What follows belongs to an exercise in optimizing a design on an open flow for small area; a production flow would make more cautious choices.
The RTL was checked by simulation tests, not by an equivalence proof against the original design.
Not every run is shown, and edits may drop behaviour that the tests do not exercise.
No driver is modelled on the clock port, so clocking that relies on it looks cheaper here than on a real chip.
Power figures rest on the tool's default switching activity, not on a simulated workload.

File: flow/config.mk
export PLATFORM = sky130hd
export DESIGN_NAME = CPUSystem
export DESIGN_NICKNAME = CPUSystem
export VERILOG_FILES = /design/flow/design.v
export SDC_FILE = /design/flow/constraint.sdc
export NUM_CORES = 4
export LEC_CHECK = 0
export CAP_MARGIN = 20
export CORE_MARGIN = 2
export CORE_UTILIZATION = 40
export SLEW_MARGIN = 20
File: flow/constraint.sdc
create_clock -name core_clock -period 12.0 [get_ports {Clock}]
set_input_delay 2.4000 -clock core_clock [delete_from_list [all_inputs] [get_ports {Clock}]]
set_output_delay 2.4000 -clock core_clock [all_outputs]
set_load 0.01 [all_outputs]
File: flow/design.v
`timescale 1ns / 1ps
module Register #(parameter [15:0] RESET_VALUE = 16'h0000) (I, E, FunSel, Clock, Reset, Q);
    input wire [15:0] I;
    input wire E;
    input wire [2:0] FunSel;
    input wire Clock;
    input wire Reset;  
    output reg [15:0] Q;
    always @(posedge Clock) begin
        if (~Reset)
            Q <= RESET_VALUE;
        else if(E) begin
            case(FunSel)
                3'b000: Q <= Q - 16'd1;
                3'b001: Q <= Q + 16'd1;
                3'b010: Q <= I;
                3'b011: Q <= 16'b0;
                3'b100: Q <= {8'b0, I[7:0]};
                3'b101: Q[7:0] <= I[7:0];
                3'b110: Q[15:8] <= I[7:0];
                3'b111: Q[15:0] <= { {8{I[7]}}, I[7:0] };
            endcase
        end
    end
endmodule
`timescale 1ns / 1ps
module RegisterFile(I, OutASel, OutBSel, FunSel, RegSel, ScrSel, Clock, Reset, OutA, OutB);
    input wire [15:0] I;
    input wire [2:0] OutASel;
    input wire [2:0] OutBSel;
    input wire [2:0] FunSel;
    input wire [3:0] RegSel;
    input wire [3:0] ScrSel;
    input wire Clock;
    input wire Reset;
    output reg [15:0] OutA;
    output reg [15:0] OutB;
    wire [15:0] R1_Q, R2_Q, R3_Q, R4_Q;
    wire [15:0] S1_Q, S2_Q, S3_Q, S4_Q;
    Register R1(.I(I), .E(~RegSel[3]), .FunSel(FunSel), .Clock(Clock), .Reset(Reset), .Q(R1_Q));
    Register R2(.I(I), .E(~RegSel[2]), .FunSel(FunSel), .Clock(Clock), .Reset(Reset), .Q(R2_Q));
    Register R3(.I(I), .E(~RegSel[1]), .FunSel(FunSel), .Clock(Clock), .Reset(Reset), .Q(R3_Q));
    Register R4(.I(I), .E(~RegSel[0]), .FunSel(FunSel), .Clock(Clock), .Reset(Reset), .Q(R4_Q));
    Register S1(.I(I), .E(~ScrSel[3]), .FunSel(FunSel), .Clock(Clock), .Reset(Reset), .Q(S1_Q));
    Register S2(.I(I), .E(~ScrSel[2]), .FunSel(FunSel), .Clock(Clock), .Reset(Reset), .Q(S2_Q));
    Register S3(.I(I), .E(~ScrSel[1]), .FunSel(FunSel), .Clock(Clock), .Reset(Reset), .Q(S3_Q));
    Register S4(.I(I), .E(~ScrSel[0]), .FunSel(FunSel), .Clock(Clock), .Reset(Reset), .Q(S4_Q));
    always @(*) begin
        case(OutASel)
            3'b000: OutA = R1_Q;
            3'b001: OutA = R2_Q;
            3'b010: OutA = R3_Q;
            3'b011: OutA = R4_Q;
            3'b100: OutA = S1_Q;
            3'b101: OutA = S2_Q;
            3'b110: OutA = S3_Q;
            3'b111: OutA = S4_Q;
        endcase
        case(OutBSel)
            3'b000: OutB = R1_Q;
            3'b001: OutB = R2_Q;
            3'b010: OutB = R3_Q;
            3'b011: OutB = R4_Q;
            3'b100: OutB = S1_Q;
            3'b101: OutB = S2_Q;
            3'b110: OutB = S3_Q;
            3'b111: OutB = S4_Q;
        endcase
    end
endmodule
`timescale 1ns / 1ps
module AddressRegisterFile(I, OutCSel, OutDSel, FunSel, RegSel, Clock, Reset, OutC, OutD);
    input wire [15:0] I;
    input wire [1:0] OutCSel;
    input wire [1:0] OutDSel;
    input wire [2:0] FunSel;
    input wire [2:0] RegSel;
    input Clock;
    input Reset;
    output reg [15:0] OutC;
    output reg [15:0] OutD;
    wire [15:0] PC_Q, AR_Q, SP_Q;
    Register #(.RESET_VALUE(16'd0))   PC(.I(I), .E(~RegSel[2]), .FunSel(FunSel), .Clock(Clock), .Reset(Reset), .Q(PC_Q));
    Register #(.RESET_VALUE(16'd0))   AR(.I(I), .E(~RegSel[1]), .FunSel(FunSel), .Clock(Clock), .Reset(Reset), .Q(AR_Q));
    Register #(.RESET_VALUE(16'd255)) SP(.I(I), .E(~RegSel[0]), .FunSel(FunSel), .Clock(Clock), .Reset(Reset), .Q(SP_Q));
    always @(*) begin
        case(OutCSel)
            2'b00: OutC = PC_Q;
            2'b01: OutC = PC_Q;
            2'b10: OutC = AR_Q;
            2'b11: OutC = SP_Q;
        endcase
        case(OutDSel)
            2'b00: OutD = PC_Q;
            2'b01: OutD = PC_Q;
            2'b10: OutD = AR_Q;
            2'b11: OutD = SP_Q;
        endcase
    end
endmodule
`timescale 1ns / 1ps
module InstructionRegister(I, Write, LH, Clock, Reset, IROut, IRNext);
    input wire [7:0] I;
    input wire Write;
    input wire LH;
    input wire Clock;
    input wire Reset;
    output reg [15:0] IROut;
    output reg [15:0] IRNext;  
    always @(*) begin
        IRNext = IROut;
        if(Write) begin
            case(LH)
                1'b0: IRNext[7:0] = I;
                1'b1: IRNext[15:8] = I;
            endcase
        end
        if (~Reset)
            IRNext = 16'b0;
    end
    always @(posedge Clock) begin
        IROut <= IRNext;
    end
endmodule
`timescale 1ns / 1ps
module ArithmeticLogicUnit(A, B, FunSel, WF, Clock, Reset, ALUOut, FlagsOut, FlagsNext);
    input wire [15:0] A;
    input wire [15:0] B;
    input wire [4:0] FunSel;
    input wire WF;
    input wire Clock;
    input wire Reset;
    output reg [15:0] ALUOut;
    output reg [3:0] FlagsOut;  
    output reg [3:0] FlagsNext;  
    reg Z, C, N, O;
    reg [15:0] comp;  
    always @(*) begin
        C = 1'b0;
        N = 1'b0;
        O = 1'b0;
        comp = ~B;
        ALUOut = 16'b0;
        case(FunSel)
            5'b00000: ALUOut = {8'b0, A[7:0]};
            5'b00001: ALUOut = {8'b0, B[7:0]};
            5'b00010: ALUOut = {8'b0, ~A[7:0]};
            5'b00011: ALUOut = {8'b0, ~B[7:0]};
            5'b00100:  begin  
                ALUOut = 16'b0;
                {C, ALUOut[7:0]} = A[7:0] + B[7:0];
                    if ((~A[7] == ALUOut[7]) && (~B[7] == ALUOut[7]))
                       O = 1;
                   else
                       O = 0;
            end
            5'b00101:  begin  
                ALUOut = 16'b0;
                {C, ALUOut[7:0]} = A[7:0] + B[7:0] + FlagsOut[2];
                    if ((~A[7] == ALUOut[7]) && (~B[7] == ALUOut[7]))
                       O = 1;
                   else
                       O = 0;
            end
            5'b00110: begin  
                ALUOut = 16'b0;
                {C, ALUOut[7:0]} = A[7:0] + comp[7:0] + 1;
                if ((~A[7] == ALUOut[7]) && (B[7] == ALUOut[7]))
                    O = 1;
                else
                    O = 0;
            end
            5'b00111: ALUOut = {8'b0, A[7:0] & B[7:0]};
            5'b01000: ALUOut = {8'b0, A[7:0] | B[7:0]};
            5'b01001: ALUOut = {8'b0, A[7:0] ^ B[7:0]};
            5'b01010: ALUOut = {8'b0, ~(A[7:0] & B[7:0])};
            5'b01011: begin  
                ALUOut = {8'b0, A[6:0], 1'b0};
                C = A[7];
            end
            5'b01100: begin  
                ALUOut = {8'b0, 1'b0, A[7:1]};
                C = A[0];
            end
            5'b01101: begin  
                ALUOut = {8'b0, A[7], A[7:1]};
                C = A[0];
            end
            5'b01110: begin  
                C = A[7];
                ALUOut = {8'b0, A[6:0], FlagsOut[2]};
            end
            5'b01111: begin  
                C = A[0];
                ALUOut = {8'b0, FlagsOut[2], A[7:1]};
            end
            5'b10000: ALUOut = A;
            5'b10001: ALUOut = B;
            5'b10010: ALUOut = ~A;
            5'b10011: ALUOut = ~B;
            5'b10100: begin  
                {C, ALUOut} = A + B;
                if ((~A[15] == ALUOut[15]) && (~B[15] == ALUOut[15]))
                    O = 1;
                else
                    O = 0;
            end
            5'b10101: begin  
                {C, ALUOut} = A + B + FlagsOut[2];
                if ((~A[15] == ALUOut[15]) && (~B[15] == ALUOut[15]))
                    O = 1;
                else
                    O = 0;
            end
            5'b10110: begin  
                {C, ALUOut} = A + comp + 1;
                if ((~A[15] == ALUOut[15]) && (B[15] == ALUOut[15]))
                    O = 1;
                else
                    O = 0;
            end
            5'b10111: ALUOut = A & B;
            5'b11000: ALUOut = A | B;
            5'b11001: ALUOut = A ^ B;
            5'b11010: ALUOut = ~(A & B);
            5'b11011: begin  
                ALUOut = {A[14:0], 1'b0};
                C = A[15];
            end
            5'b11100: begin  
                ALUOut = {1'b0, A[15:1]};
                C = A[0];
            end
            5'b11101: begin  
                ALUOut = {A[15], A[15:1]};
                C = A[0];
            end
            5'b11110: begin  
                C = A[15];
                ALUOut = {A[14:0], FlagsOut[2]};
            end
            5'b11111: begin  
                C = A[0];
                ALUOut = {FlagsOut[2], A[15:1]};
            end
        endcase
        if ((FunSel[4] && ALUOut == 16'b0) || (~FunSel[4] && ALUOut[7:0] == 8'b0))
            Z = 1;
        else
            Z = 0;
        if ((FunSel != 5'b01101) && (FunSel != 5'b11101)) begin
            if ((FunSel[4] && ALUOut[15]) || (~FunSel[4] && ALUOut[7]))
                N = 1;
            else
                N = 0;
        end
    end
    always @(*) begin
        FlagsNext = FlagsOut;
        if(WF) begin
            case (FunSel[3:0])
                4'b0100: begin
                    FlagsNext[0] = O;
                    FlagsNext[2] = C;
                end
                4'b0101: begin
                    FlagsNext[0] = O;
                    FlagsNext[2] = C;
                end
                4'b0110: begin
                    FlagsNext[0] = O;
                    FlagsNext[2] = C;
                end
                4'b1011: FlagsNext[2] = C;
                4'b1100: FlagsNext[2] = C;
                4'b1101: FlagsNext[2] = C;
                4'b1110: FlagsNext[2] = C;
                4'b1111: FlagsNext[2] = C;
                default: ;
            endcase
            if ((FunSel != 5'b01101) && (FunSel != 5'b11101))
                FlagsNext[1] = N;
            FlagsNext[3] = Z;
        end
        if (~Reset)
            FlagsNext = 4'b0;
    end
    always @(posedge Clock) begin
        FlagsOut <= FlagsNext;
    end
endmodule
`timescale 1ns / 1ps
module ArithmeticLogicUnitSystem(
    RF_OutASel, RF_OutBSel, RF_FunSel, RF_RegSel, RF_ScrSel, ALU_FunSel, ALU_WF, ARF_OutCSel,
    ARF_OutDSel, ARF_FunSel, ARF_RegSel, IR_LH, IR_Write, Mem_WR, Mem_CS, MuxASel, MuxBSel, MuxCSel, Clock,
    Reset, MemData, Address, MuxCOut, IRNext, FlagsNext
    );
    input wire [2:0] RF_OutASel, RF_OutBSel, RF_FunSel;
    input wire [3:0] RF_RegSel, RF_ScrSel;
    input wire [4:0] ALU_FunSel;
    input wire ALU_WF;
    input wire [1:0] ARF_OutCSel, ARF_OutDSel;
    input wire [2:0] ARF_FunSel, ARF_RegSel;
    input wire IR_LH, IR_Write;
    input wire Mem_WR, Mem_CS;
    input wire [1:0] MuxASel, MuxBSel;
    input wire MuxCSel;
    input wire Clock;
    input wire Reset;
    input wire [7:0] MemData;
    output wire [15:0] Address;
    output reg [7:0] MuxCOut;
    output wire [15:0] IRNext;
    output wire [3:0] FlagsNext;
    reg [15:0] MuxAOut, MuxBOut;
    wire [15:0] OutA, OutB, OutC;
    wire [15:0] ALUOut;
    wire [15:0] IRFull;
    wire [7:0] IROut;
    wire [3:0] FlagsOut;
    wire [7:0] MemOut;
    assign MemOut = (~Mem_WR && ~Mem_CS) ? MemData : 8'h00;
    assign IROut = IRFull[7:0];
    RegisterFile RF(.I(MuxAOut), .OutASel(RF_OutASel), .OutBSel(RF_OutBSel), .FunSel(RF_FunSel),
        .RegSel(RF_RegSel), .ScrSel(RF_ScrSel), .Clock(Clock), .Reset(Reset), .OutA(OutA), .OutB(OutB));
    AddressRegisterFile ARF(.I(MuxBOut), .OutCSel(ARF_OutCSel), .OutDSel(ARF_OutDSel), .FunSel(ARF_FunSel),
        .RegSel(ARF_RegSel), .Clock(Clock), .Reset(Reset), .OutC(OutC), .OutD(Address));
    InstructionRegister IR(.I(MemOut), .Write(IR_Write), .LH(IR_LH), .Clock(Clock), .Reset(Reset),
        .IROut(IRFull), .IRNext(IRNext));
    ArithmeticLogicUnit ALU(.A(OutA), .B(OutB), .FunSel(ALU_FunSel), .WF(ALU_WF), .Clock(Clock), .Reset(Reset),
        .ALUOut(ALUOut), .FlagsOut(FlagsOut), .FlagsNext(FlagsNext));
    always @(*) begin
        case(MuxASel)
            2'b00: MuxAOut = ALUOut;
            2'b01: MuxAOut = OutC;
            2'b10: MuxAOut = {8'b0, MemOut};
            2'b11: MuxAOut = {8'b0, IROut};
        endcase
        case(MuxBSel)
            2'b00: MuxBOut = ALUOut;
            2'b01: MuxBOut = OutC;
            2'b10: MuxBOut = {8'b0, MemOut};
            2'b11: MuxBOut = {8'b0, IROut};
        endcase
        case(MuxCSel)
            1'b0: MuxCOut = ALUOut[7:0];
            1'b1: MuxCOut = ALUOut[15:8];
        endcase
    end
endmodule
`timescale 1ns / 1ps
module CPUSystem(Clock, Reset, T, Mem_Address, Mem_WData, Mem_RData, Mem_Read, Mem_Write);
    input wire Clock;
    input wire Reset;
    output wire [7:0] T;
    output wire [15:0] Mem_Address;
    output wire [7:0] Mem_WData;
    input wire [7:0] Mem_RData;
    output wire Mem_Read;
    output wire Mem_Write;
    reg [2:0] RF_OutASel, RF_OutBSel, RF_FunSel;
    reg [3:0] RF_RegSel, RF_ScrSel;
    reg [4:0] ALU_FunSel;
    reg ALU_WF;
    reg [1:0] ARF_OutCSel, ARF_OutDSel;
    reg [2:0] ARF_FunSel, ARF_RegSel;
    reg IR_LH, IR_Write;
    reg Mem_WR, Mem_CS;
    reg [1:0] MuxASel, MuxBSel;
    reg MuxCSel;
    reg [5:0] D;
    reg [1:0] RSEL;
    reg S;
    reg [2:0] DSTREG, SREG1, SREG2;
    reg [7:0] _T;
    reg [7:0] T_n;
    reg [2:0] q_RF_OutASel, q_RF_OutBSel, q_RF_FunSel;
    reg [3:0] q_RF_RegSel, q_RF_ScrSel;
    reg [4:0] q_ALU_FunSel;
    reg q_ALU_WF;
    reg [1:0] q_ARF_OutCSel, q_ARF_OutDSel;
    reg [2:0] q_ARF_FunSel, q_ARF_RegSel;
    reg q_IR_LH, q_IR_Write;
    reg q_Mem_WR, q_Mem_CS;
    reg [1:0] q_MuxASel, q_MuxBSel;
    reg q_MuxCSel;
    reg [5:0] q_D;
    reg [1:0] q_RSEL;
    reg q_S;
    reg [2:0] q_DSTREG, q_SREG1, q_SREG2;
    reg [7:0] q_T;
    reg [7:0] q_Tout;
    wire [15:0] IRNext;
    wire [3:0] FlagsNext;
    ArithmeticLogicUnitSystem _ALUSystem(.RF_OutASel(q_RF_OutASel), .RF_OutBSel(q_RF_OutBSel), .RF_FunSel(q_RF_FunSel),
        .RF_RegSel(q_RF_RegSel), .RF_ScrSel(q_RF_ScrSel), .ALU_FunSel(q_ALU_FunSel), .ALU_WF(q_ALU_WF), .ARF_OutCSel(q_ARF_OutCSel),
        .ARF_OutDSel(q_ARF_OutDSel), .ARF_FunSel(q_ARF_FunSel), .ARF_RegSel(q_ARF_RegSel), .IR_LH(q_IR_LH), .IR_Write(q_IR_Write),
        .Mem_WR(q_Mem_WR), .Mem_CS(q_Mem_CS), .MuxASel(q_MuxASel), .MuxBSel(q_MuxBSel), .MuxCSel(q_MuxCSel), .Clock(Clock),
        .Reset(Reset), .MemData(Mem_RData), .Address(Mem_Address), .MuxCOut(Mem_WData), .IRNext(IRNext), .FlagsNext(FlagsNext)
    );
    assign T = q_Tout;
    assign Mem_Read = ~q_Mem_CS & ~q_Mem_WR;
    assign Mem_Write = ~q_Mem_CS & q_Mem_WR;
    always @(posedge Clock) begin
        q_RF_OutASel <= RF_OutASel; q_RF_OutBSel <= RF_OutBSel; q_RF_FunSel <= RF_FunSel;
        q_RF_RegSel <= RF_RegSel; q_RF_ScrSel <= RF_ScrSel;
        q_ALU_FunSel <= ALU_FunSel; q_ALU_WF <= ALU_WF;
        q_ARF_OutCSel <= ARF_OutCSel; q_ARF_OutDSel <= ARF_OutDSel;
        q_ARF_FunSel <= ARF_FunSel; q_ARF_RegSel <= ARF_RegSel;
        q_IR_LH <= IR_LH; q_IR_Write <= IR_Write;
        q_Mem_WR <= Mem_WR; q_Mem_CS <= Mem_CS;
        q_MuxASel <= MuxASel; q_MuxBSel <= MuxBSel; q_MuxCSel <= MuxCSel;
        q_D <= D; q_RSEL <= RSEL; q_S <= S;
        q_DSTREG <= DSTREG; q_SREG1 <= SREG1; q_SREG2 <= SREG2;
        q_T <= _T; q_Tout <= T_n;
    end
    always @(*) begin
        RF_OutASel = q_RF_OutASel; RF_OutBSel = q_RF_OutBSel; RF_FunSel = q_RF_FunSel;
        RF_RegSel = q_RF_RegSel; RF_ScrSel = q_RF_ScrSel;
        ALU_FunSel = q_ALU_FunSel; ALU_WF = q_ALU_WF;
        ARF_OutCSel = q_ARF_OutCSel; ARF_OutDSel = q_ARF_OutDSel;
        ARF_FunSel = q_ARF_FunSel; ARF_RegSel = q_ARF_RegSel;
        IR_LH = q_IR_LH; IR_Write = q_IR_Write;
        Mem_WR = q_Mem_WR; Mem_CS = q_Mem_CS;
        MuxASel = q_MuxASel; MuxBSel = q_MuxBSel; MuxCSel = q_MuxCSel;
        D = q_D; RSEL = q_RSEL; S = q_S;
        DSTREG = q_DSTREG; SREG1 = q_SREG1; SREG2 = q_SREG2;
        _T = q_T; T_n = q_Tout;
        if (~Reset) begin
            RF_OutASel = 3'b0; RF_OutBSel = 3'b0; RF_FunSel = 3'b0;
            ALU_FunSel = 5'b0; ALU_WF = 1'b0;
            ARF_OutCSel = 2'b0; ARF_OutDSel = 2'b0; ARF_FunSel = 3'b0;
            IR_LH = 1'b0; Mem_WR = 1'b0;
            MuxASel = 2'b0; MuxBSel = 2'b0; MuxCSel = 1'b0;
            D = 6'b0; RSEL = 2'b0; S = 1'b0;
            DSTREG = 3'b0; SREG1 = 3'b0; SREG2 = 3'b0;
            T_n = 8'd0;
            _T = 8'd1;
            IR_Write = 1'b0;
            Mem_CS = 1'b1;
            resetSel();
        end
        else begin
            case (_T)
                8'd1: begin
                    T_n = _T;
                    RF_RegSel = 4'b1111;
                    RF_ScrSel = 4'b1111;
                    Mem_CS = 1'b0;
                    Mem_WR = 1'b0;
                    IR_Write = 1'b1;
                    IR_LH = 1'b0;
                    ARF_OutDSel = 2'b00;
                    ARF_RegSel = 3'b011;
                    ARF_FunSel = 3'b001;
                    _T = 8'd2;
                end
                8'd2: begin
                    T_n = _T;
                    IR_LH = 1'b1;
                    _T = 8'd4;
                end
                8'd4: begin
                    T_n = _T;
                    IR_Write = 1'b0;
                    resetSel();
                    decode(IRNext);
                    case (D)
                        6'h00: branch_1();
                        6'h01: begin
                            if (~FlagsNext[3])
                                branch_1();
                            else _T =  8'd1;
                        end
                        6'h02: begin
                            if (FlagsNext[3])
                                branch_1();
                            else _T =  8'd1;
                        end
                        6'h03: begin
                            inc_dec_sp(1'b0);
                            _T = 8'd8;
                        end
                        6'h04: push_1();
                        6'h05: inc_dec_1();
                        6'h06: inc_dec_1();
                        6'h07: one_sreg_1();
                        6'h08: one_sreg_1();
                        6'h09: one_sreg_1();
                        6'h0A: one_sreg_1();
                        6'h0B: one_sreg_1();
                        6'h0C: two_sreg_1();
                        6'h0D: two_sreg_1();
                        6'h0E: one_sreg_1();
                        6'h0F: two_sreg_1();
                        6'h10: two_sreg_1();
                        6'h11: mov(1'b1);
                        6'h12: ldr_1();
                        6'h13: str_1();
                        6'h14: mov(1'b0);
                        6'h15: two_sreg_1();
                        6'h16: two_sreg_1();
                        6'h17: two_sreg_1();
                        6'h18: one_sreg_1();
                        6'h19: two_sreg_1();
                        6'h1A: two_sreg_1();
                        6'h1B: two_sreg_1();
                        6'h1C: two_sreg_1();
                        6'h1D: two_sreg_1();
                        6'h1E: branch_1();
                        6'h1F: begin
                            inc_dec_sp(1'b0);
                            _T = 8'd8;
                        end
                        6'h20: ldrim();
                        6'h21: strim_1();
                    endcase
                end
                8'd8: begin
                    T_n = _T;
                    resetSel();
                    case (D)
                        6'h00: branch_2();
                        6'h01: branch_2();
                        6'h02: branch_2();
                        6'h03: pop_1();
                        6'h04: push_2();
                        6'h05: inc_dec_2(3'b001);
                        6'h06: inc_dec_2(3'b000);
                        6'h07: one_sreg_2(5'b11011, 1'b0);
                        6'h08: one_sreg_2(5'b11100, 1'b0);
                        6'h09: one_sreg_2(5'b11101, 1'b0);
                        6'h0A: one_sreg_2(5'b11110, 1'b0);
                        6'h0B: one_sreg_2(5'b11111, 1'b0);
                        6'h0C: two_sreg_2();
                        6'h0D: two_sreg_2();
                        6'h0E: one_sreg_2(5'b10010, 1'b0);
                        6'h0F: two_sreg_2();
                        6'h10: two_sreg_2();
                        6'h12: ldr_2();
                        6'h13: str_2();
                        6'h15: two_sreg_2();
                        6'h16: two_sreg_2();
                        6'h17: two_sreg_2();
                        6'h18: one_sreg_2(5'b10000, S);
                        6'h19: two_sreg_2();
                        6'h1A: two_sreg_2();
                        6'h1B: two_sreg_2();
                        6'h1C: two_sreg_2();
                        6'h1D: two_sreg_2();
                        6'h1E: bx_1();
                        6'h1F: bl_1();
                        6'h21: strim_2();
                    endcase
                end
                8'd16: begin
                    T_n = _T;
                    resetSel();
                    case (D)
                        6'h00: branch_3();
                        6'h01: branch_3();
                        6'h02: branch_3();
                        6'h03: pop_2();
                        6'h0C: two_sreg_3(5'b10111, 1'b0);
                        6'h0D: two_sreg_3(5'b11000, 1'b0);
                        6'h0F: two_sreg_3(5'b11001, 1'b0);
                        6'h10: two_sreg_3(5'b11010, 1'b0);
                        6'h15: two_sreg_3(5'b10100, 1'b0);
                        6'h16: two_sreg_3(5'b10101, 1'b0);
                        6'h17: two_sreg_3(5'b10110, 1'b0);
                        6'h19: two_sreg_3(5'b10100, S);
                        6'h1A: two_sreg_3(5'b10110, S);
                        6'h1B: two_sreg_3(5'b10111, S);
                        6'h1C: two_sreg_3(5'b11000, S);
                        6'h1D: two_sreg_3(5'b11001, S);
                        6'h1E: bx_2();
                        6'h1F: bl_2();
                        6'h21: strim_3();
                    endcase
                end
                8'd32: begin
                    T_n = _T;
                    resetSel();
                    case (D)
                        6'h1E: bx_3();
                        6'h1F: bl_3();
                        6'h21: strim_4();
                    endcase
                end
                 8'd64: begin
                    T_n = _T;
                    resetSel();
                    case (D)
                        6'h21: begin
                            strim_5();
                        end
                    endcase
                end
                default: resetSel();
            endcase
        end
    end
    task decode (input [15:0] IR);
    begin
        D = IR[15:10];
        RSEL = IR[9:8];
        S = IR[9];
        DSTREG = IR[8:6];
        SREG1 = IR[5:3];
        SREG2 = IR[2:0];
    end
    endtask
    task resetSel ();
    begin
        Mem_CS = 1'b1;
        ARF_RegSel = 3'b111;
        RF_RegSel = 4'b1111;
        RF_ScrSel = 4'b1111;
    end
    endtask
    task branch_1 ();
    begin
        ARF_OutCSel = 2'b00;  
        MuxASel = 2'b01;  
        RF_ScrSel = 4'b0111;  
        RF_FunSel = 3'b010;
        _T = 8'd8;
        end
    endtask
    task branch_2 ();
    begin
        MuxASel = 2'b11;  
        RF_ScrSel = 4'b1011;  
        RF_FunSel = 3'b111;
        _T = 8'd16;
    end
    endtask
    task branch_3 ();
    begin
        RF_OutASel = 3'b100;  
        RF_OutBSel = 3'b101;  
        MuxBSel = 2'b00;
        ARF_RegSel = 3'b011;  
        ARF_FunSel = 3'b010;
        ALU_FunSel = 5'b10100;
        ALU_WF = 1'b0;
        _T = 8'd1;
    end
    endtask
    task inc_dec_sp (input id);
    begin
        ARF_RegSel = 3'b110;  
        ARF_FunSel = id ? 3'b000 : 3'b001;
    end
    endtask
    task  pop_1 ();
    begin
        Mem_CS = 1'b0;
        Mem_WR = 1'b0;  
        ARF_OutDSel = 2'b11;  
        MuxASel = 2'b10;  
        case (RSEL)
            2'b00: RF_RegSel = 4'b0111;  
            2'b01: RF_RegSel = 4'b1011;  
            2'b10: RF_RegSel = 4'b1101;  
            2'b11: RF_RegSel = 4'b1110;  
        endcase
        RF_FunSel = 3'b100;
        inc_dec_sp(1'b0);
        _T = 8'd16;
    end
    endtask
    task pop_2 ();
    begin
        Mem_CS = 1'b0;
        Mem_WR = 1'b0;  
        ARF_OutDSel = 2'b11;  
        MuxASel = 2'b10;  
        case (RSEL)
            2'b00: RF_RegSel = 4'b0111;  
            2'b01: RF_RegSel = 4'b1011;  
            2'b10: RF_RegSel = 4'b1101;  
            2'b11: RF_RegSel = 4'b1110;  
        endcase
        RF_FunSel = 3'b110;
        _T = 8'd1;
    end
    endtask
    task push_1 ();
    begin
        Mem_CS = 1'b0;
        Mem_WR = 1'b1;  
        ARF_OutDSel = 2'b11;  
        RF_OutASel = {1'b0, RSEL};
        MuxCSel = 1'b1;  
        ALU_FunSel = 5'b10000;
        ALU_WF = 1'b0;
        inc_dec_sp(1'b1);
        _T = 8'd8;
    end
    endtask
    task push_2 ();
    begin
        Mem_CS = 1'b0;
        Mem_WR = 1'b1;  
        ARF_OutDSel = 2'b11;  
        RF_OutASel = {1'b0, RSEL};
        MuxCSel = 1'b0;  
        ALU_FunSel = 5'b10000;
        ALU_WF = 1'b0;
        inc_dec_sp(1'b1);
        _T = 8'd1;
    end
    endtask
    task inc_dec_1 ();
    begin
        if (DSTREG[2]) begin
            case (DSTREG)
                3'b100: RF_RegSel = 4'b0111;  
                3'b101: RF_RegSel = 4'b1011;  
                3'b110: RF_RegSel = 4'b1101;  
                3'b111: RF_RegSel = 4'b1110;  
            endcase
            RF_FunSel = 3'b010;
        end
        else begin
            case (DSTREG)
                3'b000: ARF_RegSel = 3'b011;  
                3'b001: ARF_RegSel = 3'b011;  
                3'b010: ARF_RegSel = 3'b110;  
                3'b011: ARF_RegSel = 3'b101;  
            endcase
            ARF_FunSel = 3'b010;
        end
        if (SREG1[2]) begin
            RF_OutASel = {1'b0, SREG1[1:0]};
            ALU_FunSel = 5'b10000;
            ALU_WF = 1'b0;
            if (DSTREG[2])
                MuxASel = 2'b00;  
            else
                MuxBSel = 2'b00;  
        end
        else begin
            case (SREG1)
                3'b000: ARF_OutCSel = 2'b00;  
                3'b001: ARF_OutCSel = 2'b00;  
                3'b010: ARF_OutCSel = 2'b11;  
                3'b011: ARF_OutCSel = 2'b10;  
            endcase
            if (DSTREG[2])
                MuxASel = 2'b01;  
            else
                MuxBSel = 2'b01;  
        end
        _T = 8'd8;
    end
    endtask
    task inc_dec_2 (input [2:0] opcode);
    begin
        if (DSTREG[2]) begin
            case (DSTREG)
                3'b100: RF_RegSel = 4'b0111;  
                3'b101: RF_RegSel = 4'b1011;  
                3'b110: RF_RegSel = 4'b1101;  
                3'b111: RF_RegSel = 4'b1110;  
            endcase
            RF_FunSel = opcode;
        end
        else begin
            case (DSTREG)
                3'b000: ARF_RegSel = 3'b011;  
                3'b001: ARF_RegSel = 3'b011;  
                3'b010: ARF_RegSel = 3'b110;  
                3'b011: ARF_RegSel = 3'b101;  
            endcase
            ARF_FunSel = opcode;
        end
        _T = 8'd1;
    end
    endtask
    task one_sreg_1 ();
    begin
        if (~SREG1[2]) begin
            case (SREG1)
                3'b000: ARF_OutCSel = 2'b00;  
                3'b001: ARF_OutCSel = 2'b00;  
                3'b010: ARF_OutCSel = 2'b11;  
                3'b011: ARF_OutCSel = 2'b10;  
            endcase
            RF_ScrSel = 4'b0111;  
            MuxASel = 2'b01;  
            RF_FunSel = 3'b010;
        end
        _T = 8'd8;
    end
    endtask
    task one_sreg_2 (input [4:0] opcode, input s);
    begin
        if (SREG1[2])
            RF_OutASel = {1'b0, SREG1[1:0]};
        else
            RF_OutASel = 3'b100;  
        if (DSTREG[2]) begin
            case (DSTREG)
                3'b100: RF_RegSel = 4'b0111;  
                3'b101: RF_RegSel = 4'b1011;  
                3'b110: RF_RegSel = 4'b1101;  
                3'b111: RF_RegSel = 4'b1110;  
            endcase
            RF_FunSel = 3'b010;
            MuxASel = 2'b00;  
        end
        else begin
            case (DSTREG)
                3'b000: ARF_RegSel = 3'b011;  
                3'b001: ARF_RegSel = 3'b011;  
                3'b010: ARF_RegSel = 3'b110;  
                3'b011: ARF_RegSel = 3'b101;  
            endcase
            ARF_FunSel = 3'b010;
            MuxBSel = 2'b00;  
        end
        ALU_FunSel = opcode;
        ALU_WF = s;
        _T = 8'd1;
    end
    endtask
    task two_sreg_1 ();
    begin
        if (~SREG1[2]) begin
            case (SREG1)
                3'b000: ARF_OutCSel = 2'b00;  
                3'b001: ARF_OutCSel = 2'b00;  
                3'b010: ARF_OutCSel = 2'b11;  
                3'b011: ARF_OutCSel = 2'b10;  
            endcase
            RF_ScrSel = 4'b0111;  
            MuxASel = 2'b01;  
            RF_FunSel = 3'b010;
        end
        _T = 8'd8;
    end
    endtask
    task two_sreg_2 ();
    begin
       if (~SREG2[2]) begin
            case (SREG2)
                3'b000: ARF_OutCSel = 2'b00;  
                3'b001: ARF_OutCSel = 2'b00;  
                3'b010: ARF_OutCSel = 2'b11;  
                3'b011: ARF_OutCSel = 2'b10;  
            endcase
            RF_ScrSel = 4'b1011;  
            MuxASel = 2'b01;  
            RF_FunSel = 3'b010;
        end
        _T = 8'd16;
    end
    endtask
    task two_sreg_3 (input [4:0] opcode, input s);
    begin
        if (SREG1[2]) 
            RF_OutASel = {1'b0, SREG1[1:0]};
        else
            RF_OutASel = 3'b100;  
        if (SREG2[2])
            RF_OutBSel = {1'b0, SREG2[1:0]};
        else
            RF_OutBSel = 3'b101;  
        if (DSTREG[2]) begin
            case (DSTREG)
                3'b100: RF_RegSel = 4'b0111;  
                3'b101: RF_RegSel = 4'b1011;  
                3'b110: RF_RegSel = 4'b1101;  
                3'b111: RF_RegSel = 4'b1110;  
            endcase
            RF_FunSel = 3'b010;
            MuxASel = 2'b00;  
        end
        else begin
            case (DSTREG)
                3'b000: ARF_RegSel = 3'b011;  
                3'b001: ARF_RegSel = 3'b011;  
                3'b010: ARF_RegSel = 3'b110;  
                3'b011: ARF_RegSel = 3'b101;  
            endcase
            ARF_FunSel = 3'b010;
            MuxBSel = 2'b00;  
        end
        ALU_FunSel = opcode;
        ALU_WF = s;
        _T = 8'd1;
    end
    endtask
    task mov (input lh);
    begin
        case(RSEL)
            2'b00: RF_RegSel = 4'b0111;  
            2'b01: RF_RegSel = 4'b1011;  
            2'b10: RF_RegSel = 4'b1101;  
            2'b11: RF_RegSel = 4'b1110;  
        endcase
        RF_FunSel = lh ? 3'b110 : 3'b101;
        MuxASel = 2'b11;  
        _T = 8'd1;
    end
    endtask
    task ldr_1 ();
    begin
        Mem_CS = 1'b0;
        Mem_WR = 1'b0;  
        ARF_OutDSel = 2'b10;  
        MuxASel = 2'b10;  
        case (RSEL)
            2'b00: RF_RegSel = 4'b0111;  
            2'b01: RF_RegSel = 4'b1011;  
            2'b10: RF_RegSel = 4'b1101;  
            2'b11: RF_RegSel = 4'b1110;  
        endcase
        RF_FunSel = 3'b100;
        inc_dec_sp(1'b0);
        _T = 8'd8;
    end
    endtask
    task ldr_2 ();
    begin
        Mem_CS = 1'b0;
        Mem_WR = 1'b0;  
        ARF_OutDSel = 2'b10;  
        MuxASel = 2'b10;  
        case (RSEL)
            2'b00: RF_RegSel = 4'b0111;  
            2'b01: RF_RegSel = 4'b1011;  
            2'b10: RF_RegSel = 4'b1101;  
            2'b11: RF_RegSel = 4'b1110;  
        endcase
        RF_FunSel = 3'b110;
        inc_dec_sp(1'b1);
        _T = 8'd1;
    end
    endtask
    task str_1 ();
    begin
        Mem_CS = 1'b0;
        Mem_WR = 1'b1;  
        ARF_OutDSel = 2'b10;  
        RF_OutASel = {1'b0, RSEL};
        MuxCSel = 1'b0;  
        ALU_FunSel = 5'b10000;
        ALU_WF = 1'b0;
        inc_dec_sp(1'b0);
        _T = 8'd8;
    end
    endtask
    task str_2 ();
    begin
        Mem_CS = 1'b0;
        Mem_WR = 1'b1;  
        ARF_OutDSel = 2'b10;  
        RF_OutASel = {1'b0, RSEL};
        MuxCSel = 1'b1;  
        ALU_FunSel = 5'b10000;
        ALU_WF = 1'b0;
        inc_dec_sp(1'b1);
        _T = 8'd1;
    end
    endtask
    task bx_1 ();
    begin
        Mem_CS = 1'b0;
        Mem_WR = 1'b1;  
        ARF_OutDSel = 2'b11;  
        RF_OutASel = 3'b100;  
        MuxCSel = 1'b1;  
        ALU_FunSel = 5'b10000;
        ALU_WF = 1'b0;
        inc_dec_sp(1'b1);
        _T = 8'd16;
    end
    endtask
    task bx_2 ();
    begin
        Mem_CS = 1'b0;
        Mem_WR = 1'b1;  
        ARF_OutDSel = 2'b11;  
        RF_OutASel = 3'b100;  
        MuxCSel = 1'b0;  
        ALU_FunSel = 5'b10000;
        ALU_WF = 1'b0;
        inc_dec_sp(1'b1);
        _T = 8'd32;
    end
    endtask
    task bx_3 ();
    begin
        ARF_RegSel = 3'b011;  
        ARF_FunSel = 3'b010;
        RF_OutASel = {1'b0, RSEL};
        MuxBSel = 2'b00;  
        ALU_FunSel = 5'b10000;
        ALU_WF = 1'b0;
        _T = 8'd1;
    end
    endtask
    task bl_1 ();
    begin
        Mem_CS = 1'b0;
        Mem_WR = 1'b0;  
        ARF_OutDSel = 2'b11;  
        MuxBSel = 2'b10;  
        RF_ScrSel = 4'b0111;  
        RF_FunSel = 3'b100;
        inc_dec_sp(1'b0);
        _T = 8'd16;
    end
    endtask
    task bl_2 ();
    begin
        Mem_CS = 1'b0;
        Mem_WR = 1'b0;  
        ARF_OutDSel = 2'b11;  
        MuxBSel = 2'b10;  
        RF_ScrSel = 4'b0111;  
        RF_FunSel = 3'b110;
        _T = 8'd32;
    end
    endtask
    task bl_3 ();
    begin
        ARF_RegSel = 3'b011;  
        ARF_FunSel = 3'b010;
        RF_OutASel = 3'b100;  
        MuxBSel = 2'b00;  
        ALU_FunSel = 5'b10000;
        ALU_WF = 1'b0;
        _T = 8'd1;
    end
    endtask
    task ldrim ();
    begin
        case (RSEL)
            2'b00: RF_RegSel = 4'b0111;  
            2'b01: RF_RegSel = 4'b1011;  
            2'b10: RF_RegSel = 4'b1101;  
            2'b11: RF_RegSel = 4'b1110;  
        endcase
        RF_FunSel = 3'b100;
        MuxASel = 2'b11;  
        _T = 8'd1;
    end
    endtask
    task strim_1 ();
    begin
        RF_ScrSel = 4'b0111;  
        RF_FunSel = 3'b010;
        ARF_OutCSel = 2'b10;  
        MuxASel = 2'b01;  
        _T = 8'd8;
    end
    endtask
    task strim_2 ();
    begin
        RF_ScrSel = 4'b1011;  
        RF_FunSel = 3'b010;
        MuxASel = 2'b11;  
        _T = 8'd16;
    end
    endtask
    task strim_3 ();
    begin
        RF_OutASel = 3'b100;  
        RF_OutBSel = 3'b101;  
        ALU_FunSel = 5'b10100;
        ALU_WF = 1'b0;
        ARF_RegSel = 3'b101;  
        ARF_FunSel = 3'b010;
        MuxBSel = 2'b00;  
        _T = 8'd32;
    end
    endtask
    task strim_4 ();
    begin
        Mem_CS = 1'b0;
        Mem_WR = 1'b1;  
        ARF_OutDSel = 2'b10;  
        RF_OutASel = {1'b0, RSEL};
        MuxCSel = 1'b0;  
        ALU_FunSel = 5'b10000;
        ALU_WF = 1'b0;
        ARF_RegSel = 3'b101;  
        ARF_FunSel = 3'b001;
        _T = 8'd64;
    end
    endtask
    task strim_5 ();
    begin
        Mem_CS = 1'b0;
        Mem_WR = 1'b1;  
        ARF_OutDSel = 2'b10;  
        RF_OutASel = {1'b0, RSEL};
        MuxCSel = 1'b1;  
        ALU_FunSel = 5'b10000;
        ALU_WF = 1'b0;
        ARF_RegSel = 3'b101;  
        ARF_FunSel = 3'b001;
        _T = 8'd1;
    end
    endtask
endmodule
File: flow/run.sh
#!/bin/bash
# synth_recipe.tcl (not shown) runs the flow's synth.tcl, then flattens the netlist and writes it again
# the make line also repeats each setting of config.mk as NAME=value (left out here)
make -C /OpenROAD-flow-scripts/flow DESIGN_CONFIG=/design/flow/config.mk WORK_HOME=/design/flow/orfs CLKGATE_MAP_FILE= SYNTH_SCRIPT=/design/flow/synth_recipe.tcl finish
==> run_results.csv, run 1 <==
group,metric,value,unit
die,tapCellCount,782,
clock_network,cts-root-buf,"sky130_fd_sc_hd__clkbuf_16",
run_status,status,"finished clean",
clock_network,clkSlewWorstSetupHoldPaths,0.06,ns
timing,final.setup.worst_slack,3.069,ns
finish,register_area,4649,sq um
finish,bufAreaShareNonClock,3.169,%
critical_path,reg2reg_from,"q_RF_OutBSel[2]",
logic_synthesis,netlist.top_cell.by_area,"sky130_fd_sc_hd__dfxtp_1",
global_route,groute.layer.met2.usage,48.41,%
finish,final_layout_fill_cell_count,6387,
route,routedWlPerCell,23.85,um
finish,n_sequential_cell,232,
finish,syn_to_final_growth,6.685,%
global_route,first_global_vias,24360,
timing,tightestPinTransition,1.208,ns
logic_synthesis,synth_cells,3605,
clock_network,number_of_buffers_created_by_cts,31,
global_route,gr-usage-met1,40.17,%
critical_path,crit_path_capture_type,"output pin",
clock_network,htreeDepth,1,
placed_design,place_worst_setup_slack,3.828,ns
timing,max_clock_freq,112.0,MHz
placed_design,post_dp_cell_area,24910,sq um
route,drt_iter0_markers,3713,
hold_path,min_delay_path_depth,2,
global_route,grt_use_total,30.59,%
timing,hold_violations,0,
hold_path,worstHoldEndpoint,"q_Tout[6]",
die,design.die.area,62960,sq um
die,io_pins,44,
route,routed_via_density,6.527,
timing,period_share,74.42,%
finish,design_area,26020,sq um
logic_synthesis,synth_ff_type,"sky130_fd_sc_hd__dfxtp_1",
route,route.detailed.drc,0,
critical_path,timing_worst_setup_path_type,"reg2out",
timing,final_slew_viol_count,0,
finish,post_route_cells_drive_above_1_share,6.351,%
die,dieHeight,250.9,um
critical_path,critical_path.startpoint_type,"flop",
critical_path,worstRegToRegCells,19,
placed_design,dp_wirelength,73890,um
critical_path,path_buf_inv,2,
critical_path,critical-path-top-delay-family,"compound AO/OA/AOI/OAI gates",
critical_path,timing.critical_path.arrival,6.53,ns
logic_synthesis,ys_async_sr_fraction,0,%
run 1: report_power, final:
group / switching, W / total (W) / leakage [nW] / internal, W
registers: 0.000165 / 0.00100 / 1.88 / 0.000837
logic: 0.00133 / 0.00208 / 7.18 / 0.000747
clock network: 0.000412 / 0.00102 / 0.543 / 0.000604
run 1: cells by family after synthesis:
logic type | after synthesis | synth area share (%)
AO/OA/AOI/OAI | 1247 | 32.88
XOR/XNOR | 139 | 4.992
other | 1 | 0.01538
flip-flops | 232 | 19.04
buffers and inverters | 460 | 7.280
AND/OR/NAND/NOR | 1332 | 26.15
adder cells (fa/ha/maj) | 70 | 3.653
multiplexers | 124 | 5.982
run 1: worst max path at each step:
stage | start | to | slack (ns) | depth (start not counted)
2_1_floorplan | q_RF_OutBSel[2] | Mem_WData[6] | 5.00 | 18
3_3_place_gp | q_RF_OutBSel[2] | Mem_WData[6] | 3.86 | 16
3_5_place_dp | q_RF_OutBSel[2] | Mem_WData[6] | 3.83 | 16
4_1_cts | q_RF_OutBSel[2] | Mem_WData[6] | 3.12 | 16
5_1_grt | q_RF_OutBSel[2] | Mem_WData[6] | 2.73 | 16
6_report | q_RF_OutBSel[2] | Mem_WData[6] | 3.07 | 16
Fig. 1: run 1, cell area per tile
(1.5 px per um) The die is cut into 25 by 25 equal tiles; dark purple is low, yellow is high, 0 to 100% covered.
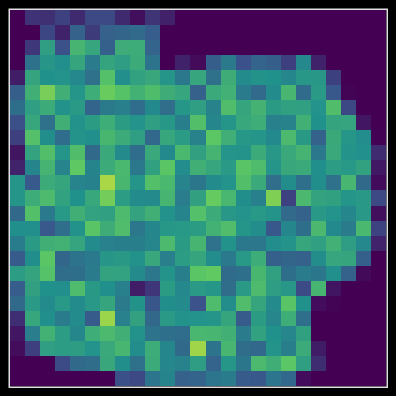
- fullest tile: 87%
- tiles over 75% full: 1.6%
- mean over tiles: 40%
- nearly empty tiles: 17%
- emptiest ninth of the die: top right
Placeable Area: 60,360 sq um
initial core utilization: 40.41%
Core Util, Final: 43.11%

Fig. 2: run 1, cell classes on the final placement
(1.5 px per um)
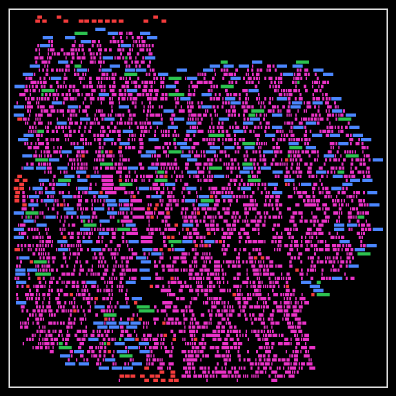
- red: other buffers and delay cells (cells 96; share of their area 3.3%)
- blue: flops (cells 232; share of their area 19%)
- magenta: combinational and other logic (cells 3,031; share of their area 74%)
- green: clock drivers and dummy loads (cells 58; share of their area 4.4%)
number of standard-cell rows in the floorplan: 90
register share of the cell area: 17.87%

Fig. 3: run 1, gate-type map
(2 px per um)
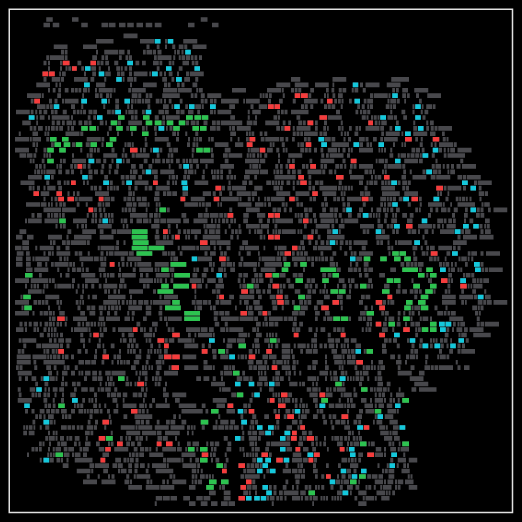
- green: multiplexers (cells 124; where all over the die)
- red: AND-OR and OR-AND gates (cells 136)
- cyan: XOR/XNOR gates (cells 139; where all over the die)
final instance count without filler cells: 4,199
most common cell after layout, fill and taps aside: sky130_fd_sc_hd__a21oi_1
share of cell area taken by multi-input logic gates: 69.30%

Fig. 4: run 1, final layout
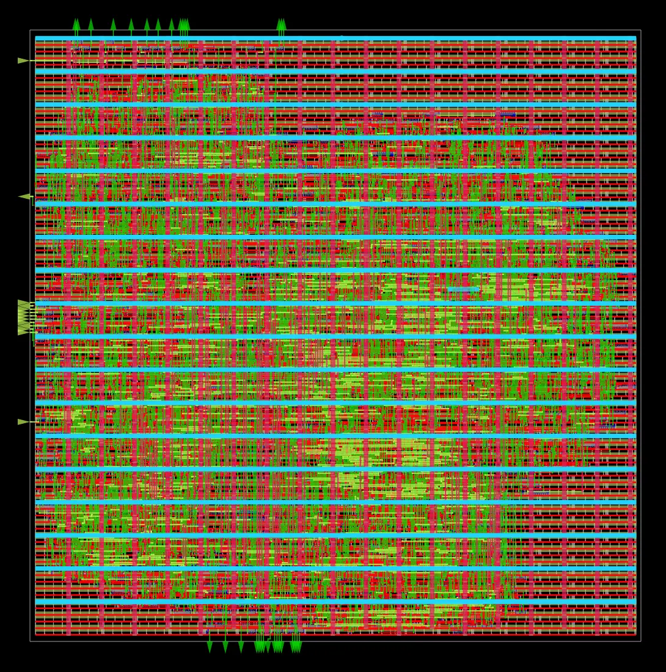

--- run 2 (changed files replaced; the others as in run 1) ---
==> flow/design.v <==
`timescale 1ns / 1ps
module CPUSystem(Clock, Reset, T, Mem_Address, Mem_WData, Mem_RData, Mem_Read, Mem_Write);
    input wire Clock;
    input wire Reset;
    output wire [7:0] T;
    output wire [15:0] Mem_Address;
    output wire [7:0] Mem_WData;
    input wire [7:0] Mem_RData;
    output wire Mem_Read;
    output wire Mem_Write;
    reg [6:0] P;                  
    reg [15:0] IR;
    reg [15:0] R0, R1, R2, R3;    
    reg [15:0] S1, S2;            
    reg [15:0] PC, AR, SP;
    reg Z, C;
    reg wf;                       
    reg [3:0] op;                 
    reg [2:0] asel, bsel;         
    reg [2:0] blsrc;              
    wire p0 = ~|P;
    wire p1 = P[0], p2 = P[1], p4 = P[2], p8 = P[3], p16 = P[4], p32 = P[5], p64 = P[6];
    wire fetch = p1 | p2;
    wire [5:0] D = IR[15:10];
    wire [1:0] RS = IR[9:8];
    wire Sb = IR[9];
    wire [2:0] DST = IR[8:6];
    wire [2:0] SR1 = IR[5:3];
    wire [2:0] SR2 = IR[2:0];
    wire [7:0] IMM = IR[7:0];
    wire iBRA = D == 6'h00, iBNE = D == 6'h01, iBEQ = D == 6'h02;
    wire iBR = iBRA | iBNE | iBEQ;
    wire iPOP = D == 6'h03, iPSH = D == 6'h04;
    wire iINC = D == 6'h05, iDEC = D == 6'h06;
    wire iID = iINC | iDEC;
    wire iMOVS = D == 6'h18;
    wire iONE = (D >= 6'h07 && D <= 6'h0B) || D == 6'h0E || iMOVS;
    wire iTWO = D == 6'h0C || D == 6'h0D || D == 6'h0F || D == 6'h10 ||
                (D >= 6'h15 && D <= 6'h17) || (D >= 6'h19 && D <= 6'h1D);
    wire iMOVH = D == 6'h11, iLDR = D == 6'h12, iSTR = D == 6'h13, iMOVL = D == 6'h14;
    wire iBX = D == 6'h1E, iBL = D == 6'h1F, iLDRIM = D == 6'h20, iSTRIM = D == 6'h21;
    wire iUND = D >= 6'h22;
    wire taken = iBRA | (iBNE & ~Z) | (iBEQ & Z);
    localparam [3:0] F_A = 4'b0000, F_NOT = 4'b0010, F_ADD = 4'b0100, F_ADC = 4'b0101,
                     F_SUB = 4'b0110, F_AND = 4'b0111, F_OR = 4'b1000, F_XOR = 4'b1001,
                     F_NAND = 4'b1010, F_LSL = 4'b1011, F_LSR = 4'b1100, F_ASR = 4'b1101,
                     F_CSL = 4'b1110, F_CSR = 4'b1111;
    reg [3:0] op_dec;
    always @(*) begin
        case (D)
            6'h07: op_dec = F_LSL;
            6'h08: op_dec = F_LSR;
            6'h09: op_dec = F_ASR;
            6'h0A: op_dec = F_CSL;
            6'h0B: op_dec = F_CSR;
            6'h0E: op_dec = F_NOT;
            6'h0C, 6'h1B: op_dec = F_AND;
            6'h0D, 6'h1C: op_dec = F_OR;
            6'h0F, 6'h1D: op_dec = F_XOR;
            6'h10: op_dec = F_NAND;
            6'h15, 6'h19: op_dec = F_ADD;
            6'h16: op_dec = F_ADC;
            6'h17, 6'h1A: op_dec = F_SUB;
            default: op_dec = F_A;
        endcase
    end
    wire [2:0] asrc1 = SR1[2] ? {1'b0, SR1[1:0]} : 3'b100;
    wire [2:0] bsrc2 = SR2[2] ? {1'b0, SR2[1:0]} : 3'b100;
    wire alu_id = p4 & iID & SR1[2];    
    reg set_alu, set_b, wf_n;
    reg [3:0] op_n;
    reg [2:0] asel_n, bsel_n;
    always @(*) begin
        set_alu = 1'b0; set_b = 1'b0; wf_n = 1'b0; op_n = F_A;
        asel_n = {1'b0, RS}; bsel_n = 3'b100;
        if (p4 & (iPSH | iSTR)) set_alu = 1'b1;
        if (alu_id) begin set_alu = 1'b1; asel_n = {1'b0, SR1[1:0]}; end
        if (p8 & (iPSH | iSTR)) set_alu = 1'b1;
        if (p8 & iBX) begin set_alu = 1'b1; asel_n = 3'b100; end
        if (p8 & iONE) begin set_alu = 1'b1; op_n = op_dec; wf_n = iMOVS & Sb; asel_n = asrc1; end
        if (p16 & (iBR | iSTRIM)) begin set_alu = 1'b1; set_b = 1'b1; op_n = F_ADD; asel_n = 3'b100; bsel_n = 3'b100; end
        if (p16 & iTWO) begin set_alu = 1'b1; set_b = 1'b1; op_n = op_dec; wf_n = (D >= 6'h19) & Sb; asel_n = asrc1; bsel_n = bsrc2; end
        if (p16 & iBX) begin set_alu = 1'b1; asel_n = 3'b100; end
        if (p32 & (iBX | iSTRIM)) set_alu = 1'b1;
        if (p32 & iBL) begin set_alu = 1'b1; asel_n = 3'b100; end
        if (p64) set_alu = 1'b1;
    end
    wire [3:0] op_e = set_alu ? op_n : op;
    wire wf_e = set_alu ? wf_n : wf;
    wire [2:0] asel_e = set_alu ? asel_n : asel;
    wire [2:0] bsel_e = set_b ? bsel_n : bsel;
    reg [15:0] A, B;
    always @(*) begin
        case (asel_e)
            3'b000: A = R0;
            3'b001: A = R1;
            3'b010: A = R2;
            3'b011: A = R3;
            default: A = S1;
        endcase
        case (bsel_e)
            3'b000: B = R0;
            3'b001: B = R1;
            3'b010: B = R2;
            3'b011: B = R3;
            default: B = S2;
        endcase
    end
    wire a_sub = (op_e == F_SUB) & ~alu_id;
    wire a_dec = p4 & iDEC;
    wire [15:0] Bx = ({16{~alu_id}} & B) ^ {16{a_sub | a_dec}};
    wire a_cin = a_sub | (alu_id & ~a_dec) | ((op_e == F_ADC) & C);
    wire [16:0] sum = {1'b0, A} + {1'b0, Bx} + {16'b0, a_cin};
    reg [15:0] alu;
    always @(*) begin
        if (alu_id) alu = sum[15:0];
        else case (op_e)
            F_NOT: alu = ~A;
            F_ADD, F_ADC, F_SUB: alu = sum[15:0];
            F_AND: alu = A & B;
            F_OR: alu = A | B;
            F_XOR: alu = A ^ B;
            F_NAND: alu = ~(A & B);
            F_LSL: alu = {A[14:0], 1'b0};
            F_LSR: alu = {1'b0, A[15:1]};
            F_ASR: alu = {A[15], A[15:1]};
            F_CSL: alu = {A[14:0], C};
            F_CSR: alu = {C, A[15:1]};
            default: alu = A;
        endcase
    end
    reg [1:0] dsel;
    always @(*) begin
        if (fetch) dsel = 2'b00;
        else if (iLDR | iSTR | iSTRIM) dsel = 2'b11;
        else if (iPSH | iPOP | iBL | (iBX & ~p4)) dsel = 2'b10;
        else if (p8 & iTWO) dsel = SR2[1:0];
        else if (iID | iONE | iTWO) dsel = SR1[1:0];
        else dsel = 2'b00;
    end
    wire [15:0] Dm = dsel[1] ? (dsel[0] ? AR : SP) : PC;
    wire id_dec = ~fetch & (iPSH | iBX | iDEC);
    wire [15:0] incdec = id_dec ? Dm - 16'd1 : Dm + 16'd1;
    wire dst_we = ~DST[2] & ((p4 & iID) | (p8 & iONE) | (p16 & iTWO));
    wire PC_we = fetch | (dst_we & ~DST[1]) | (p16 & iBR) | (p32 & (iBX | iBL));
    wire SP_we = (p4 & (iPOP | iBL | iPSH)) | (p8 & (iPOP | iPSH | iBX | iBL)) | (p16 & iBX) |
                 (dst_we & DST[1] & ~DST[0]);
    wire AR_we = ((p16 | p32) & iSTRIM) | p64 | (dst_we & DST[1] & DST[0]);
    wire a_use_alu = alu_id | (p8 & iONE) | (p16 & (iTWO | iBR | iSTRIM)) | (p32 & (iBX | iBL));
    wire [15:0] awd = a_use_alu ? alu : incdec;
    wire [1:0] r_idx = (iID | iONE | iTWO) ? DST[1:0] : RS;
    wire r_full = (p4 & iID & DST[2]) | (p4 & (iLDRIM | iLDR)) | (p8 & iPOP) |
                  (p8 & iONE & DST[2]) | (p16 & iTWO & DST[2]);
    wire r_lo = r_full | (p4 & iMOVL);
    wire r_hi = r_full | (p4 & iMOVH) | (p8 & iLDR) | (p16 & iPOP);
    wire s1_full = (p4 & ((iBR & taken) | iBX | ((iONE | iTWO) & ~SR1[2]) | iSTRIM)) | (p8 & iBL);
    wire s1_hi = s1_full | (p16 & iBL);
    wire s2_full = p8 & (iBR | (iTWO & ~SR2[2]) | iSTRIM);
    reg [7:0] blx;
    always @(*) begin
        case (blsrc)
            3'b000, 3'b001: blx = alu[7:0];
            3'b010: blx = Mem_RData;
            3'b011: blx = IMM;
            3'b100, 3'b101: blx = PC[7:0];
            3'b110: blx = SP[7:0];
            default: blx = AR[7:0];
        endcase
    end
    reg [7:0] LB, HB;
    always @(*) begin
        if (iBL) begin LB = blx; HB = 8'h00; end
        else if ((p4 & iID & ~SR1[2])) begin LB = incdec[7:0]; HB = incdec[15:8]; end
        else if ((p4 & iID) | (p8 & iONE) | (p16 & iTWO)) begin LB = alu[7:0]; HB = alu[15:8]; end
        else if (iLDR | iPOP) begin LB = Mem_RData; HB = 8'h00; end
        else if (iMOVH | iMOVL | iLDRIM | (p8 & iSTRIM)) begin LB = IMM; HB = 8'h00; end
        else if (p8 & iBR) begin LB = IMM; HB = {8{IMM[7]}}; end
        else begin LB = Dm[7:0]; HB = Dm[15:8]; end
    end
    wire hionly = (p4 & iMOVH) | (p8 & iLDR) | (p16 & (iPOP | iBL));
    wire [7:0] HW = hionly ? LB : HB;
    reg [2:0] blsrc_n;
    always @(*) begin
        blsrc_n = blsrc;
        if (p4) begin
            if ((iBR & taken) | iBX) blsrc_n = 3'b100;
            if (iID & DST[2]) blsrc_n = SR1[2] ? 3'b000 : {1'b1, SR1[1:0]};
            if (iID & ~DST[2] & ~SR1[2] & blsrc[2]) blsrc_n = {1'b1, SR1[1:0]};
            if ((iONE | iTWO) & ~SR1[2]) blsrc_n = {1'b1, SR1[1:0]};
            if (iMOVH | iMOVL | iLDRIM) blsrc_n = 3'b011;
            if (iLDR) blsrc_n = 3'b010;
            if (iSTRIM) blsrc_n = 3'b111;
        end
        if (p8) begin
            if (iBR | iSTRIM) blsrc_n = 3'b011;
            if (iPOP | iLDR) blsrc_n = 3'b010;
            if (iONE & DST[2]) blsrc_n = 3'b000;
            if (iTWO & ~SR2[2]) blsrc_n = {1'b1, SR2[1:0]};
        end
        if (p16) begin
            if (iPOP) blsrc_n = 3'b010;
            if (iTWO & DST[2]) blsrc_n = 3'b000;
        end
    end
    wire to1_4 = iMOVH | iMOVL | iLDRIM | (iBNE & Z) | (iBEQ & ~Z);
    wire [6:0] P_n;
    assign P_n[0] = p0 | (p4 & to1_4) | (p8 & (iPSH | iID | iONE | iLDR | iSTR)) |
                    (p16 & (iBR | iPOP | iTWO)) | (p32 & (iBX | iBL)) | p64;
    assign P_n[1] = p1;
    assign P_n[2] = p2 | (p4 & iUND);
    assign P_n[3] = p4 & ~to1_4 & ~iUND;
    assign P_n[4] = p8 & (iBR | iPOP | iTWO | iBX | iBL | iSTRIM);
    assign P_n[5] = p16 & (iBX | iBL | iSTRIM);
    assign P_n[6] = p32 & iSTRIM;
    assign T = {1'b0, P};
    assign Mem_Address = Dm;
    assign Mem_Read = fetch | (p4 & iLDR) | (p8 & (iPOP | iLDR | iBL)) | (p16 & (iPOP | iBL));
    assign Mem_Write = (p4 & (iPSH | iSTR)) | (p8 & (iPSH | iSTR | iBX)) | (p16 & iBX) |
                       (p32 & iSTRIM) | p64;
    wire whi = p64 | (p4 & iPSH) | (p8 & (iSTR | iBX));
    assign Mem_WData = whi ? A[15:8] : A[7:0];
    always @(posedge Clock) begin
        if (p1) IR[7:0] <= Mem_RData;
        if (p2) IR[15:8] <= Mem_RData;
        if (s1_full) S1[7:0] <= LB;
        if (s1_hi) S1[15:8] <= HW;
        if (s2_full) S2 <= {HW, LB};
        if (set_b) bsel <= bsel_n;
        if (~Reset) begin
            P <= 7'd0;
            R0 <= 16'd0; R1 <= 16'd0; R2 <= 16'd0; R3 <= 16'd0;
            PC <= 16'd0; AR <= 16'd0; SP <= 16'd255;
            Z <= 1'b0; C <= 1'b0;
            wf <= 1'b0; op <= F_A; asel <= 3'b000; blsrc <= 3'b000;
        end else begin
            P <= P_n;
            if (r_lo & (r_idx == 2'd0)) R0[7:0] <= LB;
            if (r_hi & (r_idx == 2'd0)) R0[15:8] <= HW;
            if (r_lo & (r_idx == 2'd1)) R1[7:0] <= LB;
            if (r_hi & (r_idx == 2'd1)) R1[15:8] <= HW;
            if (r_lo & (r_idx == 2'd2)) R2[7:0] <= LB;
            if (r_hi & (r_idx == 2'd2)) R2[15:8] <= HW;
            if (r_lo & (r_idx == 2'd3)) R3[7:0] <= LB;
            if (r_hi & (r_idx == 2'd3)) R3[15:8] <= HW;
            if (PC_we) PC <= awd;
            if (SP_we) SP <= awd;
            if (AR_we) AR <= awd;
            if (wf_e) begin
                Z <= alu == 16'd0;
                if (op_e == F_ADD || op_e == F_SUB) C <= sum[16];
            end
            wf <= wf_e; op <= op_e; asel <= asel_e;
            blsrc <= blsrc_n;
        end
    end
endmodule
==> flow/config.mk <==
export PLATFORM = sky130hd
export DESIGN_NAME = CPUSystem
export DESIGN_NICKNAME = CPUSystem
export VERILOG_FILES = /design/flow/design.v
export SDC_FILE = /design/flow/constraint.sdc
export NUM_CORES = 4
export LEC_CHECK = 0
export ABC_AREA = 1
export CAP_MARGIN = 20
export CORE_MARGIN = 2
export CORE_UTILIZATION = 40
export SLEW_MARGIN = 20
Fig. 5: run 2, final layout
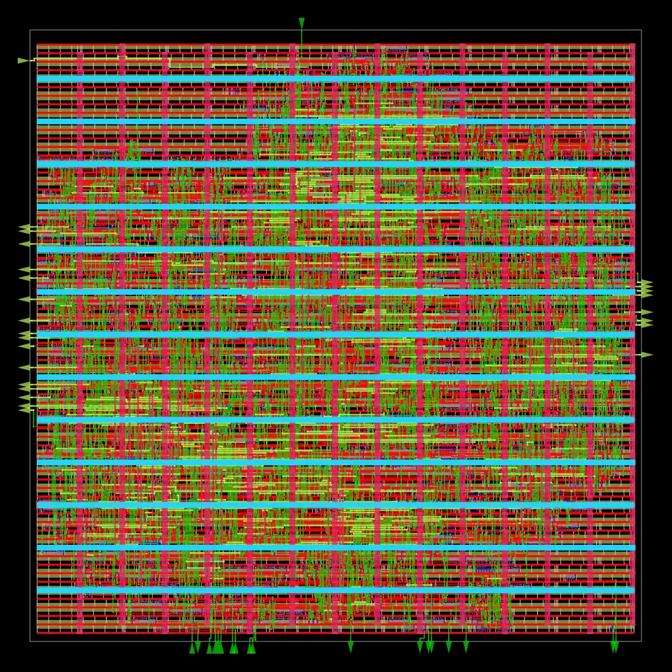
overall die area: 38,060 sq um
Horiz. Die Dim: 195.1 um
final instance count without filler cells: 2,744
final cell area excluding filler cells: 15,880 sq um

Fig. 6: run 2, cell area per tile
(2 px per um) The die is cut into 20 by 20 equal tiles; dark purple is low, yellow is high, 0 to 100% covered.
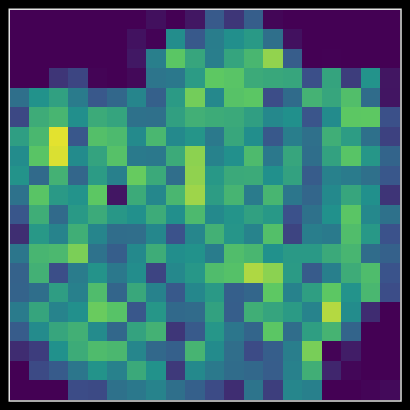
- fullest tile: 96%
- mean over tiles: 40%
- densest ninth of the die: middle
- tiles over 75% full: 3.5%
- nearly empty tiles: 14%
- emptiest ninth of the die: top left
Core Util, Final: 44.42%
initial core utilization: 40.87%
Placeable Area: 35,740 sq um

==> run_results.csv, run 2 <==
group,metric,value,unit
run_status,status,"finished clean",
power_and_ir_drop,psw,0.0005469,W
critical_path,critical_path.startpoint_type,"flop",
route,routedWlPerCell,19.07,um
clock_network,clock_path_buffers,2,
finish,syn_to_final_growth,8.686,%
global_route,grt_util_met3,4.698,%
logic_synthesis,netlist.top_cell.by_area,"sky130_fd_sc_hd__dfxtp_1",
route,drt_iter0_markers,1789,
logic_synthesis,synth_ff_type,"sky130_fd_sc_hd__dfxtp_1",
power_and_ir_drop,switching_share,33.31,%
route,routed_via_density,5.551,
placed_design,place_worst_setup_slack,4.697,ns
critical_path,path_buf_inv,2,
global_route,groute.layer.met2.usage,42.09,%
timing,setup_viol_count_final,0,
power_and_ir_drop,power_frac_comb,22.5,%
clock_network,cts-root-buf,"sky130_fd_sc_hd__clkbuf_16",
critical_path,timing_worst_setup_path_type,"reg2out",
critical_path,cpMostUsedCell,"sky130_fd_sc_hd__nand2_1",
global_route,first_global_vias,14080,
power_and_ir_drop,internal-power,0.001095,W
logic_synthesis,synth-edff-count,48,
timing,tightestPinTransition,1.054,ns
finish,post_route_cells_drive_above_1_share,7.271,%
placed_design,dp_wirelength,39920,um
die,io_pins,44,
route,route.final.wire_length,52330,um
clock_network,number_of_buffers_created_by_cts,17,
placed_design,place_congestion,0.9602,
placed_design,post_dp_cell_area,15300,sq um
logic_synthesis,synth_cells,2284,
timing,final_slew_viol_count,0,
critical_path,timing.critical_path.arrival,5.43,ns
logic_synthesis,ys_async_sr_fraction,0,%
critical_path,crit_path_capture_type,"output pin",
timing,period_share,65.28,%
route,via_count,15230,
logic_synthesis,synth.most_common_cell,"sky130_fd_sc_hd__nand2_1",
global_route,gr-usage-met1,39.36,%
route,detailedRoute.firstPassIterationCount,6,
power_and_ir_drop,reg_power_share,42.2,%
power_and_ir_drop,power_leakage,7.731,nW
timing,final.setup.worst_slack,4.166,ns
die,floorplan.rows,69,
global_route,grt_use_total,27.65,%
route,route.detailed.drc,0,
finish,final_layout_fill_cell_count,3784,
timing,hold_violations,0,
critical_path,critical-path-top-delay-family,"simple AND/OR/NAND/NOR gates",
timing,max_clock_freq,127.7,MHz
logic_synthesis,synthDistinctLibCells,63,
clock_network,clkSlewWorstSetupHoldPaths,0.07,ns
power_and_ir_drop,clockPowerShare,35.3,%
clock_network,htreeDepth,4,
Fig. 7: run 2, pin map
(2 px per um) Pins as bars across the die edge, other pins in grey.
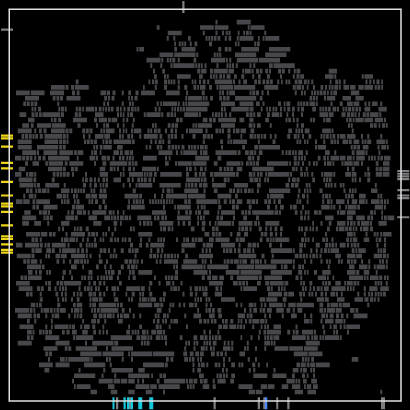
- blue: Mem_Write (pins 1; direction output; edge bottom)
- cyan: Mem_RData (pins 8; direction input; edge bottom)
- yellow: Mem_Address (pins 16; direction output; edge left)
PortBufs: 42
Vert. Die Dim: 195.1 um

Fig. 8: run 2, gate-type map
(2 px per um)
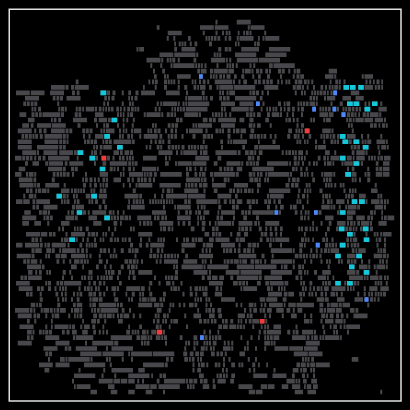
- blue: AND and OR gates (cells 11)
- red: AND-OR and OR-AND gates (cells 4)
- cyan: XOR/XNOR gates (cells 40)
most common cell after layout, fill and taps aside: sky130_fd_sc_hd__nand2_1
share of cell area taken by multi-input logic gates: 54.74%

## run 2: cell type report
type                       count  area (sq um)  area share [%]
sequential                   187          4224           26.61
tap                          461         576.8           3.633
clock buffer                  20         436.7           2.751
multi-input combinational   1666          8690           54.74
clock inverter                12         138.9          0.8748
timing repair buffer          55         516.7           3.255
inverter                     343          1292           8.142
## run 2: power groups by stage
stage          logic (W)  clock network, W  registers, W
2_1_floorplan   0.000233                 0      0.000698
3_3_place_gp    0.000358                 0      0.000707
3_5_place_dp    0.000360                 0      0.000707
4_1_cts         0.000362          0.000586      0.000693
5_1_grt         0.000405          0.000611      0.000696
6_report        0.000369          0.000579      0.000694
## run 2: final timing paths
check | start | endpoint | slack (ns) | cells after the start
max | IR[15] | Mem_WData[6] | 4.17 | 18
min | SP[7] | SP[7] | 0.50 | 2
max reg2reg | IR[15] | Z | 4.73 | 39
min reg2reg | SP[7] | SP[7] | 0.50 | 2
## run 2: cells by family after synthesis
kind of cell             share of synthesized area (%)
other                                          0.02567
flip-flops                                       28.92
AND/OR/NAND/NOR                                  30.97
AO/OA/AOI/OAI                                    20.00
adder cells (fa/ha/maj)                          5.979
XOR/XNOR                                         2.399
buffers and inverters                            11.71
Fig. 9: run 2, cell classes on the final placement
(2 px per um)
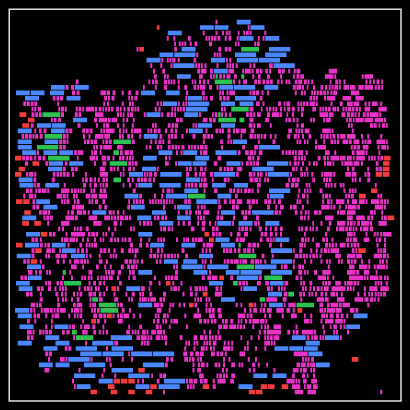

--- run 3 (diff from run 2) ---
--- a/flow/design.v
+++ b/flow/design.v
@@ -106,29 +106,43 @@
             default: B = S2;
         endcase
     end
-    wire a_sub = (op_e == F_SUB) & ~alu_id;
-    wire a_dec = p4 & iDEC;
-    wire [15:0] Bx = ({16{~alu_id}} & B) ^ {16{a_sub | a_dec}};
-    wire a_cin = a_sub | (alu_id & ~a_dec) | ((op_e == F_ADC) & C);
-    wire [16:0] sum = {1'b0, A} + {1'b0, Bx} + {16'b0, a_cin};
-    reg [15:0] alu;
-    always @(*) begin
-        if (alu_id) alu = sum[15:0];
-        else case (op_e)
-            F_NOT: alu = ~A;
-            F_ADD, F_ADC, F_SUB: alu = sum[15:0];
-            F_AND: alu = A & B;
-            F_OR: alu = A | B;
-            F_XOR: alu = A ^ B;
-            F_NAND: alu = ~(A & B);
-            F_LSL: alu = {A[14:0], 1'b0};
-            F_LSR: alu = {1'b0, A[15:1]};
-            F_ASR: alu = {A[15], A[15:1]};
-            F_CSL: alu = {A[14:0], C};
-            F_CSR: alu = {C, A[15:1]};
-            default: alu = A;
-        endcase
-    end
+    reg [3:0] tt;
+    reg [1:0] gt;
+    reg a_cin, shl, shr, sin;
+    always @(*) begin
+        tt = 4'b1100; gt = 2'b00; a_cin = 1'b0; shl = 1'b0; shr = 1'b0; sin = 1'b0;
+        if (alu_id) begin
+            if (iDEC) begin tt = 4'b0011; gt = 2'b11; end
+            else a_cin = 1'b1;
+        end else case (op_e)
+            F_NOT: tt = 4'b0011;
+            F_ADD: begin tt = 4'b0110; gt = 2'b10; end
+            F_ADC: begin tt = 4'b0110; gt = 2'b10; a_cin = C; end
+            F_SUB: begin tt = 4'b1001; gt = 2'b01; a_cin = 1'b1; end
+            F_AND: tt = 4'b1000;
+            F_OR: tt = 4'b1110;
+            F_XOR: tt = 4'b0110;
+            F_NAND: tt = 4'b0111;
+            F_LSL: shl = 1'b1;
+            F_CSL: begin shl = 1'b1; sin = C; end
+            F_LSR: shr = 1'b1;
+            F_ASR: begin shr = 1'b1; sin = A[15]; end
+            F_CSR: begin shr = 1'b1; sin = C; end
+            default: ;
+        endcase
+    end
+    wire [15:0] ap, ag;
+    wire [16:0] ac;
+    assign ac[0] = a_cin;
+    genvar i;
+    generate for (i = 0; i < 16; i = i + 1) begin : alu_bit
+        assign ap[i] = tt[{A[i], B[i]}];
+        assign ag[i] = A[i] & gt[B[i]];
+        assign ac[i+1] = ag[i] | (ap[i] & ac[i]);
+    end endgenerate
+    wire [15:0] apx = shl ? {A[14:0], sin} : shr ? {sin, A[15:1]} : ap;
+    wire [15:0] alu = apx ^ ac[15:0];
+    wire cout = ac[16];
     reg [1:0] dsel;
     always @(*) begin
         if (fetch) dsel = 2'b00;
@@ -140,14 +154,20 @@
     end
     wire [15:0] Dm = dsel[1] ? (dsel[0] ? AR : SP) : PC;
     wire id_dec = ~fetch & (iPSH | iBX | iDEC);
-    wire [15:0] incdec = id_dec ? Dm - 16'd1 : Dm + 16'd1;
+    wire id_pass = (p4 & (iBR | iBX | iONE | iTWO | iSTRIM)) | (p8 & iTWO);
+    wire [16:0] idc_c;
+    assign idc_c[0] = ~id_pass;
+    generate for (i = 0; i < 16; i = i + 1) begin : idc_bit
+        assign idc_c[i+1] = idc_c[i] & (Dm[i] ^ id_dec);
+    end endgenerate
+    wire [15:0] incdec = Dm ^ idc_c[15:0];
     wire dst_we = ~DST[2] & ((p4 & iID) | (p8 & iONE) | (p16 & iTWO));
     wire PC_we = fetch | (dst_we & ~DST[1]) | (p16 & iBR) | (p32 & (iBX | iBL));
     wire SP_we = (p4 & (iPOP | iBL | iPSH)) | (p8 & (iPOP | iPSH | iBX | iBL)) | (p16 & iBX) |
                  (dst_we & DST[1] & ~DST[0]);
     wire AR_we = ((p16 | p32) & iSTRIM) | p64 | (dst_we & DST[1] & DST[0]);
     wire a_use_alu = alu_id | (p8 & iONE) | (p16 & (iTWO | iBR | iSTRIM)) | (p32 & (iBX | iBL));
-    wire [15:0] awd = a_use_alu ? alu : incdec;
+    wire [15:0] Y = a_use_alu ? alu : incdec;    
     wire [1:0] r_idx = (iID | iONE | iTWO) ? DST[1:0] : RS;
     wire r_full = (p4 & iID & DST[2]) | (p4 & (iLDRIM | iLDR)) | (p8 & iPOP) |
                   (p8 & iONE & DST[2]) | (p16 & iTWO & DST[2]);
@@ -170,12 +190,10 @@
     reg [7:0] LB, HB;
     always @(*) begin
         if (iBL) begin LB = blx; HB = 8'h00; end
-        else if ((p4 & iID & ~SR1[2])) begin LB = incdec[7:0]; HB = incdec[15:8]; end
-        else if ((p4 & iID) | (p8 & iONE) | (p16 & iTWO)) begin LB = alu[7:0]; HB = alu[15:8]; end
         else if (iLDR | iPOP) begin LB = Mem_RData; HB = 8'h00; end
         else if (iMOVH | iMOVL | iLDRIM | (p8 & iSTRIM)) begin LB = IMM; HB = 8'h00; end
         else if (p8 & iBR) begin LB = IMM; HB = {8{IMM[7]}}; end
-        else begin LB = Dm[7:0]; HB = Dm[15:8]; end
+        else begin LB = Y[7:0]; HB = Y[15:8]; end
     end
     wire hionly = (p4 & iMOVH) | (p8 & iLDR) | (p16 & (iPOP | iBL));
     wire [7:0] HW = hionly ? LB : HB;
@@ -242,12 +260,12 @@
             if (r_hi & (r_idx == 2'd2)) R2[15:8] <= HW;
             if (r_lo & (r_idx == 2'd3)) R3[7:0] <= LB;
             if (r_hi & (r_idx == 2'd3)) R3[15:8] <= HW;
-            if (PC_we) PC <= awd;
-            if (SP_we) SP <= awd;
-            if (AR_we) AR <= awd;
+            if (PC_we) PC <= Y;
+            if (SP_we) SP <= Y;
+            if (AR_we) AR <= Y;
             if (wf_e) begin
                 Z <= alu == 16'd0;
-                if (op_e == F_ADD || op_e == F_SUB) C <= sum[16];
+                if (op_e == F_ADD || op_e == F_SUB) C <= cout;
             end
             wf <= wf_e; op <= op_e; asel <= asel_e;
             blsrc <= blsrc_n;
==> flow/flow/run.sh (new file) <==
#!/bin/bash
# Standard synthesis, then an area re-mapping of the combinational logic (flip-flops kept),
# then the standard layout from floorplan to finish.
set -euo pipefail
W=$(pwd)
RES=$W/orfs/results/sky130hd/CPUSystem/base
bash standard.sh synth > "$W/flow_synth.log" 2>&1
cp "$RES/1_2_yosys.v" "$W/std_1_2_yosys.v"
bash flow/remap.sh "$W/std_1_2_yosys.v" "$W/remap_1_2_yosys.v" > "$W/flow_remap.log" 2>&1
cp "$W/remap_1_2_yosys.v" "$RES/1_2_yosys.v"
touch "$RES/1_2_yosys.v"
BUFFER_PORTS_ARGS="-buffer_cell sky130_fd_sc_hd__buf_1" \
CTS_ARGS="-sink_clustering_enable -repair_clock_nets -dont_use_dummy_load" \
  bash standard.sh finish > "$W/flow_finish.log" 2>&1
==> flow/flow/dontuse.txt (new file) <==
-dont_use sky130_fd_sc_hd__lpflow_bleeder_1 -dont_use sky130_fd_sc_hd__lpflow_clkbufkapwr_1 -dont_use sky130_fd_sc_hd__lpflow_clkbufkapwr_16 -dont_use sky130_fd_sc_hd__lpflow_clkbufkapwr_2 -dont_use sky130_fd_sc_hd__lpflow_clkbufkapwr_4 -dont_use sky130_fd_sc_hd__lpflow_clkbufkapwr_8 -dont_use sky130_fd_sc_hd__lpflow_clkinvkapwr_1 -dont_use sky130_fd_sc_hd__lpflow_clkinvkapwr_16 -dont_use sky130_fd_sc_hd__lpflow_clkinvkapwr_2 -dont_use sky130_fd_sc_hd__lpflow_clkinvkapwr_4 -dont_use sky130_fd_sc_hd__lpflow_clkinvkapwr_8 -dont_use sky130_fd_sc_hd__lpflow_decapkapwr_12 -dont_use sky130_fd_sc_hd__lpflow_decapkapwr_3 -dont_use sky130_fd_sc_hd__lpflow_decapkapwr_4 -dont_use sky130_fd_sc_hd__lpflow_decapkapwr_6 -dont_use sky130_fd_sc_hd__lpflow_decapkapwr_8 -dont_use sky130_fd_sc_hd__lpflow_inputiso0n_1 -dont_use sky130_fd_sc_hd__lpflow_inputiso0p_1 -dont_use sky130_fd_sc_hd__lpflow_inputiso1n_1 -dont_use sky130_fd_sc_hd__lpflow_inputiso1p_1 -dont_use sky130_fd_sc_hd__lpflow_inputisolatch_1 -dont_use sky130_fd_sc_hd__lpflow_isobufsrc_1 -dont_use sky130_fd_sc_hd__lpflow_isobufsrc_16 -dont_use sky130_fd_sc_hd__lpflow_isobufsrc_2 -dont_use sky130_fd_sc_hd__lpflow_isobufsrc_4 -dont_use sky130_fd_sc_hd__lpflow_isobufsrc_8 -dont_use sky130_fd_sc_hd__lpflow_isobufsrckapwr_16 -dont_use sky130_fd_sc_hd__lpflow_lsbuf_lh_hl_isowell_tap_1 -dont_use sky130_fd_sc_hd__lpflow_lsbuf_lh_hl_isowell_tap_2 -dont_use sky130_fd_sc_hd__lpflow_lsbuf_lh_hl_isowell_tap_4 -dont_use sky130_fd_sc_hd__lpflow_lsbuf_lh_isowell_4 -dont_use sky130_fd_sc_hd__lpflow_lsbuf_lh_isowell_tap_1 -dont_use sky130_fd_sc_hd__lpflow_lsbuf_lh_isowell_tap_2 -dont_use sky130_fd_sc_hd__lpflow_lsbuf_lh_isowell_tap_4 -dont_use sky130_fd_sc_hd__probe_p_8 -dont_use sky130_fd_sc_hd__probec_p_8 
==> flow/flow/remap.abc (new file) <==
&get -n
&st
&syn2
&dch -f
&nf -a -R 1000
&st
&syn2
&dch -f
&nf -a -R 1000
&put
==> flow/flow/remap.sh (new file) <==
#!/bin/bash
# Re-map the combinational logic of a synthesised netlist for area with ABC.
# Every flip-flop instance is kept as it is (cell type and name).
# usage: remap.sh IN.v OUT.v
set -euo pipefail
IN=$1; OUT=$2
HERE=$(cd "$(dirname "$0")" && pwd)
LIB=$FLOW_HOME/platforms/sky130hd/lib/sky130_fd_sc_hd__tt_025C_1v80.lib
YOSYS=$FLOW_HOME/../tools/install/yosys/bin/yosys
[[ -x $YOSYS ]] || YOSYS=yosys
SEQ=$(grep -o "sky130_fd_sc_hd__[a-z0-9_]*" "$IN" | sort -u | grep -E "__(df|edf|sdf|dlx|dlr|dlc|sdl)" | tr '\n' ' ')
DU=$(cat "$HERE/dontuse.txt")
cat > remap.ys <<EOS
read_liberty -ignore_miss_func $LIB
blackbox $SEQ
read_verilog $IN
hierarchy -top CPUSystem
flatten
opt_clean -purge
abc -script $HERE/remap.abc -liberty $LIB $DU
opt_clean -purge
hilomap -singleton -hicell sky130_fd_sc_hd__conb_1 HI -locell sky130_fd_sc_hd__conb_1 LO
splitnets
opt_clean -purge
stat -liberty $LIB
write_verilog -noattr -noexpr -nohex -nodec $OUT
EOS
"$YOSYS" -s remap.ys
==> flow/standard.sh (new file) <==
#!/bin/bash
# synth_recipe.tcl (not shown) runs the flow's synth.tcl, then flattens the netlist and writes it again
# the make line also repeats each setting of config.mk as NAME=value (left out here)
make -C /OpenROAD-flow-scripts/flow DESIGN_CONFIG=/design/flow/config.mk WORK_HOME=/design/flow/orfs CLKGATE_MAP_FILE= SYNTH_SCRIPT=/design/flow/synth_recipe.tcl "${@:-finish}"
--- a/flow/config.mk
+++ b/flow/config.mk
@@ -6,7 +6,8 @@
 export NUM_CORES = 4
 export LEC_CHECK = 0
 export ABC_AREA = 1
-export CAP_MARGIN = 20
+export CAP_MARGIN = 0
 export CORE_MARGIN = 2
 export CORE_UTILIZATION = 40
-export SLEW_MARGIN = 20
+export GPL_TIMING_DRIVEN = 0
+export SLEW_MARGIN = 0
removed: flow/run.sh
Fig. 10: run 3, cell classes on the final placement
(2 px per um)
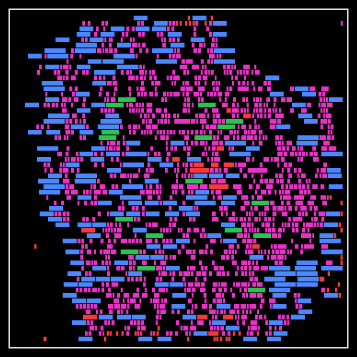
- magenta: combinational and other logic (cells 1,222; share of their area 57%)
- blue: flops (cells 187; share of their area 36%)
- red: other buffers and delay cells (cells 58; share of their area 3.4%)
- green: clock drivers (cells 17; share of their area 3.6%)
Core Util, Final: 45.60%
number of standard-cell rows in the floorplan: 60
Placeable Area: 26,800 sq um
final cell area excluding filler cells: 12,220 sq um
register share of the cell area: 34.56%

Fig. 11: run 3, pin map
(3 px per um) Pins as bars across the die edge, other pins in grey.
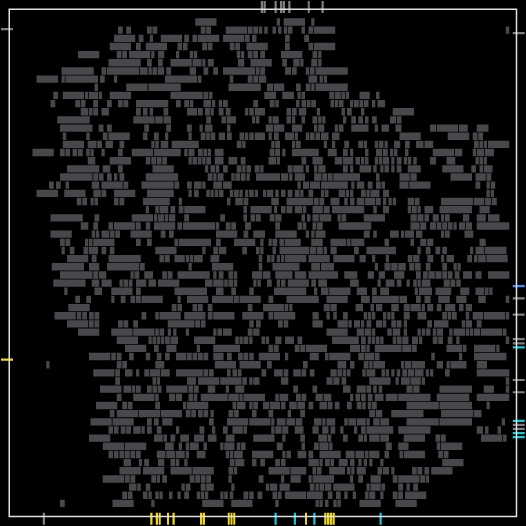
- blue: Mem_Write (pins 1; direction output; edge right)
- yellow: Mem_Address (pins 16; direction output; edge 15 bottom, 1 left)
- cyan: Mem_RData (pins 8; direction input; edge 4 bottom, 4 right)
Horiz. Die Dim: 168.6 um
Vert. Die Dim: 168.6 um

==> run_results.csv, run 3 <==
group,metric,value,unit
run_status,status,"finished clean",
critical_path,regToRegSetupSlack,0.55,ns
placed_design,dp_wirelength,28110,um
route,drt_iter0_markers,1439,
global_route,grt_util_met3,3.647,%
hold_path,worstHoldEndpoint,"SP[2]",
route,routed_via_density,6.356,
clock_network,htreeDepth,4,
route,route.detailed.drc,0,
global_route,groute.layer.met2.usage,43.62,%
placed_design,placement.io_buffers,42,
critical_path,crit_path_capture_type,"flop",
hold_path,min_delay_path_depth,2,
critical_path,cpMostUsedCell,"sky130_fd_sc_hd__a21oi_1",
placed_design,place_worst_setup_slack,-0.9512,ns
critical_path,timing_worst_setup_path_type,"reg2reg",
clock_network,cts-root-buf,"sky130_fd_sc_hd__clkbuf_16",
finish,syn_to_final_growth,12.83,%
clock_network,clock_path_buffers,2,
timing,period_share,95.44,%
timing,max_clock_freq,87.32,MHz
timing,final_slew_viol_count,0,
critical_path,reg2reg_from,"IR[11]",
critical_path,worst_setup_path_startpoint,"IR[11]",
route,via_count,11600,
timing,tightestPinTransition,1.327,ns
critical_path,timing.critical_path.arrival,11.61,ns
hold_path,holdCritStartpoint,"SP[2]",
timing,setup_viol_count_final,0,
clock_network,number_of_buffers_created_by_cts,17,
global_route,gr-usage-met1,38.08,%
placed_design,place_congestion,0.9625,
critical_path,timing.rr.end,"S1[15]",
logic_synthesis,synth_cells,1409,
Fig. 12: run 3, cell area per tile
(2 px per um) The die is cut into 17 by 17 equal tiles; dark purple is low, yellow is high, 0 to 100% covered.
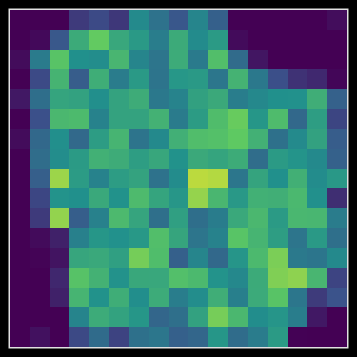
- emptiest ninth of the die: top right
- fullest tile: 90%
- tiles over 75% full: 4.5%
- mean over tiles: 42%
- densest ninth of the die: middle
initial core utilization: 40.42%

Fig. 13: run 3, final layout
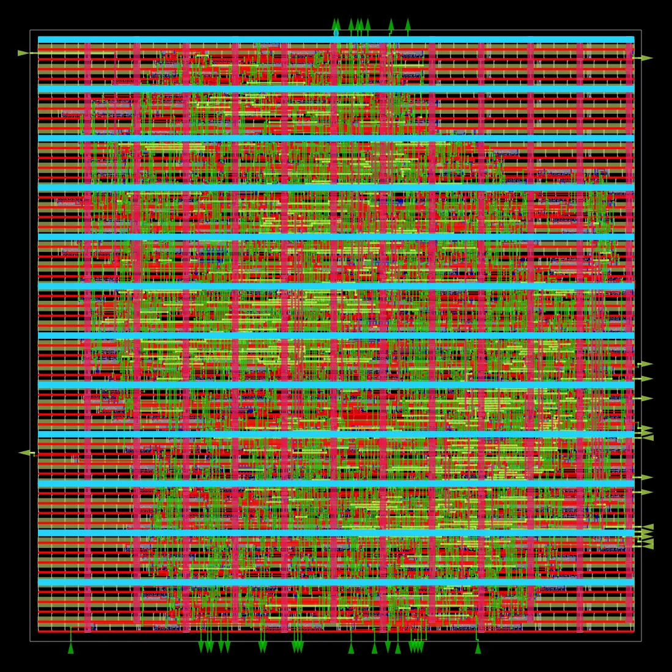
final instance count without filler cells: 1,825
number of top-level pins: 44
overall die area: 28,410 sq um
DRT Wirelength: 40,250 um

## run 3: changes by cell type in the layout (fill, tap and decap cells not counted), sizes merged, moves of 19 or more
cell and delta:
a21oi +32, a22oi +35, buf +44, clkdlybuf4s50 -41
clkinv +32, ha -65, inv -335, mux2i +34
nand2 -401, nand3 -119, nand4 -31, nor2 -64
o211ai -19, xor2 -26
## run 3: worst max-delay path, delay by kind of cell, from the launching register on
kind	cells	cell delay, ns
XOR/XNOR	1	0.42
AND/OR/NAND/NOR	20	4.18
buffers and inverters	3	0.60
flip-flops	1	0.74
AO/OA/AOI/OAI	24	5.21
## run 3: cell type report
cell class / count / area (sq um)
Fill cell: 2691 / 14580
Multi-Input combinational cell: 1176 / 6573
Sequential cell: 187 / 4224
Tap cell: 341 / 426.7
Clock buffer: 17 / 425.4
Timing Repair Buffer: 58 / 400.4
Inverter: 46 / 172.7
## run 3: metal layers
layer | up-vias | share of wire, %
met5 | - | 0
met4 | 0 | 3.7
met3 | 102 | 8.3
met2 | 636 | 45
met1 | 5440 | 43
li1 | 5422 | -
## run 3: power breakdown
group,total [W],internal [W],switching (W)
Combinational,0.000287,0.0000867,0.000201
Clock,0.000481,0.000247,0.000234
Sequential,0.000703,0.000675,0.0000280
Fig. 14: run 3, gate-type map
(3 px per um)
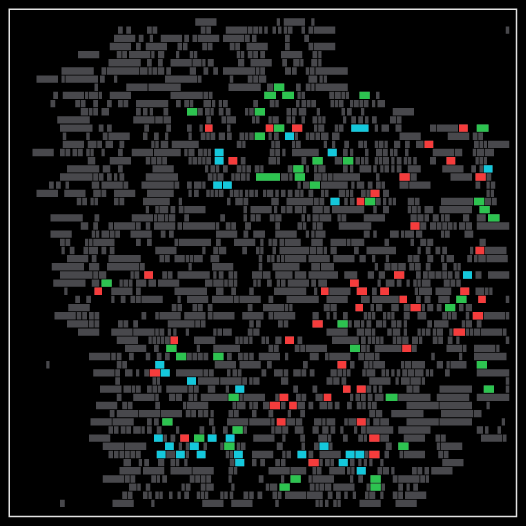

--- run 4 (diff from run 3) ---
--- a/flow/flow/run.sh
+++ b/flow/flow/run.sh
@@ -9,6 +9,4 @@
 bash flow/remap.sh "$W/std_1_2_yosys.v" "$W/remap_1_2_yosys.v" > "$W/flow_remap.log" 2>&1
 cp "$W/remap_1_2_yosys.v" "$RES/1_2_yosys.v"
 touch "$RES/1_2_yosys.v"
-BUFFER_PORTS_ARGS="-buffer_cell sky130_fd_sc_hd__buf_1" \
-CTS_ARGS="-sink_clustering_enable -repair_clock_nets -dont_use_dummy_load" \
-  bash standard.sh finish > "$W/flow_finish.log" 2>&1
+bash standard.sh finish > "$W/flow_finish.log" 2>&1
--- a/flow/config.mk
+++ b/flow/config.mk
@@ -6,8 +6,7 @@
 export NUM_CORES = 4
 export LEC_CHECK = 0
 export ABC_AREA = 1
-export CAP_MARGIN = 0
+export CAP_MARGIN = 20
 export CORE_MARGIN = 2
 export CORE_UTILIZATION = 40
-export GPL_TIMING_DRIVEN = 0
-export SLEW_MARGIN = 0
+export SLEW_MARGIN = 20
Fig. 15: run 4, gate-type map
(3 px per um)
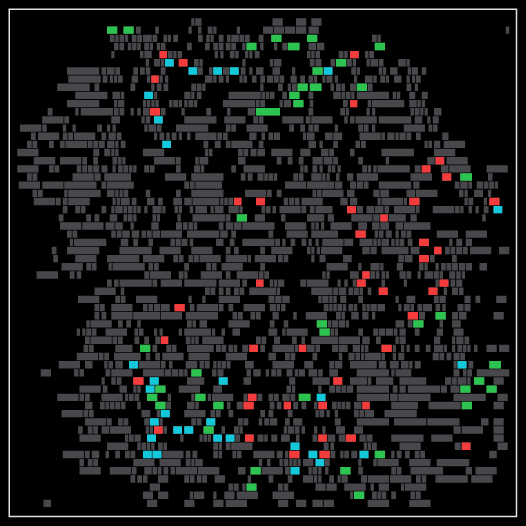
- cyan: XOR/XNOR gates (cells 30)
- green: multiplexers (cells 40; where all over the die)
- red: AND-OR and OR-AND gates (cells 45)
most common cell after layout, fill and taps aside: sky130_fd_sc_hd__o21ai_0
final instance count without filler cells: 1,858
share of cell area taken by multi-input logic gates: 51.43%

Fig. 16: run 4, cell classes on the final placement
(2 px per um)
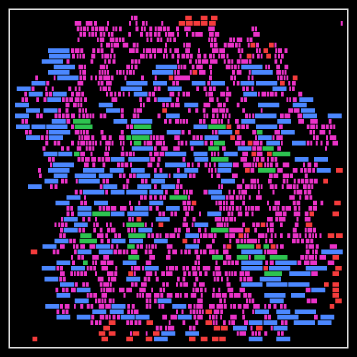
- red: other buffers and delay cells (cells 76; share of their area 5.5%)
- magenta: combinational and other logic (cells 1,222; share of their area 55%)
- green: clock drivers and dummy loads (cells 32; share of their area 5.1%)
- blue: flops (cells 187; share of their area 35%)
register share of the cell area: 33.55%
final cell area excluding filler cells: 12,590 sq um

==> run_results.csv, run 4 <==
group,metric,value,unit
run_status,status,"finished clean",
power_and_ir_drop,psw,0.0005285,W
finish,clk_share,4.919,%
clock_network,number_of_buffers_created_by_cts,17,
finish,final_layout_fill_cell_count,2676,
timing,hold_violations,0,
die,dieHeight,168.6,um
timing,tightestPinTransition,1.024,ns
die,floorplan.rows,60,
route,routed_via_density,6.205,
power_and_ir_drop,switching_share,33.17,%
die,tapCellCount,341,
power_and_ir_drop,power.sequential.total,0.000701,W
critical_path,critical_path.startpoint_type,"flop",
critical_path,cpMostUsedCell,"sky130_fd_sc_hd__a21oi_1",
timing,setup_viol_count_final,0,
power_and_ir_drop,power_frac_comb,19.2,%
power_and_ir_drop,reg_power_share,44.0,%
die,die_width,168.6,um
timing,final.setup.worst_slack,2.069,ns
finish,multi_input_area,6476,sq um
finish,layout.clock_buffers,17,
route,route.detailed.drc,0,
finish,n_sequential_cell,187,
die,design.die.area,28410,sq um
timing,period_share,82.76,%
global_route,grt_util_met3,4.396,%
global_route,groute.layer.met2.usage,45.97,%
finish,buffers,76,
route,routedWlPerCell,21.74,um
hold_path,worstHoldEndpoint,"SP[5]",
global_route,grt_use_total,28.65,%
finish,post_route_cells_drive_above_1_share,5.010,%
clock_network,clkSlewWorstSetupHoldPaths,0.08,ns
finish,inverters_excl_clock,46,
power_and_ir_drop,top_power_group,"registers",
placed_design,place_worst_setup_slack,2.380,ns
power_and_ir_drop,power_leakage,4.393,nW
hold_path,holdCritStartpoint,"SP[5]",
finish,largest_class,"multi-input combinational cells",
clock_network,cts-root-buf,"sky130_fd_sc_hd__clkbuf_16",
Fig. 17: run 4, final layout
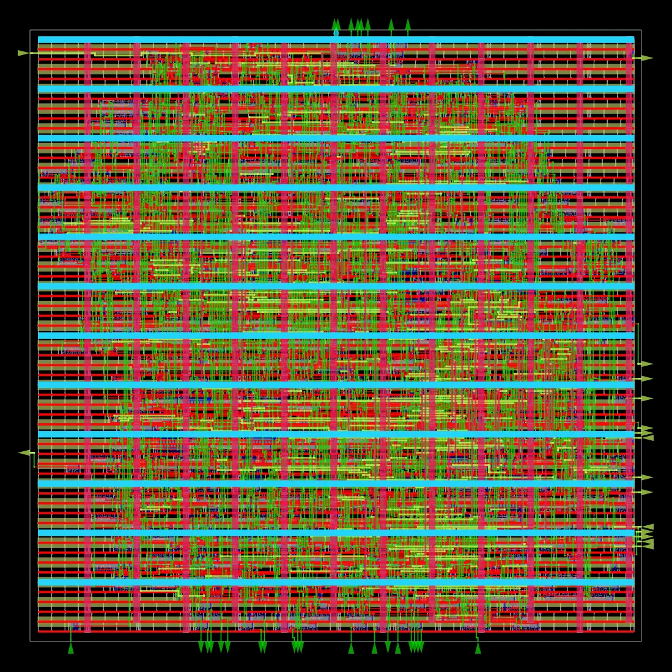
Core Util, Final: 46.98%
DRT Wirelength: 40,400 um

Fig. 18: run 4, pin map
(3 px per um) Pins as bars across the die edge, other pins in grey.
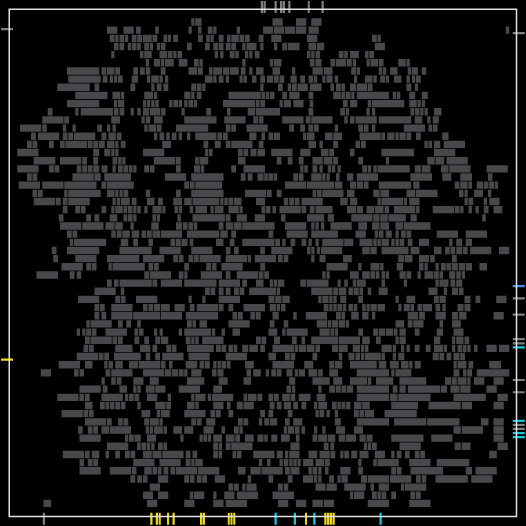
- blue: Mem_Write (pins 1; direction output; edge right)
- cyan: Mem_RData (pins 8; direction input; edge 4 bottom, 4 right)
- yellow: Mem_Address (pins 16; direction output; edge 15 bottom, 1 left)

run 4: cell count changes in the layout (fill, tap and decap cells not counted), sizes merged:
cell	before	now
clkdlybuf4s50	0	41
clkinvlp	0	2
clkinv	46	53
buf	58	35
inv	0	6
run 4: how the worst max path moves through the flow:
| stage | startpoint | cells past startpoint | end | slack [ns] |
|---|---|---|---|---|
| final | IR[10] | 44 | S1[15] | 2.07 |
| after global routing | IR[10] | 44 | S1[15] | 1.13 |
| after CTS | IR[10] | 44 | S1[15] | 2.32 |
| after detailed placement | IR[10] | 44 | S1[15] | 2.38 |
| after global placement | IR[10] | 44 | S1[15] | 2.63 |
| after floorplan | IR[10] | 46 | S1[15] | 2.46 |
run 4: per-stage QoR:
| step | std cells | utilization [%] | cell area [sq um] |
|---|---|---|---|
| 6_report | 1858 | 46.98 | 12590 |
| 5_1_grt | 1858 | 46.98 | 12590 |
| 4_1_cts | 1858 | 46.96 | 12580 |
| 3_5_place_dp | 1826 | 44.65 | 11970 |
| 3_3_place_gp | 1826 | 44.65 | 11970 |
| 2_1_floorplan | 1409 | - | 10830 |
run 4: layer usage:
layer	routed length, um	up-vias
li1	-	5478
met1	17430	5421
met2	18440	536
met3	2980	93
met4	1555	0
met5	0	-
Fig. 19: run 4, cell area per tile
(2 px per um) The die is cut into 17 by 17 equal tiles; dark purple is low, yellow is high, 0 to 100% covered.
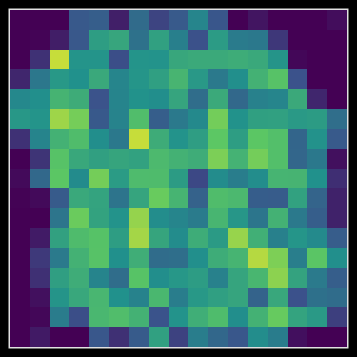

--- run 5 (diff from run 4) ---
--- a/flow/design.v
+++ b/flow/design.v
@@ -8,7 +8,8 @@
     input wire [7:0] Mem_RData;
     output wire Mem_Read;
     output wire Mem_Write;
-    reg [6:0] P;                  
+    reg [2:0] ST;                 
+    wire [6:0] P;
     reg [15:0] IR;
     reg [15:0] R0, R1, R2, R3;    
     reg [15:0] S1, S2;            
@@ -18,7 +19,8 @@
     reg [3:0] op;                 
     reg [2:0] asel, bsel;         
     reg [2:0] blsrc;              
-    wire p0 = ~|P;
+    assign P = {ST == 3'd7, ST == 3'd6, ST == 3'd5, ST == 3'd4, ST == 3'd3, ST == 3'd2, ST == 3'd1};
+    wire p0 = ST == 3'd0;
     wire p1 = P[0], p2 = P[1], p4 = P[2], p8 = P[3], p16 = P[4], p32 = P[5], p64 = P[6];
     wire fetch = p1 | p2;
     wire [5:0] D = IR[15:10];
@@ -176,25 +178,15 @@
     wire s1_full = (p4 & ((iBR & taken) | iBX | ((iONE | iTWO) & ~SR1[2]) | iSTRIM)) | (p8 & iBL);
     wire s1_hi = s1_full | (p16 & iBL);
     wire s2_full = p8 & (iBR | (iTWO & ~SR2[2]) | iSTRIM);
-    reg [7:0] blx;
-    always @(*) begin
-        case (blsrc)
-            3'b000, 3'b001: blx = alu[7:0];
-            3'b010: blx = Mem_RData;
-            3'b011: blx = IMM;
-            3'b100, 3'b101: blx = PC[7:0];
-            3'b110: blx = SP[7:0];
-            default: blx = AR[7:0];
-        endcase
-    end
-    reg [7:0] LB, HB;
-    always @(*) begin
-        if (iBL) begin LB = blx; HB = 8'h00; end
-        else if (iLDR | iPOP) begin LB = Mem_RData; HB = 8'h00; end
-        else if (iMOVH | iMOVL | iLDRIM | (p8 & iSTRIM)) begin LB = IMM; HB = 8'h00; end
-        else if (p8 & iBR) begin LB = IMM; HB = {8{IMM[7]}}; end
-        else begin LB = Y[7:0]; HB = Y[15:8]; end
-    end
+    wire bl_alu = iBL & ~blsrc[2] & ~blsrc[1];
+    wire bl_q = iBL & blsrc[2];
+    wire sel_mem = iLDR | iPOP | (iBL & ~blsrc[2] & blsrc[1] & ~blsrc[0]);
+    wire sel_imm = iMOVH | iMOVL | iLDRIM | (p8 & (iBR | iSTRIM)) | (iBL & ~blsrc[2] & blsrc[1] & blsrc[0]);
+    wire sel_y = ~(iBL | iLDR | iPOP | iMOVH | iMOVL | iLDRIM | (p8 & (iBR | iSTRIM)));
+    wire [7:0] Q = blsrc[1] ? (blsrc[0] ? AR[7:0] : Dm[7:0]) : PC[7:0];
+    wire [7:0] LB = ({8{sel_y}} & Y[7:0]) | ({8{bl_alu}} & alu[7:0]) | ({8{sel_mem}} & Mem_RData) |
+                    ({8{sel_imm}} & IMM) | ({8{bl_q}} & Q);
+    wire [7:0] HB = ({8{sel_y}} & Y[15:8]) | ({8{p8 & iBR}} & {8{IMM[7]}});
     wire hionly = (p4 & iMOVH) | (p8 & iLDR) | (p16 & (iPOP | iBL));
     wire [7:0] HW = hionly ? LB : HB;
     reg [2:0] blsrc_n;
@@ -245,13 +237,13 @@
         if (s2_full) S2 <= {HW, LB};
         if (set_b) bsel <= bsel_n;
         if (~Reset) begin
-            P <= 7'd0;
+            ST <= 3'd0;
             R0 <= 16'd0; R1 <= 16'd0; R2 <= 16'd0; R3 <= 16'd0;
             PC <= 16'd0; AR <= 16'd0; SP <= 16'd255;
             Z <= 1'b0; C <= 1'b0;
             wf <= 1'b0; op <= F_A; asel <= 3'b000; blsrc <= 3'b000;
         end else begin
-            P <= P_n;
+            ST <= {P_n[3] | P_n[4] | P_n[5] | P_n[6], P_n[1] | P_n[2] | P_n[5] | P_n[6], P_n[0] | P_n[2] | P_n[4] | P_n[6]};
             if (r_lo & (r_idx == 2'd0)) R0[7:0] <= LB;
             if (r_hi & (r_idx == 2'd0)) R0[15:8] <= HW;
             if (r_lo & (r_idx == 2'd1)) R1[7:0] <= LB;
--- a/flow/flow/run.sh
+++ b/flow/flow/run.sh
@@ -9,4 +9,6 @@
 bash flow/remap.sh "$W/std_1_2_yosys.v" "$W/remap_1_2_yosys.v" > "$W/flow_remap.log" 2>&1
 cp "$W/remap_1_2_yosys.v" "$RES/1_2_yosys.v"
 touch "$RES/1_2_yosys.v"
-bash standard.sh finish > "$W/flow_finish.log" 2>&1
+BUFFER_PORTS_ARGS="-buffer_cell sky130_fd_sc_hd__buf_1" \
+CTS_ARGS="-sink_clustering_enable -repair_clock_nets -dont_use_dummy_load -buf_list sky130_fd_sc_hd__clkbuf_8 -sink_clustering_size 25" \
+  bash standard.sh finish > "$W/flow_finish.log" 2>&1
--- a/flow/config.mk
+++ b/flow/config.mk
@@ -6,7 +6,8 @@
 export NUM_CORES = 4
 export LEC_CHECK = 0
 export ABC_AREA = 1
-export CAP_MARGIN = 20
+export CAP_MARGIN = 0
 export CORE_MARGIN = 2
 export CORE_UTILIZATION = 40
-export SLEW_MARGIN = 20
+export GPL_TIMING_DRIVEN = 0
+export SLEW_MARGIN = 0
Fig. 20: run 5, cell area per tile
(2 px per um) The die is cut into 17 by 17 equal tiles; dark purple is low, yellow is high, 0 to 100% covered.
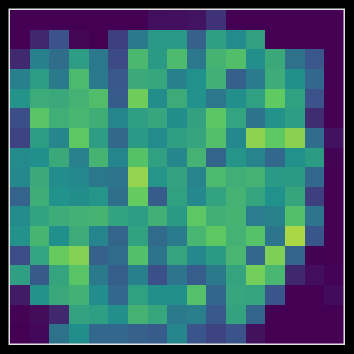
- mean over tiles: 41%
- densest ninth of the die: middle
- fullest tile: 87%
Core Util, Final: 45.17%
Placeable Area: 26,060 sq um
initial core utilization: 40.67%

Fig. 21: run 5, gate-type map
(3 px per um)
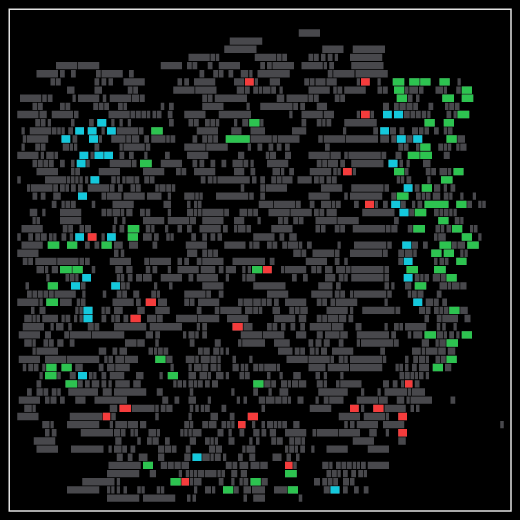
- green: multiplexers (cells 70)
- red: AND-OR and OR-AND gates (cells 21)
- cyan: XOR/XNOR gates (cells 35)
share of cell area taken by multi-input logic gates: 54.38%
most common cell after layout, fill and taps aside: sky130_fd_sc_hd__a21oi_1
final instance count without filler cells: 1,725

==> run_results.csv, run 5 <==
group,metric,value,unit
run_status,status,"finished clean",
global_route,grt_use_total,25.97,%
timing,final_slew_viol_count,0,
critical_path,crit_path_capture_type,"flop",
global_route,first_global_vias,9777,
route,topRoutingLayerUsed,"met4",
critical_path,cpMostUsedCell,"sky130_fd_sc_hd__a21oi_1",
route,detailedRoute.firstPassIterationCount,6,
route,routed_via_density,6.165,
finish,final_layout_fill_cell_count,2613,
route,routed-wl-met2,15820,um
placed_design,post_dp_cell_area,11500,sq um
placed_design,place.detailed.instances,1707,
clock_network,cts-root-buf,"sky130_fd_sc_hd__clkbuf_8",
clock_network,clkSlewWorstSetupHoldPaths,0.09,ns
clock_network,htreeDepth,4,
route,routedWlPerCell,21.16,um
route,drt_iter0_markers,1317,
global_route,groute.layer.met2.usage,39.27,%
logic_synthesis,synth_cells,1314,
clock_network,clock_path_buffers,2,
placed_design,placement.io_buffers,42,
route,wl_met3,2796,um
route,drt_met1_wl,17050,um
power_and_ir_drop,power_leakage,4.078,nW
placed_design,place_congestion,0.9469,
Fig. 22: run 5, cell classes on the final placement
(2 px per um)
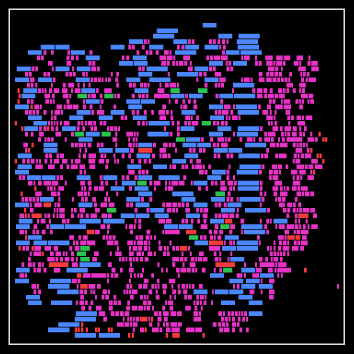
- magenta: combinational and other logic (cells 1,131; share of their area 58%)
- red: other buffers and delay cells (cells 59; share of their area 3.6%)
- green: clock drivers (cells 17; share of their area 2.1%)
- blue: flops (cells 183; share of their area 37%)
number of standard-cell rows in the floorplan: 59
final cell area excluding filler cells: 11,770 sq um
register share of the cell area: 35.20%

Fig. 23: run 5, final layout
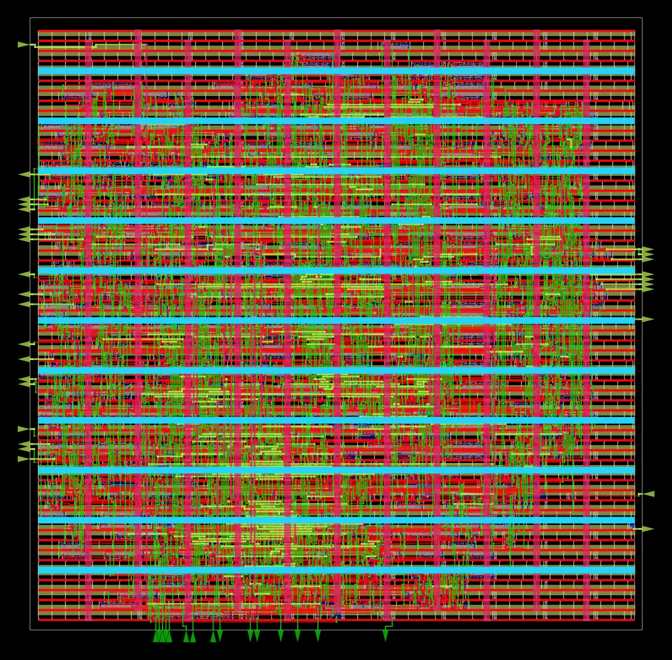
Horiz. Die Dim: 166.8 um
overall die area: 27,810 sq um
DRT Wirelength: 36,500 um
Vert. Die Dim: 166.8 um

## run 5: worst paths after layout
path           from      to  slack, ns  cells after the start
max          IR[12]  S1[15]       1.16                     43
min           SP[4]   SP[4]       0.49                      2
max reg2reg  IR[12]  S1[15]       1.16                     43
min reg2reg   SP[4]   SP[4]       0.49                      2
## run 5: what timing repair did
item,4_1_cts,5_1_grt
hold endpoints to repair,0,0
endpoints found under the setup margin,0,8
gates resized for setup,0,2
## run 5: power by group
| part | switching, W | internal (W) | total (W) | leakage [nW] |
|---|---|---|---|---|
| registers | 0.0000193 | 0.000658 | 0.000678 | 1.53 |
| logic | 0.000189 | 0.0000846 | 0.000274 | 2.42 |
| clock network | 0.000197 | 0.000126 | 0.000323 | 0.122 |
| total | 0.000406 | 0.000869 | 0.00127 | 4.08 |
## run 5: area by class of cell
type                    instances  share of cell area, %
well taps                     335                  3.561
multi-input cells            1086                  54.38
repair buffers                 59                  3.433
clock buffers                  17                  1.988
inverters                      45                  1.435
flip-flops and latches        183                  35.20
## run 5: critical path, delay by kind of cell, from the launching register on
family,cells,cell delay [ns]
flops,1,0.63
compound gates,19,4.35
simple gates,21,5.04
xor+xnor,1,0.26
buf+inv,2,0.26
Fig. 24: run 5, pin map
(3 px per um) Pins as bars across the die edge, other pins in grey.
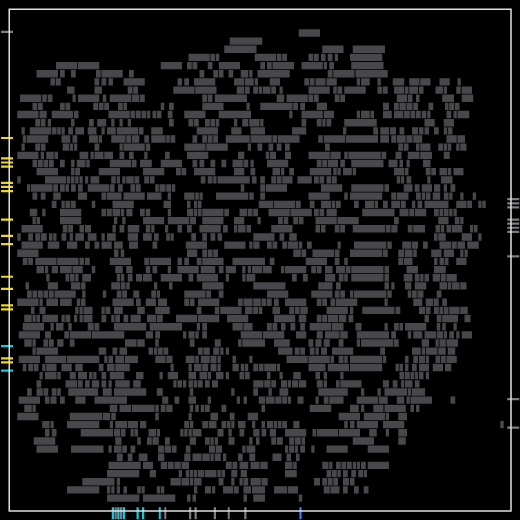

--- run 6 (diff from run 5) ---
--- a/flow/flow/run.sh
+++ b/flow/flow/run.sh
@@ -10,5 +10,5 @@
 cp "$W/remap_1_2_yosys.v" "$RES/1_2_yosys.v"
 touch "$RES/1_2_yosys.v"
 BUFFER_PORTS_ARGS="-buffer_cell sky130_fd_sc_hd__buf_1" \
-CTS_ARGS="-sink_clustering_enable -repair_clock_nets -dont_use_dummy_load -buf_list sky130_fd_sc_hd__clkbuf_8 -sink_clustering_size 25" \
+CTS_ARGS="-sink_clustering_enable -repair_clock_nets -dont_use_dummy_load -buf_list sky130_fd_sc_hd__clkbuf_16 -sink_clustering_size 50 -sink_clustering_max_diameter 200" \
   bash standard.sh finish > "$W/flow_finish.log" 2>&1
==> flow/flow/remap.sh (replaced) <==
#!/bin/bash
# Re-map the combinational logic of a synthesised netlist for area with ABC, trying each
# remap*.abc script beside this file and keeping the smallest result.
# Every flip-flop instance is kept as it is (cell type and name).
# usage: remap.sh IN.v OUT.v
set -euo pipefail
IN=$1; OUT=$2
HERE=$(cd "$(dirname "$0")" && pwd)
LIB=$FLOW_HOME/platforms/sky130hd/lib/sky130_fd_sc_hd__tt_025C_1v80.lib
YOSYS=$FLOW_HOME/../tools/install/yosys/bin/yosys
[[ -x $YOSYS ]] || YOSYS=yosys
SEQ=$(grep -o "sky130_fd_sc_hd__[a-z0-9_]*" "$IN" | sort -u | grep -E "__(df|edf|sdf|dlx|dlr|dlc|sdl)" | tr '\n' ' ')
DU=$(cat "$HERE/dontuse.txt")
run_one() {
  local SCR=$1 N
  N=$(basename "$SCR" .abc)
  cat > $N.ys <<EOS
read_liberty -ignore_miss_func $LIB
blackbox $SEQ
read_verilog $IN
hierarchy -top CPUSystem
flatten
opt_clean -purge
abc -script $SCR -liberty $LIB $DU
opt_clean -purge
hilomap -singleton -hicell sky130_fd_sc_hd__conb_1 HI -locell sky130_fd_sc_hd__conb_1 LO
splitnets
opt_clean -purge
stat -liberty $LIB
write_verilog -noattr -noexpr -nohex -nodec $N.v
EOS
  "$YOSYS" -l $N.log -s $N.ys > /dev/null 2>&1 || echo "$N failed"
}
for SCR in "$HERE"/remap*.abc; do run_one "$SCR" & done
wait
BEST=""; BESTA=""
for SCR in "$HERE"/remap*.abc; do
  N=$(basename "$SCR" .abc)
  [[ -s $N.v ]] || continue
  A=$(grep "Chip area for module" $N.log | tail -1 | awk '{print $NF}')
  echo "$N area $A"
  if [[ -n "$A" ]] && { [[ -z "$BESTA" ]] || awk -v a="$A" -v b="$BESTA" 'BEGIN{exit !(a<b)}'; }; then
    BEST=$N; BESTA=$A
  fi
done
echo "chosen $BEST area $BESTA"
cp $BEST.v "$OUT"
==> flow/flow/remap1.abc (new file) <==
strash
ifraig
dc2
balance; rewrite; refactor; balance; rewrite; rewrite -z; balance; refactor -z; rewrite -z; balance
dch -f
amap -F 100 -A 50
strash
dc2
balance; rewrite; refactor; balance; rewrite; rewrite -z; balance; refactor -z; rewrite -z; balance
dch -f
amap -F 100 -A 50
==> flow/flow/remap2.abc (new file) <==
strash
ifraig
dc2
balance; rewrite; refactor; balance; rewrite; rewrite -z; balance; refactor -z; rewrite -z; balance
dch -f
amap -F 100 -A 50
strash
ifraig
dc2
balance; rewrite; refactor; balance; rewrite; rewrite -z; balance; refactor -z; rewrite -z; balance
dch -f
amap -F 100 -A 50
strash
ifraig
dc2
balance; rewrite; refactor; balance; rewrite; rewrite -z; balance; refactor -z; rewrite -z; balance
dch -f
amap -F 100 -A 50
==> flow/flow/remap3.abc (new file) <==
strash
ifraig
dc2
balance; rewrite; refactor; balance; rewrite; rewrite -z; balance; refactor -z; rewrite -z; balance
dch -f
amap -F 100 -A 50
==> flow/flow/remap4.abc (new file) <==
strash
dc2
balance; rewrite; refactor; balance; rewrite; rewrite -z; balance; refactor -z; rewrite -z; balance
dch -f
amap
topo
==> flow/flow/remap5.abc (new file) <==
&get -n
&st
&syn2
&dch -f
&nf -a -R 1000
&st
&syn2
&dch -f
&nf -a -R 1000
&put
==> flow/flow/remap6.abc (new file) <==
strash
ifraig
dc2
balance; rewrite; refactor; balance; rewrite; rewrite -z; balance; refactor -z; rewrite -z; balance
balance; rewrite; refactor; balance; rewrite; rewrite -z; balance; refactor -z; rewrite -z; balance
dch -f
amap -F 200 -A 100
==> flow/flow/remap7.abc (new file) <==
strash
ifraig
dc2
balance; rewrite; refactor; balance; rewrite; rewrite -z; balance; refactor -z; rewrite -z; balance
dc2
dch -f -r
amap -F 100 -A 50
==> flow/flow/remap8.abc (new file) <==
strash
ifraig
dc2
balance; rewrite; refactor; balance; rewrite; rewrite -z; balance; refactor -z; rewrite -z; balance
dch -f
amap -F 100 -A 50
strash
ifraig
dc2
balance; rewrite; refactor; balance; rewrite; rewrite -z; balance; refactor -z; rewrite -z; balance
dch -f
amap -F 100 -A 50
strash
ifraig
dc2
balance; rewrite; refactor; balance; rewrite; rewrite -z; balance; refactor -z; rewrite -z; balance
dch -f
amap -F 100 -A 50
strash
ifraig
dc2
balance; rewrite; refactor; balance; rewrite; rewrite -z; balance; refactor -z; rewrite -z; balance
dch -f
amap -F 100 -A 50
==> flow/flow/remap9.abc (new file) <==
strash
ifraig
dc2
balance; rewrite; refactor; balance; rewrite; rewrite -z; balance; refactor -z; rewrite -z; balance
dch -f
amap -F 100 -A 50
strash
dc2
balance; rewrite; refactor; balance; rewrite; rewrite -z; balance; refactor -z; rewrite -z; balance
dch -f
amap -F 100 -A 50
strash
dc2
balance; rewrite; refactor; balance; rewrite; rewrite -z; balance; refactor -z; rewrite -z; balance
dch -f
amap -F 100 -A 50
strash
dc2
balance; rewrite; refactor; balance; rewrite; rewrite -z; balance; refactor -z; rewrite -z; balance
dch -f
amap -F 100 -A 50
strash
dc2
balance; rewrite; refactor; balance; rewrite; rewrite -z; balance; refactor -z; rewrite -z; balance
dch -f
amap -F 100 -A 50
==> flow/flow/remapA.abc (new file) <==
&get -n
&st
&syn2
&dch -f
&nf -a -R 1000
&st
&dc2
&dch -f
&nf -a -R 1000
&put
==> flow/flow/remapB.abc (new file) <==
strash
ifraig
dc2
balance; rewrite; refactor; balance; rewrite; rewrite -z; balance; refactor -z; rewrite -z; balance
dch
amap -F 100 -A 50
strash
dc2
balance; rewrite; refactor; balance; rewrite; rewrite -z; balance; refactor -z; rewrite -z; balance
dch
amap -F 100 -A 50
==> flow/flow/remapC.abc (new file) <==
strash
ifraig
dc2
balance; rewrite; refactor; balance; rewrite; rewrite -z; balance; refactor -z; rewrite -z; balance
dch -f
amap -F 100 -A 50
strash
dch -f
amap -F 200 -A 100
--- a/flow/config.mk
+++ b/flow/config.mk
@@ -6,8 +6,8 @@
 export NUM_CORES = 4
 export LEC_CHECK = 0
 export ABC_AREA = 1
-export CAP_MARGIN = 0
+export CAP_MARGIN = 10
 export CORE_MARGIN = 2
 export CORE_UTILIZATION = 40
 export GPL_TIMING_DRIVEN = 0
-export SLEW_MARGIN = 0
+export SLEW_MARGIN = 10
removed: flow/flow/remap.abc
Fig. 25: run 6, pin map
(3 px per um) Pins as bars across the die edge, other pins in grey.
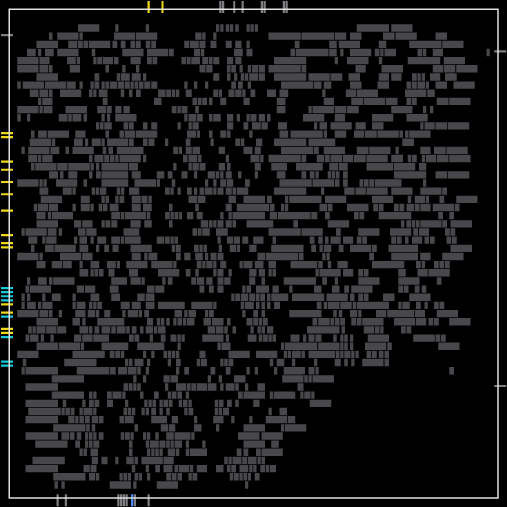
- cyan: Mem_RData (pins 8; direction input; edge left)
- blue: Mem_Write (pins 1; direction output; edge bottom)
- yellow: Mem_Address (pins 16; direction output; edge 14 left, 2 top)
Horiz. Die Dim: 162.4 um
Vert. Die Dim: 162.4 um

Fig. 26: run 6, final layout
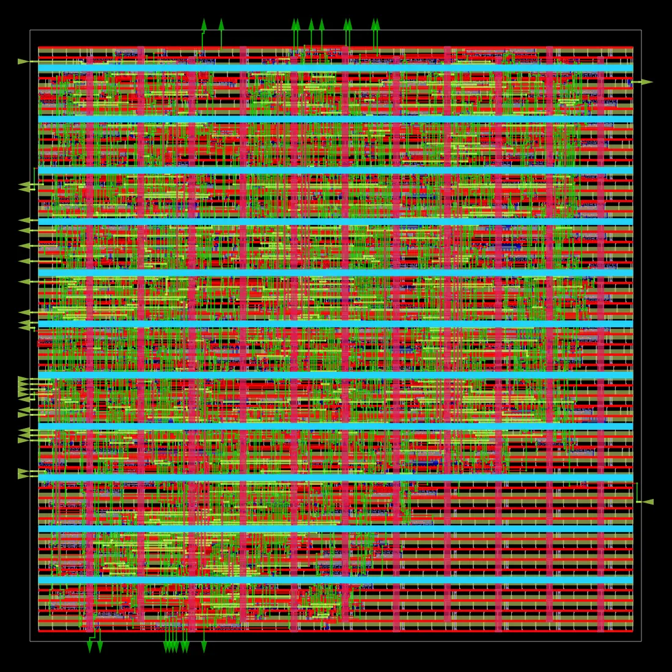
final instance count without filler cells: 1,625
overall die area: 26,370 sq um
number of standard-cell rows in the floorplan: 57

Fig. 27: run 6, cell classes on the final placement
(2 px per um)
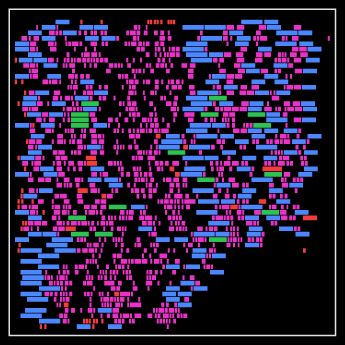
- blue: flops (cells 183; share of their area 38%)
- red: other buffers and delay cells (cells 57; share of their area 3.1%)
- green: clock drivers (cells 17; share of their area 3.9%)
- magenta: combinational and other logic (cells 1,044; share of their area 55%)
Core Util, Final: 46.25%
register share of the cell area: 36.63%

Fig. 28: run 6, gate-type map
(3 px per um)
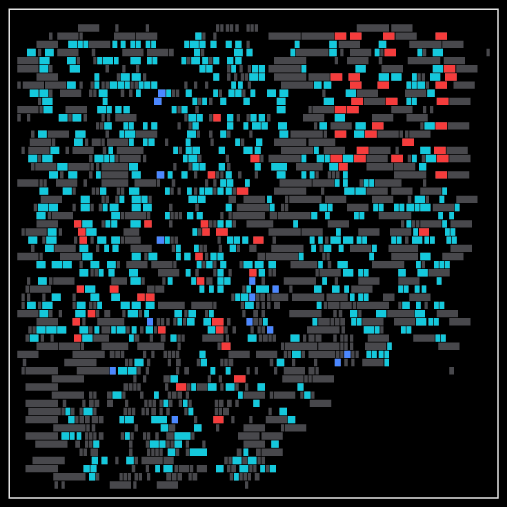
- cyan: inverting AOI/OAI gates (cells 487; where all over the die)
- blue: AND and OR gates (cells 14)
- red: AND-OR and OR-AND gates (cells 60)
share of cell area taken by multi-input logic gates: 46.96%
most common cell after layout, fill and taps aside: sky130_fd_sc_hd__clkinv_1

==> run_results.csv, run 6 <==
group,metric,value,unit
power_and_ir_drop,internal-power,0.0009771,W
placed_design,dp_wirelength,27690,um
power_and_ir_drop,clockPowerShare,33.2,%
die,initial_core_utilization,41.03,%
run_status,status,"finished clean",
power_and_ir_drop,power_leakage,3.594,nW
power_and_ir_drop,clockNetworkPower,0.000473,W
critical_path,timing_worst_setup_path_type,"reg2reg",
clock_network,cts-root-buf,"sky130_fd_sc_hd__clkbuf_16",
timing,period_share,90.36,%
timing,max_clock_freq,92.23,MHz
timing,final_slew_viol_count,0,
die,core-area,24460,sq um
global_route,groute.layer.met2.usage,44.08,%
power_and_ir_drop,power_frac_comb,19.3,%
placed_design,place_congestion,0.9937,
logic_synthesis,synth_cells,1227,
clock_network,clock_path_buffers,2,
finish,syn_to_final_growth,12.73,%
placed_design,place.detailed.instances,1606,
route,via_count,10810,
critical_path,timing.critical_path.arrival,11.17,ns
timing,tightestPinTransition,1.164,ns
placed_design,place_worst_setup_slack,0.6787,ns
power_and_ir_drop,psw,0.0004465,W
global_route,first_global_vias,9768,
critical_path,critical_path.startpoint_type,"flop",
route,routed_via_density,6.652,
finish,post_route_cells_drive_above_1_share,4.228,%
global_route,grt_use_total,28.94,%
route,detailedRoute.firstPassIterationCount,6,
clock_network,number_of_buffers_created_by_cts,17,
timing,setup_viol_count_final,0,
timing,hold_violations,0,
global_route,grt_util_met3,5.577,%
clock_network,clkSlewWorstSetupHoldPaths,0.07,ns
power_and_ir_drop,power.sequential.total,0.000676,W
power_and_ir_drop,switching_share,31.36,%
finish,design_area,11310,sq um
power_and_ir_drop,top_power_group,"registers",
power_and_ir_drop,comb-power,0.000274,W
placed_design,placement.io_buffers,42,
global_route,gr-usage-met1,40.72,%
timing,final.setup.worst_slack,1.157,ns
[run 6: worst paths after layout]
check        endpoint  startpoint  cells past startpoint  slack, ns
max            R0[15]      IR[10]                     56       1.16
min             R2[8]       R2[8]                      2       0.46
max reg2reg    R0[15]      IR[10]                     56       1.16
min reg2reg     R2[8]       R2[8]                      2       0.46
[run 6: per-layer routing]
| layer | vias up | part of all wire [%] | routed length (um) |
|---|---|---|---|
| met5 | - | 0 | 0 |
| met4 | 0 | 3.3 | 1252 |
| met3 | 74 | 9.4 | 3626 |
| met2 | 623 | 44 | 17100 |
| met1 | 5137 | 43 | 16520 |
| li1 | 4975 | - | - |
[run 6: cell type report]
class                      count  share of cell area (%)
multi-input combinational    862                   46.96
sequential                   183                   36.63
inverter                     182                   6.050
tap                          324                   3.583
timing repair buffer          57                   3.019
clock buffer                  17                   3.760
[run 6: critical path, delay by kind of cell (launching register included)]
kind | cells | cell delay [ns]
buffers and inverters | 8 | 1.95
and+or+nand+nor | 37 | 5.34
DFF | 1 | 0.59
AOI/OAI and AO/OA | 11 | 2.85
[run 6: what timing repair did]
| action | CTS | global route |
|---|---|---|
| setup endpoints to repair | 0 | 29 |
| resized for setup | 0 | 10 |
| buffers inserted | 0 | 2 |
Fig. 29: run 6, cell area per tile
(2 px per um) The die is cut into 16 by 16 equal tiles; dark purple is low, yellow is high, 0 to 100% covered.
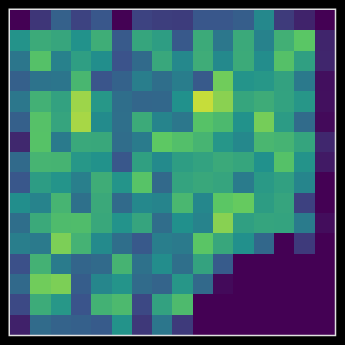

--- run 7 (diff from run 6) ---
--- a/flow/flow/run.sh
+++ b/flow/flow/run.sh
@@ -9,6 +9,7 @@
 bash flow/remap.sh "$W/std_1_2_yosys.v" "$W/remap_1_2_yosys.v" > "$W/flow_remap.log" 2>&1
 cp "$W/remap_1_2_yosys.v" "$RES/1_2_yosys.v"
 touch "$RES/1_2_yosys.v"
+PRE_CTS_TCL="$W/flow/cts_pre.tcl" \
 BUFFER_PORTS_ARGS="-buffer_cell sky130_fd_sc_hd__buf_1" \
-CTS_ARGS="-sink_clustering_enable -repair_clock_nets -dont_use_dummy_load -buf_list sky130_fd_sc_hd__clkbuf_16 -sink_clustering_size 50 -sink_clustering_max_diameter 200" \
+CTS_ARGS="-sink_clustering_enable -repair_clock_nets -dont_use_dummy_load -buf_list sky130_fd_sc_hd__clkbuf_4" \
   bash standard.sh finish > "$W/flow_finish.log" 2>&1
==> flow/flow/cts_pre.tcl (new file) <==
# Before CTS: wrap clock_tree_synthesis so that, right after it, clock buffers whose
# flip-flop loads see a slow clock edge are upsized (clkbuf_2 -> 4 -> 8 -> 16).
# upsize clock buffers whose flip-flop loads see a slow clock edge
proc clk_worst_load_slew {inst} {
  set worst 0
  foreach it [[[$inst findITerm X] getNet] getITerms] {
    if {[$it isInputSignal]} {
      set p [get_pins [[$it getInst] getName]/[[$it getMTerm] getName]]
      foreach e {rise fall} { set s [get_property $p slew_max_$e]; if {$s > $worst} {set worst $s} }
    }
  }
  return $worst
}
proc fix_clk_slew {limit} {
  set next [dict create sky130_fd_sc_hd__clkbuf_2 sky130_fd_sc_hd__clkbuf_4 sky130_fd_sc_hd__clkbuf_4 sky130_fd_sc_hd__clkbuf_8 sky130_fd_sc_hd__clkbuf_8 sky130_fd_sc_hd__clkbuf_16]
  for {set pass 0} {$pass < 4} {incr pass} {
    estimate_parasitics -placement
    set n 0
    foreach inst [[ord::get_db_block] getInsts] {
      set m [[$inst getMaster] getName]
      if {![dict exists $next $m]} continue
      if {[clk_worst_load_slew $inst] > $limit} { replace_cell [get_cells [$inst getName]] [dict get $next $m]; incr n }
    }
    puts "fix_clk_slew pass $pass upsized $n"
    if {$n == 0} break
  }
}
rename clock_tree_synthesis my_orig_clock_tree_synthesis
proc clock_tree_synthesis {args} {
  my_orig_clock_tree_synthesis {*}$args
  fix_clk_slew 0.1
}
--- a/flow/config.mk
+++ b/flow/config.mk
@@ -8,6 +8,6 @@
 export ABC_AREA = 1
 export CAP_MARGIN = 10
 export CORE_MARGIN = 2
-export CORE_UTILIZATION = 40
+export CORE_UTILIZATION = 65
 export GPL_TIMING_DRIVEN = 0
 export SLEW_MARGIN = 10
Fig. 30: run 7, cell area per tile
(3 px per um) The die is cut into 13 by 13 equal tiles; dark purple is low, yellow is high, 0 to 100% covered.
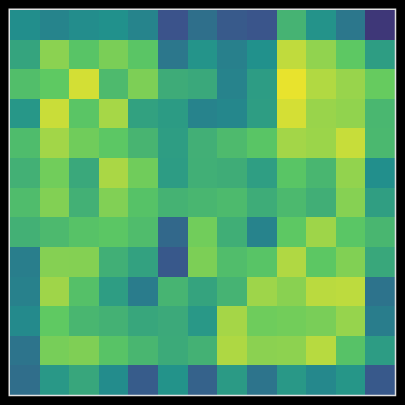
- mean over tiles: 65%
- emptiest ninth of the die: top middle
- fullest tile: 97%
- tiles over 75% full: 31%
initial core utilization: 66.26%
Placeable Area: 15,150 sq um
Core Util, Final: 71.92%

Fig. 31: run 7, final layout
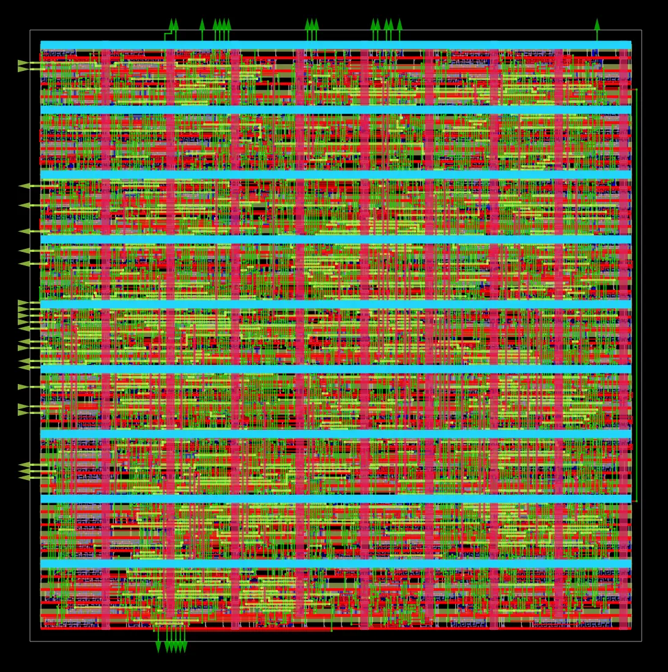
DRT Wirelength: 34,900 um
Horiz. Die Dim: 128.3 um
overall die area: 16,450 sq um

==> run_results.csv, run 7 <==
group,metric,value,unit
run_status,status,"finished clean",
placed_design,place_congestion,1.019,
clock_network,clkSlewWorstSetupHoldPaths,0.09,ns
finish,register_area,4144,sq um
critical_path,critical_path.startpoint_type,"flop",
critical_path,cpMostUsedCell,"sky130_fd_sc_hd__nor2_1",
finish,inverters_excl_clock,182,
placed_design,place.detailed.instances,1468,
placed_design,placement.io_buffers,42,
route,route.detailed.drc,0,
timing,max_clock_freq,91.57,MHz
hold_path,holdCritStartpoint,"SP[14]",
power_and_ir_drop,power_leakage,3.483,nW
finish,post_route_cells_drive_above_1_share,3.544,%
finish,buffers,54,
critical_path,regToRegSetupSlack,1.08,ns
critical_path,crit_path_capture_type,"flop",
timing,hold_violations,0,
route,routed-wl-met2,15270,um
placed_design,dp_wirelength,25470,um
route,via_count,10940,
finish,layout.clock_buffers,17,
finish,multi_input_area,5294,sq um
placed_design,post_dp_cell_area,10620,sq um
die,tapCellCount,188,
finish,n_sequential_cell,183,
finish,syn_to_final_growth,8.540,%
clock_network,cts.repair.resized,0,
clock_network,post-cts-setup-buffer-count,0,
global_route,grt_use_total,42.71,%
timing,final_slew_viol_count,0,
route,routedWlPerCell,23.48,um
global_route,grt_util_met3,8.723,%
finish,largest_class,"multi-input combinational cells",
timing,setup_viol_count_final,0,
route,topRoutingLayerUsed,"met4",
logic_synthesis,synth_cells,1227,
global_route,gr-usage-met1,58.50,%
clock_network,number_of_buffers_created_by_cts,17,
critical_path,critPathCapture,"R2[15]",
die,io_pins,44,
die,floorplan.rows,45,
finish,final_common_cell,"sky130_fd_sc_hd__clkinv_1",
timing,period_share,91.01,%
finish,multi_input_gates,862,
critical_path,timing.rr.end,"R2[15]",
route,wl_met3,4427,um
critical_path,reg2reg_from,"IR[10]",
finish,bufAreaShareNonClock,2.803,%
critical_path,worstRegToRegCells,57,
critical_path,timing_worst_setup_path_type,"reg2reg",
finish,final_layout_fill_cell_count,1221,
finish,seq-cell-share,38.04,%
route,routed_via_density,7.363,
Fig. 32: run 7, pin map
(4 px per um) Pins as bars across the die edge, other pins in grey.
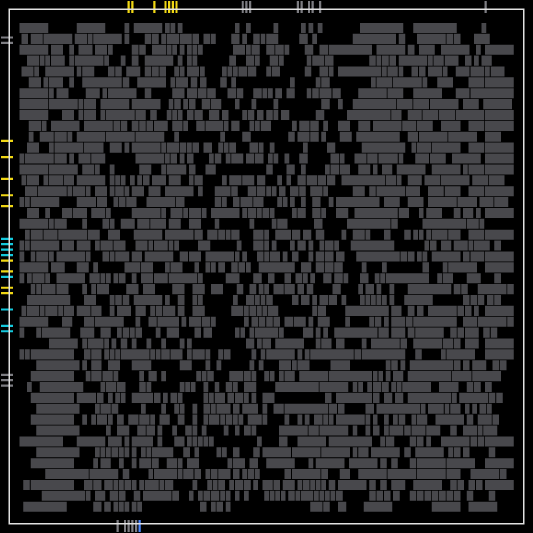
- blue: Mem_Write (pins 1; direction output; edge bottom)
- cyan: Mem_RData (pins 8; direction input; edge left)
- yellow: Mem_Address (pins 16; direction output; edge 9 left, 7 top)
Vert. Die Dim: 128.3 um

Fig. 33: run 7, gate-type map
(4 px per um)
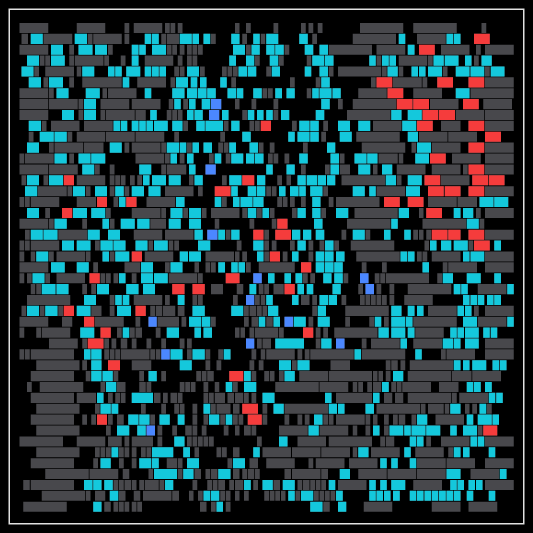
- red: AND-OR and OR-AND gates (cells 60)
- cyan: inverting AOI/OAI gates (cells 487; where all over the die)
- blue: AND and OR gates (cells 14)
final instance count without filler cells: 1,486
share of cell area taken by multi-input logic gates: 48.60%

run 7: cell types whose count changed in the layout (fill, tap and decap cells not counted), moves of 2 or more:
| cell | delta |
|---|---|
| sky130_fd_sc_hd__buf_4 | -3 |
| sky130_fd_sc_hd__buf_8 | -2 |
| sky130_fd_sc_hd__clkbuf_16 | -15 |
| sky130_fd_sc_hd__clkbuf_4 | +4 |
| sky130_fd_sc_hd__clkbuf_8 | +11 |
| sky130_fd_sc_hd__nor2_1 | +2 |
| sky130_fd_sc_hd__nor2_4 | -2 |
run 7: metrics by stage:
step	setup TNS (ns)	setup slack (ns)	hold WS, ns
after CTS	0	0.6948	0.4623
after floorplan	0	2.606	0.4313
after detailed placement	0	0.7645	0.4512
after global routing	0	0.1024	0.4763
after global placement	-11.16	-0.7512	0.4429
final	0	1.079	0.4607
run 7: critical path, delay by kind of cell, from the launching register on:
kind	cells	cell delay (ns)
simple gates	38	5.50
buf+inv	8	1.89
flops	1	0.59
compound gates	11	2.85
run 7: power by group:
part | leakage [nW] | switching, W | internal, W
registers | 1.53 | 0.0000155 | 0.000659
clock network | 0.122 | 0.000199 | 0.000128
logic | 1.83 | 0.000203 | 0.0000693
total | 3.48 | 0.000418 | 0.000856
Fig. 34: run 7, cell classes on the final placement
(3 px per um)
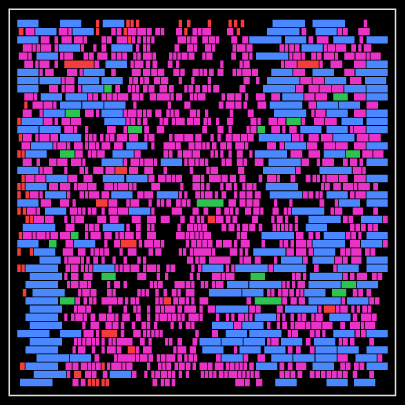

--- run 8 (diff from run 7) ---
--- a/flow/config.mk
+++ b/flow/config.mk
@@ -8,6 +8,6 @@
 export ABC_AREA = 1
 export CAP_MARGIN = 10
 export CORE_MARGIN = 2
-export CORE_UTILIZATION = 65
+export CORE_UTILIZATION = 40
 export GPL_TIMING_DRIVEN = 0
 export SLEW_MARGIN = 10
Fig. 35: run 8, cell classes on the final placement
(2 px per um)
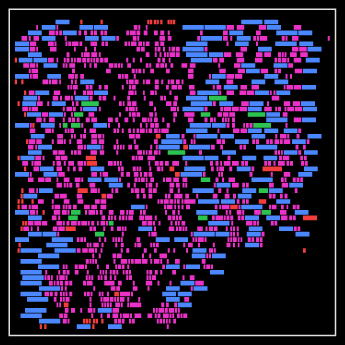
- blue: flops (cells 183; share of their area 38%)
- magenta: combinational and other logic (cells 1,044; share of their area 56%)
- red: other buffers and delay cells (cells 57; share of their area 3.2%)
- green: clock drivers (cells 17; share of their area 2.6%)
Placeable Area: 24,460 sq um
Core Util, Final: 45.67%
final cell area excluding filler cells: 11,170 sq um

Fig. 36: run 8, cell area per tile
(2 px per um) The die is cut into 16 by 16 equal tiles; dark purple is low, yellow is high, 0 to 100% covered.
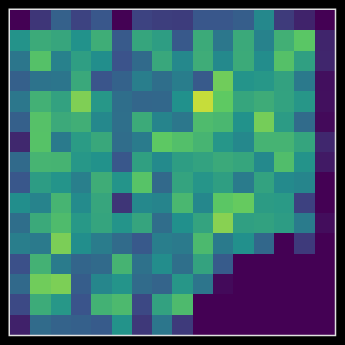
- mean over tiles: 41%
- emptiest ninth of the die: bottom right
- tiles over 75% full: 3.5%
- nearly empty tiles: 12%
initial core utilization: 41.03%

==> run_results.csv, run 8 <==
group,metric,value,unit
run_status,status,"finished clean",
power_and_ir_drop,psw,0.0004330,W
die,floorplan.rows,57,
timing,final_slew_viol_count,0,
finish,post_route_cells_drive_above_1_share,4.381,%
die,design.die.area,26370,sq um
route,detailedRoute.firstPassIterationCount,8,
critical_path,timing_worst_setup_path_type,"reg2reg",
power_and_ir_drop,clockPowerShare,28.1,%
timing,period_share,89.98,%
power_and_ir_drop,reg_power_share,51.2,%
finish,final_common_cell,"sky130_fd_sc_hd__clkinv_1",
timing,final.setup.worst_slack,1.203,ns
global_route,grt_use_total,28.69,%
critical_path,timing.rr.end,"R0[15]",
placed_design,post_dp_cell_area,10840,sq um
finish,syn_to_final_growth,11.31,%
route,via_count,10780,
timing,hold_slack,0.4613,ns
clock_network,number_of_buffers_created_by_cts,17,
placed_design,place.detailed.instances,1606,
power_and_ir_drop,power_leakage,3.529,nW
power_and_ir_drop,internal-power,0.0008862,W
timing,max_clock_freq,92.62,MHz
critical_path,regToRegSetupSlack,1.20,ns
clock_network,clkSlewWorstSetupHoldPaths,0.09,ns
critical_path,timing.critical_path.arrival,11.08,ns
timing,totalNegativeSetupSlack,0,ns
placed_design,dp_wirelength,27690,um
critical_path,worst_setup_path_startpoint,"IR[10]",
power_and_ir_drop,switching_share,32.82,%
critical_path,crit_path_capture_type,"flop",
timing,hold_violations,0,
hold_path,worstHoldEndpoint,"R2[8]",
placed_design,placement.io_buffers,42,
critical_path,critPathCapture,"R0[15]",
global_route,first_global_vias,9743,
critical_path,reg2reg_from,"IR[10]",
timing,tightestPinTransition,1.176,ns
die,io_pins,44,
route,routedWlPerCell,23.61,um
Fig. 37: run 8, gate-type map
(3 px per um)
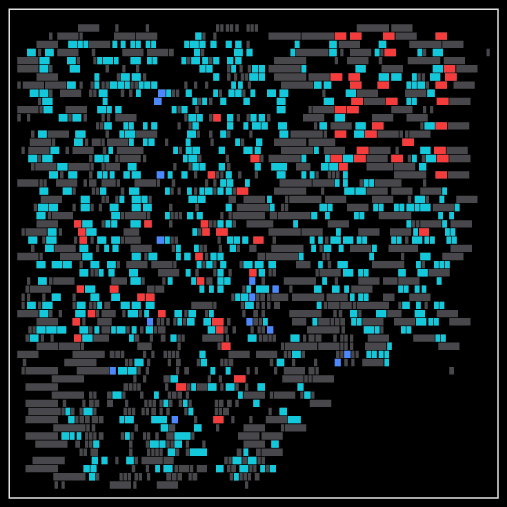
- red: AND-OR and OR-AND gates (cells 60)
- blue: AND and OR gates (cells 14)
- cyan: inverting AOI/OAI gates (cells 487; where all over the die)
share of cell area taken by multi-input logic gates: 47.60%
final instance count without filler cells: 1,625

Fig. 38: run 8, pin map
(3 px per um) Pins as bars across the die edge, other pins in grey.
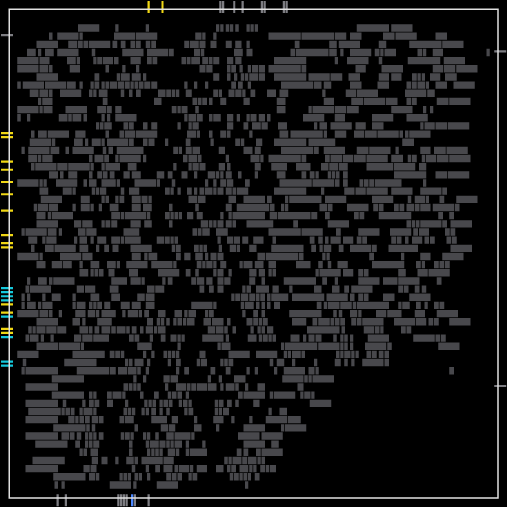
- yellow: Mem_Address (pins 16; direction output; edge 14 left, 2 top)
- blue: Mem_Write (pins 1; direction output; edge bottom)
- cyan: Mem_RData (pins 8; direction input; edge left)
Horiz. Die Dim: 162.4 um
Vert. Die Dim: 162.4 um

[run 8: power by group through the flow]
stage,clock (W),sequential [W],combinational [W]
2_1_floorplan,0,0.000682,0.000163
3_3_place_gp,0,0.000689,0.000255
3_5_place_dp,0,0.000689,0.000263
4_1_cts,0.000374,0.000675,0.000264
5_1_grt,0.000396,0.000677,0.000294
6_report,0.000371,0.000675,0.000273
[run 8: metal layers]
layer	GRT usage, %	share of wire (%)	up-vias
met5	0	0	-
met4	10.50	3.5	0
met3	4.686	9.2	77
met2	43.89	44	587
met1	40.89	43	5137
li1	-	-	4979
[run 8: final cells by class]
type | instances | area [sq um]
Sequential cell | 183 | 4144
Inverter | 182 | 684.4
Timing Repair Buffer | 57 | 341.6
Clock buffer | 17 | 277.8
Multi-Input combinational cell | 862 | 5318
Tap cell | 324 | 405.4
Fill cell | 2393 | 13290
[run 8: critical path: cells and delay by family, from the launching register on]
kind	cells	cell delay [ns]
and+or+nand+nor	37	5.83
buffers and inverters	6	1.39
AOI/OAI and AO/OA	11	2.83
DFF	1	0.60
[run 8: repair_timing]
action | CTS | global route
setup buffers | 0 | 2
endpoints found under the setup margin | 0 | 30
resized for setup | 0 | 11
hold buffers | 0 | 0
Fig. 39: run 8, final layout
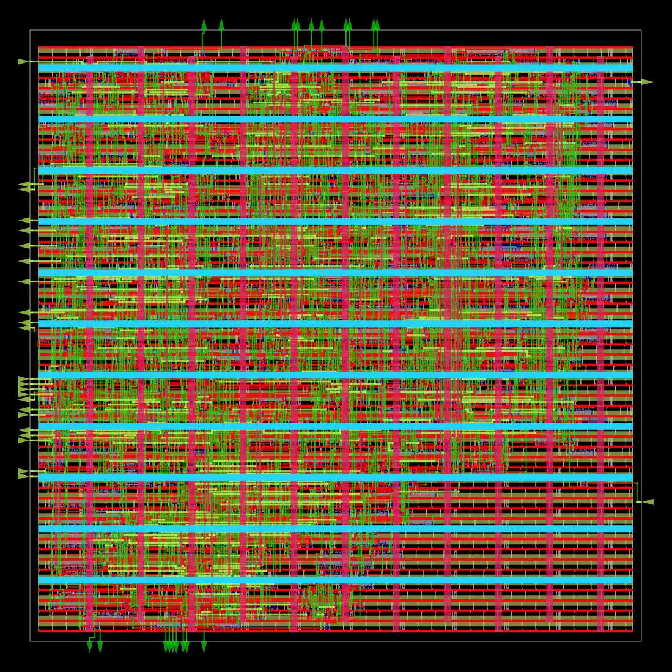

--- run 9 (diff from run 8) ---
==> flow/flow/remapD.abc (new file) <==
strash
ifraig
dc2
balance; rewrite; refactor; balance; rewrite; rewrite -z; balance; refactor -z; rewrite -z; balance
dch -f
amap -F 100 -A 50
strash
dc2
balance; rewrite; refactor; balance; rewrite; rewrite -z; balance; refactor -z; rewrite -z; balance
dch -f
amap -F 100 -A 50
strash
dch -f
amap -F 200 -A 200
==> flow/flow/remapE.abc (new file) <==
strash
ifraig
dc2
balance; rewrite; refactor; balance; rewrite; rewrite -z; balance; refactor -z; rewrite -z; balance
dch -f
if -K 4 -a
mfs2 -W 4
strash
dch -f
amap -F 100 -A 50
strash
dch -f
amap -F 100 -A 50
--- a/flow/config.mk
+++ b/flow/config.mk
@@ -8,6 +8,6 @@
 export ABC_AREA = 1
 export CAP_MARGIN = 10
 export CORE_MARGIN = 2
-export CORE_UTILIZATION = 40
+export CORE_UTILIZATION = 65
 export GPL_TIMING_DRIVEN = 0
 export SLEW_MARGIN = 10
Fig. 40: run 9, final layout
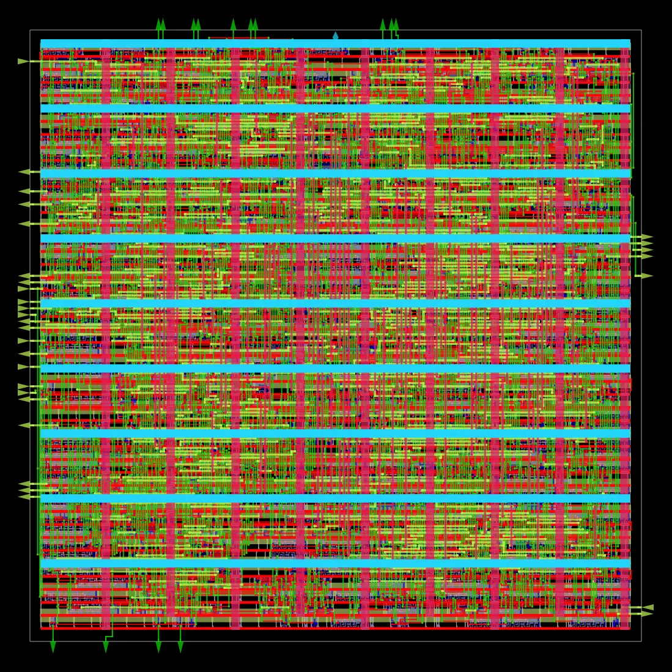
Vert. Die Dim: 127.9 um
final instance count without filler cells: 1,523
DRT Wirelength: 36,280 um
Horiz. Die Dim: 127.9 um
number of standard-cell rows in the floorplan: 45

Fig. 41: run 9, cell classes on the final placement
(3 px per um)
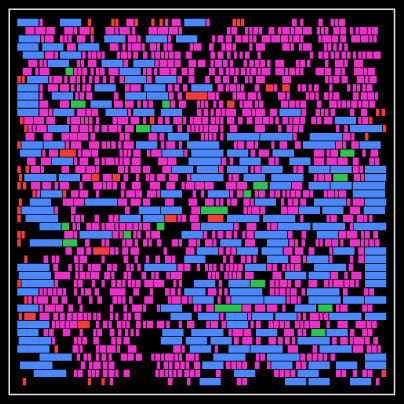
- blue: flops (cells 183; share of their area 39%)
- green: clock drivers (cells 17; share of their area 2.1%)
- red: other buffers and delay cells (cells 55; share of their area 2.8%)
- magenta: combinational and other logic (cells 1,080; share of their area 56%)
Core Util, Final: 71.68%
final cell area excluding filler cells: 10,820 sq um
register share of the cell area: 38.31%

Fig. 42: run 9, cell area per tile
(3 px per um) The die is cut into 13 by 13 equal tiles; dark purple is low, yellow is high, 0 to 100% covered.
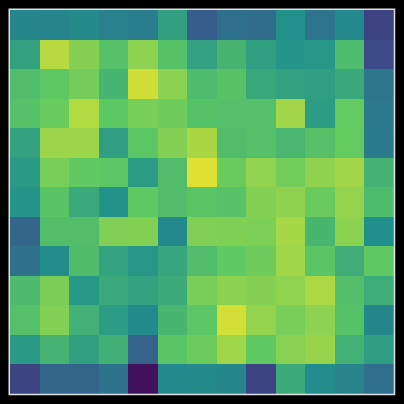
- tiles over 75% full: 32%
- mean over tiles: 65%
- fullest tile: 95%
Placeable Area: 15,090 sq um
initial core utilization: 66.18%

Fig. 43: run 9, pin map
(4 px per um) Pins as bars across the die edge, other pins in grey.
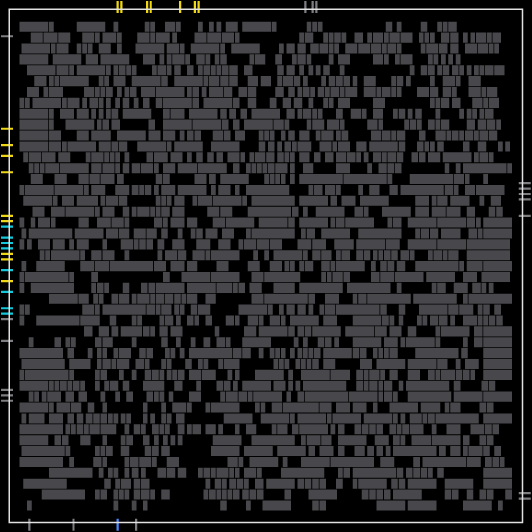
- cyan: Mem_RData (pins 8; direction input; edge left)
- blue: Mem_Write (pins 1; direction output; edge bottom)
- yellow: Mem_Address (pins 16; direction output; edge 9 left, 7 top)
- all pins by edge: 23 left, 10 top, 7 right, 4 bottom

==> run_results.csv, run 9 <==
group,metric,value,unit
placed_design,placement.io_buffers,42,
clock_network,number_of_buffers_created_by_cts,17,
power_and_ir_drop,comb-power,0.000278,W
critical_path,timing_worst_setup_path_type,"reg2reg",
die,design.die.area,16370,sq um
placed_design,place_worst_setup_slack,0.6752,ns
global_route,first_global_vias,9842,
placed_design,post_dp_cell_area,10570,sq um
critical_path,critical_path.startpoint_type,"flop",
global_route,globalRoute.busiestLayer,"met2",
logic_synthesis,synth_cells,1263,
placed_design,place.detailed.instances,1506,
power_and_ir_drop,clockPowerShare,24.8,%
finish,share_of_cell_area_taken_by_multi_input_logic_gates,47.97,%
power_and_ir_drop,top_power_group,"registers",
critical_path,regToRegSetupSlack,0.77,ns
critical_path,reg2reg_from,"IR[10]",
critical_path,worstRegToRegCells,50,
route,routed-wl-met2,15570,um
route,routedWlPerCell,23.82,um
route,topRoutingLayerUsed,"met4",
timing,max_clock_freq,89.06,MHz
critical_path,critPathCapture,"R1[15]",
timing,hold_violations,0,
critical_path,crit_path_capture_type,"flop",
finish,final_layout_fill_cell_count,1261,
power_and_ir_drop,switching_share,32.74,%
critical_path,worst_setup_path_startpoint,"IR[10]",
critical_path,timing.critical_path.arrival,11.56,ns
power_and_ir_drop,reg_power_share,53.3,%
placed_design,place_congestion,1.007,
finish,final_common_cell,"sky130_fd_sc_hd__nor2_1",
finish,inverters_excl_clock,193,
clock_network,clkSlewWorstSetupHoldPaths,0.10,ns
route,drt_met1_wl,13310,um
timing,totalNegativeSetupSlack,0,ns
finish,multi_input_gates,887,
finish,n_sequential_cell,183,
power_and_ir_drop,clockNetworkPower,0.000313,W
critical_path,cpMostUsedCell,"sky130_fd_sc_hd__nor2_1",
global_route,groute.layer.met2.usage,64.93,%
run_status,status,"finished clean",
finish,post_route_cells_drive_above_1_share,3.895,%
route,route.detailed.drc,0,
route,routed_via_density,7.379,
placed_design,dp_wirelength,25620,um
clock_network,post-cts-setup-buffer-count,0,
clock_network,cts.repair.resized,0,
[run 9: cell types whose count changed in the layout (fill, tap and decap cells not counted), moves of 5 or more]
| cell | delta |
|---|---|
| sky130_fd_sc_hd__nor3_1 | +6 |
| sky130_fd_sc_hd__o21a_1 | -6 |
| sky130_fd_sc_hd__o221a_1 | -30 |
| sky130_fd_sc_hd__nand3_1 | -5 |
| sky130_fd_sc_hd__a221oi_1 | +7 |
| sky130_fd_sc_hd__nor2_1 | +28 |
| sky130_fd_sc_hd__a21oi_1 | +17 |
| sky130_fd_sc_hd__a22oi_1 | +6 |
| sky130_fd_sc_hd__o32ai_1 | +7 |
| sky130_fd_sc_hd__clkinv_1 | +10 |
| sky130_fd_sc_hd__o22ai_1 | +15 |
[run 9: worst min path at each step]
stage / from / to / slack, ns / cells after the start
global route: PC[12] / PC[12] / 0.48 / 2
floorplan: R0[13] / R0[13] / 0.43 / 2
finish: R0[13] / R0[13] / 0.45 / 2
CTS: R0[13] / R0[13] / 0.45 / 2
global placement: R0[13] / R0[13] / 0.44 / 2
detailed placement: R0[13] / R0[13] / 0.44 / 2
Fig. 44: run 9, gate-type map
(4 px per um)
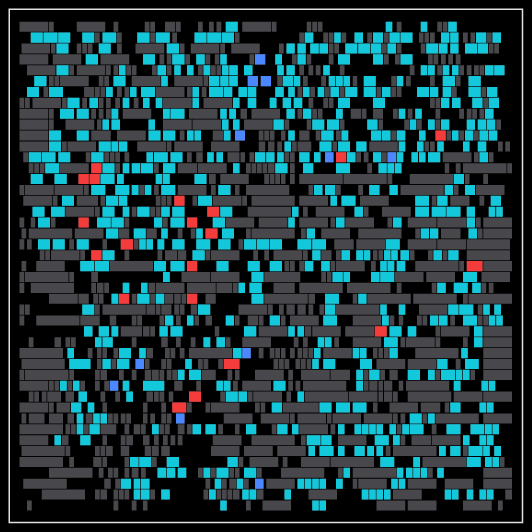

--- run 10 (diff from run 9) ---
--- a/flow/config.mk
+++ b/flow/config.mk
@@ -8,6 +8,6 @@
 export ABC_AREA = 1
 export CAP_MARGIN = 10
 export CORE_MARGIN = 2
-export CORE_UTILIZATION = 65
+export CORE_UTILIZATION = 40
 export GPL_TIMING_DRIVEN = 0
 export SLEW_MARGIN = 10
Fig. 45: run 10, gate-type map
(3 px per um)
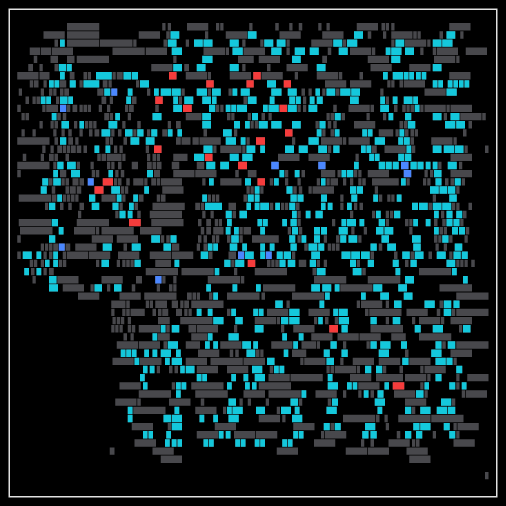
- cyan: inverting AOI/OAI gates (cells 526; where all over the die)
- blue: AND and OR gates (cells 11)
- red: AND-OR and OR-AND gates (cells 20)
final instance count without filler cells: 1,662
most common cell after layout, fill and taps aside: sky130_fd_sc_hd__nor2_1
share of cell area taken by multi-input logic gates: 47.11%

Fig. 46: run 10, cell area per tile
(2 px per um) The die is cut into 16 by 16 equal tiles; dark purple is low, yellow is high, 0 to 100% covered.
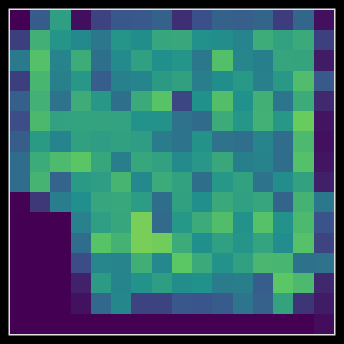
- densest ninth of the die: middle
- nearly empty tiles: 13%
- fullest tile: 79%
- tiles over 75% full: 1.6%
- emptiest ninth of the die: bottom left
- mean over tiles: 41%
Core Util, Final: 45.40%
initial core utilization: 40.94%

==> run_results.csv, run 10 <==
group,metric,value,unit
die,io_pins,44,
timing,hold_slack,0.4595,ns
finish,post_layout_net_count,1350,
placed_design,place.detailed.instances,1643,
run_status,status,"finished clean",
global_route,gr-usage-met1,40.87,%
critical_path,reg2reg_from,"IR[10]",
route,drt_iter0_markers,1638,
placed_design,place_worst_setup_slack,0.6430,ns
timing,period_share,92.14,%
route,wl_met3,3915,um
clock_network,ctsHoldBuffers,0,
critical_path,timing.rr.end,"R0[15]",
clock_network,clkSlewWorstSetupHoldPaths,0.10,ns
placed_design,placement.io_buffers,42,
global_route,groute.layer.met2.usage,43.71,%
timing,final_slew_viol_count,0,
clock_network,number_of_buffers_created_by_cts,17,
placed_design,post_dp_cell_area,10780,sq um
route,routed-wl-met2,16970,um
placed_design,place_congestion,1.005,
critical_path,worst_setup_path_startpoint,"IR[10]",
timing,final.setup.worst_slack,0.9436,ns
critical_path,critPathCapture,"R0[15]",
global_route,globalRoute.busiestLayer,"met2",
critical_path,cpMostUsedCell,"sky130_fd_sc_hd__nor2_1",
route,via_count,10970,
critical_path,timing.critical_path.arrival,11.40,ns
logic_synthesis,synth_cells,1263,
route,routed_via_density,6.602,
finish,final_layout_fill_cell_count,2540,
finish,post_route_cells_drive_above_1_share,4.185,%
critical_path,crit_path_capture_type,"flop",
power_and_ir_drop,power_leakage,3.528,nW
critical_path,regToRegSetupSlack,0.94,ns
timing,hold_violations,0,
timing,totalNegativeSetupSlack,0,ns
critical_path,critical_path.startpoint_type,"flop",
finish,syn_to_final_growth,10.89,%
timing,max_clock_freq,90.45,MHz
critical_path,worstRegToRegCells,51,
route,topRoutingLayerUsed,"met4",
finish,register_area,4144,sq um
critical_path,timing_worst_setup_path_type,"reg2reg",
timing,setup_viol_count_final,0,
global_route,first_global_vias,9903,
route,route.final.wire_length,38720,um
placed_design,dp_wirelength,27580,um
finish,multi_input_area,5216,sq um
die,core-area,24390,sq um
timing,tightestPinTransition,1.261,ns
route,route.detailed.drc,0,
route,drt_met1_wl,16700,um
Fig. 47: run 10, final layout
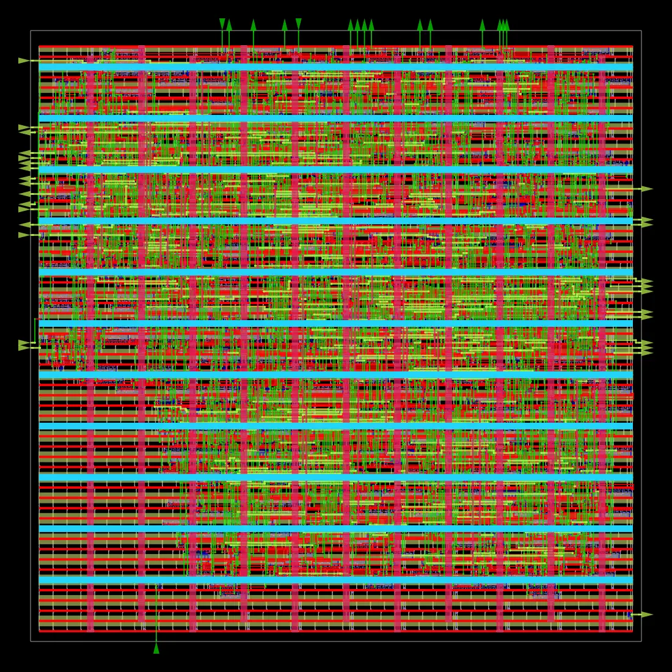
Vert. Die Dim: 162 um
overall die area: 26,240 sq um
number of standard-cell rows in the floorplan: 57

Fig. 48: run 10, pin map
(3 px per um) Pins as bars across the die edge, other pins in grey.
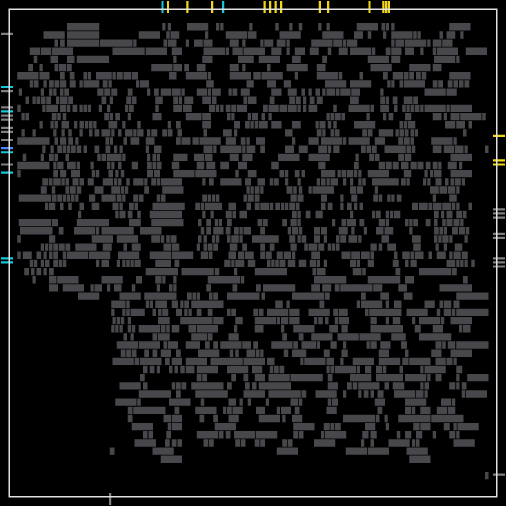
- yellow: Mem_Address (pins 16; direction output; edge 13 top, 3 right)
- blue: Mem_Write (pins 1; direction output; edge left)
- cyan: Mem_RData (pins 8; direction input; edge 6 left, 2 top)
Horiz. Die Dim: 162 um

-- run 10: report_power, final --
group | total, W | leakage [nW] | switching [W] | internal [W]
combinational | 0.000278 | 1.86 | 0.000207 | 0.0000716
clock | 0.000345 | 0.130 | 0.000206 | 0.000139
sequential | 0.000673 | 1.53 | 0.0000133 | 0.000659
total | 0.00130 | 3.53 | 0.000427 | 0.000870
-- run 10: what timing repair did --
action	in CTS	in global routing
endpoints found under the setup margin	0	21
resized for setup	0	7
buffers inserted	0	2
-- run 10: cell type report --
class	instances	area share [%]
clock buffer	17	2.249
inverter	193	6.554
multi-input combinational	887	47.11
sequential	183	37.42
tap	324	3.661
timing repair buffer	58	3.006
-- run 10: how the worst min path moves through the flow --
stage                      start     end  slack (ns)  cells after the start
after floorplan           R0[13]  R0[13]        0.43                      2
after global routing       R2[8]   R2[8]        0.48                      2
after detailed placement   R2[8]   R2[8]        0.45                      2
final                     PC[15]  PC[15]        0.46                      2
after global placement    PC[15]  PC[15]        0.44                      2
after CTS                 PC[15]  PC[15]        0.46                      2
-- run 10: worst max-delay path: cells and delay by family (launching register included) --
family          cells  cell delay [ns]
compound gates      9             2.60
buf+inv             7             2.20
flops               1             0.54
simple gates       35             5.63
Fig. 49: run 10, cell classes on the final placement
(2 px per um)
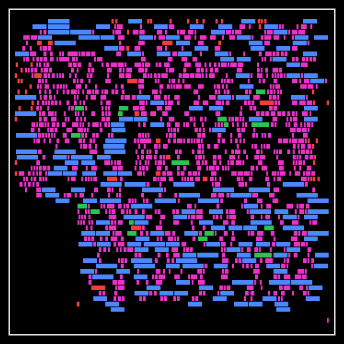

--- run 11 (diff from run 10) ---
--- a/flow/config.mk
+++ b/flow/config.mk
@@ -6,8 +6,8 @@
 export NUM_CORES = 4
 export LEC_CHECK = 0
 export ABC_AREA = 1
-export CAP_MARGIN = 10
+export CAP_MARGIN = 5
 export CORE_MARGIN = 2
-export CORE_UTILIZATION = 40
+export CORE_UTILIZATION = 65
 export GPL_TIMING_DRIVEN = 0
-export SLEW_MARGIN = 10
+export SLEW_MARGIN = 5
Fig. 50: run 11, cell classes on the final placement
(3 px per um)
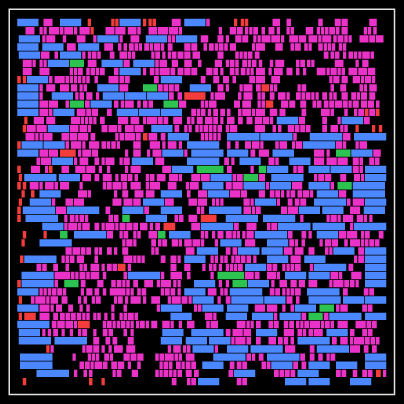
- red: other buffers and delay cells (cells 52; share of their area 2.6%)
- green: clock drivers (cells 17; share of their area 2.2%)
- magenta: combinational and other logic (cells 1,080; share of their area 56%)
- blue: flops (cells 183; share of their area 39%)
number of standard-cell rows in the floorplan: 45
final cell area excluding filler cells: 10,800 sq um
Core Util, Final: 71.54%
register share of the cell area: 38.39%

Fig. 51: run 11, cell area per tile
(3 px per um) The die is cut into 13 by 13 equal tiles; dark purple is low, yellow is high, 0 to 100% covered.
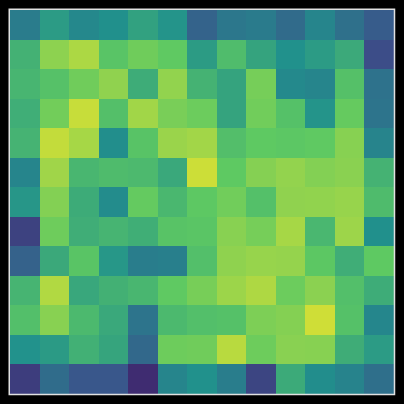
- tiles over 75% full: 34%
- mean over tiles: 65%
- fullest tile: 93%
initial core utilization: 66.18%

==> run_results.csv, run 11 <==
group,metric,value,unit
clock_network,post-cts-setup-buffer-count,0,
timing,max_clock_freq,87.35,MHz
route,routed_via_density,7.372,
critical_path,reg2reg_from,"IR[10]",
die,design.die.area,16370,sq um
route,routedWlPerCell,23.86,um
route,route.detailed.drc,0,
finish,syn_to_final_growth,8.107,%
clock_network,cts.repair.resized,0,
route,route.final.wire_length,36280,um
power_and_ir_drop,psw,0.0004174,W
timing,setup_viol_count_final,0,
power_and_ir_drop,switching_share,32.78,%
timing,hold_violations,0,
hold_path,holdCritStartpoint,"R0[13]",
power_and_ir_drop,reg_power_share,52.9,%
power_and_ir_drop,comb-power,0.000278,W
placed_design,place_worst_setup_slack,0.6374,ns
timing,final.setup.worst_slack,0.5524,ns
power_and_ir_drop,power.sequential.total,0.000673,W
clock_network,clkSlewWorstSetupHoldPaths,0.10,ns
power_and_ir_drop,clockPowerShare,25.3,%
critical_path,timing_worst_setup_path_type,"reg2reg",
critical_path,cpMostUsedCell,"sky130_fd_sc_hd__nor2_1",
route,drt_iter0_markers,2183,
route,detailedRoute.firstPassIterationCount,15,
die,io_pins,44,
placed_design,post_dp_cell_area,10530,sq um
timing,final_slew_viol_count,0,
die,core-area,15090,sq um
critical_path,critical_path.startpoint_type,"flop",
finish,final_common_cell,"sky130_fd_sc_hd__nor2_1",
route,via_count,11210,
critical_path,path_buf_inv,6,
critical_path,crit_path_capture_type,"flop",
clock_network,number_of_buffers_created_by_cts,17,
placed_design,placement.io_buffers,42,
run_status,status,"finished clean",
power_and_ir_drop,clockNetworkPower,0.000323,W
placed_design,dp_wirelength,25450,um
Fig. 52: run 11, pin map
(4 px per um) Pins as bars across the die edge, other pins in grey.
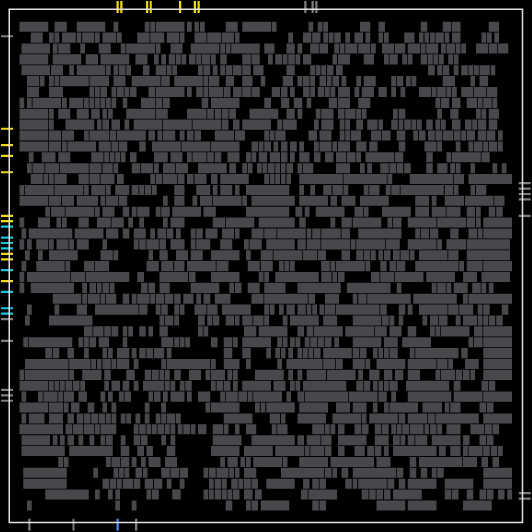
- cyan: Mem_RData (pins 8; direction input; edge left)
- blue: Mem_Write (pins 1; direction output; edge bottom)
- yellow: Mem_Address (pins 16; direction output; edge 9 left, 7 top)
- all pins by edge: 23 left, 10 top, 7 right, 4 bottom
Horiz. Die Dim: 127.9 um
Vert. Die Dim: 127.9 um

Fig. 53: run 11, gate-type map
(4 px per um)
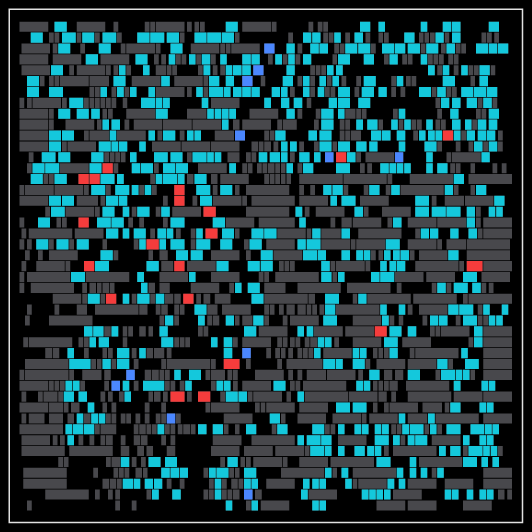
- cyan: inverting AOI/OAI gates (cells 526; where all over the die)
- red: AND-OR and OR-AND gates (cells 20)
- blue: AND and OR gates (cells 11)
share of cell area taken by multi-input logic gates: 48.01%
final instance count without filler cells: 1,521

run 11: cell types whose count changed in the layout (fill, tap and decap cells not counted), sizes merged:
cell | before | now
buf | 58 | 52
clkinv | 193 | 192
clkinvlp | 0 | 1
diode | 0 | 1
run 11: path summary, 6_finish.rpt:
| kind | end | cells past startpoint | slack [ns] |
|---|---|---|---|
| hold reg to reg | R0[13] | 2 | 0.46 |
| hold / removal | R0[13] | 2 | 0.46 |
| setup reg to reg | R1[15] | 50 | 0.55 |
| setup / recovery | R1[15] | 50 | 0.55 |
run 11: worst reg2reg max path, delay by kind of cell (launching register included):
family	cells	cell delay, ns
DFF	1	0.57
and+or+nand+nor	35	6.24
AOI/OAI and AO/OA	9	2.57
buffers and inverters	6	2.02
run 11: metal layers:
layer	track usage [%]	part of all wire [%]	wire length, um
met5	0	0	0
met1	59.13	37	13400
met2	65.81	43	15510
met3	9.558	14	5221
met4	24.37	5.9	2154
run 11: final cells by class:
class,count,area share [%]
multi-input cells,887,48.01
clock buffers,17,2.144
repair buffers,52,2.503
inverters,193,6.757
well taps,188,2.179
diodes,1,0.02318
flip-flops and latches,183,38.39
Fig. 54: run 11, final layout
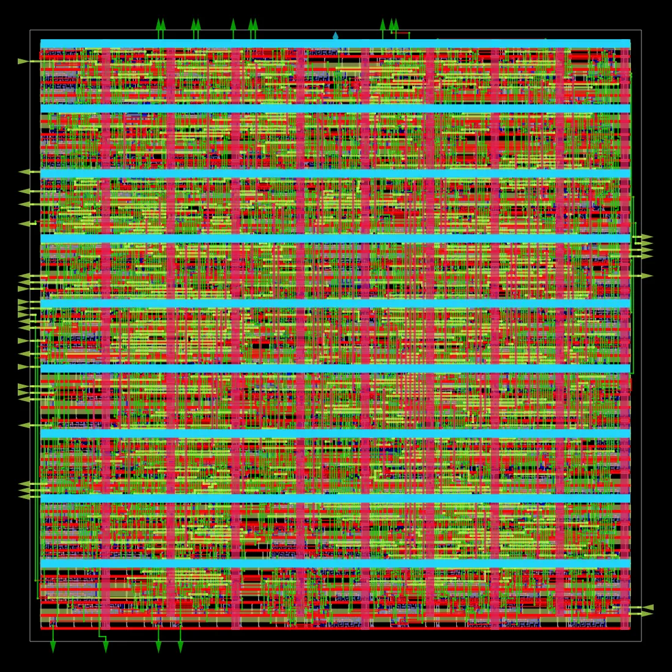

--- run 12 (diff from run 11) ---
==> flow/flow/remapF.abc (new file) <==
strash
ifraig
dc2
balance; rewrite; refactor; balance; rewrite; rewrite -z; balance; refactor -z; rewrite -z; balance
dch -f
amap -F 100 -A 50
strash
dc2
balance; rewrite; refactor; balance; rewrite; rewrite -z; balance; refactor -z; rewrite -z; balance
dch -f
amap -F 100 -A 50
strash
dch -f
amap -F 200 -A 200
strash
dch -f
amap -F 200 -A 200
--- a/flow/config.mk
+++ b/flow/config.mk
@@ -6,8 +6,8 @@
 export NUM_CORES = 4
 export LEC_CHECK = 0
 export ABC_AREA = 1
-export CAP_MARGIN = 5
+export CAP_MARGIN = 10
 export CORE_MARGIN = 2
 export CORE_UTILIZATION = 65
 export GPL_TIMING_DRIVEN = 0
-export SLEW_MARGIN = 5
+export SLEW_MARGIN = 10
Fig. 55: run 12, final layout
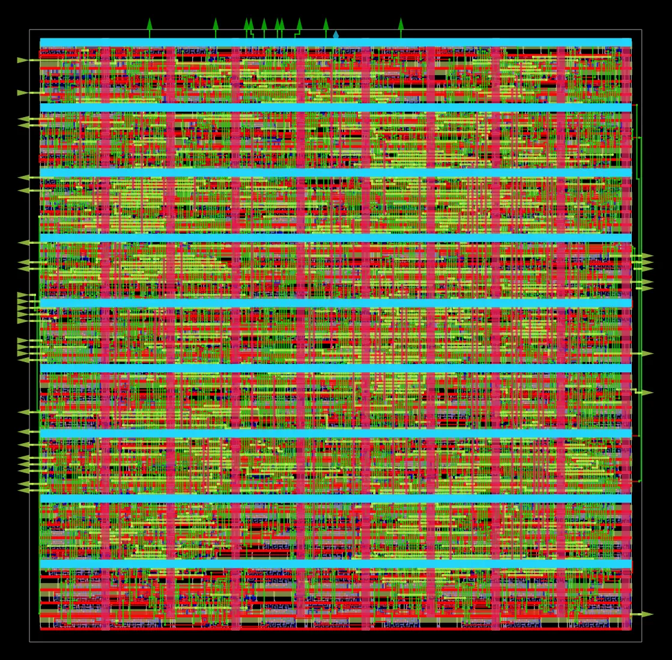
DRT Wirelength: 35,840 um
overall die area: 16,330 sq um

Fig. 56: run 12, gate-type map
(4 px per um)
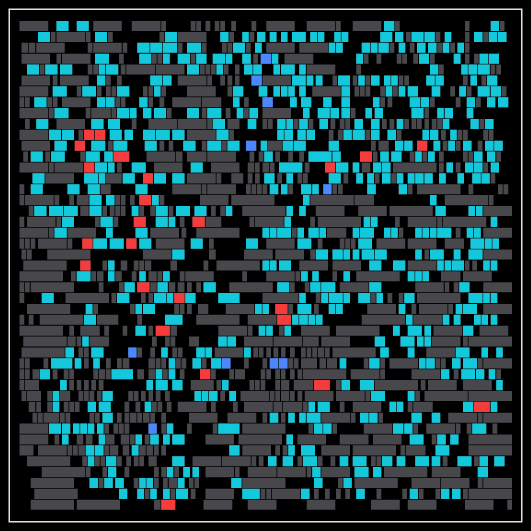
- blue: AND and OR gates (cells 10)
- red: AND-OR and OR-AND gates (cells 24)
- cyan: inverting AOI/OAI gates (cells 535; where all over the die)
final instance count without filler cells: 1,512
share of cell area taken by multi-input logic gates: 47.89%

Fig. 57: run 12, cell classes on the final placement
(3 px per um)
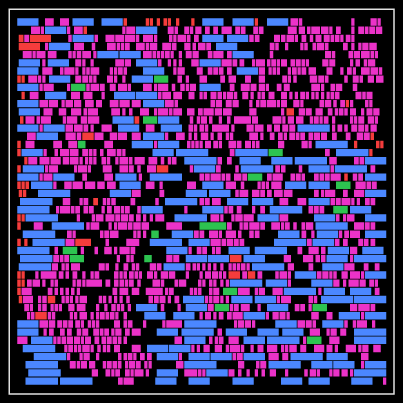
- red: other buffers and delay cells (cells 55; share of their area 2.9%)
- magenta: combinational and other logic (cells 1,069; share of their area 56%)
- blue: flops (cells 183; share of their area 39%)
- green: clock drivers (cells 17; share of their area 2.1%)
register share of the cell area: 38.23%
final cell area excluding filler cells: 10,840 sq um
Core Util, Final: 71.84%

Fig. 58: run 12, cell area per tile
(3 px per um) The die is cut into 13 by 13 equal tiles; dark purple is low, yellow is high, 0 to 100% covered.
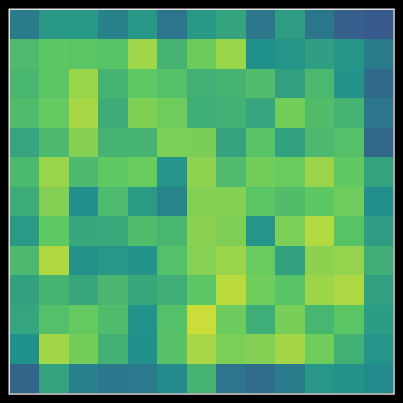
- tiles over 75% full: 29%
- mean over tiles: 65%
- fullest tile: 92%
- emptiest ninth of the die: top right
initial core utilization: 66.00%

==> run_results.csv, run 12 <==
group,metric,value,unit
timing,setup_viol_count_final,0,
finish,diodes_inserted,0,
route,routed_via_density,7.460,
power_and_ir_drop,clockPowerShare,24.9,%
critical_path,critical_path.startpoint_type,"flop",
finish,syn_to_final_growth,8.858,%
placed_design,placement.io_buffers,42,
timing,period_share,93.00,%
critical_path,critical-path-top-delay-family,"compound AO/OA/AOI/OAI gates",
global_route,first_global_vias,9817,
die,floorplan.rows,45,
finish,post_layout_net_count,1336,
placed_design,post_dp_cell_area,10530,sq um
route,topRoutingLayerUsed,"met4",
die,dieHeight,127.8,um
placed_design,dp_wirelength,25230,um
placed_design,place_congestion,1.033,
route,routed-wl-met2,15770,um
timing,final_slew_viol_count,0,
route,detailedRoute.firstPassIterationCount,8,
timing,final_min_period,11.16,ns
timing,tightestPinTransition,1.252,ns
timing,final.setup.worst_slack,0.8397,ns
critical_path,timing_worst_setup_path_type,"reg2reg",
global_route,globalRoute.busiestLayer,"met2",
power_and_ir_drop,switching_share,32.49,%
global_route,grt_use_total,43.37,%
route,via_count,11280,
critical_path,path_buf_inv,6,
clock_network,clkSlewWorstSetupHoldPaths,0.10,ns
global_route,groute.layer.met2.usage,66.28,%
timing,hold_slack,0.4592,ns
global_route,grt_util_met3,9.933,%
timing,max_clock_freq,89.60,MHz
power_and_ir_drop,internal-power,0.0008547,W
finish,layout_common_cells,"sky130_fd_sc_hd__nor2_1 (196), sky130_fd_sc_hd__clkinv_1 (193), sky130_fd_sc_hd__dfxtp_1 (135), sky130_fd_sc_hd__o22ai_1 (122), sky130_fd_sc_hd__a21oi_1 (112)",
critical_path,cpMostUsedCell,"sky130_fd_sc_hd__nor2_1",
placed_design,place_worst_setup_slack,0.1834,ns
timing,hold_violations,0,
route,route.detailed.drc,0,
timing,max-slew-margin-rel,16.25,%
critical_path,crit_path_capture_type,"flop",
route,drt_met1_wl,13080,um
finish,final_layout_fill_cell_count,1251,
power_and_ir_drop,power_frac_comb,21.9,%
run_status,status,"finished clean",
die,core-area,15090,sq um
logic_synthesis,synth_cells,1252,
power_and_ir_drop,psw,0.0004114,W
die,io_pins,44,
route,drt_iter0_markers,2049,
die,die_width,127.8,um
power_and_ir_drop,power_leakage,3.461,nW
[run 12: worst paths after layout]
path | from | end | slack [ns] | cells past startpoint
max | IR[10] | R3[14] | 0.84 | 54
min | PC[14] | PC[14] | 0.46 | 2
max reg2reg | IR[10] | R3[14] | 0.84 | 54
min reg2reg | PC[14] | PC[14] | 0.46 | 2
[run 12: power by group through the flow]
stage          Combinational, W  Sequential, W  Clock, W
6_report               0.000277       0.000673  0.000315
3_3_place_gp           0.000252       0.000686         0
3_5_place_dp           0.000261       0.000687         0
2_1_floorplan          0.000169       0.000682         0
5_1_grt                0.000293       0.000676  0.000336
4_1_cts                0.000262       0.000673  0.000312
[run 12: timing repair]
item / CTS / global route
hold buffers: 0 / 0
gates resized for setup: 0 / 12
buffers inserted: 0 / 0
setup endpoints to repair: 0 / 37
[run 12: layout make-up]
class                           instances  area [sq um]  share of cell area (%)
Clock buffer                           17         226.5                   2.089
Inverter                              196         740.7                   6.833
Multi-Input combinational cell        873          5191                   47.89
Sequential cell                       183          4144                   38.23
Tap cell                              188         235.2                   2.170
Timing Repair Buffer                   55         302.8                   2.793
Fig. 59: run 12, pin map
(4 px per um) Pins as bars across the die edge, other pins in grey.
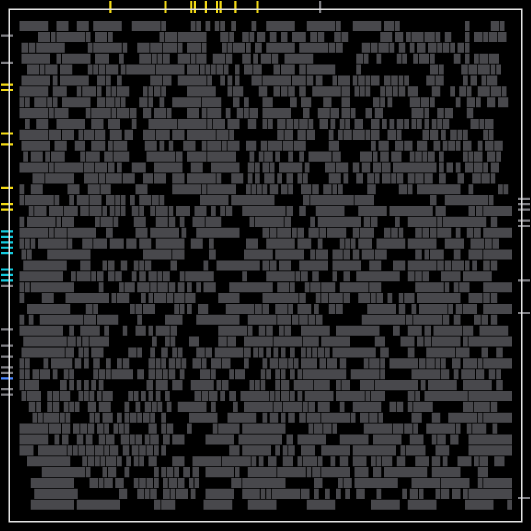

--- run 13 (diff from run 12) ---
--- a/flow/config.mk
+++ b/flow/config.mk
@@ -8,6 +8,6 @@
 export ABC_AREA = 1
 export CAP_MARGIN = 10
 export CORE_MARGIN = 2
-export CORE_UTILIZATION = 65
+export CORE_UTILIZATION = 55
 export GPL_TIMING_DRIVEN = 0
 export SLEW_MARGIN = 10
Fig. 60: run 13, pin map
(3 px per um) Pins as bars across the die edge, other pins in grey.
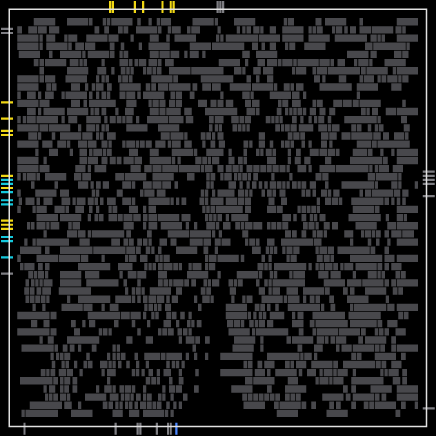
- yellow: Mem_Address (pins 16; direction output; edge 9 left, 7 top)
- cyan: Mem_RData (pins 8; direction input; edge left)
- blue: Mem_Write (pins 1; direction output; edge bottom)
Horiz. Die Dim: 138.6 um
Vert. Die Dim: 138.6 um

Fig. 61: run 13, cell area per tile
(3 px per um) The die is cut into 14 by 14 equal tiles; dark purple is low, yellow is high, 0 to 100% covered.
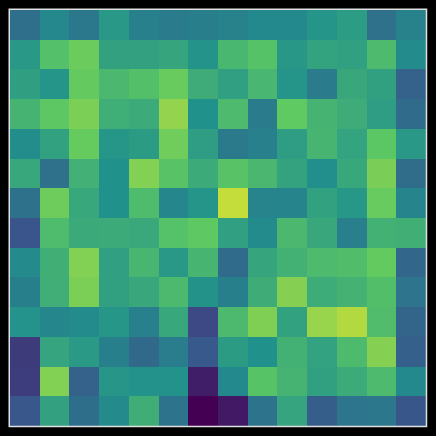
- nearly empty tiles: 0.50%
- fullest tile: 91%
- tiles over 75% full: 12%
- mean over tiles: 55%
initial core utilization: 55.82%
Placeable Area: 17,840 sq um
Core Util, Final: 61.13%

==> run_results.csv, run 13 <==
group,metric,value,unit
global_route,groute.layer.met2.usage,58.94,%
power_and_ir_drop,power_frac_comb,22.2,%
timing,setup_viol_count_final,0,
timing,totalNegativeSetupSlack,0,ns
timing,hold_violations,0,
clock_network,clkSlewWorstSetupHoldPaths,0.09,ns
route,drt_iter0_markers,1705,
power_and_ir_drop,top_power_group,"registers",
route,detailedRoute.firstPassIterationCount,9,
power_and_ir_drop,power.sequential.total,0.000675,W
timing,final_slew_viol_count,0,
clock_network,number_of_buffers_created_by_cts,17,
route,routedWlPerCell,24.37,um
power_and_ir_drop,clockNetworkPower,0.000333,W
placed_design,placement.io_buffers,42,
power_and_ir_drop,internal-power,0.0008651,W
global_route,grt_util_met3,9.910,%
global_route,first_global_vias,10200,
placed_design,post_dp_cell_area,10570,sq um
route,wl_met3,4337,um
critical_path,timing.critical_path.arrival,11.39,ns
run_status,status,"finished clean",
route,route.detailed.drc,0,
global_route,globalRoute.busiestLayer,"met2",
power_and_ir_drop,reg_power_share,52.2,%
finish,layout_common_cells,"sky130_fd_sc_hd__clkinv_1 (194), sky130_fd_sc_hd__nor2_1 (192), sky130_fd_sc_hd__dfxtp_1 (135), sky130_fd_sc_hd__o22ai_1 (122), sky130_fd_sc_hd__a21oi_1 (112)",
route,drt_met1_wl,14820,um
placed_design,dp_wirelength,26920,um
power_and_ir_drop,psw,0.0004297,W
die,io_pins,44,
critical_path,critical-path-top-delay-family,"simple AND/OR/NAND/NOR gates",
route,route.final.wire_length,37770,um
route,routed-wl-met2,16500,um
global_route,gr-usage-met1,50.04,%
power_and_ir_drop,clockPowerShare,25.7,%
route,routed_via_density,7.137,
critical_path,path_buf_inv,7,
finish,syn_to_final_growth,9.512,%
finish,diodes_inserted,0,
Fig. 62: run 13, final layout
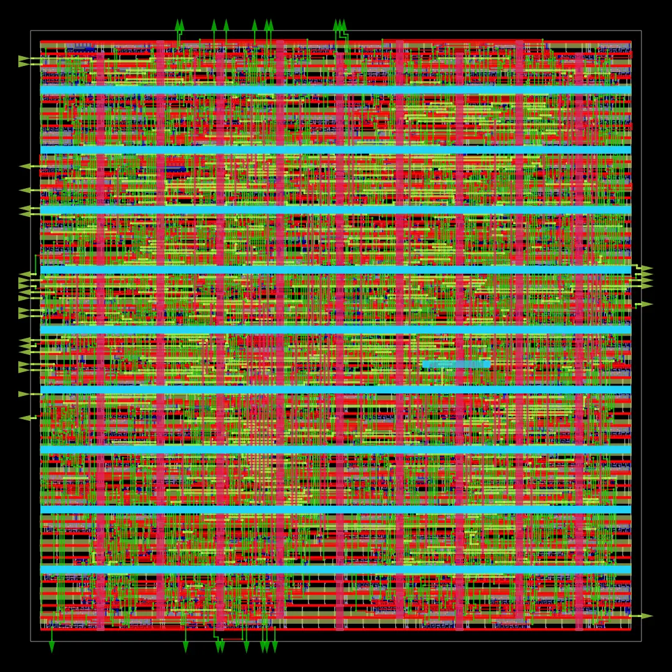
overall die area: 19,200 sq um
final cell area excluding filler cells: 10,910 sq um
final instance count without filler cells: 1,550

Fig. 63: run 13, cell classes on the final placement
(3 px per um)
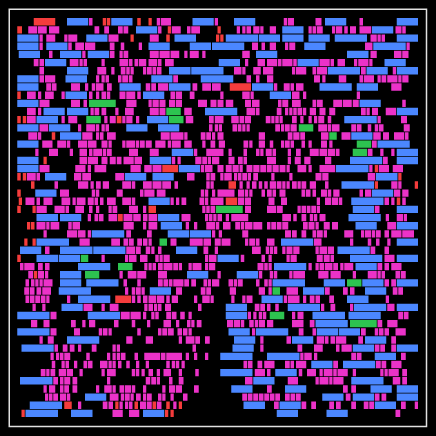
- green: clock drivers (cells 17; share of their area 2.3%)
- magenta: combinational and other logic (cells 1,069; share of their area 56%)
- blue: flops (cells 183; share of their area 39%)
- red: other buffers and delay cells (cells 52; share of their area 2.6%)
number of standard-cell rows in the floorplan: 49
register share of the cell area: 38.00%

run 13: cell type report:
type	instances	area (sq um)	area share, %
Sequential cell	183	4144	38.00
Clock buffer	17	242.7	2.226
Inverter	196	737.0	6.758
Timing Repair Buffer	52	272.8	2.501
Multi-Input combinational cell	873	5223	47.89
Tap cell	229	286.5	2.627
run 13: worst paths after layout:
path	startpoint	end	slack, ns	cells past startpoint
setup / recovery	IR[10]	R3[15]	0.91	55
hold / removal	PC[8]	PC[8]	0.46	2
setup reg to reg	IR[10]	R3[15]	0.91	55
hold reg to reg	PC[8]	PC[8]	0.46	2
run 13: metrics by stage:
step	hold slack [ns]	cells
after floorplan	0.4322	1252
after global placement	0.4449	1523
after detailed placement	0.4492	1532
after CTS	0.4607	1549
after global routing	0.4728	1550
final	0.4554	1550
run 13: tightest hold or removal path: stages (launching register included):
cell,delay (ns)
sky130_fd_sc_hd__dfxtp_1,0.30
sky130_fd_sc_hd__clkinv_1,0.05
sky130_fd_sc_hd__a221oi_1,0.06
run 13: what timing repair did:
item                                   in CTS  in global routing
hold buffers                                0                  0
gates resized for setup                     0                 18
endpoints found under the hold margin       0                  0
setup buffers                               0                  1
setup endpoints to repair                   0                 48

-- afterwards: timing with drivers on the ports --
No port has a modelled driver above. Below, the same layouts with a new extraction and two added sets of constraints. Step 1: set_driving_cell puts a clkbuf_16 on Clock and a buf_2 on each other input, an assumption about the parent block. Step 2, shift: input delay + t, output delay - t, t = (earliest + latest rising clock arrival at the registers) / 2. This alone moves slack from input paths to output paths. a / b / c = ideal / step 1 / step 2; a / b = the first two.
run | shift t [ns] | slack for setup (ns) | clock arrival spread, ns | worst register clock-pin slew, ns | pins driven straight from the clock port
run 1 | 0.673 | 3.069 / 3.004 / 3.677 | 0.046 / 0.046 | 0.06 / 0.06 | 1
run 2 | 0.499 | 4.166 / 4.116 / 4.615 | 0.015 / 0.014 | 0.08 / 0.08 | 1
run 3 | 0.482 | 0.548 / 0.548 / 0.548 | 0.027 / 0.027 | 0.09 / 0.09 | 1
run 4 | 0.494 | 2.069 / 2.069 / 2.069 | 0.015 / 0.014 | 0.08 / 0.08 | 1
run 5 | 0.503 | 1.158 / 1.158 / 1.158 | 0.041 / 0.042 | 0.11 / 0.11 | 1
run 6 | 0.483 | 1.157 / 1.157 / 1.157 | 0.048 / 0.048 | 0.09 / 0.09 | 1
run 7 | 0.444 | 1.079 / 1.079 / 1.079 | 0.030 / 0.031 | 0.11 / 0.11 | 1
run 8 | 0.442 | 1.203 / 1.203 / 1.203 | 0.024 / 0.024 | 0.10 / 0.10 | 1
run 9 | 0.435 | 0.772 / 0.772 / 0.772 | 0.035 / 0.035 | 0.11 / 0.11 | 1
run 10 | 0.440 | 0.944 / 0.944 / 0.944 | 0.033 / 0.032 | 0.10 / 0.10 | 1
run 11 | 0.429 | 0.552 / 0.552 / 0.552 | 0.032 / 0.032 | 0.10 / 0.10 | 1
run 12 | 0.438 | 0.840 / 0.840 / 0.840 | 0.034 / 0.033 | 0.10 / 0.10 | 1
run 13 | 0.434 | 0.909 / 0.909 / 0.909 | 0.035 / 0.034 | 0.10 / 0.10 | 1
After both steps every run listed still meets setup and hold.
